What follows belongs to an exercise in optimizing a design on an open flow for small area, a short achievable clock period and few clock cycles per item; a production flow would make more cautious choices. RTL that was checked went through simulation tests only; none was proved equivalent to the original. Some runs may be left out. An edit can pass the tests and still lose a function that they never use. For runs 4 and 5, only the layout was checked, not whether the RTL still works.

==> design/flow/design.v <==
module EQ(
    clk,
    rst_n,
    in_valid,
    in_row,
    in_col,
    out_valid,
    out
);
input clk, rst_n, in_valid;
input [2:0] in_row, in_col;
output logic out_valid;
output logic [2:0] out;
logic       got_a;       
logic       calc;        
logic       ph;          
logic [2:0] k;           
logic [7:0] ra, ca;      
logic [7:0] rb, cb;      
logic [7:0] in_r, in_c;  
logic [5:0] idx;         
logic       h;
logic       hit;         
logic [5:0] idx_next;
logic [2:0] col0;        
logic [2:0] col;         
EQ_match u_match (.ra(ra), .ca(ca), .rb(rb), .cb(cb), .ph(ph), .hit(hit), .idx(idx_next), .col0(col0));
EQ_rom u_rom (.idx(idx), .k(k), .h(h), .col(col));
always_comb begin
    in_r = 8'd0; in_r[in_row] = 1'b1;
    in_c = 8'd0; in_c[in_col] = 1'b1;
end
always_ff @(posedge clk) begin
    if (!got_a && !calc) begin ra <= in_r; ca <= in_c; end
    else if (calc && !ph) ca <= {ca[0], ca[1], ca[2], ca[3], ca[4], ca[5], ca[6], ca[7]};
    if (!calc) begin rb <= in_r; cb <= in_c; end
    else if (!ph) cb <= {cb[0], cb[1], cb[2], cb[3], cb[4], cb[5], cb[6], cb[7]};
    if (calc) begin idx <= idx_next; h <= ph; end
    if (calc) out <= col0;
    else if (out_valid) out <= col;
end
always_ff @(posedge clk or negedge rst_n) begin
    if (!rst_n) begin
        got_a <= 1'b0; calc <= 1'b0; ph <= 1'b0; out_valid <= 1'b0; k <= 3'd0;
    end else begin
        got_a <= in_valid && !got_a;
        if (in_valid && got_a) begin calc <= 1'b1; ph <= 1'b0; end
        else if (calc && (hit || ph)) begin calc <= 1'b0; ph <= 1'b0; end
        else if (calc) ph <= 1'b1;
        if (calc && (hit || ph)) begin out_valid <= 1'b1; k <= 3'd0; end
        else if (out_valid) begin k <= k + 3'd1; if (k == 3'd7) out_valid <= 1'b0; end
    end
end
endmodule
module EQ_match(ra, ca, rb, cb, ph, hit, idx, col0);
  input [7:0] ra;
  wire [7:0] ra;
  input [7:0] ca;
  wire [7:0] ca;
  input [7:0] rb;
  wire [7:0] rb;
  input [7:0] cb;
  wire [7:0] cb;
  input ph;
  wire ph;
  output hit;
  wire hit;
  output [5:0] idx;
  wire [5:0] idx;
  output [2:0] col0;
  wire [2:0] col0;
  wire _0000_;
  wire _0001_;
  wire _0002_;
  wire _0003_;
  wire _0004_;
  wire _0005_;
  wire _0006_;
  wire _0007_;
  wire _0008_;
  wire _0009_;
  wire _0010_;
  wire _0011_;
  wire _0012_;
  wire _0013_;
  wire _0014_;
  wire _0015_;
  wire _0016_;
  wire _0017_;
  wire _0018_;
  wire _0019_;
  wire _0020_;
  wire _0021_;
  wire _0022_;
  wire _0023_;
  wire _0024_;
  wire _0025_;
  wire _0026_;
  wire _0027_;
  wire _0028_;
  wire _0029_;
  wire _0030_;
  wire _0031_;
  wire _0032_;
  wire _0033_;
  wire _0034_;
  wire _0035_;
  wire _0036_;
  wire _0037_;
  wire _0038_;
  wire _0039_;
  wire _0040_;
  wire _0041_;
  wire _0042_;
  wire _0043_;
  wire _0044_;
  wire _0045_;
  wire _0046_;
  wire _0047_;
  wire _0048_;
  wire _0049_;
  wire _0050_;
  wire _0051_;
  wire _0052_;
  wire _0053_;
  wire _0054_;
  wire _0055_;
  wire _0056_;
  wire _0057_;
  wire _0058_;
  wire _0059_;
  wire _0060_;
  wire _0061_;
  wire _0062_;
  wire _0063_;
  wire _0064_;
  wire _0065_;
  wire _0066_;
  wire _0067_;
  wire _0068_;
  wire _0069_;
  wire _0070_;
  wire _0071_;
  wire _0072_;
  wire _0073_;
  wire _0074_;
  wire _0075_;
  wire _0076_;
  wire _0077_;
  wire _0078_;
  wire _0079_;
  wire _0080_;
  wire _0081_;
  wire _0082_;
  wire _0083_;
  wire _0084_;
  wire _0085_;
  wire _0086_;
  wire _0087_;
  wire _0088_;
  wire _0089_;
  wire _0090_;
  wire _0091_;
  wire _0092_;
  wire _0093_;
  wire _0094_;
  wire _0095_;
  wire _0096_;
  wire _0097_;
  wire _0098_;
  wire _0099_;
  wire _0100_;
  wire _0101_;
  wire _0102_;
  wire _0103_;
  wire _0104_;
  wire _0105_;
  wire _0106_;
  wire _0107_;
  wire _0108_;
  wire _0109_;
  wire _0110_;
  wire _0111_;
  wire _0112_;
  wire _0113_;
  wire _0114_;
  wire _0115_;
  wire _0116_;
  wire _0117_;
  wire _0118_;
  wire _0119_;
  wire _0120_;
  wire _0121_;
  wire _0122_;
  wire _0123_;
  wire _0124_;
  wire _0125_;
  wire _0126_;
  wire _0127_;
  wire _0128_;
  wire _0129_;
  wire _0130_;
  wire _0131_;
  wire _0132_;
  wire _0133_;
  wire _0134_;
  wire _0135_;
  wire _0136_;
  wire _0137_;
  wire _0138_;
  wire _0139_;
  wire _0140_;
  wire _0141_;
  wire _0142_;
  wire _0143_;
  wire _0144_;
  wire _0145_;
  wire _0146_;
  wire _0147_;
  wire _0148_;
  wire _0149_;
  wire _0150_;
  wire _0151_;
  wire _0152_;
  wire _0153_;
  wire _0154_;
  wire _0155_;
  wire _0156_;
  wire _0157_;
  wire _0158_;
  wire _0159_;
  wire _0160_;
  wire _0161_;
  wire _0162_;
  wire _0163_;
  wire _0164_;
  wire _0165_;
  wire _0166_;
  wire _0167_;
  wire _0168_;
  wire _0169_;
  wire _0170_;
  wire _0171_;
  wire _0172_;
  wire _0173_;
  wire _0174_;
  wire _0175_;
  wire _0176_;
  wire _0177_;
  wire _0178_;
  wire _0179_;
  wire _0180_;
  wire _0181_;
  wire _0182_;
  wire _0183_;
  wire _0184_;
  wire _0185_;
  wire _0186_;
  wire _0187_;
  wire _0188_;
  wire _0189_;
  wire _0190_;
  wire _0191_;
  wire _0192_;
  wire _0193_;
  wire _0194_;
  wire _0195_;
  wire _0196_;
  wire _0197_;
  wire _0198_;
  wire _0199_;
  wire _0200_;
  wire _0201_;
  wire _0202_;
  wire _0203_;
  wire _0204_;
  wire _0205_;
  wire _0206_;
  wire _0207_;
  wire _0208_;
  wire _0209_;
  wire _0210_;
  wire _0211_;
  wire _0212_;
  wire _0213_;
  wire _0214_;
  wire _0215_;
  wire _0216_;
  wire _0217_;
  wire _0218_;
  wire _0219_;
  wire _0220_;
  wire _0221_;
  wire _0222_;
  wire _0223_;
  wire _0224_;
  wire _0225_;
  wire _0226_;
  wire _0227_;
  wire _0228_;
  wire _0229_;
  wire _0230_;
  wire _0231_;
  wire _0232_;
  wire _0233_;
  wire _0234_;
  wire _0235_;
  wire _0236_;
  wire _0237_;
  wire _0238_;
  wire _0239_;
  wire _0240_;
  wire _0241_;
  wire _0242_;
  wire _0243_;
  wire _0244_;
  wire _0245_;
  wire _0246_;
  wire _0247_;
  wire _0248_;
  wire _0249_;
  wire _0250_;
  wire _0251_;
  wire _0252_;
  wire _0253_;
  wire _0254_;
  wire _0255_;
  wire _0256_;
  wire _0257_;
  wire _0258_;
  wire _0259_;
  wire _0260_;
  wire _0261_;
  wire _0262_;
  wire _0263_;
  wire _0264_;
  wire _0265_;
  wire _0266_;
  wire _0267_;
  wire _0268_;
  wire _0269_;
  wire _0270_;
  wire _0271_;
  wire _0272_;
  wire _0273_;
  wire _0274_;
  wire _0275_;
  wire _0276_;
  wire _0277_;
  wire _0278_;
  wire _0279_;
  wire _0280_;
  wire _0281_;
  wire _0282_;
  wire _0283_;
  wire _0284_;
  wire _0285_;
  wire _0286_;
  wire _0287_;
  wire _0288_;
  wire _0289_;
  wire _0290_;
  wire _0291_;
  wire _0292_;
  wire _0293_;
  wire _0294_;
  wire _0295_;
  wire _0296_;
  wire _0297_;
  wire _0298_;
  wire _0299_;
  wire _0300_;
  wire _0301_;
  wire _0302_;
  wire _0303_;
  wire _0304_;
  wire _0305_;
  wire _0306_;
  wire _0307_;
  wire _0308_;
  wire _0309_;
  wire _0310_;
  wire _0311_;
  wire _0312_;
  wire _0313_;
  wire _0314_;
  wire _0315_;
  wire _0316_;
  wire _0317_;
  wire _0318_;
  wire _0319_;
  wire _0320_;
  wire _0321_;
  wire _0322_;
  wire _0323_;
  wire _0324_;
  wire _0325_;
  wire _0326_;
  wire _0327_;
  wire _0328_;
  wire _0329_;
  wire _0330_;
  wire _0331_;
  wire _0332_;
  wire _0333_;
  wire _0334_;
  wire _0335_;
  wire _0336_;
  wire _0337_;
  wire _0338_;
  wire _0339_;
  wire _0340_;
  wire _0341_;
  wire _0342_;
  wire _0343_;
  wire _0344_;
  wire _0345_;
  wire _0346_;
  wire _0347_;
  wire _0348_;
  wire _0349_;
  wire _0350_;
  wire _0351_;
  wire _0352_;
  wire _0353_;
  wire _0354_;
  wire _0355_;
  wire _0356_;
  wire _0357_;
  wire _0358_;
  wire _0359_;
  wire _0360_;
  wire _0361_;
  wire _0362_;
  wire _0363_;
  wire _0364_;
  wire _0365_;
  wire _0366_;
  wire _0367_;
  wire _0368_;
  wire _0369_;
  wire _0370_;
  wire _0371_;
  wire _0372_;
  wire _0373_;
  wire _0374_;
  wire _0375_;
  wire _0376_;
  wire _0377_;
  wire _0378_;
  wire _0379_;
  wire _0380_;
  wire _0381_;
  wire _0382_;
  wire _0383_;
  wire _0384_;
  wire _0385_;
  wire _0386_;
  wire _0387_;
  wire _0388_;
  wire _0389_;
  wire _0390_;
  wire _0391_;
  wire _0392_;
  wire _0393_;
  wire _0394_;
  wire _0395_;
  wire _0396_;
  wire _0397_;
  wire _0398_;
  wire _0399_;
  wire _0400_;
  wire _0401_;
  wire _0402_;
  wire _0403_;
  wire _0404_;
  wire _0405_;
  wire _0406_;
  wire _0407_;
  wire _0408_;
  wire _0409_;
  wire _0410_;
  wire _0411_;
  wire _0412_;
  wire _0413_;
  wire _0414_;
  wire _0415_;
  wire _0416_;
  wire _0417_;
  wire _0418_;
  wire _0419_;
  wire _0420_;
  wire _0421_;
  wire _0422_;
  wire _0423_;
  wire _0424_;
  wire _0425_;
  wire _0426_;
  wire _0427_;
  wire _0428_;
  wire _0429_;
  wire _0430_;
  wire _0431_;
  wire _0432_;
  wire _0433_;
  wire _0434_;
  wire _0435_;
  wire _0436_;
  wire _0437_;
  wire _0438_;
  wire _0439_;
  wire _0440_;
  wire _0441_;
  wire _0442_;
  wire _0443_;
  wire _0444_;
  wire _0445_;
  wire _0446_;
  wire _0447_;
  wire _0448_;
  wire _0449_;
  wire _0450_;
  wire _0451_;
  wire _0452_;
  wire _0453_;
  wire _0454_;
  wire _0455_;
  wire _0456_;
  wire _0457_;
  wire _0458_;
  wire _0459_;
  wire _0460_;
  wire _0461_;
  wire _0462_;
  wire _0463_;
  wire _0464_;
  wire _0465_;
  wire _0466_;
  wire _0467_;
  wire _0468_;
  wire _0469_;
  wire _0470_;
  wire _0471_;
  wire _0472_;
  wire _0473_;
  wire _0474_;
  wire _0475_;
  wire _0476_;
  wire _0477_;
  wire _0478_;
  wire _0479_;
  wire _0480_;
  wire _0481_;
  wire _0482_;
  wire _0483_;
  wire _0484_;
  wire _0485_;
  wire _0486_;
  wire _0487_;
  wire _0488_;
  wire _0489_;
  wire _0490_;
  wire _0491_;
  wire _0492_;
  wire _0493_;
  wire _0494_;
  wire _0495_;
  wire _0496_;
  wire _0497_;
  wire _0498_;
  wire _0499_;
  wire _0500_;
  wire _0501_;
  wire _0502_;
  wire _0503_;
  wire _0504_;
  wire _0505_;
  wire _0506_;
  wire _0507_;
  wire _0508_;
  wire _0509_;
  wire _0510_;
  wire _0511_;
  wire _0512_;
  wire _0513_;
  wire _0514_;
  wire _0515_;
  wire _0516_;
  wire _0517_;
  wire _0518_;
  wire _0519_;
  wire _0520_;
  wire _0521_;
  wire _0522_;
  wire _0523_;
  wire _0524_;
  wire _0525_;
  wire _0526_;
  wire _0527_;
  wire _0528_;
  wire _0529_;
  wire _0530_;
  wire _0531_;
  wire _0532_;
  wire _0533_;
  wire _0534_;
  wire _0535_;
  wire _0536_;
  wire _0537_;
  wire _0538_;
  wire _0539_;
  wire _0540_;
  wire _0541_;
  wire _0542_;
  wire _0543_;
  wire _0544_;
  wire _0545_;
  wire _0546_;
  wire _0547_;
  wire _0548_;
  wire _0549_;
  wire _0550_;
  wire _0551_;
  wire _0552_;
  wire _0553_;
  wire _0554_;
  wire _0555_;
  wire _0556_;
  wire _0557_;
  wire _0558_;
  wire _0559_;
  wire _0560_;
  wire _0561_;
  wire _0562_;
  wire _0563_;
  wire _0564_;
  wire _0565_;
  wire _0566_;
  wire _0567_;
  wire _0568_;
  wire _0569_;
  wire _0570_;
  wire _0571_;
  wire _0572_;
  wire _0573_;
  wire _0574_;
  wire _0575_;
  wire _0576_;
  wire _0577_;
  wire _0578_;
  wire _0579_;
  wire _0580_;
  wire _0581_;
  wire _0582_;
  wire _0583_;
  wire _0584_;
  wire _0585_;
  wire _0586_;
  wire _0587_;
  wire _0588_;
  wire _0589_;
  wire _0590_;
  wire _0591_;
  wire _0592_;
  wire _0593_;
  wire _0594_;
  wire _0595_;
  wire _0596_;
  wire _0597_;
  wire _0598_;
  wire _0599_;
  wire _0600_;
  wire _0601_;
  wire _0602_;
  wire _0603_;
  wire _0604_;
  wire _0605_;
  wire _0606_;
  wire _0607_;
  wire _0608_;
  wire _0609_;
  wire _0610_;
  wire _0611_;
  wire _0612_;
  wire _0613_;
  wire _0614_;
  wire _0615_;
  wire _0616_;
  wire _0617_;
  wire _0618_;
  wire _0619_;
  wire _0620_;
  wire _0621_;
  wire _0622_;
  wire _0623_;
  wire _0624_;
  wire _0625_;
  wire _0626_;
  wire _0627_;
  wire _0628_;
  wire _0629_;
  wire _0630_;
  wire _0631_;
  wire _0632_;
  wire _0633_;
  wire _0634_;
  wire _0635_;
  wire _0636_;
  wire _0637_;
  wire _0638_;
  wire _0639_;
  wire _0640_;
  wire _0641_;
  wire _0642_;
  wire _0643_;
  wire _0644_;
  wire _0645_;
  wire _0646_;
  wire _0647_;
  wire _0648_;
  wire _0649_;
  wire _0650_;
  wire _0651_;
  wire _0652_;
  wire _0653_;
  wire _0654_;
  wire _0655_;
  wire _0656_;
  wire _0657_;
  wire _0658_;
  wire _0659_;
  wire _0660_;
  wire _0661_;
  wire _0662_;
  wire _0663_;
  wire _0664_;
  wire _0665_;
  wire _0666_;
  wire _0667_;
  wire _0668_;
  wire _0669_;
  wire _0670_;
  wire _0671_;
  wire _0672_;
  wire _0673_;
  wire _0674_;
  wire _0675_;
  wire _0676_;
  wire _0677_;
  wire _0678_;
  wire _0679_;
  wire _0680_;
  wire _0681_;
  wire _0682_;
  wire _0683_;
  wire _0684_;
  wire _0685_;
  wire _0686_;
  wire _0687_;
  wire _0688_;
  wire _0689_;
  wire _0690_;
  wire _0691_;
  wire _0692_;
  wire _0693_;
  wire _0694_;
  wire _0695_;
  wire _0696_;
  wire _0697_;
  wire _0698_;
  wire _0699_;
  wire _0700_;
  wire _0701_;
  wire _0702_;
  wire _0703_;
  wire _0704_;
  wire _0705_;
  wire _0706_;
  wire _0707_;
  wire _0708_;
  wire _0709_;
  wire _0710_;
  wire _0711_;
  wire _0712_;
  wire _0713_;
  wire _0714_;
  wire _0715_;
  wire _0716_;
  wire _0717_;
  wire _0718_;
  wire _0719_;
  wire _0720_;
  wire _0721_;
  wire _0722_;
  wire _0723_;
  wire _0724_;
  wire _0725_;
  wire _0726_;
  wire _0727_;
  wire _0728_;
  wire _0729_;
  wire _0730_;
  wire _0731_;
  wire _0732_;
  wire _0733_;
  wire _0734_;
  wire _0735_;
  wire _0736_;
  wire _0737_;
  wire _0738_;
  wire _0739_;
  wire _0740_;
  wire _0741_;
  wire _0742_;
  wire _0743_;
  wire _0744_;
  wire _0745_;
  wire _0746_;
  wire _0747_;
  wire _0748_;
  wire _0749_;
  wire _0750_;
  wire _0751_;
  wire _0752_;
  wire _0753_;
  wire _0754_;
  wire _0755_;
  wire _0756_;
  wire _0757_;
  wire _0758_;
  wire _0759_;
  wire _0760_;
  wire _0761_;
  wire _0762_;
  wire _0763_;
  wire _0764_;
  wire _0765_;
  wire _0766_;
  wire _0767_;
  wire _0768_;
  wire _0769_;
  wire _0770_;
  wire _0771_;
  wire _0772_;
  wire _0773_;
  wire _0774_;
  wire _0775_;
  wire _0776_;
  wire _0777_;
  wire _0778_;
  wire _0779_;
  wire _0780_;
  wire _0781_;
  wire _0782_;
  wire _0783_;
  wire _0784_;
  wire _0785_;
  wire _0786_;
  wire _0787_;
  wire _0788_;
  wire _0789_;
  wire _0790_;
  wire _0791_;
  wire _0792_;
  wire _0793_;
  wire _0794_;
  wire _0795_;
  wire _0796_;
  wire _0797_;
  wire _0798_;
  wire _0799_;
  wire _0800_;
  wire _0801_;
  wire _0802_;
  wire _0803_;
  wire _0804_;
  wire _0805_;
  wire _0806_;
  wire _0807_;
  wire _0808_;
  wire _0809_;
  wire _0810_;
  wire _0811_;
  wire _0812_;
  wire _0813_;
  wire _0814_;
  wire _0815_;
  wire _0816_;
  wire _0817_;
  wire _0818_;
  wire _0819_;
  wire _0820_;
  wire _0821_;
  wire _0822_;
  wire _0823_;
  wire _0824_;
  wire _0825_;
  wire _0826_;
  wire _0827_;
  wire _0828_;
  wire _0829_;
  wire _0830_;
  wire _0831_;
  wire _0832_;
  wire _0833_;
  wire a44;
  wire [31:0] c;
  wire [63:0] da;
  wire [63:0] db;
  wire [31:0] r;
  wire r44;
  assign _0330_ = 4'h8 >> { ca[2], ra[7] };
  assign _0341_ = 4'h8 >> { ra[6], ca[5] };
  assign _0352_ = 4'h1 >> { _0341_, _0330_ };
  assign _0363_ = 4'h8 >> { ca[7], ra[3] };
  assign _0374_ = 4'h8 >> { ca[4], ra[2] };
  assign _0385_ = 4'h1 >> { _0374_, _0363_ };
  assign _0396_ = 4'h8 >> { ca[6], ra[1] };
  assign _0407_ = 4'h2 >> { _0396_, _0385_ };
  assign _0418_ = 4'h8 >> { _0407_, _0352_ };
  assign _0429_ = 4'h8 >> { ra[4], ca[1] };
  assign _0440_ = 4'h8 >> { ca[0], ra[0] };
  assign _0451_ = 4'h8 >> { ra[5], ca[3] };
  assign _0462_ = 4'h1 >> { _0451_, _0440_ };
  assign _0473_ = 4'h4 >> { _0462_, _0429_ };
  assign _0484_ = 4'h8 >> { _0473_, _0418_ };
  assign _0495_ = 4'h8 >> { cb[2], rb[7] };
  assign _0506_ = 4'h8 >> { rb[6], cb[5] };
  assign _0517_ = 4'h1 >> { _0506_, _0495_ };
  assign _0528_ = 4'h8 >> { cb[6], rb[1] };
  assign _0539_ = 4'h8 >> { cb[7], rb[3] };
  assign _0550_ = 4'h1 >> { _0539_, _0528_ };
  assign _0561_ = 4'h8 >> { _0550_, _0517_ };
  assign _0572_ = 4'h8 >> { cb[4], rb[2] };
  assign _0583_ = 4'h2 >> { _0572_, _0561_ };
  assign _0594_ = 4'h8 >> { cb[0], rb[0] };
  assign _0603_ = 4'h8 >> { rb[5], cb[3] };
  assign _0613_ = 4'h1 >> { _0603_, _0594_ };
  assign _0624_ = 4'h8 >> { rb[4], cb[1] };
  assign _0635_ = 4'h2 >> { _0624_, _0613_ };
  assign _0646_ = 4'h8 >> { _0635_, _0583_ };
  assign _0657_ = 4'h1 >> { _0646_, _0484_ };
  assign _0668_ = 4'h1 >> { _0594_, _0495_ };
  assign _0679_ = 4'h8 >> { rb[2], cb[3] };
  assign _0690_ = 4'h8 >> { cb[4], rb[6] };
  assign _0700_ = 4'h1 >> { _0690_, _0679_ };
  assign _0711_ = 4'h8 >> { _0700_, _0668_ };
  assign _0722_ = 4'h8 >> { cb[5], rb[3] };
  assign _0733_ = 4'h1 >> { _0722_, _0528_ };
  assign _0744_ = 4'h8 >> { rb[5], cb[1] };
  assign _0754_ = 4'h8 >> { rb[4], cb[7] };
  assign _0765_ = 4'h1 >> { _0754_, _0744_ };
  assign _0776_ = 4'h8 >> { _0765_, _0733_ };
  assign _0787_ = 4'h8 >> { _0776_, _0711_ };
  assign _0798_ = 4'h1 >> { _0440_, _0330_ };
  assign _0808_ = 4'h8 >> { ca[4], ra[6] };
  assign _0818_ = 4'h8 >> { ra[5], ca[1] };
  assign _0823_ = 4'h1 >> { _0818_, _0808_ };
  assign _0824_ = 4'h8 >> { _0823_, _0798_ };
  assign _0825_ = 4'h8 >> { ra[4], ca[7] };
  assign _0826_ = 4'h8 >> { ra[2], ca[3] };
  assign _0827_ = 4'h1 >> { _0826_, _0825_ };
  assign _0828_ = 4'h8 >> { ca[5], ra[3] };
  assign _0829_ = 4'h1 >> { _0828_, _0396_ };
  assign _0830_ = 4'h8 >> { _0829_, _0827_ };
  assign _0831_ = 4'h8 >> { _0830_, _0824_ };
  assign _0832_ = 4'h1 >> { _0831_, _0787_ };
  assign _0833_ = 4'h1 >> { _0832_, _0657_ };
  assign _0000_ = 4'h8 >> { ra[2], ca[7] };
  assign _0001_ = 4'h8 >> { ca[2], ra[3] };
  assign _0002_ = 4'h1 >> { _0001_, _0000_ };
  assign _0003_ = 4'h8 >> { ca[5], ra[1] };
  assign _0004_ = 4'h2 >> { _0003_, _0002_ };
  assign _0005_ = 4'h8 >> { ra[4], ca[6] };
  assign _0006_ = 4'h8 >> { ra[6], ca[1] };
  assign _0007_ = 4'h8 >> { ra[7], ca[4] };
  assign _0008_ = 4'h1 >> { _0007_, _0006_ };
  assign _0009_ = 4'h4 >> { _0008_, _0005_ };
  assign _0010_ = 4'h8 >> { _0009_, _0462_ };
  assign _0011_ = 4'h8 >> { _0010_, _0004_ };
  assign _0012_ = 4'h8 >> { cb[5], rb[1] };
  assign _0013_ = 4'h8 >> { rb[2], cb[7] };
  assign _0014_ = 4'h8 >> { cb[2], rb[3] };
  assign _0015_ = 4'h1 >> { _0014_, _0013_ };
  assign _0016_ = 4'h4 >> { _0015_, _0012_ };
  assign _0017_ = 4'h8 >> { rb[7], cb[4] };
  assign _0018_ = 4'h8 >> { rb[6], cb[1] };
  assign _0019_ = 4'h1 >> { _0018_, _0017_ };
  assign _0020_ = 4'h8 >> { rb[4], cb[6] };
  assign _0021_ = 4'h2 >> { _0020_, _0613_ };
  assign _0022_ = 4'h8 >> { _0021_, _0019_ };
  assign _0023_ = 4'h8 >> { _0022_, _0016_ };
  assign _0024_ = 4'h1 >> { _0023_, _0011_ };
  assign _0025_ = 4'h8 >> { ca[4], ra[1] };
  assign _0026_ = 4'h1 >> { _0025_, _0006_ };
  assign _0027_ = 4'h8 >> { ra[7], ca[3] };
  assign _0028_ = 4'h8 >> { ca[2], ra[4] };
  assign _0029_ = 4'h1 >> { _0028_, _0027_ };
  assign _0030_ = 4'h8 >> { _0029_, _0026_ };
  assign _0031_ = 4'h8 >> { ra[5], ca[6] };
  assign _0032_ = 4'h1 >> { _0031_, _0000_ };
  assign _0033_ = 4'h1 >> { _0828_, _0440_ };
  assign _0034_ = 4'h8 >> { _0033_, _0032_ };
  assign _0035_ = 4'h8 >> { _0034_, _0030_ };
  assign _0036_ = 4'h1 >> { _0722_, _0594_ };
  assign _0037_ = 4'h8 >> { cb[4], rb[1] };
  assign _0038_ = 4'h8 >> { cb[2], rb[4] };
  assign _0039_ = 4'h1 >> { _0038_, _0037_ };
  assign _0040_ = 4'h8 >> { _0039_, _0036_ };
  assign _0041_ = 4'h8 >> { rb[5], cb[6] };
  assign _0042_ = 4'h1 >> { _0041_, _0013_ };
  assign _0043_ = 4'h8 >> { rb[7], cb[3] };
  assign _0044_ = 4'h1 >> { _0043_, _0018_ };
  assign _0045_ = 4'h8 >> { _0044_, _0042_ };
  assign _0046_ = 4'h8 >> { _0045_, _0040_ };
  assign _0047_ = 4'h1 >> { _0046_, _0035_ };
  assign _0048_ = 4'h1 >> { _0047_, _0024_ };
  assign _0049_ = 4'h8 >> { _0048_, _0833_ };
  assign _0050_ = 4'h4 >> { _0049_, ph };
  assign _0051_ = 4'h8 >> { ra[4], ca[0] };
  assign _0052_ = 4'h1 >> { _0051_, _0451_ };
  assign _0053_ = 4'h8 >> { ca[1], ra[0] };
  assign _0054_ = 4'h2 >> { _0053_, _0052_ };
  assign _0055_ = 4'h8 >> { _0054_, _0418_ };
  assign _0056_ = 4'h8 >> { rb[4], cb[0] };
  assign _0057_ = 4'h1 >> { _0056_, _0603_ };
  assign _0058_ = 4'h8 >> { cb[1], rb[0] };
  assign _0059_ = 4'h2 >> { _0058_, _0057_ };
  assign _0060_ = 4'h8 >> { _0059_, _0583_ };
  assign _0061_ = 4'h1 >> { _0060_, _0055_ };
  assign _0062_ = 4'h1 >> { _0053_, _0028_ };
  assign _0063_ = 4'h8 >> { ca[5], ra[2] };
  assign _0064_ = 4'h8 >> { ca[6], ra[6] };
  assign _0065_ = 4'h1 >> { _0064_, _0063_ };
  assign _0066_ = 4'h8 >> { _0065_, _0062_ };
  assign _0067_ = 4'h8 >> { ca[0], ra[3] };
  assign _0068_ = 4'h1 >> { _0067_, _0027_ };
  assign _0069_ = 4'h8 >> { ra[5], ca[4] };
  assign _0070_ = 4'h8 >> { ca[7], ra[1] };
  assign _0071_ = 4'h1 >> { _0070_, _0069_ };
  assign _0072_ = 4'h8 >> { _0071_, _0068_ };
  assign _0073_ = 4'h8 >> { _0072_, _0066_ };
  assign _0074_ = 4'h8 >> { cb[6], rb[6] };
  assign _0075_ = 4'h1 >> { _0074_, _0043_ };
  assign _0076_ = 4'h8 >> { rb[5], cb[4] };
  assign _0077_ = 4'h8 >> { cb[7], rb[1] };
  assign _0078_ = 4'h1 >> { _0077_, _0076_ };
  assign _0079_ = 4'h8 >> { _0078_, _0075_ };
  assign _0080_ = 4'h8 >> { cb[0], rb[3] };
  assign _0081_ = 4'h1 >> { _0080_, _0038_ };
  assign _0082_ = 4'h8 >> { cb[5], rb[2] };
  assign _0083_ = 4'h1 >> { _0082_, _0058_ };
  assign _0084_ = 4'h8 >> { _0083_, _0081_ };
  assign _0085_ = 4'h8 >> { _0084_, _0079_ };
  assign _0086_ = 4'h1 >> { _0085_, _0073_ };
  assign _0087_ = 4'h1 >> { _0086_, _0061_ };
  assign _0088_ = 4'h1 >> { _0074_, _0017_ };
  assign _0089_ = 4'h8 >> { _0088_, _0016_ };
  assign _0090_ = 4'h8 >> { _0089_, _0059_ };
  assign _0091_ = 4'h1 >> { _0064_, _0007_ };
  assign _0092_ = 4'h8 >> { _0091_, _0004_ };
  assign _0093_ = 4'h8 >> { _0092_, _0054_ };
  assign _0094_ = 4'h1 >> { _0093_, _0090_ };
  assign _0095_ = 4'h8 >> { cb[0], rb[6] };
  assign _0096_ = 4'h8 >> { cb[2], rb[2] };
  assign _0097_ = 4'h1 >> { _0096_, _0076_ };
  assign _0098_ = 4'h4 >> { _0097_, _0095_ };
  assign _0099_ = 4'h1 >> { _0043_, _0754_ };
  assign _0100_ = 4'h4 >> { _0099_, _0058_ };
  assign _0101_ = 4'h8 >> { _0100_, _0733_ };
  assign _0102_ = 4'h8 >> { _0101_, _0098_ };
  assign _0103_ = 4'h8 >> { ca[0], ra[6] };
  assign _0104_ = 4'h8 >> { ca[2], ra[2] };
  assign _0105_ = 4'h1 >> { _0104_, _0069_ };
  assign _0106_ = 4'h4 >> { _0105_, _0103_ };
  assign _0107_ = 4'h1 >> { _0027_, _0825_ };
  assign _0108_ = 4'h2 >> { _0053_, _0829_ };
  assign _0109_ = 4'h8 >> { _0108_, _0107_ };
  assign _0110_ = 4'h8 >> { _0109_, _0106_ };
  assign _0111_ = 4'h1 >> { _0110_, _0102_ };
  assign _0112_ = 4'h1 >> { _0111_, _0094_ };
  assign _0113_ = 4'h8 >> { _0112_, _0087_ };
  assign _0114_ = 4'h1 >> { _0007_, _0363_ };
  assign _0115_ = 4'h8 >> { ca[3], ra[1] };
  assign _0116_ = 4'h8 >> { ca[0], ra[5] };
  assign _0117_ = 4'h1 >> { _0116_, _0115_ };
  assign _0118_ = 4'h8 >> { _0117_, _0114_ };
  assign _0119_ = 4'h8 >> { _0118_, _0066_ };
  assign _0120_ = 4'h8 >> { cb[3], rb[1] };
  assign _0121_ = 4'h1 >> { _0120_, _0038_ };
  assign _0122_ = 4'h8 >> { _0121_, _0083_ };
  assign _0123_ = 4'h8 >> { cb[0], rb[5] };
  assign _0124_ = 4'h1 >> { _0123_, _0539_ };
  assign _0125_ = 4'h8 >> { _0124_, _0088_ };
  assign _0126_ = 4'h8 >> { _0125_, _0122_ };
  assign _0127_ = 4'h1 >> { _0126_, _0119_ };
  assign _0128_ = 4'h8 >> { ca[6], ra[2] };
  assign _0129_ = 4'h8 >> { ra[5], ca[7] };
  assign _0130_ = 4'h1 >> { _0129_, _0128_ };
  assign _0131_ = 4'h1 >> { _0053_, _0025_ };
  assign _0132_ = 4'h8 >> { _0131_, _0130_ };
  assign _0133_ = 4'h1 >> { _0028_, _0341_ };
  assign _0134_ = 4'h8 >> { _0133_, _0068_ };
  assign _0135_ = 4'h8 >> { _0134_, _0132_ };
  assign _0136_ = 4'h8 >> { cb[6], rb[2] };
  assign _0137_ = 4'h8 >> { rb[5], cb[7] };
  assign _0138_ = 4'h1 >> { _0137_, _0136_ };
  assign _0139_ = 4'h1 >> { _0058_, _0037_ };
  assign _0140_ = 4'h8 >> { _0139_, _0138_ };
  assign _0141_ = 4'h1 >> { _0043_, _0506_ };
  assign _0142_ = 4'h8 >> { _0141_, _0081_ };
  assign _0143_ = 4'h8 >> { _0142_, _0140_ };
  assign _0144_ = 4'h1 >> { _0143_, _0135_ };
  assign _0145_ = 4'h1 >> { _0144_, _0127_ };
  assign _0146_ = 4'h8 >> { ra[3], ca[3] };
  assign _0147_ = 4'h1 >> { _0146_, _0051_ };
  assign _0148_ = 4'h8 >> { _0147_, _0352_ };
  assign _0149_ = 4'h8 >> { _0148_, _0132_ };
  assign _0150_ = 4'h1 >> { _0137_, _0056_ };
  assign _0151_ = 4'h8 >> { _0150_, _0517_ };
  assign _0152_ = 4'h8 >> { rb[3], cb[3] };
  assign _0153_ = 4'h2 >> { _0152_, _0140_ };
  assign _0154_ = 4'h8 >> { _0153_, _0151_ };
  assign _0155_ = 4'h1 >> { _0154_, _0149_ };
  assign _0156_ = 4'h8 >> { cb[6], rb[3] };
  assign _0157_ = 4'h1 >> { _0156_, _0012_ };
  assign _0158_ = 4'h8 >> { rb[4], cb[3] };
  assign _0159_ = 4'h1 >> { _0158_, _0058_ };
  assign _0160_ = 4'h8 >> { _0159_, _0157_ };
  assign _0161_ = 4'h8 >> { cb[2], rb[6] };
  assign _0162_ = 4'h1 >> { _0161_, _0017_ };
  assign _0163_ = 4'h8 >> { cb[0], rb[2] };
  assign _0164_ = 4'h1 >> { _0163_, _0137_ };
  assign _0165_ = 4'h8 >> { _0164_, _0162_ };
  assign _0166_ = 4'h8 >> { _0165_, _0160_ };
  assign _0167_ = 4'h8 >> { ca[0], ra[2] };
  assign _0168_ = 4'h8 >> { ca[2], ra[6] };
  assign _0169_ = 4'h1 >> { _0168_, _0129_ };
  assign _0170_ = 4'h4 >> { _0169_, _0167_ };
  assign _0171_ = 4'h8 >> { ca[6], ra[3] };
  assign _0172_ = 4'h1 >> { _0171_, _0007_ };
  assign _0173_ = 4'h8 >> { ra[4], ca[3] };
  assign _0174_ = 4'h1 >> { _0053_, _0003_ };
  assign _0175_ = 4'h4 >> { _0174_, _0173_ };
  assign _0176_ = 4'h8 >> { _0175_, _0172_ };
  assign _0177_ = 4'h8 >> { _0176_, _0170_ };
  assign _0178_ = 4'h1 >> { _0177_, _0166_ };
  assign _0179_ = 4'h1 >> { _0178_, _0155_ };
  assign _0180_ = 4'h8 >> { _0179_, _0145_ };
  assign _0181_ = 4'h8 >> { _0180_, _0113_ };
  assign _0182_ = 4'h8 >> { cb[2], rb[0] };
  assign _0183_ = 4'h8 >> { rb[2], cb[1] };
  assign _0184_ = 4'h1 >> { _0183_, _0182_ };
  assign _0185_ = 4'h8 >> { rb[6], cb[7] };
  assign _0186_ = 4'h2 >> { _0185_, _0157_ };
  assign _0187_ = 4'h8 >> { _0186_, _0184_ };
  assign _0188_ = 4'h8 >> { rb[4], cb[4] };
  assign _0189_ = 4'h1 >> { _0188_, _0123_ };
  assign _0190_ = 4'h4 >> { _0189_, _0043_ };
  assign _0191_ = 4'h8 >> { _0190_, _0187_ };
  assign _0192_ = 4'h8 >> { ca[2], ra[0] };
  assign _0193_ = 4'h1 >> { _0192_, _0003_ };
  assign _0194_ = 4'h8 >> { ra[2], ca[1] };
  assign _0195_ = 4'h8 >> { ra[6], ca[7] };
  assign _0196_ = 4'h1 >> { _0195_, _0194_ };
  assign _0197_ = 4'h8 >> { _0196_, _0193_ };
  assign _0198_ = 4'h8 >> { ra[4], ca[4] };
  assign _0199_ = 4'h1 >> { _0198_, _0116_ };
  assign _0200_ = 4'h1 >> { _0171_, _0027_ };
  assign _0201_ = 4'h8 >> { _0200_, _0199_ };
  assign _0202_ = 4'h8 >> { _0201_, _0197_ };
  assign _0203_ = 4'h1 >> { _0202_, _0191_ };
  assign _0204_ = 4'h4 >> { _0057_, _0017_ };
  assign _0205_ = 4'h8 >> { _0204_, _0187_ };
  assign _0206_ = 4'h8 >> { _0172_, _0052_ };
  assign _0207_ = 4'h8 >> { _0206_, _0197_ };
  assign _0208_ = 4'h1 >> { _0207_, _0205_ };
  assign _0209_ = 4'h1 >> { _0208_, _0203_ };
  assign _0210_ = 4'h1 >> { _0116_, _0064_ };
  assign _0211_ = 4'h8 >> { _0210_, _0193_ };
  assign _0212_ = 4'h8 >> { ca[4], ra[3] };
  assign _0213_ = 4'h1 >> { _0212_, _0194_ };
  assign _0214_ = 4'h8 >> { _0213_, _0107_ };
  assign _0215_ = 4'h8 >> { _0214_, _0211_ };
  assign _0216_ = 4'h8 >> { _0184_, _0075_ };
  assign _0217_ = 4'h8 >> { cb[4], rb[3] };
  assign _0218_ = 4'h1 >> { _0217_, _0123_ };
  assign _0219_ = 4'h1 >> { _0012_, _0754_ };
  assign _0220_ = 4'h8 >> { _0219_, _0218_ };
  assign _0221_ = 4'h8 >> { _0220_, _0216_ };
  assign _0222_ = 4'h1 >> { _0221_, _0215_ };
  assign _0223_ = 4'h1 >> { _0056_, _0041_ };
  assign _0224_ = 4'h8 >> { rb[7], cb[5] };
  assign _0225_ = 4'h1 >> { _0224_, _0018_ };
  assign _0226_ = 4'h8 >> { _0225_, _0223_ };
  assign _0227_ = 4'h1 >> { _0182_, _0037_ };
  assign _0228_ = 4'h1 >> { _0152_, _0013_ };
  assign _0229_ = 4'h8 >> { _0228_, _0227_ };
  assign _0230_ = 4'h8 >> { _0229_, _0226_ };
  assign _0231_ = 4'h1 >> { _0051_, _0031_ };
  assign _0232_ = 4'h8 >> { ra[7], ca[5] };
  assign _0233_ = 4'h1 >> { _0232_, _0006_ };
  assign _0234_ = 4'h8 >> { _0233_, _0231_ };
  assign _0235_ = 4'h1 >> { _0192_, _0025_ };
  assign _0236_ = 4'h1 >> { _0146_, _0000_ };
  assign _0237_ = 4'h8 >> { _0236_, _0235_ };
  assign _0238_ = 4'h8 >> { _0237_, _0234_ };
  assign _0239_ = 4'h1 >> { _0238_, _0230_ };
  assign _0240_ = 4'h1 >> { _0239_, _0222_ };
  assign _0241_ = 4'h8 >> { _0240_, _0209_ };
  assign _0242_ = 4'h1 >> { _0182_, _0012_ };
  assign _0243_ = 4'h8 >> { _0242_, _0042_ };
  assign _0244_ = 4'h8 >> { rb[7], cb[1] };
  assign _0245_ = 4'h1 >> { _0244_, _0690_ };
  assign _0246_ = 4'h1 >> { _0158_, _0080_ };
  assign _0247_ = 4'h8 >> { _0246_, _0245_ };
  assign _0248_ = 4'h8 >> { _0247_, _0243_ };
  assign _0249_ = 4'h8 >> { _0193_, _0032_ };
  assign _0250_ = 4'h1 >> { _0173_, _0067_ };
  assign _0251_ = 4'h8 >> { ra[7], ca[1] };
  assign _0252_ = 4'h1 >> { _0251_, _0808_ };
  assign _0253_ = 4'h8 >> { _0252_, _0250_ };
  assign _0254_ = 4'h8 >> { _0253_, _0249_ };
  assign _0255_ = 4'h1 >> { _0254_, _0248_ };
  assign _0256_ = 4'h1 >> { _0188_, _0080_ };
  assign _0257_ = 4'h8 >> { _0256_, _0044_ };
  assign _0258_ = 4'h8 >> { _0257_, _0243_ };
  assign _0259_ = 4'h1 >> { _0198_, _0006_ };
  assign _0260_ = 4'h8 >> { _0259_, _0068_ };
  assign _0261_ = 4'h8 >> { _0260_, _0249_ };
  assign _0262_ = 4'h1 >> { _0261_, _0258_ };
  assign _0263_ = 4'h1 >> { _0262_, _0255_ };
  assign _0264_ = 4'h2 >> { _0069_, _0827_ };
  assign _0265_ = 4'h8 >> { _0264_, _0193_ };
  assign _0266_ = 4'h8 >> { ra[3], ca[1] };
  assign _0267_ = 4'h8 >> { ca[0], ra[7] };
  assign _0268_ = 4'h1 >> { _0267_, _0064_ };
  assign _0269_ = 4'h4 >> { _0268_, _0266_ };
  assign _0270_ = 4'h8 >> { _0269_, _0265_ };
  assign _0271_ = 4'h1 >> { _0182_, _0679_ };
  assign _0272_ = 4'h4 >> { _0271_, _0076_ };
  assign _0273_ = 4'h8 >> { _0272_, _0219_ };
  assign _0274_ = 4'h8 >> { rb[3], cb[1] };
  assign _0275_ = 4'h8 >> { cb[0], rb[7] };
  assign _0276_ = 4'h1 >> { _0275_, _0074_ };
  assign _0277_ = 4'h4 >> { _0276_, _0274_ };
  assign _0278_ = 4'h8 >> { _0277_, _0273_ };
  assign _0279_ = 4'h1 >> { _0278_, _0270_ };
  assign _0280_ = 4'h1 >> { _0244_, _0074_ };
  assign _0281_ = 4'h4 >> { _0280_, _0080_ };
  assign _0282_ = 4'h8 >> { _0281_, _0273_ };
  assign _0283_ = 4'h1 >> { _0251_, _0064_ };
  assign _0284_ = 4'h4 >> { _0283_, _0067_ };
  assign _0285_ = 4'h8 >> { _0284_, _0265_ };
  assign _0286_ = 4'h1 >> { _0285_, _0282_ };
  assign _0287_ = 4'h1 >> { _0286_, _0279_ };
  assign _0288_ = 4'h8 >> { _0287_, _0263_ };
  assign _0289_ = 4'h8 >> { _0288_, _0241_ };
  assign _0290_ = 4'h4 >> { _0184_, _0539_ };
  assign _0291_ = 4'h4 >> { _0290_, _0528_ };
  assign _0292_ = 4'h8 >> { rb[6], cb[3] };
  assign _0293_ = 4'h1 >> { _0292_, _0224_ };
  assign _0294_ = 4'h8 >> { _0293_, _0189_ };
  assign _0295_ = 4'h8 >> { _0294_, _0291_ };
  assign _0296_ = 4'h1 >> { _0194_, _0363_ };
  assign _0297_ = 4'h1 >> { _0192_, _0396_ };
  assign _0298_ = 4'h8 >> { _0297_, _0296_ };
  assign _0299_ = 4'h8 >> { ra[6], ca[3] };
  assign _0300_ = 4'h1 >> { _0299_, _0232_ };
  assign _0301_ = 4'h8 >> { _0300_, _0199_ };
  assign _0302_ = 4'h8 >> { _0301_, _0298_ };
  assign _0303_ = 4'h1 >> { _0302_, _0295_ };
  assign _0304_ = 4'h1 >> { _0007_, _0000_ };
  assign _0305_ = 4'h4 >> { _0304_, _0266_ };
  assign _0306_ = 4'h4 >> { _0211_, _0173_ };
  assign _0307_ = 4'h8 >> { _0306_, _0305_ };
  assign _0308_ = 4'h1 >> { _0158_, _0013_ };
  assign _0309_ = 4'h8 >> { _0308_, _0088_ };
  assign _0310_ = 4'h1 >> { _0274_, _0123_ };
  assign _0311_ = 4'h8 >> { _0310_, _0242_ };
  assign _0312_ = 4'h8 >> { _0311_, _0309_ };
  assign _0313_ = 4'h1 >> { _0312_, _0307_ };
  assign _0314_ = 4'h1 >> { _0313_, _0303_ };
  assign _0315_ = 4'h1 >> { _0095_, _0017_ };
  assign _0316_ = 4'h8 >> { rb[4], cb[5] };
  assign _0317_ = 4'h1 >> { _0316_, _0603_ };
  assign _0318_ = 4'h8 >> { _0317_, _0315_ };
  assign _0319_ = 4'h8 >> { _0318_, _0291_ };
  assign _0320_ = 4'h8 >> { ra[4], ca[5] };
  assign _0321_ = 4'h1 >> { _0320_, _0451_ };
  assign _0322_ = 4'h1 >> { _0103_, _0007_ };
  assign _0323_ = 4'h8 >> { _0322_, _0321_ };
  assign _0324_ = 4'h8 >> { _0323_, _0298_ };
  assign _0325_ = 4'h1 >> { _0324_, _0319_ };
  assign _0326_ = 4'h1 >> { _0156_, _0077_ };
  assign _0327_ = 4'h8 >> { _0326_, _0019_ };
  assign _0328_ = 4'h8 >> { rb[5], cb[5] };
  assign _0329_ = 4'h1 >> { _0328_, _0056_ };
  assign _0331_ = 4'h8 >> { _0329_, _0271_ };
  assign _0332_ = 4'h8 >> { _0331_, _0327_ };
  assign _0333_ = 4'h1 >> { _0006_, _0826_ };
  assign _0334_ = 4'h1 >> { _0192_, _0070_ };
  assign _0335_ = 4'h8 >> { _0334_, _0333_ };
  assign _0336_ = 4'h8 >> { ra[5], ca[5] };
  assign _0337_ = 4'h1 >> { _0336_, _0051_ };
  assign _0338_ = 4'h8 >> { _0337_, _0172_ };
  assign _0339_ = 4'h8 >> { _0338_, _0335_ };
  assign _0340_ = 4'h1 >> { _0339_, _0332_ };
  assign _0342_ = 4'h1 >> { _0340_, _0325_ };
  assign _0343_ = 4'h8 >> { _0342_, _0314_ };
  assign _0344_ = 4'h4 >> { _0290_, _0037_ };
  assign _0345_ = 4'h8 >> { _0317_, _0276_ };
  assign _0346_ = 4'h8 >> { _0345_, _0344_ };
  assign _0347_ = 4'h8 >> { _0296_, _0235_ };
  assign _0348_ = 4'h8 >> { _0321_, _0268_ };
  assign _0349_ = 4'h8 >> { _0348_, _0347_ };
  assign _0350_ = 4'h1 >> { _0349_, _0346_ };
  assign _0351_ = 4'h1 >> { _0232_, _0195_ };
  assign _0353_ = 4'h8 >> { _0351_, _0235_ };
  assign _0354_ = 4'h1 >> { _0128_, _0818_ };
  assign _0355_ = 4'h8 >> { _0354_, _0250_ };
  assign _0356_ = 4'h8 >> { _0355_, _0353_ };
  assign _0357_ = 4'h1 >> { _0136_, _0744_ };
  assign _0358_ = 4'h1 >> { _0224_, _0185_ };
  assign _0359_ = 4'h8 >> { _0358_, _0357_ };
  assign _0360_ = 4'h8 >> { _0246_, _0227_ };
  assign _0361_ = 4'h8 >> { _0360_, _0359_ };
  assign _0362_ = 4'h1 >> { _0361_, _0356_ };
  assign _0364_ = 4'h1 >> { _0362_, _0350_ };
  assign _0365_ = 4'h8 >> { _0293_, _0223_ };
  assign _0366_ = 4'h8 >> { _0365_, _0344_ };
  assign _0367_ = 4'h8 >> { _0300_, _0231_ };
  assign _0368_ = 4'h8 >> { _0367_, _0347_ };
  assign _0369_ = 4'h1 >> { _0368_, _0366_ };
  assign _0370_ = 4'h8 >> { cb[0], rb[1] };
  assign _0371_ = 4'h1 >> { _0370_, _0182_ };
  assign _0372_ = 4'h8 >> { _0371_, _0765_ };
  assign _0373_ = 4'h1 >> { _0217_, _0136_ };
  assign _0375_ = 4'h8 >> { _0373_, _0293_ };
  assign _0376_ = 4'h8 >> { _0375_, _0372_ };
  assign _0377_ = 4'h1 >> { _0192_, _0825_ };
  assign _0378_ = 4'h8 >> { ca[0], ra[1] };
  assign _0379_ = 4'h1 >> { _0378_, _0299_ };
  assign _0380_ = 4'h8 >> { _0379_, _0377_ };
  assign _0381_ = 4'h1 >> { _0232_, _0212_ };
  assign _0382_ = 4'h8 >> { _0381_, _0354_ };
  assign _0383_ = 4'h8 >> { _0382_, _0380_ };
  assign _0384_ = 4'h1 >> { _0383_, _0376_ };
  assign _0386_ = 4'h1 >> { _0384_, _0369_ };
  assign _0387_ = 4'h8 >> { _0386_, _0364_ };
  assign _0388_ = 4'h8 >> { _0387_, _0343_ };
  assign _0389_ = 4'h8 >> { _0388_, _0289_ };
  assign _0390_ = 4'h2 >> { _0389_, _0181_ };
  assign _0391_ = 4'h2 >> { _0390_, _0050_ };
  assign _0392_ = 4'h4 >> { _0389_, _0181_ };
  assign _0393_ = 4'h1 >> { _0316_, _0014_ };
  assign _0394_ = 4'h8 >> { cb[3], rb[0] };
  assign _0395_ = 4'h8 >> { rb[1], cb[1] };
  assign _0397_ = 4'h1 >> { _0395_, _0394_ };
  assign _0398_ = 4'h8 >> { _0397_, _0138_ };
  assign _0399_ = 4'h8 >> { _0398_, _0393_ };
  assign _0400_ = 4'h1 >> { _0275_, _0690_ };
  assign _0401_ = 4'h8 >> { _0400_, _0399_ };
  assign _0402_ = 4'h8 >> { ca[3], ra[0] };
  assign _0403_ = 4'h8 >> { ra[1], ca[1] };
  assign _0404_ = 4'h1 >> { _0403_, _0402_ };
  assign _0405_ = 4'h8 >> { _0404_, _0130_ };
  assign _0406_ = 4'h1 >> { _0320_, _0001_ };
  assign _0408_ = 4'h8 >> { _0406_, _0405_ };
  assign _0409_ = 4'h1 >> { _0267_, _0808_ };
  assign _0410_ = 4'h8 >> { _0409_, _0408_ };
  assign _0411_ = 4'h1 >> { _0410_, _0401_ };
  assign _0412_ = 4'h2 >> { _0212_, _0352_ };
  assign _0413_ = 4'h4 >> { _0405_, _0051_ };
  assign _0414_ = 4'h8 >> { _0413_, _0412_ };
  assign _0415_ = 4'h8 >> { _0397_, _0373_ };
  assign _0416_ = 4'h8 >> { _0415_, _0151_ };
  assign _0417_ = 4'h1 >> { _0416_, _0414_ };
  assign _0419_ = 4'h1 >> { _0417_, _0411_ };
  assign _0420_ = 4'h1 >> { _0168_, _0116_ };
  assign _0421_ = 4'h4 >> { _0420_, _0005_ };
  assign _0422_ = 4'h4 >> { _0404_, _0000_ };
  assign _0423_ = 4'h8 >> { _0422_, _0381_ };
  assign _0424_ = 4'h8 >> { _0423_, _0421_ };
  assign _0425_ = 4'h1 >> { _0224_, _0161_ };
  assign _0426_ = 4'h8 >> { _0425_, _0218_ };
  assign _0427_ = 4'h1 >> { _0020_, _0013_ };
  assign _0428_ = 4'h8 >> { _0427_, _0397_ };
  assign _0430_ = 4'h8 >> { _0428_, _0426_ };
  assign _0431_ = 4'h1 >> { _0430_, _0424_ };
  assign _0432_ = 4'h8 >> { rb[7], cb[6] };
  assign _0433_ = 4'h2 >> { _0432_, _0397_ };
  assign _0434_ = 4'h1 >> { _0722_, _0690_ };
  assign _0435_ = 4'h8 >> { cb[2], rb[5] };
  assign _0436_ = 4'h1 >> { _0056_, _0013_ };
  assign _0437_ = 4'h4 >> { _0436_, _0435_ };
  assign _0438_ = 4'h8 >> { _0437_, _0434_ };
  assign _0439_ = 4'h8 >> { _0438_, _0433_ };
  assign _0441_ = 4'h1 >> { _0828_, _0808_ };
  assign _0442_ = 4'h8 >> { ra[7], ca[6] };
  assign _0443_ = 4'h8 >> { ca[2], ra[5] };
  assign _0444_ = 4'h1 >> { _0443_, _0051_ };
  assign _0445_ = 4'h4 >> { _0444_, _0442_ };
  assign _0446_ = 4'h8 >> { _0445_, _0441_ };
  assign _0447_ = 4'h8 >> { _0446_, _0422_ };
  assign _0448_ = 4'h1 >> { _0447_, _0439_ };
  assign _0449_ = 4'h1 >> { _0448_, _0431_ };
  assign _0450_ = 4'h8 >> { _0449_, _0419_ };
  assign _0452_ = 4'h1 >> { _0402_, _0396_ };
  assign _0453_ = 4'h4 >> { _0452_, _0363_ };
  assign _0454_ = 4'h1 >> { _0167_, _0818_ };
  assign _0455_ = 4'h2 >> { _0198_, _0352_ };
  assign _0456_ = 4'h8 >> { _0455_, _0454_ };
  assign _0457_ = 4'h8 >> { _0456_, _0453_ };
  assign _0458_ = 4'h1 >> { _0163_, _0744_ };
  assign _0459_ = 4'h4 >> { _0458_, _0394_ };
  assign _0460_ = 4'h2 >> { _0188_, _0561_ };
  assign _0461_ = 4'h8 >> { _0460_, _0459_ };
  assign _0463_ = 4'h1 >> { _0461_, _0457_ };
  assign _0464_ = 4'h8 >> { _0223_, _0015_ };
  assign _0465_ = 4'h1 >> { _0394_, _0012_ };
  assign _0466_ = 4'h8 >> { _0465_, _0245_ };
  assign _0467_ = 4'h8 >> { _0466_, _0464_ };
  assign _0468_ = 4'h8 >> { _0231_, _0002_ };
  assign _0469_ = 4'h1 >> { _0402_, _0003_ };
  assign _0470_ = 4'h8 >> { _0469_, _0252_ };
  assign _0471_ = 4'h8 >> { _0470_, _0468_ };
  assign _0472_ = 4'h1 >> { _0471_, _0467_ };
  assign _0474_ = 4'h1 >> { _0472_, _0463_ };
  assign _0475_ = 4'h1 >> { _0212_, _0429_ };
  assign _0476_ = 4'h4 >> { _0475_, _0442_ };
  assign _0477_ = 4'h8 >> { _0476_, _0469_ };
  assign _0478_ = 4'h8 >> { _0477_, _0170_ };
  assign _0479_ = 4'h1 >> { _0432_, _0217_ };
  assign _0480_ = 4'h8 >> { _0479_, _0164_ };
  assign _0481_ = 4'h1 >> { _0161_, _0624_ };
  assign _0482_ = 4'h8 >> { _0481_, _0465_ };
  assign _0483_ = 4'h8 >> { _0482_, _0480_ };
  assign _0485_ = 4'h1 >> { _0483_, _0478_ };
  assign _0486_ = 4'h8 >> { _0310_, _0162_ };
  assign _0487_ = 4'h8 >> { _0465_, _0427_ };
  assign _0488_ = 4'h8 >> { _0487_, _0486_ };
  assign _0489_ = 4'h8 >> { _0469_, _0305_ };
  assign _0490_ = 4'h8 >> { _0489_, _0421_ };
  assign _0491_ = 4'h1 >> { _0490_, _0488_ };
  assign _0492_ = 4'h1 >> { _0491_, _0485_ };
  assign _0493_ = 4'h8 >> { _0492_, _0474_ };
  assign _0494_ = 4'h8 >> { _0493_, _0450_ };
  assign _0496_ = 4'h4 >> { _0420_, _0320_ };
  assign _0497_ = 4'h8 >> { ra[7], ca[7] };
  assign _0498_ = 4'h1 >> { _0266_, _0374_ };
  assign _0499_ = 4'h4 >> { _0498_, _0497_ };
  assign _0500_ = 4'h8 >> { _0499_, _0452_ };
  assign _0501_ = 4'h8 >> { _0500_, _0496_ };
  assign _0502_ = 4'h1 >> { _0161_, _0572_ };
  assign _0503_ = 4'h4 >> { _0502_, _0316_ };
  assign _0504_ = 4'h1 >> { _0394_, _0528_ };
  assign _0505_ = 4'h8 >> { rb[7], cb[7] };
  assign _0507_ = 4'h2 >> { _0505_, _0310_ };
  assign _0508_ = 4'h8 >> { _0507_, _0504_ };
  assign _0509_ = 4'h8 >> { _0508_, _0503_ };
  assign _0510_ = 4'h1 >> { _0509_, _0501_ };
  assign _0511_ = 4'h1 >> { _0232_, _0429_ };
  assign _0512_ = 4'h8 >> { _0511_, _0106_ };
  assign _0513_ = 4'h8 >> { _0512_, _0453_ };
  assign _0514_ = 4'h1 >> { _0224_, _0624_ };
  assign _0515_ = 4'h4 >> { _0514_, _0394_ };
  assign _0516_ = 4'h8 >> { _0515_, _0550_ };
  assign _0518_ = 4'h8 >> { _0516_, _0098_ };
  assign _0519_ = 4'h1 >> { _0518_, _0513_ };
  assign _0520_ = 4'h1 >> { _0519_, _0510_ };
  assign _0521_ = 4'h4 >> { _0459_, _0077_ };
  assign _0522_ = 4'h8 >> { _0393_, _0088_ };
  assign _0523_ = 4'h8 >> { _0522_, _0521_ };
  assign _0524_ = 4'h1 >> { _0402_, _0070_ };
  assign _0525_ = 4'h8 >> { _0524_, _0454_ };
  assign _0526_ = 4'h8 >> { _0406_, _0091_ };
  assign _0527_ = 4'h8 >> { _0526_, _0525_ };
  assign _0529_ = 4'h1 >> { _0527_, _0523_ };
  assign _0530_ = 4'h1 >> { _0251_, _0195_ };
  assign _0531_ = 4'h8 >> { _0530_, _0337_ };
  assign _0532_ = 4'h1 >> { _0001_, _0374_ };
  assign _0533_ = 4'h8 >> { _0532_, _0452_ };
  assign _0534_ = 4'h8 >> { _0533_, _0531_ };
  assign _0535_ = 4'h1 >> { _0014_, _0572_ };
  assign _0536_ = 4'h1 >> { _0244_, _0185_ };
  assign _0537_ = 4'h8 >> { _0536_, _0535_ };
  assign _0538_ = 4'h8 >> { _0504_, _0329_ };
  assign _0540_ = 4'h8 >> { _0538_, _0537_ };
  assign _0541_ = 4'h1 >> { _0540_, _0534_ };
  assign _0542_ = 4'h1 >> { _0541_, _0529_ };
  assign _0543_ = 4'h8 >> { _0542_, _0520_ };
  assign _0544_ = 4'h4 >> { _0412_, _0005_ };
  assign _0545_ = 4'h8 >> { _0544_, _0525_ };
  assign _0546_ = 4'h1 >> { _0217_, _0020_ };
  assign _0547_ = 4'h8 >> { _0546_, _0517_ };
  assign _0548_ = 4'h8 >> { _0547_, _0521_ };
  assign _0549_ = 4'h1 >> { _0548_, _0545_ };
  assign _0551_ = 4'h1 >> { _0394_, _0572_ };
  assign _0552_ = 4'h1 >> { _0077_, _0014_ };
  assign _0553_ = 4'h8 >> { _0552_, _0551_ };
  assign _0554_ = 4'h8 >> { _0553_, _0226_ };
  assign _0555_ = 4'h8 >> { _0532_, _0524_ };
  assign _0556_ = 4'h8 >> { _0555_, _0234_ };
  assign _0557_ = 4'h1 >> { _0556_, _0554_ };
  assign _0558_ = 4'h1 >> { _0557_, _0549_ };
  assign _0559_ = 4'h8 >> { _0558_, _0543_ };
  assign _0560_ = 4'h8 >> { _0559_, _0494_ };
  assign _0562_ = 4'h1 >> { _0370_, _0539_ };
  assign _0563_ = 4'h8 >> { _0562_, _0551_ };
  assign _0564_ = 4'h1 >> { _0224_, _0041_ };
  assign _0565_ = 4'h8 >> { _0564_, _0481_ };
  assign _0566_ = 4'h8 >> { _0565_, _0563_ };
  assign _0567_ = 4'h1 >> { _0402_, _0378_ };
  assign _0568_ = 4'h8 >> { _0567_, _0385_ };
  assign _0569_ = 4'h1 >> { _0168_, _0031_ };
  assign _0570_ = 4'h8 >> { _0569_, _0511_ };
  assign _0571_ = 4'h8 >> { _0570_, _0568_ };
  assign _0573_ = 4'h1 >> { _0571_, _0566_ };
  assign _0574_ = 4'h1 >> { _0435_, _0316_ };
  assign _0575_ = 4'h8 >> { _0574_, _0280_ };
  assign _0576_ = 4'h8 >> { _0575_, _0563_ };
  assign _0577_ = 4'h1 >> { _0443_, _0320_ };
  assign _0578_ = 4'h8 >> { _0577_, _0283_ };
  assign _0579_ = 4'h8 >> { _0578_, _0568_ };
  assign _0580_ = 4'h1 >> { _0579_, _0576_ };
  assign _0581_ = 4'h1 >> { _0580_, _0573_ };
  assign _0582_ = 4'h8 >> { _0408_, _0322_ };
  assign _0584_ = 4'h8 >> { _0399_, _0315_ };
  assign _0585_ = 4'h1 >> { _0584_, _0582_ };
  assign _0586_ = 4'h8 >> { _0433_, _0124_ };
  assign _0587_ = 4'h8 >> { _0586_, _0503_ };
  assign _0588_ = 4'h2 >> { _0442_, _0385_ };
  assign _0589_ = 4'h8 >> { _0588_, _0404_ };
  assign _0590_ = 4'h8 >> { _0589_, _0496_ };
  assign _0591_ = 4'h1 >> { _0590_, _0587_ };
  assign _0592_ = 4'h1 >> { _0591_, _0585_ };
  assign _0593_ = 4'h8 >> { _0592_, _0581_ };
  assign _0595_ = 4'h8 >> { _0593_, ph };
  assign _0596_ = 4'h8 >> { _0595_, _0560_ };
  assign _0597_ = 4'h4 >> { _0596_, _0392_ };
  assign col0[0] = 4'he >> { _0597_, _0391_ };
  assign _0598_ = 4'h8 >> { _0181_, _0049_ };
  assign _0599_ = 4'h8 >> { _0593_, _0389_ };
  assign _0600_ = 4'h8 >> { _0599_, _0598_ };
  assign hit = 4'h7 >> { _0600_, _0560_ };
  assign _0601_ = 4'h1 >> { _0600_, ph };
  assign _0602_ = 4'h8 >> { _0560_, ph };
  assign r44 = 4'h1 >> { _0602_, _0601_ };
  assign _0604_ = 4'h8 >> { _0598_, _0387_ };
  assign _0605_ = 4'h1 >> { _0604_, ph };
  assign _0606_ = 4'h8 >> { _0595_, _0343_ };
  assign _0607_ = 4'h8 >> { _0606_, _0289_ };
  assign _0608_ = 4'h1 >> { _0607_, _0605_ };
  assign _0609_ = 4'h1 >> { _0608_, r44 };
  assign _0610_ = 4'h8 >> { _0180_, _0050_ };
  assign _0611_ = 4'h2 >> { _0387_, ph };
  assign _0612_ = 4'h1 >> { _0611_, _0113_ };
  assign _0614_ = 4'h4 >> { _0369_, _0350_ };
  assign _0615_ = 4'h1 >> { _0614_, _0362_ };
  assign _0616_ = 4'h4 >> { _0615_, _0612_ };
  assign _0617_ = 4'h2 >> { _0616_, ph };
  assign _0618_ = 4'h1 >> { _0617_, _0611_ };
  assign _0619_ = 4'h4 >> { _0618_, _0610_ };
  assign _0620_ = 4'h8 >> { _0619_, _0609_ };
  assign _0621_ = 4'h2 >> { _0180_, ph };
  assign _0622_ = 4'h1 >> { _0621_, _0050_ };
  assign _0623_ = 4'h2 >> { _0155_, _0144_ };
  assign _0625_ = 4'h1 >> { _0623_, _0178_ };
  assign _0626_ = 4'h2 >> { _0625_, ph };
  assign _0627_ = 4'h4 >> { _0144_, ph };
  assign _0628_ = 4'h2 >> { _0627_, _0155_ };
  assign _0629_ = 4'h1 >> { _0628_, _0127_ };
  assign _0630_ = 4'h1 >> { _0629_, _0626_ };
  assign _0631_ = 4'h4 >> { _0630_, _0622_ };
  assign _0632_ = 4'h4 >> { _0024_, _0832_ };
  assign _0633_ = 4'h1 >> { _0632_, _0657_ };
  assign _0634_ = 4'h2 >> { _0633_, ph };
  assign _0636_ = 4'h2 >> { _0024_, _0832_ };
  assign _0637_ = 4'h1 >> { _0047_, ph };
  assign _0638_ = 4'h4 >> { _0637_, _0636_ };
  assign _0639_ = 4'h1 >> { _0638_, _0634_ };
  assign _0640_ = 4'h8 >> { _0639_, _0622_ };
  assign _0641_ = 4'h1 >> { _0640_, _0631_ };
  assign _0642_ = 4'h8 >> { _0641_, _0620_ };
  assign _0643_ = 4'h2 >> { _0619_, _0609_ };
  assign _0644_ = 4'h4 >> { _0111_, _0061_ };
  assign _0645_ = 4'h1 >> { _0644_, _0086_ };
  assign _0647_ = 4'h8 >> { _0645_, _0612_ };
  assign _0648_ = 4'h2 >> { _0647_, _0617_ };
  assign _0649_ = 4'h2 >> { _0369_, _0350_ };
  assign _0650_ = 4'h1 >> { _0649_, _0384_ };
  assign _0651_ = 4'h2 >> { _0650_, _0113_ };
  assign _0652_ = 4'h2 >> { _0111_, _0061_ };
  assign _0653_ = 4'h1 >> { _0094_, ph };
  assign _0654_ = 4'h4 >> { _0653_, _0652_ };
  assign _0655_ = 4'h4 >> { _0654_, _0651_ };
  assign _0656_ = 4'h1 >> { _0655_, _0648_ };
  assign _0658_ = 4'h2 >> { _0656_, _0643_ };
  assign _0659_ = 4'h8 >> { _0559_, ph };
  assign _0660_ = 4'h1 >> { _0494_, ph };
  assign _0661_ = 4'h1 >> { _0660_, _0659_ };
  assign _0662_ = 4'h2 >> { _0541_, _0510_ };
  assign _0663_ = 4'h1 >> { _0662_, _0529_ };
  assign _0664_ = 4'h1 >> { _0663_, _0549_ };
  assign _0665_ = 4'h1 >> { _0664_, _0557_ };
  assign _0666_ = 4'h2 >> { _0665_, ph };
  assign _0667_ = 4'h8 >> { _0549_, _0543_ };
  assign _0669_ = 4'h4 >> { _0541_, _0510_ };
  assign _0670_ = 4'h1 >> { _0519_, ph };
  assign _0671_ = 4'h4 >> { _0670_, _0669_ };
  assign _0672_ = 4'h4 >> { _0671_, _0667_ };
  assign _0673_ = 4'h1 >> { _0672_, _0666_ };
  assign _0674_ = 4'h2 >> { _0673_, _0661_ };
  assign _0675_ = 4'h2 >> { _0493_, ph };
  assign _0676_ = 4'h1 >> { _0675_, _0450_ };
  assign _0677_ = 4'h2 >> { _0431_, _0417_ };
  assign _0678_ = 4'h1 >> { _0677_, _0448_ };
  assign _0680_ = 4'h2 >> { _0678_, ph };
  assign _0681_ = 4'h4 >> { _0417_, ph };
  assign _0682_ = 4'h2 >> { _0681_, _0431_ };
  assign _0683_ = 4'h1 >> { _0682_, _0411_ };
  assign _0684_ = 4'h1 >> { _0683_, _0680_ };
  assign _0685_ = 4'h8 >> { _0684_, _0676_ };
  assign _0686_ = 4'h4 >> { _0491_, ph };
  assign _0687_ = 4'h2 >> { _0686_, _0472_ };
  assign _0688_ = 4'h1 >> { _0687_, _0485_ };
  assign _0689_ = 4'h4 >> { _0491_, _0472_ };
  assign _0691_ = 4'h1 >> { _0689_, _0463_ };
  assign _0692_ = 4'h2 >> { _0691_, ph };
  assign _0693_ = 4'h1 >> { _0692_, _0688_ };
  assign _0694_ = 4'h4 >> { _0693_, _0676_ };
  assign _0695_ = 4'h1 >> { _0694_, _0661_ };
  assign _0696_ = 4'h4 >> { _0695_, _0685_ };
  assign _0697_ = 4'h1 >> { _0696_, _0674_ };
  assign _0698_ = 4'h2 >> { _0697_, r44 };
  assign idx[4] = 4'h4 >> { _0608_, r44 };
  assign _0699_ = 4'h1 >> { _0289_, ph };
  assign _0701_ = 4'h1 >> { _0699_, _0606_ };
  assign _0702_ = 4'h1 >> { _0241_, ph };
  assign _0703_ = 4'h1 >> { _0702_, _0288_ };
  assign _0704_ = 4'h2 >> { _0279_, _0255_ };
  assign _0705_ = 4'h1 >> { _0704_, _0286_ };
  assign _0706_ = 4'h1 >> { _0705_, ph };
  assign _0707_ = 4'h2 >> { _0263_, ph };
  assign _0708_ = 4'h2 >> { _0707_, _0279_ };
  assign _0709_ = 4'h1 >> { _0708_, _0262_ };
  assign _0710_ = 4'h1 >> { _0709_, _0706_ };
  assign _0712_ = 4'h2 >> { _0710_, _0703_ };
  assign _0713_ = 4'h4 >> { _0222_, _0208_ };
  assign _0714_ = 4'h1 >> { _0713_, _0203_ };
  assign _0715_ = 4'h2 >> { _0714_, ph };
  assign _0716_ = 4'h4 >> { _0222_, ph };
  assign _0717_ = 4'h2 >> { _0716_, _0208_ };
  assign _0718_ = 4'h1 >> { _0717_, _0239_ };
  assign _0719_ = 4'h1 >> { _0718_, _0715_ };
  assign _0720_ = 4'h4 >> { _0719_, _0703_ };
  assign _0721_ = 4'h1 >> { _0720_, _0712_ };
  assign _0723_ = 4'h1 >> { _0721_, _0701_ };
  assign _0724_ = 4'h1 >> { _0343_, ph };
  assign _0725_ = 4'h1 >> { _0724_, _0595_ };
  assign _0726_ = 4'h2 >> { _0591_, _0580_ };
  assign _0727_ = 4'h1 >> { _0726_, _0585_ };
  assign _0728_ = 4'h2 >> { _0727_, ph };
  assign _0729_ = 4'h4 >> { _0580_, ph };
  assign _0730_ = 4'h2 >> { _0729_, _0591_ };
  assign _0731_ = 4'h1 >> { _0730_, _0573_ };
  assign _0732_ = 4'h1 >> { _0731_, _0728_ };
  assign _0734_ = 4'h8 >> { _0732_, _0725_ };
  assign _0735_ = 4'h2 >> { _0325_, _0303_ };
  assign _0736_ = 4'h1 >> { _0735_, _0340_ };
  assign _0737_ = 4'h2 >> { _0736_, ph };
  assign _0738_ = 4'h4 >> { _0325_, _0303_ };
  assign _0739_ = 4'h1 >> { _0313_, ph };
  assign _0740_ = 4'h4 >> { _0739_, _0738_ };
  assign _0741_ = 4'h1 >> { _0740_, _0737_ };
  assign _0742_ = 4'h4 >> { _0741_, _0725_ };
  assign _0743_ = 4'h1 >> { _0742_, _0734_ };
  assign _0745_ = 4'h2 >> { _0743_, _0701_ };
  assign _0746_ = 4'h1 >> { _0745_, _0723_ };
  assign _0747_ = 4'h8 >> { _0746_, idx[4] };
  assign _0748_ = 4'h1 >> { _0747_, _0698_ };
  assign _0749_ = 4'h4 >> { _0748_, _0658_ };
  assign idx[0] = 4'hb >> { _0749_, _0642_ };
  assign _0750_ = 4'h2 >> { _0145_, _0833_ };
  assign _0751_ = 4'h2 >> { _0750_, _0048_ };
  assign _0752_ = 4'h1 >> { _0751_, ph };
  assign _0753_ = 4'h1 >> { _0621_, _0833_ };
  assign _0755_ = 4'h2 >> { _0753_, _0179_ };
  assign _0756_ = 4'h1 >> { _0755_, _0752_ };
  assign _0757_ = 4'h8 >> { _0756_, _0618_ };
  assign _0758_ = 4'h4 >> { _0386_, _0087_ };
  assign _0759_ = 4'h2 >> { _0758_, _0364_ };
  assign _0760_ = 4'h2 >> { _0759_, ph };
  assign _0761_ = 4'h2 >> { _0386_, _0087_ };
  assign _0762_ = 4'h2 >> { _0761_, _0112_ };
  assign _0763_ = 4'h8 >> { _0762_, _0610_ };
  assign _0764_ = 4'h1 >> { _0763_, _0760_ };
  assign _0766_ = 4'h4 >> { _0764_, _0757_ };
  assign _0767_ = 4'h8 >> { _0766_, _0609_ };
  assign _0768_ = 4'h4 >> { _0725_, _0699_ };
  assign _0769_ = 4'h2 >> { _0592_, ph };
  assign _0770_ = 4'h1 >> { _0769_, _0581_ };
  assign _0771_ = 4'h2 >> { _0770_, _0768_ };
  assign _0772_ = 4'h4 >> { _0314_, ph };
  assign _0773_ = 4'h1 >> { _0772_, _0595_ };
  assign _0774_ = 4'h1 >> { _0773_, _0342_ };
  assign _0775_ = 4'h2 >> { _0774_, _0701_ };
  assign _0777_ = 4'h2 >> { _0209_, ph };
  assign _0778_ = 4'h1 >> { _0777_, _0240_ };
  assign _0779_ = 4'h1 >> { _0209_, ph };
  assign _0780_ = 4'h1 >> { _0779_, _0287_ };
  assign _0781_ = 4'h1 >> { _0780_, _0778_ };
  assign _0782_ = 4'h1 >> { _0781_, _0707_ };
  assign _0783_ = 4'h4 >> { _0782_, _0701_ };
  assign _0784_ = 4'h1 >> { _0783_, _0775_ };
  assign _0785_ = 4'h1 >> { _0784_, _0771_ };
  assign _0786_ = 4'h8 >> { _0785_, idx[4] };
  assign _0788_ = 4'h1 >> { _0520_, ph };
  assign _0789_ = 4'h2 >> { _0558_, ph };
  assign _0790_ = 4'h1 >> { _0789_, _0542_ };
  assign _0791_ = 4'h4 >> { _0790_, _0788_ };
  assign _0792_ = 4'h8 >> { _0791_, _0661_ };
  assign _0793_ = 4'h4 >> { _0492_, _0449_ };
  assign _0794_ = 4'h2 >> { _0793_, _0474_ };
  assign _0795_ = 4'h2 >> { _0794_, ph };
  assign _0796_ = 4'h1 >> { _0449_, ph };
  assign _0797_ = 4'h1 >> { _0796_, _0492_ };
  assign _0799_ = 4'h2 >> { _0797_, _0419_ };
  assign _0800_ = 4'h1 >> { _0799_, _0795_ };
  assign _0801_ = 4'h1 >> { _0800_, _0661_ };
  assign _0802_ = 4'h1 >> { _0801_, _0792_ };
  assign _0803_ = 4'h8 >> { _0802_, r44 };
  assign _0804_ = 4'h1 >> { _0803_, _0786_ };
  assign idx[1] = 4'h4 >> { _0804_, _0767_ };
  assign _0805_ = 4'h8 >> { _0622_, _0620_ };
  assign _0806_ = 4'h8 >> { _0643_, _0612_ };
  assign _0807_ = 4'h1 >> { _0660_, _0543_ };
  assign _0809_ = 4'h1 >> { _0807_, _0676_ };
  assign _0810_ = 4'h1 >> { _0809_, _0789_ };
  assign _0811_ = 4'h8 >> { _0810_, r44 };
  assign _0812_ = 4'h4 >> { _0703_, _0701_ };
  assign _0813_ = 4'h1 >> { _0812_, _0768_ };
  assign _0814_ = 4'h8 >> { _0813_, idx[4] };
  assign _0815_ = 4'h1 >> { _0814_, _0811_ };
  assign _0816_ = 4'h4 >> { _0815_, _0806_ };
  assign idx[2] = 4'h4 >> { _0816_, _0805_ };
  assign _0817_ = 4'h8 >> { _0701_, idx[4] };
  assign _0819_ = 4'h4 >> { _0661_, _0601_ };
  assign _0820_ = 4'h1 >> { _0819_, _0643_ };
  assign idx[3] = 4'hb >> { _0820_, _0817_ };
  assign _0821_ = 4'h8 >> { _0602_, _0599_ };
  assign _0822_ = 4'h8 >> { _0610_, _0113_ };
  assign col0[1] = 4'he >> { _0822_, _0821_ };
  assign a44 = hit;
  assign c = 32'd8;
  assign r = 32'd8;
  assign { db[10], db[7:4] } = 5'hxx;
  assign { da[10], da[7:4] } = 5'hxx;
  assign col0[2] = ph;
  assign idx[5] = r44;
endmodule
module EQ_rom(idx, k, h, col);
  input [5:0] idx;
  wire [5:0] idx;
  input [2:0] k;
  wire [2:0] k;
  input h;
  wire h;
  output [2:0] col;
  wire [2:0] col;
  wire _000_;
  wire _001_;
  wire _002_;
  wire _003_;
  wire _004_;
  wire _005_;
  wire _006_;
  wire _007_;
  wire _008_;
  wire _009_;
  wire _010_;
  wire _011_;
  wire _012_;
  wire _013_;
  wire _014_;
  wire _015_;
  wire _016_;
  wire _017_;
  wire _018_;
  wire _019_;
  wire _020_;
  wire _021_;
  wire _022_;
  wire _023_;
  wire _024_;
  wire _025_;
  wire _026_;
  wire _027_;
  wire _028_;
  wire _029_;
  wire _030_;
  wire _031_;
  wire _032_;
  wire _033_;
  wire _034_;
  wire _035_;
  wire _036_;
  wire _037_;
  wire _038_;
  wire _039_;
  wire _040_;
  wire _041_;
  wire _042_;
  wire _043_;
  wire _044_;
  wire _045_;
  wire _046_;
  wire _047_;
  wire _048_;
  wire _049_;
  wire _050_;
  wire _051_;
  wire _052_;
  wire _053_;
  wire _054_;
  wire _055_;
  wire _056_;
  wire _057_;
  wire _058_;
  wire _059_;
  wire _060_;
  wire _061_;
  wire _062_;
  wire _063_;
  wire _064_;
  wire _065_;
  wire _066_;
  wire _067_;
  wire _068_;
  wire _069_;
  wire _070_;
  wire _071_;
  wire _072_;
  wire _073_;
  wire _074_;
  wire _075_;
  wire _076_;
  wire _077_;
  wire _078_;
  wire _079_;
  wire _080_;
  wire _081_;
  wire _082_;
  wire _083_;
  wire _084_;
  wire _085_;
  wire _086_;
  wire _087_;
  wire _088_;
  wire _089_;
  wire _090_;
  wire _091_;
  wire _092_;
  wire _093_;
  wire _094_;
  wire _095_;
  wire _096_;
  wire _097_;
  wire _098_;
  wire _099_;
  wire _100_;
  wire _101_;
  wire _102_;
  wire _103_;
  wire _104_;
  wire _105_;
  wire _106_;
  wire _107_;
  wire _108_;
  wire _109_;
  wire _110_;
  wire _111_;
  wire _112_;
  wire _113_;
  wire _114_;
  wire _115_;
  wire _116_;
  wire _117_;
  wire _118_;
  wire _119_;
  wire _120_;
  wire _121_;
  wire _122_;
  wire _123_;
  wire _124_;
  wire _125_;
  wire _126_;
  wire _127_;
  wire _128_;
  wire _129_;
  wire _130_;
  wire _131_;
  wire _132_;
  wire _133_;
  wire _134_;
  wire _135_;
  wire _136_;
  wire _137_;
  wire _138_;
  wire _139_;
  wire _140_;
  wire _141_;
  wire _142_;
  wire _143_;
  wire _144_;
  wire _145_;
  wire _146_;
  wire _147_;
  wire _148_;
  wire _149_;
  wire _150_;
  wire _151_;
  wire _152_;
  wire _153_;
  wire _154_;
  wire _155_;
  wire _156_;
  wire _157_;
  wire _158_;
  wire _159_;
  wire _160_;
  wire _161_;
  wire _162_;
  wire _163_;
  wire _164_;
  wire _165_;
  wire _166_;
  wire _167_;
  wire _168_;
  wire _169_;
  wire _170_;
  wire _171_;
  wire _172_;
  wire _173_;
  wire _174_;
  wire _175_;
  wire _176_;
  wire _177_;
  wire _178_;
  wire _179_;
  wire _180_;
  wire _181_;
  wire _182_;
  wire _183_;
  wire _184_;
  wire _185_;
  wire _186_;
  wire _187_;
  wire _188_;
  wire _189_;
  wire _190_;
  wire _191_;
  wire _192_;
  wire _193_;
  wire _194_;
  wire _195_;
  wire _196_;
  wire _197_;
  wire _198_;
  wire _199_;
  wire _200_;
  wire _201_;
  wire _202_;
  wire _203_;
  wire _204_;
  wire _205_;
  wire _206_;
  wire _207_;
  wire _208_;
  wire _209_;
  wire _210_;
  wire _211_;
  wire _212_;
  wire _213_;
  wire _214_;
  wire _215_;
  wire _216_;
  wire _217_;
  wire _218_;
  wire _219_;
  wire _220_;
  wire _221_;
  wire _222_;
  wire _223_;
  wire _224_;
  wire _225_;
  wire _226_;
  wire _227_;
  wire _228_;
  wire _229_;
  wire _230_;
  wire _231_;
  wire _232_;
  wire _233_;
  wire _234_;
  wire _235_;
  wire _236_;
  wire _237_;
  wire _238_;
  wire _239_;
  wire _240_;
  wire _241_;
  wire _242_;
  wire _243_;
  wire _244_;
  wire _245_;
  wire _246_;
  wire _247_;
  wire _248_;
  wire _249_;
  wire _250_;
  wire _251_;
  wire _252_;
  wire _253_;
  wire _254_;
  wire _255_;
  wire _256_;
  wire _257_;
  wire _258_;
  wire _259_;
  wire _260_;
  wire _261_;
  wire _262_;
  wire _263_;
  wire _264_;
  wire _265_;
  wire _266_;
  wire _267_;
  wire _268_;
  wire _269_;
  wire _270_;
  wire _271_;
  wire _272_;
  wire _273_;
  wire _274_;
  wire _275_;
  wire _276_;
  wire _277_;
  wire _278_;
  wire _279_;
  wire _280_;
  wire _281_;
  wire _282_;
  wire _283_;
  wire _284_;
  wire _285_;
  wire _286_;
  wire _287_;
  wire _288_;
  wire _289_;
  wire _290_;
  wire _291_;
  wire _292_;
  wire _293_;
  wire _294_;
  wire _295_;
  wire _296_;
  wire _297_;
  wire _298_;
  wire _299_;
  wire _300_;
  wire _301_;
  wire _302_;
  wire _303_;
  wire _304_;
  wire _305_;
  wire _306_;
  wire _307_;
  wire _308_;
  wire _309_;
  wire _310_;
  wire _311_;
  wire _312_;
  wire _313_;
  wire _314_;
  wire _315_;
  wire _316_;
  wire _317_;
  wire _318_;
  wire _319_;
  wire _320_;
  wire _321_;
  wire _322_;
  wire _323_;
  wire _324_;
  wire _325_;
  wire _326_;
  wire _327_;
  wire _328_;
  wire _329_;
  wire _330_;
  wire _331_;
  wire _332_;
  wire _333_;
  wire _334_;
  wire _335_;
  wire _336_;
  wire _337_;
  wire _338_;
  wire _339_;
  wire _340_;
  wire _341_;
  wire _342_;
  wire _343_;
  wire _344_;
  wire _345_;
  wire _346_;
  wire _347_;
  wire _348_;
  wire _349_;
  assign _040_ = 4'h8 >> { k[2], k[0] };
  assign _051_ = 4'h1 >> { _040_, idx[1] };
  assign _062_ = 4'h8 >> k[1:0];
  assign _073_ = 4'h1 >> k[1:0];
  assign _083_ = 4'h1 >> { _073_, _062_ };
  assign _094_ = 4'h1 >> { _083_, _040_ };
  assign _105_ = 4'h2 >> { _094_, idx[0] };
  assign _116_ = 4'h2 >> { _105_, k[2] };
  assign _127_ = 4'h2 >> { k[2], k[0] };
  assign _138_ = 4'h1 >> { k[1], k[2] };
  assign _149_ = 4'h8 >> { k[1], k[2] };
  assign _160_ = 4'h1 >> { _149_, _138_ };
  assign _171_ = 4'h4 >> { _160_, k[0] };
  assign _182_ = 4'h1 >> { _171_, _127_ };
  assign _192_ = 4'h4 >> { _182_, idx[0] };
  assign _203_ = 4'h2 >> { _062_, k[2] };
  assign _214_ = 4'h8 >> { _127_, k[1] };
  assign _225_ = 4'h1 >> { _214_, _203_ };
  assign _236_ = 4'h8 >> { _225_, idx[0] };
  assign _247_ = 4'h1 >> { _236_, _192_ };
  assign _258_ = 4'h4 >> { _247_, k[0] };
  assign _269_ = 4'h1 >> { _258_, _182_ };
  assign _280_ = 4'h1 >> { _269_, _116_ };
  assign _287_ = 4'h2 >> { _280_, _051_ };
  assign _288_ = 4'h4 >> { _160_, _127_ };
  assign _289_ = 4'h1 >> { _288_, _040_ };
  assign _290_ = 4'h1 >> { _289_, idx[0] };
  assign _291_ = 4'h8 >> { k[0], idx[0] };
  assign _292_ = 4'h2 >> { _291_, idx[1] };
  assign _293_ = 4'h4 >> { _292_, _290_ };
  assign _294_ = 4'h1 >> { _293_, idx[2] };
  assign _295_ = 4'h4 >> { _294_, _287_ };
  assign _296_ = 4'h2 >> { _160_, idx[0] };
  assign _297_ = 4'h2 >> { _296_, idx[1] };
  assign _298_ = 4'h2 >> k[1:0];
  assign _299_ = 4'h4 >> { _298_, k[2] };
  assign _300_ = 4'h1 >> { _299_, _171_ };
  assign _301_ = 4'h4 >> { _300_, idx[0] };
  assign _302_ = 4'h4 >> { k[2], k[0] };
  assign _303_ = 4'h2 >> { _302_, _301_ };
  assign _304_ = 4'h2 >> { _303_, _297_ };
  assign _305_ = 4'h2 >> { _298_, k[2] };
  assign _306_ = 4'h1 >> { _305_, _299_ };
  assign _307_ = 4'h1 >> { _306_, idx[0] };
  assign _308_ = 4'h1 >> { k[2], k[0] };
  assign _309_ = 4'h1 >> { _308_, _040_ };
  assign _310_ = 4'h2 >> { _309_, idx[0] };
  assign _311_ = 4'h1 >> { _310_, idx[1] };
  assign _312_ = 4'h4 >> { _311_, _307_ };
  assign _313_ = 4'h2 >> { _312_, idx[2] };
  assign _314_ = 4'h4 >> { _313_, _304_ };
  assign _315_ = 4'h1 >> { _314_, idx[3] };
  assign _316_ = 4'h4 >> { _315_, _295_ };
  assign _317_ = 4'h4 >> { k[0], idx[0] };
  assign _318_ = 4'h2 >> { _317_, idx[1] };
  assign _319_ = 4'h1 >> { _171_, _062_ };
  assign _320_ = 4'h2 >> { _319_, idx[0] };
  assign _321_ = 4'h2 >> { _300_, idx[0] };
  assign _322_ = 4'h4 >> { _321_, k[1] };
  assign _323_ = 4'h1 >> { _322_, _320_ };
  assign _324_ = 4'h1 >> { _322_, _301_ };
  assign _325_ = 4'h8 >> { _324_, _247_ };
  assign _326_ = 4'h1 >> { _325_, _323_ };
  assign _327_ = 4'h2 >> { _326_, _318_ };
  assign _328_ = 4'h2 >> { _289_, idx[0] };
  assign _329_ = 4'h1 >> { _328_, idx[1] };
  assign _330_ = 4'h1 >> { _298_, idx[0] };
  assign _331_ = 4'h4 >> { _330_, _288_ };
  assign _332_ = 4'h2 >> { _331_, _329_ };
  assign _333_ = 4'h1 >> { _332_, idx[2] };
  assign _334_ = 4'h4 >> { _333_, _327_ };
  assign _335_ = 4'h2 >> { _288_, idx[0] };
  assign _336_ = 4'h4 >> { _330_, _127_ };
  assign _337_ = 4'h1 >> { _336_, _335_ };
  assign _338_ = 4'h1 >> { _337_, _040_ };
  assign _339_ = 4'h4 >> { _338_, idx[1] };
  assign _340_ = 4'h1 >> { _293_, _149_ };
  assign _341_ = 4'h4 >> { _340_, _339_ };
  assign _342_ = 4'h2 >> { _341_, idx[2] };
  assign _343_ = 4'h2 >> { _342_, idx[3] };
  assign _344_ = 4'h4 >> { _343_, _334_ };
  assign _345_ = 4'h1 >> { _344_, idx[5] };
  assign _346_ = 4'h4 >> { _345_, _316_ };
  assign _347_ = 4'h1 >> { _062_, k[2] };
  assign _348_ = 4'h1 >> { _347_, idx[0] };
  assign _349_ = 4'h1 >> { _348_, idx[1] };
  assign _000_ = 4'h8 >> { _349_, _323_ };
  assign _001_ = 4'h8 >> { _203_, k[0] };
  assign _002_ = 4'h1 >> { _001_, _308_ };
  assign _003_ = 4'h2 >> { _002_, idx[1] };
  assign _004_ = 4'h1 >> { _003_, idx[2] };
  assign _005_ = 4'h4 >> { _004_, _000_ };
  assign _006_ = 4'h2 >> { _308_, _105_ };
  assign _007_ = 4'h1 >> { _006_, idx[1] };
  assign _008_ = 4'h1 >> { _298_, _291_ };
  assign _009_ = 4'h4 >> { _008_, _290_ };
  assign _010_ = 4'h8 >> { _009_, _007_ };
  assign _011_ = 4'h2 >> { _010_, idx[2] };
  assign _012_ = 4'h2 >> { _011_, idx[3] };
  assign _013_ = 4'h4 >> { _012_, _005_ };
  assign _014_ = 4'h8 >> { _324_, _292_ };
  assign _015_ = 4'h1 >> { _291_, _203_ };
  assign _016_ = 4'h1 >> { _298_, _127_ };
  assign _017_ = 4'h1 >> { _016_, idx[1] };
  assign _018_ = 4'h2 >> { _083_, idx[0] };
  assign _019_ = 4'h2 >> { _347_, idx[0] };
  assign _020_ = 4'h1 >> { _019_, idx[1] };
  assign _021_ = 4'h4 >> { _020_, _018_ };
  assign _022_ = 4'h1 >> { _021_, _017_ };
  assign _023_ = 4'h1 >> { _022_, _015_ };
  assign _024_ = 4'h2 >> { _023_, idx[2] };
  assign _025_ = 4'h4 >> { _024_, _014_ };
  assign _026_ = 4'h1 >> idx[1:0];
  assign _027_ = 4'h4 >> { _026_, _300_ };
  assign _028_ = 4'h2 >> { _302_, idx[0] };
  assign _029_ = 4'h4 >> { _028_, _299_ };
  assign _030_ = 4'h1 >> { _026_, _336_ };
  assign _031_ = 4'h4 >> { _030_, _029_ };
  assign _032_ = 4'h1 >> { _031_, idx[2] };
  assign _033_ = 4'h4 >> { _032_, _027_ };
  assign _034_ = 4'h1 >> { _033_, idx[3] };
  assign _035_ = 4'h4 >> { _034_, _025_ };
  assign _036_ = 4'h2 >> { _035_, idx[5] };
  assign _037_ = 4'h4 >> { _036_, _013_ };
  assign _038_ = 4'h1 >> { _037_, idx[4] };
  assign _039_ = 4'h4 >> { _038_, _346_ };
  assign _041_ = 4'h8 >> { _348_, _300_ };
  assign _042_ = 4'h2 >> { _019_, _318_ };
  assign _043_ = 4'h4 >> { _042_, _041_ };
  assign _044_ = 4'h8 >> { _002_, idx[0] };
  assign _045_ = 4'h1 >> { _336_, idx[1] };
  assign _046_ = 4'h4 >> { _045_, _044_ };
  assign _047_ = 4'h1 >> { _046_, _043_ };
  assign _048_ = 4'h1 >> { _047_, idx[2] };
  assign _049_ = 4'h2 >> { _138_, _083_ };
  assign _050_ = 4'h4 >> { _049_, idx[0] };
  assign _052_ = 4'h2 >> { _050_, idx[1] };
  assign _053_ = 4'h4 >> { _052_, _321_ };
  assign _054_ = 4'h1 >> { _288_, idx[1] };
  assign _055_ = 4'h2 >> { _054_, idx[2] };
  assign _056_ = 4'h4 >> { _055_, _053_ };
  assign _057_ = 4'h1 >> { _056_, _048_ };
  assign _058_ = 4'h2 >> { _057_, idx[3] };
  assign _059_ = 4'h4 >> { _325_, idx[1] };
  assign _060_ = 4'h2 >> { _018_, idx[1] };
  assign _061_ = 4'h8 >> { k[1], idx[0] };
  assign _063_ = 4'h1 >> { _061_, _288_ };
  assign _064_ = 4'h2 >> { _063_, _060_ };
  assign _065_ = 4'h1 >> { _064_, idx[2] };
  assign _066_ = 4'h4 >> { _065_, _059_ };
  assign _067_ = 4'h2 >> { _308_, idx[1] };
  assign _068_ = 4'h4 >> { _067_, _029_ };
  assign _069_ = 4'h4 >> { _068_, _192_ };
  assign _070_ = 4'h2 >> { _017_, idx[2] };
  assign _071_ = 4'h4 >> { _070_, _069_ };
  assign _072_ = 4'h1 >> { _071_, idx[3] };
  assign _074_ = 4'h4 >> { _072_, _066_ };
  assign _075_ = 4'h1 >> { _074_, _058_ };
  assign _076_ = 4'h2 >> idx[5:4];
  assign _077_ = 4'h4 >> { _076_, _075_ };
  assign _078_ = 4'h1 >> { _077_, _039_ };
  assign _079_ = 4'h1 >> { _078_, h };
  assign _080_ = 4'h8 >> { _078_, h };
  assign col[1] = 4'he >> { _080_, _079_ };
  assign _081_ = 4'h1 >> { _299_, idx[1] };
  assign _082_ = 4'h4 >> { k[1], idx[0] };
  assign _084_ = 4'h2 >> { _082_, idx[2] };
  assign _085_ = 4'h8 >> { _084_, _081_ };
  assign _086_ = 4'h8 >> { _085_, _323_ };
  assign _087_ = 4'h1 >> { _203_, idx[0] };
  assign _088_ = 4'h1 >> { _087_, _105_ };
  assign _089_ = 4'h2 >> { _088_, idx[1] };
  assign _090_ = 4'h2 >> { _040_, k[1] };
  assign _091_ = 4'h1 >> { _090_, idx[1] };
  assign _092_ = 4'h1 >> { _091_, idx[2] };
  assign _093_ = 4'h4 >> { _092_, _089_ };
  assign _095_ = 4'h2 >> { _093_, idx[3] };
  assign _096_ = 4'h4 >> { _095_, _086_ };
  assign _097_ = 4'h4 >> idx[5:4];
  assign _098_ = 4'h8 >> { _335_, idx[2] };
  assign _099_ = 4'h1 >> { _160_, _040_ };
  assign _100_ = 4'h1 >> { _099_, idx[0] };
  assign _101_ = 4'h4 >> { _019_, idx[2] };
  assign _102_ = 4'h2 >> { _101_, idx[1] };
  assign _103_ = 4'h4 >> { _102_, _100_ };
  assign _104_ = 4'h4 >> { _103_, _098_ };
  assign _106_ = 4'h1 >> { _094_, idx[0] };
  assign _107_ = 4'h8 >> { _020_, idx[2] };
  assign _108_ = 4'h1 >> { _061_, idx[2] };
  assign _109_ = 4'h8 >> { _108_, _081_ };
  assign _110_ = 4'h1 >> { _109_, _107_ };
  assign _111_ = 4'h1 >> { _110_, _106_ };
  assign _112_ = 4'h1 >> { _111_, idx[3] };
  assign _113_ = 4'h4 >> { _112_, _104_ };
  assign _114_ = 4'h2 >> { _113_, _097_ };
  assign _115_ = 4'h4 >> { _114_, _096_ };
  assign _117_ = 4'h2 >> { _082_, idx[1] };
  assign _118_ = 4'h4 >> { _117_, _326_ };
  assign _119_ = 4'h2 >> { _203_, idx[0] };
  assign _120_ = 4'h1 >> { _119_, _348_ };
  assign _121_ = 4'h2 >> { _120_, _118_ };
  assign _122_ = 4'h4 >> { _120_, _118_ };
  assign _123_ = 4'h2 >> { _122_, idx[2] };
  assign _124_ = 4'h4 >> { _123_, _121_ };
  assign _125_ = 4'h4 >> { _297_, _192_ };
  assign _126_ = 4'h1 >> { _083_, idx[0] };
  assign _128_ = 4'h1 >> { _126_, idx[1] };
  assign _129_ = 4'h4 >> { _128_, _061_ };
  assign _130_ = 4'h1 >> { _129_, idx[2] };
  assign _131_ = 4'h4 >> { _130_, _125_ };
  assign _132_ = 4'h1 >> { _131_, _124_ };
  assign _133_ = 4'h1 >> { _132_, idx[4] };
  assign _134_ = 4'h2 >> { _258_, _051_ };
  assign _135_ = 4'h2 >> { _320_, idx[1] };
  assign _136_ = 4'h4 >> { _135_, _290_ };
  assign _137_ = 4'h1 >> { _136_, _134_ };
  assign _139_ = 4'h2 >> { _137_, idx[2] };
  assign _140_ = 4'h4 >> { _135_, _082_ };
  assign _141_ = 4'h4 >> { _128_, _328_ };
  assign _142_ = 4'h1 >> { _141_, _140_ };
  assign _143_ = 4'h1 >> { _142_, idx[2] };
  assign _144_ = 4'h2 >> { _143_, idx[4] };
  assign _145_ = 4'h4 >> { _144_, _139_ };
  assign _146_ = 4'h1 >> { _145_, _133_ };
  assign _147_ = 4'h1 >> { _146_, idx[3] };
  assign _148_ = 4'h4 >> { _225_, idx[0] };
  assign _150_ = 4'h1 >> { _148_, _018_ };
  assign _151_ = 4'h1 >> { _150_, k[0] };
  assign _152_ = 4'h2 >> { _214_, idx[1] };
  assign _153_ = 4'h4 >> { _152_, _151_ };
  assign _154_ = 4'h1 >> { _153_, _091_ };
  assign _155_ = 4'h2 >> { _154_, idx[2] };
  assign _156_ = 4'h2 >> { _061_, idx[1] };
  assign _157_ = 4'h4 >> { _156_, _192_ };
  assign _158_ = 4'h1 >> { _018_, idx[1] };
  assign _159_ = 4'h4 >> { _158_, _116_ };
  assign _161_ = 4'h1 >> { _159_, idx[2] };
  assign _162_ = 4'h4 >> { _161_, _157_ };
  assign _163_ = 4'h2 >> { _162_, idx[4] };
  assign _164_ = 4'h4 >> { _163_, _155_ };
  assign _165_ = 4'h8 >> { _247_, idx[1] };
  assign _166_ = 4'h4 >> { _150_, idx[1] };
  assign _167_ = 4'h2 >> { _166_, idx[2] };
  assign _168_ = 4'h4 >> { _167_, _165_ };
  assign _169_ = 4'h1 >> { _100_, _335_ };
  assign _170_ = 4'h2 >> { _062_, idx[1] };
  assign _172_ = 4'h4 >> { _170_, _169_ };
  assign _173_ = 4'h1 >> { k[1], idx[0] };
  assign _174_ = 4'h1 >> { _173_, _061_ };
  assign _175_ = 4'h2 >> { _174_, _051_ };
  assign _176_ = 4'h1 >> { _175_, idx[2] };
  assign _177_ = 4'h4 >> { _176_, _172_ };
  assign _178_ = 4'h1 >> { _177_, idx[4] };
  assign _179_ = 4'h4 >> { _178_, _168_ };
  assign _180_ = 4'h2 >> { _179_, idx[3] };
  assign _181_ = 4'h4 >> { _180_, _164_ };
  assign _183_ = 4'h1 >> { _181_, idx[5] };
  assign _184_ = 4'h4 >> { _183_, _147_ };
  assign _185_ = 4'h1 >> { _184_, _115_ };
  assign _186_ = 4'h4 >> { _185_, h };
  assign _187_ = 4'h2 >> { _185_, h };
  assign col[0] = 4'h1 >> { _187_, _186_ };
  assign _188_ = 4'h2 >> { _041_, _329_ };
  assign _189_ = 4'h4 >> { _044_, _138_ };
  assign _190_ = 4'h2 >> { _307_, idx[1] };
  assign _191_ = 4'h4 >> { _190_, _189_ };
  assign _193_ = 4'h1 >> { _191_, idx[2] };
  assign _194_ = 4'h4 >> { _193_, _188_ };
  assign _195_ = 4'h2 >> { _082_, _292_ };
  assign _196_ = 4'h2 >> { _195_, idx[2] };
  assign _197_ = 4'h4 >> { _196_, _129_ };
  assign _198_ = 4'h1 >> { _197_, idx[3] };
  assign _199_ = 4'h4 >> { _198_, _194_ };
  assign _200_ = 4'h4 >> { _135_, _307_ };
  assign _201_ = 4'h1 >> { _073_, _040_ };
  assign _202_ = 4'h1 >> { _201_, idx[0] };
  assign _204_ = 4'h1 >> { _291_, idx[1] };
  assign _205_ = 4'h4 >> { _204_, _202_ };
  assign _206_ = 4'h2 >> { _205_, idx[2] };
  assign _207_ = 4'h4 >> { _206_, _200_ };
  assign _208_ = 4'h4 >> { _026_, _319_ };
  assign _209_ = 4'h2 >> { _208_, _007_ };
  assign _210_ = 4'h4 >> { _330_, _308_ };
  assign _211_ = 4'h2 >> { _210_, _156_ };
  assign _212_ = 4'h1 >> { _211_, idx[2] };
  assign _213_ = 4'h4 >> { _212_, _209_ };
  assign _215_ = 4'h2 >> { _213_, idx[3] };
  assign _216_ = 4'h4 >> { _215_, _207_ };
  assign _217_ = 4'h1 >> { _216_, idx[4] };
  assign _218_ = 4'h4 >> { _217_, _199_ };
  assign _219_ = 4'h2 >> { _306_, idx[0] };
  assign _220_ = 4'h2 >> { _049_, _002_ };
  assign _221_ = 4'h2 >> { _220_, idx[1] };
  assign _222_ = 4'h1 >> { _302_, _138_ };
  assign _223_ = 4'h1 >> { _222_, idx[1] };
  assign _224_ = 4'h1 >> { _223_, idx[0] };
  assign _226_ = 4'h4 >> { _224_, _221_ };
  assign _227_ = 4'h1 >> { _226_, _219_ };
  assign _228_ = 4'h1 >> { _227_, idx[2] };
  assign _229_ = 4'h2 >> { _138_, _105_ };
  assign _230_ = 4'h2 >> { _229_, _117_ };
  assign _231_ = 4'h1 >> { _001_, _094_ };
  assign _232_ = 4'h1 >> { _231_, idx[1] };
  assign _233_ = 4'h2 >> { _232_, idx[2] };
  assign _234_ = 4'h4 >> { _233_, _230_ };
  assign _235_ = 4'h1 >> { _234_, idx[3] };
  assign _237_ = 4'h4 >> { _235_, _228_ };
  assign _238_ = 4'h1 >> { _022_, _303_ };
  assign _239_ = 4'h2 >> { _310_, idx[1] };
  assign _240_ = 4'h4 >> { _239_, _202_ };
  assign _241_ = 4'h2 >> { _240_, idx[2] };
  assign _242_ = 4'h4 >> { _241_, _238_ };
  assign _243_ = 4'h8 >> { _291_, idx[1] };
  assign _244_ = 4'h8 >> idx[1:0];
  assign _245_ = 4'h1 >> { _026_, _308_ };
  assign _246_ = 4'h4 >> { _245_, _244_ };
  assign _248_ = 4'h4 >> { _246_, _090_ };
  assign _249_ = 4'h1 >> { _248_, _243_ };
  assign _250_ = 4'h4 >> { _249_, _208_ };
  assign _251_ = 4'h1 >> { _250_, idx[2] };
  assign _252_ = 4'h2 >> { _251_, idx[3] };
  assign _253_ = 4'h4 >> { _252_, _242_ };
  assign _254_ = 4'h2 >> { _253_, idx[4] };
  assign _255_ = 4'h4 >> { _254_, _237_ };
  assign _256_ = 4'h1 >> { _255_, idx[5] };
  assign _257_ = 4'h4 >> { _256_, _218_ };
  assign _259_ = 4'h1 >> { _223_, _026_ };
  assign _260_ = 4'h1 >> { _259_, _307_ };
  assign _261_ = 4'h2 >> { _260_, idx[2] };
  assign _262_ = 4'h1 >> { _339_, idx[2] };
  assign _263_ = 4'h4 >> { _262_, _118_ };
  assign _264_ = 4'h1 >> { _263_, _261_ };
  assign _265_ = 4'h2 >> { _264_, idx[3] };
  assign _266_ = 4'h8 >> { _083_, idx[1] };
  assign _267_ = 4'h2 >> { _266_, _338_ };
  assign _268_ = 4'h4 >> { _266_, _338_ };
  assign _270_ = 4'h2 >> { _268_, idx[2] };
  assign _271_ = 4'h4 >> { _270_, _267_ };
  assign _272_ = 4'h2 >> { _337_, _300_ };
  assign _273_ = 4'h8 >> { _082_, _308_ };
  assign _274_ = 4'h1 >> { _273_, idx[1] };
  assign _275_ = 4'h4 >> { _274_, _272_ };
  assign _276_ = 4'h2 >> { _202_, _060_ };
  assign _277_ = 4'h1 >> { _276_, idx[2] };
  assign _278_ = 4'h4 >> { _277_, _275_ };
  assign _279_ = 4'h1 >> { _278_, _271_ };
  assign _281_ = 4'h1 >> { _279_, idx[3] };
  assign _282_ = 4'h2 >> { _281_, _097_ };
  assign _283_ = 4'h4 >> { _282_, _265_ };
  assign _284_ = 4'h1 >> { _283_, _257_ };
  assign _285_ = 4'h2 >> { _284_, h };
  assign _286_ = 4'h4 >> { _284_, h };
  assign col[2] = 4'h1 >> { _286_, _285_ };
endmodule
==> design/flow/run.sh <==
#!/bin/bash
# synth_recipe.tcl (not shown) runs the flow's synth.tcl, then flattens the netlist and writes it again
# the make line also repeats each setting of config.mk as NAME=value (left out here)
make -C /OpenROAD-flow-scripts/flow DESIGN_CONFIG=/design/flow/config.mk WORK_HOME=/design/flow/orfs CLKGATE_MAP_FILE= SYNTH_SCRIPT=/design/flow/synth_recipe.tcl finish
==> design/flow/config.mk <==
export PLATFORM = sky130hd
export DESIGN_NAME = EQ
export DESIGN_NICKNAME = EQ
export VERILOG_FILES = /design/flow/design.v
export SDC_FILE = /design/flow/constraint.sdc
export NUM_CORES = 4
export LEC_CHECK = 0
export ABC_AREA = 1
export CAP_MARGIN = 20
export CORE_MARGIN = 2
export CORE_UTILIZATION = 50
export PLACE_DENSITY = 0.9
export SETUP_SLACK_MARGIN = 2.5
export SLEW_MARGIN = 20
==> design/flow/constraint.sdc <==
create_clock -name core_clock -period 5.5 [get_ports {clk}]
set_input_delay 1.1000 -clock core_clock [delete_from_list [all_inputs] [get_ports {clk}]]
set_output_delay 1.1000 -clock core_clock [all_outputs]
set_load 0.01 [all_outputs]
==> run_1/pins.png <==
Pins as bars across the die edge, other pins in gray.
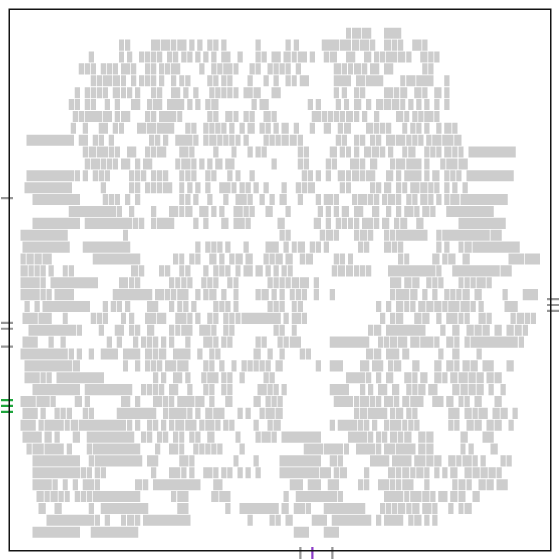
[`in_col`] green | pins: 3 | direction: input | edge: west
[`rst_n`] purple | pins: 1 | direction: input | edge: south

==> run_1/met1.png <==
Supply wires on this layer in gray.
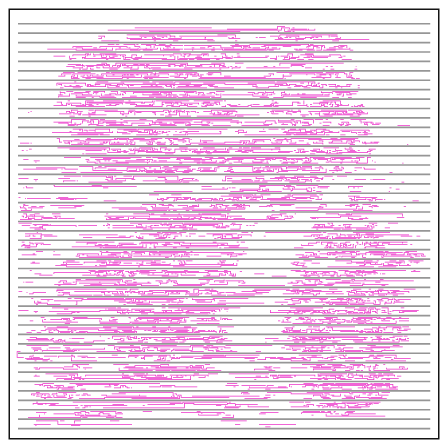
main direction: horizontal
wire length on this layer: 10200 µm
nets with wire on the layer: 1225
longest straight run: 50.1 µm

==> run_1/pdn.png <==
Pins as bars on the die edge.
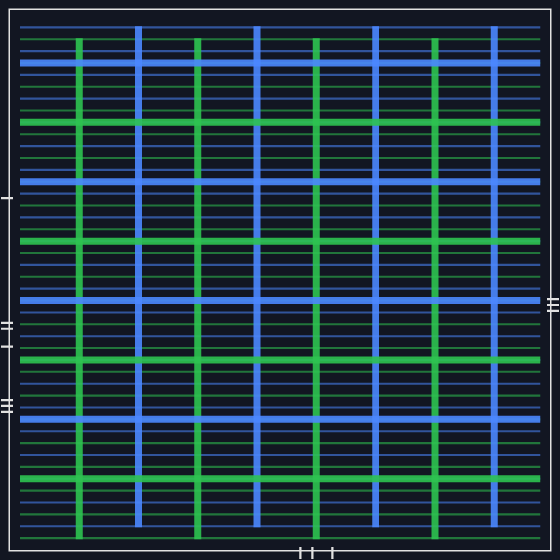
[VDD] blue
[VSS] green
met1 rails: 44
rows: 43

==> run_1/final_congestion.png <==
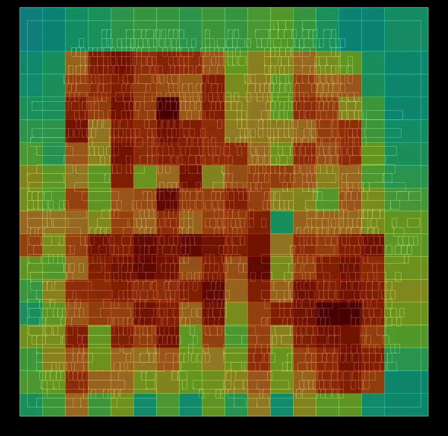
Total GRT Usage: 35.8%
routing usage on met1: 44.6%
met2 Use GR: 55.9%
global routing's busiest layer: met2

==> summary.md, run 1 <==
| Metric | Value |
|---|---|
| Unique cell type count in the Yosys netlist | `44` |
| Fraction of area in multi-input gates | `around two thirds` |
| Final hold viol count | `0` |
| Mux share of post-synthesis cell area | `0%` |
| Flops & latches, synth | `around 50` |
| Die height | `approximately 120 µm` |
| Main synth FF type | `edfxtp_1` |
| Gpl congestion | `between 1 and 1.5` |
| Multi-input gates | `approximately 1100` |
| CLK BUF | `5` |
| # rows | `43` |
| Number of non-clock inverters | `about 110` |
| Vias | `8700` |
| Multi-input gate area | `between 4000 and 5000 µm²` |
| Outcome | `timing/DRC/antenna clean` |
| Async S/R FF share, synth | `approximately 14%` |
| CTS tree | `yes` |
| GR Overflow Total | `0` |
| Post-synth EDFFs | `between 40 and 50` |
| DR top layer | `met4` |
| Sum Neg Setup Slack | `0 ps` |
| Pin count of the biggest net entering global routing | `34` |
| Register area | `between 1000 and 1500 µm²` |
| Min cycle time layout | `~2900 ps` |
| RSZ-0062 raised after global routing | `yes` |
| Core area | `~14000 µm²` |
| Port Buffers | `12` |
| M1 WL | `10200 µm` |
| Skew-Pair Late Insertion Delay | `about 300 ps` |
| Seq/Total Area, Yosys | `about a fifth` |
| Share of cells above drive strength 1 | `10.5%` |
| Reg2Reg Setup Slack | `~2600 ps` |
| Die Wd | `124 µm` |
| CP endpoint kind | `flop` |
| Xor and xnor area share after synthesis | `0.245%` |
| Antenna fix cells | `0` |
| Largest family of logic cells by synthesized area | `simple AND/OR/NAND/NOR gates` |
| Global-route met3 utilization | `around 9%` |
| WL met3 | `between 3000 and 4000 µm` |
| Fill cells | `between 1000 and 1500` |
| Non-CTS buffers | `36` |
| Routed wire per std cell | `~19 µm` |
| Post-DP HPWL | `around 21000 µm` |
| Tap Cells | `180` |
| Top cell category | `multi-input gates` |
| Final setup viols | `0` |
| Worst Setup SP | `k[2]$_DFFE_PN0P_` |
| Simple-gate area share of the yosys netlist | `a little over half` |
| # IOs | `13` |
| Seq_cells | `roughly 50` |
| Synth Area in Adders | `under 10%` |
| Vias in the first global route | `about 8000` |
| Most common cell after layout, fill and taps aside | `nand2_1` |
| H-tree depth | `2` |
| Kind of critical path | `reg -> reg` |
| Clock Path Buffers | `2` |
| Max-cap violation count | `0` |
| Crit start category | `flop` |
| Crit-path max FO | `9` |
| Global-route wire length before repair | `approximately 42000 µm` |
| CTS Buf Count | `5` |
| Synth Net Count | `~1300` |
| Routed WL | `between 20000 and 30000 µm` |
| Clock buffers and inverters, area share | `roughly 2.0%` |
| Commonest non-fill, non-tap cells in the layout | `nand2_1, nor2_1, inv_1` |
| Reg clk slew, reported paths | `roughly 70 ps` |
| Compound-gate portion of the synthesized area | `between 10% and 20%` |
| Placed cells | `between 1000 and 1500` |
| F_max | `approximately 350 MHz` |
| Yosys warning total | `1` |
| Antenna violations before repair | `0` |
| Req. time, crit path | `roughly 5600 ps` |
| Antenna-violating nets left | `0` |
| Sequential share of cell area | `19.2%` |
| Final nets | `1299` |
| Final period util | `a little over half` |
| Worst EP arrival | `2940 ps` |
| Worst setup endpoint | `out[0]$_DFFE_PP_` |
| Final Skew | `about 9 ps` |
| Count of final max-slew check failures | `0` |
| Met2 WL post-DR | `11700 µm` |
| Tightest Hold Check Type | `reg -> reg` |
| Iter 0 DRT Violations | `roughly 1600` |
| CTS sink cnt | `a little under 50` |
Testbench counts for the RTL of run 1, summed over its fixed seeds: cycles 4,707, puzzles 384.
==> run 1: worst max-delay path, cell delays in order, from the launching register on <==
cell	delay (ps)
dfrtp_2	480
clkinvlp_4	170
ha_1	330
nand2_1	210
nand3_1	300
and2_1	270
o311ai_0	370
nand2_1	100
nor2_1	100
nor2_1	40
nand2_1	80
nand2_1	60
nand2_1	60
nand3_1	70
==> run 1: cell usage after synthesis (5+ instances only) <==
master,number,share of area (%)
nand3b_1,7,0.73
buf_6,17,2.7
buf_4,9,0.94
nand4_1,16,1.4
nand2_1,519,27
nand2_4,10,1.6
nor2_4,7,1.1
nand3_1,91,6.4
dfrtp_1,7,2.4
nor2_1,171,9.0
nor2_2,13,1.1
clkbuf_1,13,0.68
a21oi_1,40,2.8
o21ai_0,70,4.9
buf_2,6,0.42
or2_2,5,0.44
nand2_2,50,4.4
edfxtp_1,42,18
inv_2,6,0.31
inv_1,103,5.4
a31oi_1,10,0.87
ha_1,21,3.7
o211ai_1,10,1.0
==> run 1: flip-flops by register name (all words and copies together) (netlist names) <==
signal	cells
cb	8
out_valid	1
out	3
rb	8
ra	8
got_a	1
k	3
calc	1
idx	6
ph	1
h	1
ca	8
==> run 1: stage by stage <==
stage	setup WS, ps	hold WS (ps)	area, µm²	utilization [%]
floorplan	3130	421	7160	-
global placement	2590	439	7190	51.6
detailed placement	2530	449	7190	51.6
CTS	2580	461	7330	52.6
global route	2390	491	7500	53.8
finish	2600	453	7500	53.8
==> run 1: how the worst min path moves through the flow <==
stage,start,end,slack [ps],cells after the start
after floorplan,got_a$_DFF_PN0_,got_a$_DFF_PN0_,420,1
after detailed placement,got_a$_DFF_PN0_,got_a$_DFF_PN0_,450,1
final,got_a$_DFF_PN0_,got_a$_DFF_PN0_,450,1
after global placement,got_a$_DFF_PN0_,got_a$_DFF_PN0_,440,1
after global routing,got_a$_DFF_PN0_,got_a$_DFF_PN0_,490,1
after CTS,got_a$_DFF_PN0_,got_a$_DFF_PN0_,460,1
==> run 1: repair_timing <==
item	CTS	global route
buffers inserted	0	20
endpoints found under the setup margin	0	5
resized for setup	0	5
hold endpoints to repair	0	0
==> run_1/metal_stack.png <==
Scale bar: 20 µm.
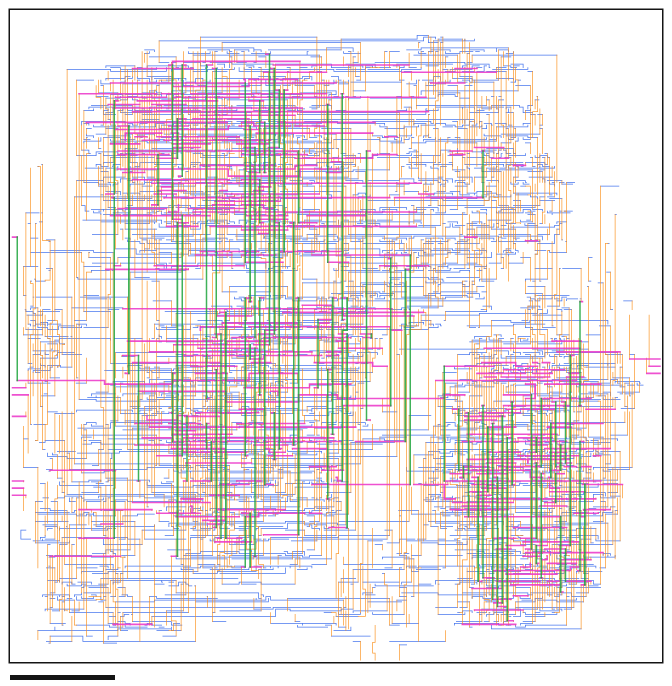

==> run 2, diff against run 1 <==
--- a/design/flow/config.mk
+++ b/design/flow/config.mk
@@ -11,3 +11,2 @@
 export CORE_UTILIZATION = 50
-export PLACE_DENSITY = 0.9
 export SETUP_SLACK_MARGIN = 2.5
==> run_2/metal_stack.png <==
Scale bar: 20 µm.
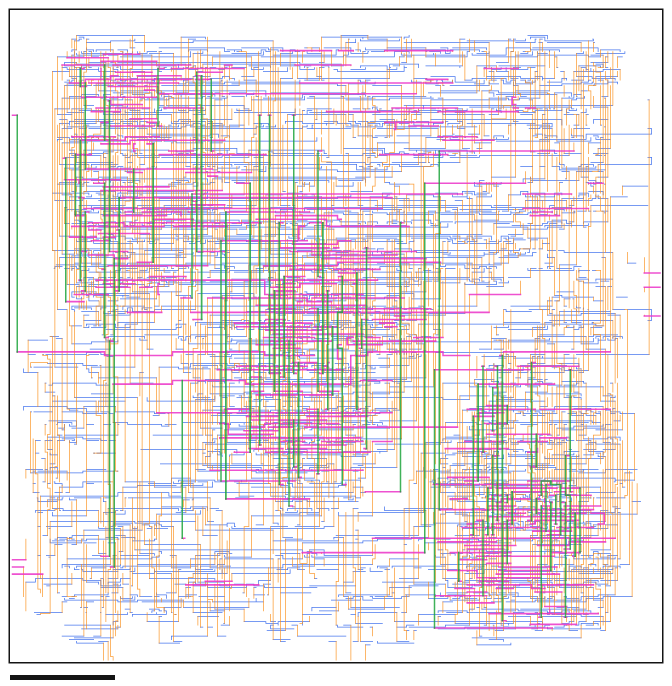
[met1] blue | wire length: 10900 µm
[met3] magenta | wire length: 2940 µm
[met4] green | wire length: 1840 µm
[met2] orange | wire length: 11700 µm

==> run_2/final_congestion.png <==
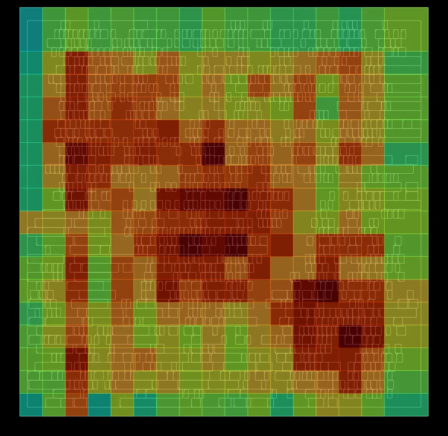
global-route met3 utilization: 8.79%
final core occ: 55.2%

==> summary.md, run 2 <==
| Metric | Value |
|---|---|
| Final hold viol count | `0 (unchanged)` |
| Non-Filler Instances | `1471 (was 1450)` |
| Antenna violations before repair | `0 (unchanged)` |
| Vias in the first global route | `7705 (was 7859)` |
| Most frequent cell after synthesis | `nand2_1 (unchanged)` |
| Die height | `124 µm (unchanged)` |
| Final nets | `1320 (was 1299)` |
| Die Wd | `124 µm (unchanged)` |
| Starting density of the core | `51.4% (unchanged)` |
| Area contributors post-synth | `nand2_1, edfxtp_1, nor2_1 (unchanged)` |
| Hold-fix buffers at CTS | `0 (unchanged)` |
| Placed cells | `1419 (was 1421)` |
| Flops & latches, synth | `49 (unchanged)` |
| Reg clk slew, reported paths | `80 ps (was 70 ps)` |
| Fill cells | `1468 (was 1457)` |
| Core area | `13900 µm² (unchanged)` |
| Routed WL | `27400 µm (was 27000 µm)` |
| DR top layer | `met4 (unchanged)` |
| CTS tree | `yes (unchanged)` |
| Port Buffers | `12 (unchanged)` |
| Crit-path max FO | `7 (was 9)` |
| Synth cell count leaders | `nand2_1, nor2_1, inv_1 (unchanged)` |
| Clock Path Buffers | `2 (unchanged)` |
| Synth Net Count | `1302 (unchanged)` |
| Count of final max-slew check failures | `0 (unchanged)` |
| Antenna-violating nets left | `0 (unchanged)` |
| Seq/Total Area, Yosys | `20.1% (unchanged)` |
| GR Overflow Total | `0 (unchanged)` |
| M1 WL | `10900 µm (was 10200 µm)` |
| Met2 WL post-DR | `11700 µm (about the same)` |
| Async S/R FF share, synth | `14.3% (unchanged)` |
| Max-cap violation count | `0 (unchanged)` |
| Register area | `1440 µm² (unchanged)` |
| Synth Area per Inst | `5.63 µm² (unchanged)` |
| CTS sink cnt | `49 (unchanged)` |
| Die ar. | `15300 µm² (unchanged)` |
| Slew margin rel. | `30.6% (was 29.2%)` |
| Post-synth EDFFs | `42 (unchanged)` |
| Multi-input gate area | `4990 µm² (was 4960 µm²)` |
| Req. time, crit path | `5520 ps (was 5550 ps)` |
| # rows | `43 (unchanged)` |
| WHS | `492 ps (was 453 ps)` |
| # IOs | `13 (unchanged)` |
| Share of cells above drive strength 1 | `12.5% (was 10.5%)` |
| Total GRT Usage | `36.8% (was 35.8%)` |
| Slowest Stage Delay on Critical Path | `550 ps (was 480 ps)` |
| Worst Setup Slack post-DPL | `2480 ps (was 2530 ps)` |
| Kind of cell adding the most delay to the critical path | `simple AND/OR/NAND/NOR gates (unchanged)` |
| Most frequent CP cell | `nand2_1 (unchanged)` |
| Final setup viols | `0 (unchanged)` |
| Syn-to-layout area delta | `7.50% (was 4.79%)` |
| Pin count of the biggest net entering global routing | `33 (was 34)` |
| Worst EP arrival | `2850 ps (was 2940 ps)` |
| Most common cell after layout, fill and taps aside | `nand2_1 (unchanged)` |
| Syn Inst Count | `1272 (unchanged)` |
| Iter 0 DRT Violations | `1251 (was 1628)` |
| Kind of critical path | `reg -> reg (unchanged)` |
| Outcome | `timing/DRC/antenna clean (unchanged)` |
| CP endpoint kind | `flop (unchanged)` |
| Clk Tree Root Cell | `clkbuf_16 (unchanged)` |
| Commonest non-fill, non-tap cells in the layout | `nand2_1, nor2_1, inv_1 (unchanged)` |
| Area leader, netlist | `nand2_1 (unchanged)` |
| Worst-path cell chain | `buf_4, nand2_4, nand2_1, inv_1, nand4_1, nand2_1, nand2_1, nor2_2, nand3_1, nor2_1, inv_1, nand2_4, inv_2, nand2_1, nand2_1, inv_1, nand3_2 (was clkinvlp_4, ha_1, nand2_1, nand3_1, and2_1, o311ai_0, nand2_1, nor2_1, nor2_1, nand2_1, nand2_1, nand2_1, nand3_1)` |
| Antenna fix cells | `0 (unchanged)` |
| Vias | `8628 (was 8700)` |
| H-tree depth | `2 (unchanged)` |
| Routed vias/inst | `5.87 (was 6.00)` |
| Final period util | `51.5% (was 52.7%)` |
| Skew-Pair Late Insertion Delay | `310 ps (was 300 ps)` |
| RSZ-0062 raised after global routing | `no (was yes)` |
| Final Skew | `12.2 ps (was 8.95 ps)` |
| Slowest CP cell | `edfxtp_1 (was dfrtp_2)` |
| Design Area, Final | `7690 µm² (was 7500 µm²)` |
| Crit start category | `flop (unchanged)` |
| F_max | `353 MHz (was 345 MHz)` |
| Sum Neg Setup Slack | `0 ps (unchanged)` |
| Post-DP HPWL | `21300 µm (was 21100 µm)` |
| Tightest Hold Check Type | `reg -> reg (unchanged)` |
| Unique cell type count in the Yosys netlist | `44 (unchanged)` |
| Post-route DRC | `0 (unchanged)` |
| WP buf/inv | `5 (was 1)` |
| Gpl congestion | `1.06 (was 1.13)` |
| Synth Cell Area | `7160 µm² (unchanged)` |
| CTS Buf Count | `5 (unchanged)` |
| Actual slew at the worst max-slew pin | `1040 ps (was 1060 ps)` |
| WL met3 | `2940 µm (was 3050 µm)` |
| Main synth FF type | `edfxtp_1 (unchanged)` |
| Routed wire per std cell | `18.6 µm (about the same)` |
| Min cycle time layout | `2830 ps (was 2900 ps)` |
| DRT Pass-1 Iters | `8 (unchanged)` |
| Share of the synthesized area in the top cell type | `27.2% (unchanged)` |
| DP Area | `7170 µm² (was 7190 µm²)` |
| Global-route wire length before repair | `42400 µm (was 41600 µm)` |
| Yosys warning total | `1 (unchanged)` |
| Final WS setup | `2670 ps (was 2600 ps)` |
[run 2: cell types whose count changed in the layout (fill, tap and decap cells not counted), sizes merged]
cell,change
clkinvlp,-2
buf,+22
clkinv,-1
inv,+2
[run 2: layer usage]
| layer | vias to the layer above | global-route usage (%) |
|---|---|---|
| met1 | 3767 | 48.1 |
| met5 | - | 0 |
| met3 | 157 | 8.79 |
| li1 | 4106 | - |
| met2 | 598 | 56.1 |
| met4 | 0 | 19.5 |
[run 2: repair_timing]
action | in CTS | in global routing
setup buffers | 0 | 44
pin swaps | 0 | 2
gates resized for setup | 1 | 13
endpoints found under the setup margin | 8 | 5
[run 2: final cells by class]
class | count | share of cell area, %
flip-flops and latches | 49 | 18.7
inverters | 112 | 5.51
multi-input cells | 1064 | 64.8
well taps | 180 | 2.93
clock inverters | 3 | 0.374
repair buffers | 58 | 6.05
clock buffers | 5 | 1.63
[run 2: final timing paths]
check	start	to	slack, ps	cells after the start
max	ca[0]$_DFFE_PP_	idx[0]$_SDFFCE_PN1P_	2670	17
min reg2reg	got_a$_DFF_PN0_	got_a$_DFF_PN0_	490	1
min	got_a$_DFF_PN0_	got_a$_DFF_PN0_	490	1
max reg2reg	ca[0]$_DFFE_PP_	idx[0]$_SDFFCE_PN1P_	2670	17
max in group asynchronous	rst_n	k[0]$_DFFE_PN0P_	4220	1
min in group asynchronous	rst_n	out_valid$_DFF_PN0_	1030	1
[run 2: worst reg2reg max path, delay by kind of cell, from the launching register on]
kind / cells / cell delay, ps
buffers and inverters: 5 / 480
DFF: 1 / 550
and+or+nand+nor: 12 / 1500
[run 2: cell families (layout without fill, tap and decap cells)]
logic type	Yosys count	after routing	synth area share, %
flops	49	49	20.1
buf+inv	159	178	10.7
compound gates	144	144	11.1
simple gates	897	897	54.2
fa+ha+maj	21	21	3.67
xor+xnor	2	2	0.245
==> run_2/pdn.png <==
Pins as bars on the die edge.
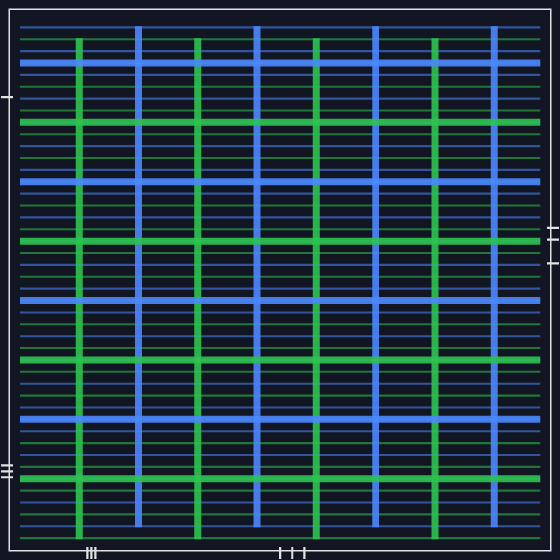

==> run 3, diff against run 2 <==
--- a/design/flow/config.mk
+++ b/design/flow/config.mk
@@ -11,2 +11,3 @@
 export CORE_UTILIZATION = 50
+export PLACE_DENSITY = 0.8
 export SETUP_SLACK_MARGIN = 2.5
==> run_3/pdn.png <==
Pins as bars on the die edge.
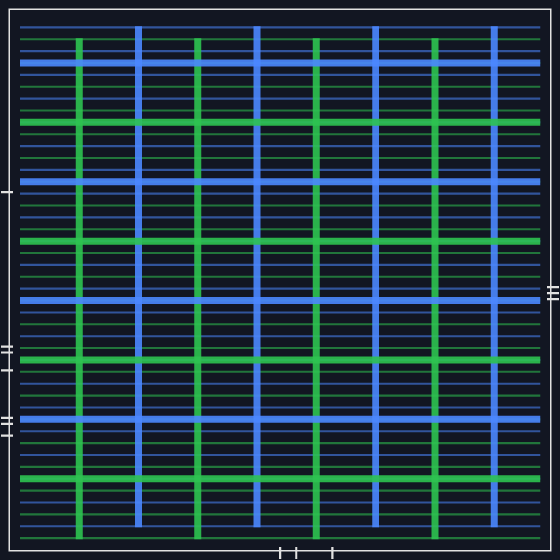
[VSS] green
[VDD] blue
signal pins: 13
met1 rails: 44

==> run_3/final_congestion.png <==
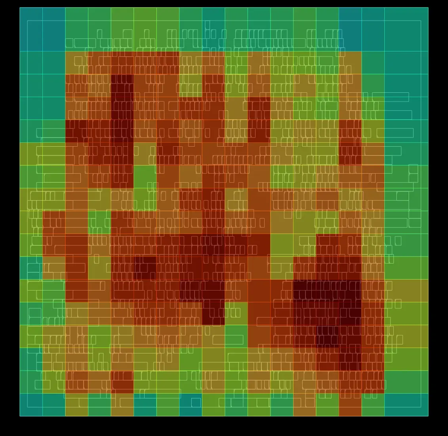
routing usage on met1: 45.6%
global-route met3 utilization: 8.38%
final core occ: 53.8%

==> summary.md, run 3 <==
| Metric | Value |
|---|---|
| Outcome | `timing/DRC/antenna clean (unchanged)` |
| Area leader, netlist | `nand2_1 (unchanged)` |
| Share of the synthesized area in the top cell type | `27.2% (unchanged)` |
| Max-cap violation count | `0 (unchanged)` |
| Skew-Pair Late Insertion Delay | `310 ps (about the same)` |
| Routed wire per std cell | `18.5 µm (was 18.6 µm)` |
| Actual slew at the worst max-slew pin | `985 ps (was 1040 ps)` |
| Sum Neg Setup Slack | `0 ps (unchanged)` |
| Reg2Reg Setup Slack | `2710 ps (was 2670 ps)` |
| Reg clk slew, reported paths | `80 ps (about the same)` |
| Crit-path max FO | `8 (was 7)` |
| Worst Setup SP | `ca[2]$_DFFE_PP_ (was ca[0]$_DFFE_PP_)` |
| Antenna fix cells | `0 (unchanged)` |
| Antenna-violating nets left | `0 (unchanged)` |
| Total GRT Usage | `35.8% (was 36.8%)` |
| Global-route wire length before repair | `41800 µm (was 42400 µm)` |
| Worst EP arrival | `2840 ps (was 2850 ps)` |
| Req. time, crit path | `5550 ps (was 5520 ps)` |
| Iter 0 DRT Violations | `1825 (was 1251)` |
| GR Overflow Total | `0 (unchanged)` |
| Compound-gate portion of the synthesized area | `11.1% (unchanged)` |
| Routed vias/inst | `6.05 (was 5.87)` |
| Crit start category | `flop (unchanged)` |
| Tightest Hold Check Type | `reg -> reg (unchanged)` |
| CTS Buf Count | `5 (unchanged)` |
| Most frequent CP cell | `nand2_1 (unchanged)` |
| Port Buffers | `12 (unchanged)` |
| Synth Area per Inst | `5.63 µm² (unchanged)` |
| CTS sink cnt | `49 (unchanged)` |
| Reg2reg end | `idx[1]$_SDFFCE_PN0P_ (was idx[0]$_SDFFCE_PN1P_)` |
| # IOs | `13 (unchanged)` |
| # rows | `43 (unchanged)` |
| Die Wd | `124 µm (unchanged)` |
| Main synth FF type | `edfxtp_1 (unchanged)` |
| Seq/Total Area, Yosys | `20.1% (unchanged)` |
| Count of final max-slew check failures | `0 (unchanged)` |
| Flops & latches, synth | `49 (unchanged)` |
| Simple-gate area share of the yosys netlist | `54.2% (unchanged)` |
| Post-route DRC | `0 (unchanged)` |
| Reg-to-Reg Start | `ca[2]$_DFFE_PP_ (was ca[0]$_DFFE_PP_)` |
| Worst r2r path cells | `14 (was 17)` |
| Die height | `124 µm (unchanged)` |
| Mux share of post-synthesis cell area | `0% (unchanged)` |
| Vias | `8761 (was 8628)` |
| Async S/R FF share, synth | `14.3% (unchanged)` |
| CP endpoint kind | `flop (unchanged)` |
| Most frequent cell after synthesis | `nand2_1 (unchanged)` |
| Share of cells above drive strength 1 | `10.5% (was 12.5%)` |
| Unique cell type count in the Yosys netlist | `44 (unchanged)` |
| Slowest Stage Delay on Critical Path | `590 ps (was 550 ps)` |
| Final period util | `50.7% (was 51.5%)` |
| Clk Tree Root Cell | `clkbuf_16 (unchanged)` |
| Synth Net Count | `1302 (unchanged)` |
| Final WS setup | `2710 ps (was 2670 ps)` |
| Synth Cell Area | `7160 µm² (unchanged)` |
| Vias in the first global route | `7867 (was 7705)` |
| Final hold viol count | `0 (unchanged)` |
| Area contributors post-synth | `nand2_1, edfxtp_1, nor2_1 (unchanged)` |
| Synth cell count leaders | `nand2_1, nor2_1, inv_1 (unchanged)` |
| Final nets | `1296 (was 1320)` |
| Post-synth EDFFs | `42 (unchanged)` |
| Starting density of the core | `51.4% (unchanged)` |
| Pin count of the biggest net entering global routing | `34 (was 33)` |
| Yosys warning total | `1 (unchanged)` |
| H-tree depth | `2 (unchanged)` |
| RSZ-0062 raised after global routing | `no (unchanged)` |
| Min cycle time layout | `2790 ps (was 2830 ps)` |
| Clock Path Buffers | `2 (unchanged)` |
| Post-DP HPWL | `20700 µm (was 21300 µm)` |
| Final setup viols | `0 (unchanged)` |
| Worst setup endpoint | `idx[1]$_SDFFCE_PN0P_ (was idx[0]$_SDFFCE_PN1P_)` |
| Kind of critical path | `reg -> reg (unchanged)` |
-- run 3: worst min-delay path by stage --
stage / startpoint / end / slack (ps) / cells after the start
floorplan: got_a$_DFF_PN0_ / got_a$_DFF_PN0_ / 420 / 1
global placement: got_a$_DFF_PN0_ / got_a$_DFF_PN0_ / 450 / 1
detailed placement: got_a$_DFF_PN0_ / got_a$_DFF_PN0_ / 480 / 1
CTS: got_a$_DFF_PN0_ / got_a$_DFF_PN0_ / 500 / 1
global route: got_a$_DFF_PN0_ / got_a$_DFF_PN0_ / 510 / 1
finish: got_a$_DFF_PN0_ / got_a$_DFF_PN0_ / 490 / 1
-- run 3: metrics by stage --
| step | util [%] | hold WS [ps] | cell area, µm² | cells |
|---|---|---|---|---|
| after floorplan | - | 421 | 7160 | 1272 |
| after CTS | 52.7 | 501 | 7340 | 1429 |
| final | 53.8 | 490 | 7490 | 1447 |
| after global routing | 53.8 | 511 | 7490 | 1447 |
| after global placement | 51.6 | 447 | 7190 | 1421 |
| after detailed placement | 51.6 | 481 | 7190 | 1421 |
-- run 3: cells by family after synthesis --
group	count (synthesis)
flops	49
fa+ha+maj	21
xor+xnor	2
compound gates	144
buf+inv	159
simple gates	897
-- run 3: critical path, delay by kind of cell, from the launching register on --
kind	cells	cell delay, ps
buf+inv	1	80
compound gates	1	200
flops	1	590
simple gates	12	1670
-- run 3: area by class of cell --
class | count | area, µm²
clock buffer | 5 | 125
clock inverter | 3 | 28.8
fill | 1440 | 6440
inverter | 112 | 428
multi-input combinational | 1064 | 4960
sequential | 49 | 1440
tap | 180 | 225
timing repair buffer | 33 | 278
timing repair inverter | 1 | 5.00
-- run 3: per-layer routing --
layer | part of all wire [%] | global-route usage, % | up-vias
met5 | 0 | 0 | -
met4 | 7.7 | 18.5 | 0
met3 | 12 | 8.38 | 207
met2 | 43 | 56.6 | 744
met1 | 38 | 45.6 | 3757
li1 | - | - | 4053
-- run 3: timing repair --
item | in CTS | in global routing
endpoints found under the setup margin | 0 | 4
setup buffers | 0 | 17
gates resized for setup | 0 | 8
--- run 4: outline of the changes from run 3 ---
design/flow/design.v: 2475 -> 2480 lines; modules unchanged: 1
  EQ: edited, 54 -> 61 lines
  EQ_match: edited, 1708 -> 1706 lines
==> module EQ as of run 4 <==
module EQ(
    clk,
    rst_n,
    in_valid,
    in_row,
    in_col,
    out_valid,
    out
);
input clk, rst_n, in_valid;
input [2:0] in_row, in_col;
output logic out_valid;
output logic [2:0] out;
logic       got_a;       
logic       calc;        
logic       ph;          
logic       ld_a;        
logic       ld_b;        
logic       mir;         
logic [2:0] k;           
logic [7:0] ra, ca;      
logic [7:0] rb, cb;      
logic [7:0] in_r, in_c;  
logic [5:0] idx;         
logic       h;
logic       hit;         
logic [5:0] idx_next;
logic [2:0] col0;        
logic [2:0] col;         
EQ_match u_match (.ra(ra), .ca(ca), .rb(rb), .cb(cb), .ph(ph), .hit(hit), .idx(idx_next), .col0(col0));
EQ_rom u_rom (.idx(idx), .k(k), .h(h), .col(col));
always_comb begin
    in_r = 8'd0; in_r[in_row] = 1'b1;
    in_c = 8'd0; in_c[in_col] = 1'b1;
end
always_ff @(posedge clk) begin
    if (ld_a) begin ra <= in_r; ca <= in_c; end
    else if (mir) ca <= {ca[0], ca[1], ca[2], ca[3], ca[4], ca[5], ca[6], ca[7]};
    if (ld_b) begin rb <= in_r; cb <= in_c; end
    else if (mir) cb <= {cb[0], cb[1], cb[2], cb[3], cb[4], cb[5], cb[6], cb[7]};
    if (calc) begin idx <= idx_next; h <= ph; end
    if (calc) out <= col0;
    else if (out_valid) out <= col;
end
always_ff @(posedge clk or negedge rst_n) begin
    if (!rst_n) begin
        got_a <= 1'b0; calc <= 1'b0; ph <= 1'b0; out_valid <= 1'b0; k <= 3'd0;
        ld_a <= 1'b1; ld_b <= 1'b1; mir <= 1'b0;
    end else begin
        got_a <= in_valid && !got_a;
        ld_a <= !in_valid && !(calc && !hit && !ph);
        ld_b <= !(in_valid && got_a) && !(calc && !hit && !ph);
        mir <= in_valid && got_a;
        if (in_valid && got_a) begin calc <= 1'b1; ph <= 1'b0; end
        else if (calc && (hit || ph)) begin calc <= 1'b0; ph <= 1'b0; end
        else if (calc) ph <= 1'b1;
        if (calc && (hit || ph)) begin out_valid <= 1'b1; k <= 3'd0; end
        else if (out_valid) begin k <= k + 3'd1; if (k == 3'd7) out_valid <= 1'b0; end
    end
end
endmodule
--- a/design/flow/config.mk
+++ b/design/flow/config.mk
@@ -10,5 +10,4 @@
 export CORE_MARGIN = 2
 export CORE_UTILIZATION = 50
-export PLACE_DENSITY = 0.8
 export SETUP_SLACK_MARGIN = 2.5
 export SLEW_MARGIN = 20
==> run_4/pdn.png <==
Pins as bars on the die edge.
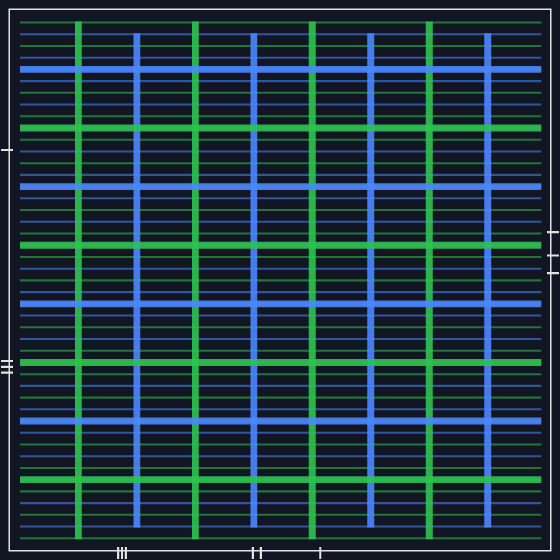
[VDD] blue
[VSS] green
met1 rails: 45
met5 straps: 8
met4 straps: 8
signal pins: 13
rows: 44

==> summary.md, run 4 <==
| Metric | Value |
|---|---|
| Flops & latches, synth | `52 (was 49)` |
| Worst setup endpoint | `out[2]$_DFFE_PP_ (was idx[1]$_SDFFCE_PN0P_)` |
| Critical path depth | `12 (was 14)` |
| Count of final max-slew check failures | `0 (unchanged)` |
| Die Wd | `125 µm (was 124 µm)` |
| Req. time, crit path | `5560 ps (was 5550 ps)` |
| Most frequent CP cell | `o21ai_0 (was nand2_1)` |
| Area leader, netlist | `nand2_1 (unchanged)` |
| Die height | `125 µm (was 124 µm)` |
| Crit start category | `flop (unchanged)` |
| Total GRT Usage | `34.4% (was 35.8%)` |
| Antenna violations before repair | `0 (unchanged)` |
| CP endpoint kind | `flop (unchanged)` |
| Kind of cell adding the most delay to the critical path | `flip-flops (was simple AND/OR/NAND/NOR gates)` |
| Final period util | `52.5% (was 50.7%)` |
| Final Skew | `13.8 ps (was 15.6 ps)` |
| Sum Neg Setup Slack | `0 ps (unchanged)` |
| Fill cells | `1551 (was 1440)` |
| # IOs | `13 (unchanged)` |
| Slowest Stage Delay on Critical Path | `710 ps (was 590 ps)` |
| DRT Pass-1 Iters | `14 (was 10)` |
| Outcome | `timing/DRC/antenna clean (unchanged)` |
| Async S/R FF share, synth | `19.2% (was 14.3%)` |
| Share of cells above drive strength 1 | `11.5% (was 10.5%)` |
| Iter 0 DRT Violations | `1479 (was 1825)` |
| Reg2reg end | `out[2]$_DFFE_PP_ (was idx[1]$_SDFFCE_PN0P_)` |
| Clock Path Buffers | `2 (unchanged)` |
| WP buf/inv | `1 (unchanged)` |
| Tightest Hold Check Type | `reg -> reg (unchanged)` |
| Gpl congestion | `1.08 (was 1.10)` |
| Most common cell after layout, fill and taps aside | `nand2_1 (unchanged)` |
| CTS tree | `yes (unchanged)` |
| Post-route DRC | `0 (unchanged)` |
| Clk Tree Root Cell | `clkbuf_16 (unchanged)` |
| Final hold viol count | `0 (unchanged)` |
| CTS Buf Count | `5 (unchanged)` |
| Worst r2r path cells | `12 (was 14)` |
| Global-route wire length before repair | `42600 µm (was 41800 µm)` |
| Main synth FF type | `edfxtp_1 (unchanged)` |
| Synth Net Count | `1302 (unchanged)` |
| Reg-to-Reg Start | `idx[0]$_SDFFCE_PN1P_ (was ca[2]$_DFFE_PP_)` |
| Actual slew at the worst max-slew pin | `749 ps (was 985 ps)` |
| Slew margin rel. | `50.0% (was 34.1%)` |
| Final nets | `1296 (unchanged)` |
| Commonest non-fill, non-tap cells in the layout | `nand2_1, nor2_1, inv_1 (unchanged)` |
| Core area | `14500 µm² (was 13900 µm²)` |
| Worst EP arrival | `2950 ps (was 2840 ps)` |
| Area contributors post-synth | `nand2_1, edfxtp_1, nor2_1 (unchanged)` |
| Slowest CP cell | `edfxtp_1 (unchanged)` |
| Syn Inst Count | `1272 (unchanged)` |
| Worst-path cell chain | `inv_1, ha_1, nor2_1, o21ai_0, a21oi_1, o21ai_0, nand3_1, nand3_1, o21ai_0, nand2_1, nand2_1, o21ai_0 (was nand2_1, nand2_1, nor2_1, nand4_1, nand2_1, nand2_1, nor2_2, nand3_1, nand2_1, inv_1, o21ai_0, nand2_1, nand2_1, nor2_2)` |
| CTS sink cnt | `52 (was 49)` |
| Unique cell type count in the Yosys netlist | `48 (was 44)` |
| Routed wire per std cell | `18.9 µm (was 18.5 µm)` |
| Synth Area per Inst | `5.78 µm² (was 5.63 µm²)` |
| Starting density of the core | `50.8% (was 51.4%)` |
| Share of the synthesized area in the top cell type | `25.9% (was 27.2%)` |
| GR Overflow Total | `0 (unchanged)` |
| Kind of critical path | `reg -> reg (unchanged)` |
| Yosys warning total | `1 (unchanged)` |
| RSZ-0062 raised after global routing | `yes (was no)` |
| Antenna fix cells | `0 (unchanged)` |
| Post-synth EDFFs | `42 (unchanged)` |
| Routed vias/inst | `5.93 (was 6.05)` |
| Synth cell count leaders | `nand2_1, nor2_1, inv_1 (unchanged)` |
| Pin count of the biggest net entering global routing | `33 (was 34)` |
| Port Buffers | `12 (unchanged)` |
| Syn-to-layout area delta | `4.56% (was 4.68%)` |
| Final core occ | `53.1% (was 53.8%)` |
| Most frequent cell after synthesis | `nand2_1 (unchanged)` |
| Max-cap violation count | `0 (unchanged)` |
| H-tree depth | `2 (unchanged)` |
| Synth Cell Area | `7360 µm² (was 7160 µm²)` |
| Post-DP HPWL | `22000 µm (was 20700 µm)` |
| Die ar. | `15700 µm² (was 15300 µm²)` |
| # rows | `44 (was 43)` |
| Seq/Total Area, Yosys | `20.6% (was 20.1%)` |
| WHS | `434 ps (was 490 ps)` |
==> run_4/met1.png <==
Supply wires on this layer in gray.
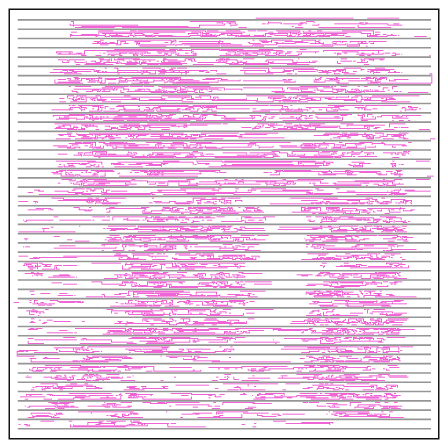
longest straight run: 32.2 µm
nets with wire on the layer: 1215
main direction: horizontal
share of all routed wire: 40%
wire length on this layer: 10900 µm
Vias: 8603
routing usage on met1: 43.8%
Routed WL: 27500 µm

[run 4: layout make-up]
type / count / area (µm²) / share of cell area, %
clock buffers: 5 / 125 / 1.63
clock inverters: 3 / 25.0 / 0.325
inverters: 111 / 423 / 5.50
multi-input cells: 1062 / 5070 / 66.0
flip-flops and latches: 52 / 1520 / 19.7
well taps: 184 / 230 / 2.99
repair buffers: 34 / 298 / 3.87
[run 4: metal layers]
layer / part of all wire (%) / up-vias / track usage, %
met5: 0 / - / 0
met4: 7.0 / 0 / 20.7
met3: 9.5 / 147 / 5.91
met2: 44 / 623 / 54.7
met1: 40 / 3777 / 43.8
li1: - / 4056 / -
[run 4: worst min-delay path by stage]
| stage | start | end | slack [ps] | depth (start not counted) |
|---|---|---|---|---|
| floorplan | got_a$_DFF_PN0_ | got_a$_DFF_PN0_ | 400 | 1 |
| global placement | got_a$_DFF_PN0_ | got_a$_DFF_PN0_ | 410 | 1 |
| detailed placement | got_a$_DFF_PN0_ | got_a$_DFF_PN0_ | 410 | 1 |
| CTS | got_a$_DFF_PN0_ | got_a$_DFF_PN0_ | 430 | 1 |
| global route | got_a$_DFF_PN0_ | got_a$_DFF_PN0_ | 480 | 1 |
| finish | got_a$_DFF_PN0_ | got_a$_DFF_PN0_ | 430 | 1 |
[run 4: worst reg2reg max path: stages (launching register included)]
cell and delay (ps):
edfxtp_1 710, inv_1 390, ha_1 330, nor2_1 270
o21ai_0 140, a21oi_1 140, o21ai_0 140, nand3_1 140
nand3_1 80, o21ai_0 80, nand2_1 80, nand2_1 70
o21ai_0 70
[run 4: stage by stage]
step / cell area, µm² / std cells / worst slack [ps]
final: 7690 / 1451 / 2610
after floorplan: 7360 / 1272 / 3100
after global routing: 7690 / 1451 / 2400
after CTS: 7520 / 1432 / 2560
after global placement: 7370 / 1424 / 2460
after detailed placement: 7370 / 1424 / 2460
[run 4: what timing repair did]
action,in CTS,in global routing
setup buffers,0,19
setup endpoints to repair,0,4
resized for setup,0,6
[run 4: kinds of logic after synthesis]
logic type,Yosys count,share of synthesized area (%)
AOI/OAI and AO/OA,150,11.4
xor gates and xnor gates,2,0.238
adders and majority gates,21,3.57
buffers and inverters,158,10.6
DFF,52,20.6
and+or+nand+nor,889,53.6
## Run 5: large edit since run 4, in outline
design/flow/design.v: 2480 -> 2473 lines; modules unchanged: 1
  EQ: edited, 61 -> 56 lines
  EQ_match: edited, 1706 -> 1704 lines
==> module EQ as of run 5 <==
module EQ(
    clk,
    rst_n,
    in_valid,
    in_row,
    in_col,
    out_valid,
    out
);
input clk, rst_n, in_valid;
input [2:0] in_row, in_col;
output logic out_valid;
output logic [2:0] out;
logic       got_a;       
logic       calc;        
logic       ph;          
logic [2:0] k;           
logic [2:0] ra, ca;      
logic [2:0] rb, cb;      
logic [7:0] ra_h, ca_h, rb_h, cb_h;  
logic [5:0] idx;         
logic       h;
logic       hit;         
logic [5:0] idx_next;
logic [2:0] col0;        
logic [2:0] col;         
EQ_match u_match (.ra(ra_h), .ca(ca_h), .rb(rb_h), .cb(cb_h), .ph(ph), .hit(hit), .idx(idx_next), .col0(col0));
EQ_rom u_rom (.idx(idx), .k(k), .h(h), .col(col));
always_comb begin
    ra_h = 8'd0; ra_h[ra] = 1'b1;
    ca_h = 8'd0; ca_h[ca] = 1'b1;
    rb_h = 8'd0; rb_h[rb] = 1'b1;
    cb_h = 8'd0; cb_h[cb] = 1'b1;
end
always_ff @(posedge clk) begin
    if (!got_a && !calc) begin ra <= in_row; ca <= in_col; end
    else if (calc && !ph) ca <= ~ca;
    if (!calc) begin rb <= in_row; cb <= in_col; end
    else if (!ph) cb <= ~cb;
    if (calc) begin idx <= idx_next; h <= ph; end
    if (calc) out <= col0;
    else if (out_valid) out <= col;
end
always_ff @(posedge clk or negedge rst_n) begin
    if (!rst_n) begin
        got_a <= 1'b0; calc <= 1'b0; ph <= 1'b0; out_valid <= 1'b0; k <= 3'd0;
    end else begin
        got_a <= in_valid && !got_a;
        if (in_valid && got_a) begin calc <= 1'b1; ph <= 1'b0; end
        else if (calc && (hit || ph)) begin calc <= 1'b0; ph <= 1'b0; end
        else if (calc) ph <= 1'b1;
        if (calc && (hit || ph)) begin out_valid <= 1'b1; k <= 3'd0; end
        else if (out_valid) begin k <= k + 3'd1; if (k == 3'd7) out_valid <= 1'b0; end
    end
end
endmodule
--- a/design/flow/config.mk
+++ b/design/flow/config.mk
@@ -10,4 +10,3 @@
 export CORE_MARGIN = 2
 export CORE_UTILIZATION = 50
-export SETUP_SLACK_MARGIN = 2.5
 export SLEW_MARGIN = 20
==> run_5/met1.png <==
Supply wires on this layer in gray.
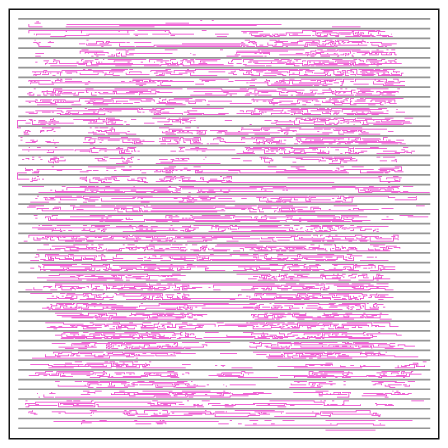
main direction: horizontal
wire length on this layer: 10900 µm
Routed WL: 26800 µm
routing usage on met1: 52.5%

==> run_5/pins.png <==
Pins as bars across the die edge, other pins in gray.
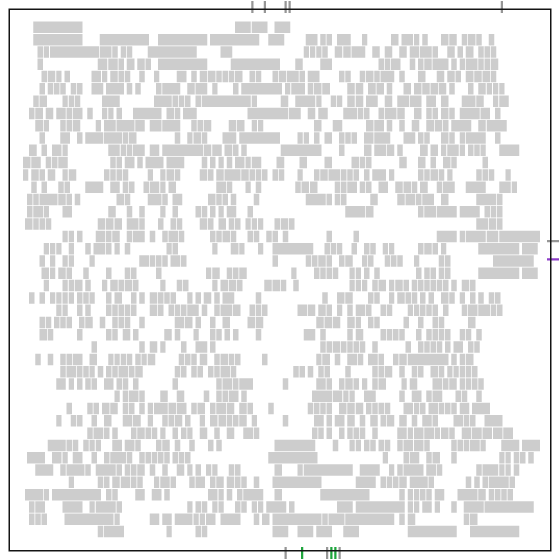
[`rst_n`] purple | pins: 1 | direction: input | edge: east
[`in_col`] green | pins: 3 | direction: input | edge: south

==> summary.md, run 5 <==
| Metric | Value |
|---|---|
| Outcome | `timing/DRC/antenna clean (unchanged)` |
| Slew margin rel. | `44.5% (was 50.0%)` |
| Synth Area per Inst | `5.27 µm² (was 5.78 µm²)` |
| Hold depth | `1 (unchanged)` |
| Crit start category | `flop (unchanged)` |
| RSZ-0062 raised after global routing | `no (was yes)` |
| Min cycle time layout | `3530 ps (was 2890 ps)` |
| Share of cells above drive strength 1 | `9.62% (was 11.5%)` |
| Final hold viol count | `0 (unchanged)` |
| Final period util | `64.2% (was 52.5%)` |
| Gpl congestion | `1.13 (was 1.08)` |
| Max reg flops | `6` |
| Min-delay src | `got_a$_DFF_PN0_ (unchanged)` |
| Total GRT Usage | `37.9% (was 34.4%)` |
| Routed vias/inst | `6.15 (was 5.93)` |
| # rows | `42 (was 44)` |
| Final Skew | `4.34 ps (was 13.8 ps)` |
| GR Overflow Total | `0 (unchanged)` |
| DRT Pass-1 Iters | `8 (was 14)` |
| Reg clk slew, reported paths | `60 ps (was 80 ps)` |
| CTS tree | `yes (unchanged)` |
| Compound-gate portion of the synthesized area | `14.5% (was 11.4%)` |
| Worst Setup Slack post-DPL | `2090 ps (was 2460 ps)` |
| Count of final max-slew check failures | `0 (unchanged)` |
| Unique cell type count in the Yosys netlist | `46 (was 48)` |
| Placed cells | `1436 (was 1424)` |
| CTS Buf Count | `5 (unchanged)` |
| Area leader, netlist | `nand2_1 (unchanged)` |
| Share of the synthesized area in the top cell type | `24.8% (was 25.9%)` |
| Pin count of the biggest net entering global routing | `33 (unchanged)` |
| Routed wire per std cell | `18.6 µm (was 18.9 µm)` |
| Antenna fix cells | `0 (unchanged)` |
| Area contributors post-synth | `nand2_1, nor2_1, edfxtp_1 (was nand2_1, edfxtp_1, nor2_1)` |
| Vias in the first global route | `8083 (was 7949)` |
| # IOs | `13 (unchanged)` |
| Hold-fix buffers at CTS | `0 (unchanged)` |
| Final WS setup | `1970 ps (was 2610 ps)` |
| Global-route wire length before repair | `42600 µm (about the same)` |
| Reg2reg end | `idx[0]$_SDFFCE_PN1P_ (was out[2]$_DFFE_PP_)` |
| Syn-to-layout area delta | `6.35% (was 4.56%)` |
| Non-Filler Instances | `1444 (was 1451)` |
| Post-synth EDFFs | `22 (was 42)` |
| Synth Area in Adders | `5.07% (was 3.57%)` |
| Final setup viols | `0 (unchanged)` |
| Xor and xnor area share after synthesis | `0% (was 0.238%)` |
| Antenna-violating nets left | `0 (unchanged)` |
| Die ar. | `14300 µm² (was 15700 µm²)` |
| Tightest Hold Check Type | `reg -> reg (unchanged)` |
| CP endpoint kind | `flop (unchanged)` |
| Req. time, crit path | `5540 ps (was 5560 ps)` |
| Post-CTS Setup Bufs | `0 (unchanged)` |
| Flops & latches, synth | `29 (was 52)` |
| WHS Endpoint | `got_a$_DFF_PN0_ (unchanged)` |
| Clk Tree Root Cell | `clkbuf_16 (unchanged)` |
| Worst EP arrival | `3570 ps (was 2950 ps)` |
| Yosys warning total | `1 (unchanged)` |
| Starting density of the core | `50.7% (was 50.8%)` |
| Clock Path Buffers | `2 (unchanged)` |
| Commonest non-fill, non-tap cells in the layout | `nand2_1, nor2_1, inv_1 (unchanged)` |
| Sum Neg Setup Slack | `0 ps (unchanged)` |
| Main synth FF type | `edfxtp_1 (unchanged)` |
| Die height | `119 µm (was 125 µm)` |
| Seq/Total Area, Yosys | `12.5% (was 20.6%)` |
| Kind of critical path | `reg -> reg (unchanged)` |
| Port Buffers | `12 (unchanged)` |
| F_max | `283 MHz (was 346 MHz)` |
| Reg with most FFs | `idx` |
| Antenna violations before repair | `0 (unchanged)` |
| Max-cap violation count | `0 (unchanged)` |
| Worst r2r path cells | `20 (was 12)` |
| CTS sink cnt | `29 (was 52)` |
| Actual slew at the worst max-slew pin | `830 ps (was 749 ps)` |
| Mux share of post-synthesis cell area | `0% (unchanged)` |
| Post-route DRC | `0 (unchanged)` |
| Die Wd | `119 µm (was 125 µm)` |
| Crit-path max FO | `6 (was 14)` |
| Reg2Reg Setup Slack | `1970 ps (was 2610 ps)` |
| Worst Setup SP | `ca[0]$_DFFE_PP_ (was idx[0]$_SDFFCE_PN1P_)` |
| H-tree depth | `2 (unchanged)` |
| Final core occ | `53.9% (was 53.1%)` |
| Core area | `13100 µm² (was 14500 µm²)` |
| Reg-to-Reg Start | `ca[0]$_DFFE_PP_ (was idx[0]$_SDFFCE_PN1P_)` |
| Skew-Pair Late Insertion Delay | `290 ps (was 320 ps)` |
| Async S/R FF share, synth | `24.1% (was 19.2%)` |
| Iter 0 DRT Violations | `1786 (was 1479)` |
| Most frequent cell after synthesis | `nand2_1 (unchanged)` |
| Largest family of logic cells by synthesized area | `simple AND/OR/NAND/NOR gates (unchanged)` |
| PostCTS Resize Cnt | `0 (unchanged)` |
| Simple-gate area share of the yosys netlist | `60.0% (was 53.6%)` |
| Post-DP HPWL | `21400 µm (was 22000 µm)` |
| Synth Net Count | `1301 (was 1302)` |
| Most common cell after layout, fill and taps aside | `nand2_1 (unchanged)` |
| Final nets | `1303 (was 1296)` |
| Synth cell count leaders | `nand2_1, nor2_1, inv_1 (unchanged)` |
| Synth Cell Area | `6660 µm² (was 7360 µm²)` |
| Vias | `8886 (was 8603)` |
| Syn Inst Count | `1265 (was 1272)` |
==> run 5: changes by cell type after synthesis, sizes merged, moves of 4 or more <==
cell	delta
nor3	+9
o211ai	+7
nor2	+83
and2	+4
clkbuf	+4
nand3	-4
o21ai	-8
nand2	-81
ha	+6
a31oi	-4
buf	-32
edfxtp	-20
inv	+8
==> run 5: worst max-delay path by stage <==
stage / to / slack [ps]
finish: idx[0]$_SDFFCE_PN1P_ / 1970
detailed placement: idx[0]$_SDFFCE_PN1P_ / 2090
CTS: idx[0]$_SDFFCE_PN1P_ / 2080
floorplan: idx[0]$_SDFFCE_PN1P_ / 2760
global placement: idx[0]$_SDFFCE_PN1P_ / 2080
global route: idx[0]$_SDFFCE_PN1P_ / 1720
==> run 5: cell type report <==
type | count | area, µm²
inverter | 122 | 458
sequential | 29 | 836
clock buffer | 6 | 129
fill | 1421 | 6050
multi-input combinational | 1095 | 5300
timing repair buffer | 14 | 135
clock inverter | 2 | 10.0
tap | 176 | 220
==> run 5: critical path, stage by stage (launching register included) <==
cell	delay (ps)
edfxtp_1	430
inv_1	80
ha_1	320
nor2_1	210
inv_1	60
nor2_1	470
nand2_1	280
nand2_1	200
nor2_1	70
nand3b_1	130
nand2_1	100
nand2_1	130
nor2_1	80
nand2_2	90
nand2_1	80
nand2_1	160
nand3_1	90
nand2_1	80
nor2_1	40
nor2_1	90
nand3_1	70
==> run 5: per-layer routing <==
metal	up-vias	routed length (µm)	GRT usage, %
li1	4102	-	-
met1	3913	10900	52.5
met2	716	11000	56.1
met3	155	3590	9.48
met4	0	1290	15.4
met5	-	0	0
==> run 5: through the flow <==
| stage | hold slack [ps] | cell area, µm² |
|---|---|---|
| 2_1_floorplan | 442 | 6660 |
| 3_3_place_gp | 480 | 6950 |
| 3_5_place_dp | 492 | 6950 |
| 4_1_cts | 501 | 7090 |
| 5_1_grt | 523 | 7090 |
| 6_report | 492 | 7090 |
==> run 5: kinds of logic after synthesis <==
| logic type | count (synthesis) |
|---|---|
| AOI/OAI and AO/OA | 164 |
| DFF | 29 |
| adders and majority gates | 27 |
| buffers and inverters | 141 |
| and+or+nand+nor | 904 |

==> what the ideal ports hide <==
No port has a modelled driver above. Below, the same layouts with a new extraction and two added sets of constraints. Step 1 (the two cells are an assumption about what drives the block):
set clk [get_ports {clk}]
set_driving_cell -lib_cell sky130_fd_sc_hd__clkbuf_16 $clk
set_driving_cell -lib_cell sky130_fd_sc_hd__buf_2 [delete_from_list [all_inputs] $clk]
Step 2 also shifts input and output timing later by t, the mid clock arrival at the registers, as if the neighbouring blocks saw the same clock. Slacks: no drivers / after step 1 / after step 2; pairs: no drivers / after step 1.
| run | shift t [ns] | setup WS [ns] | latest minus earliest clock arrival (ns) | pins driven straight from the clock port |
|---|---|---|---|---|
| run 1 | 0.334 | 2.604 / 2.604 / 2.517 | 0.010 / 0.010 | 1 |
| run 2 | 0.343 | 2.666 / 2.666 / 2.549 | 0.014 / 0.014 | 1 |
| run 3 | 0.345 | 2.713 / 2.713 / 2.602 | 0.016 / 0.016 | 1 |
| run 4 | 0.345 | 2.610 / 2.610 / 2.482 | 0.014 / 0.014 | 1 |
| run 5 | 0.327 | 1.967 / 1.967 / 1.967 | 0.004 / 0.005 | 1 |
After both steps setup and hold are still met in every run listed. The setup slack of run 4, which loses most, moves by 0.000 ns with the drivers and by -0.128 ns with both steps.
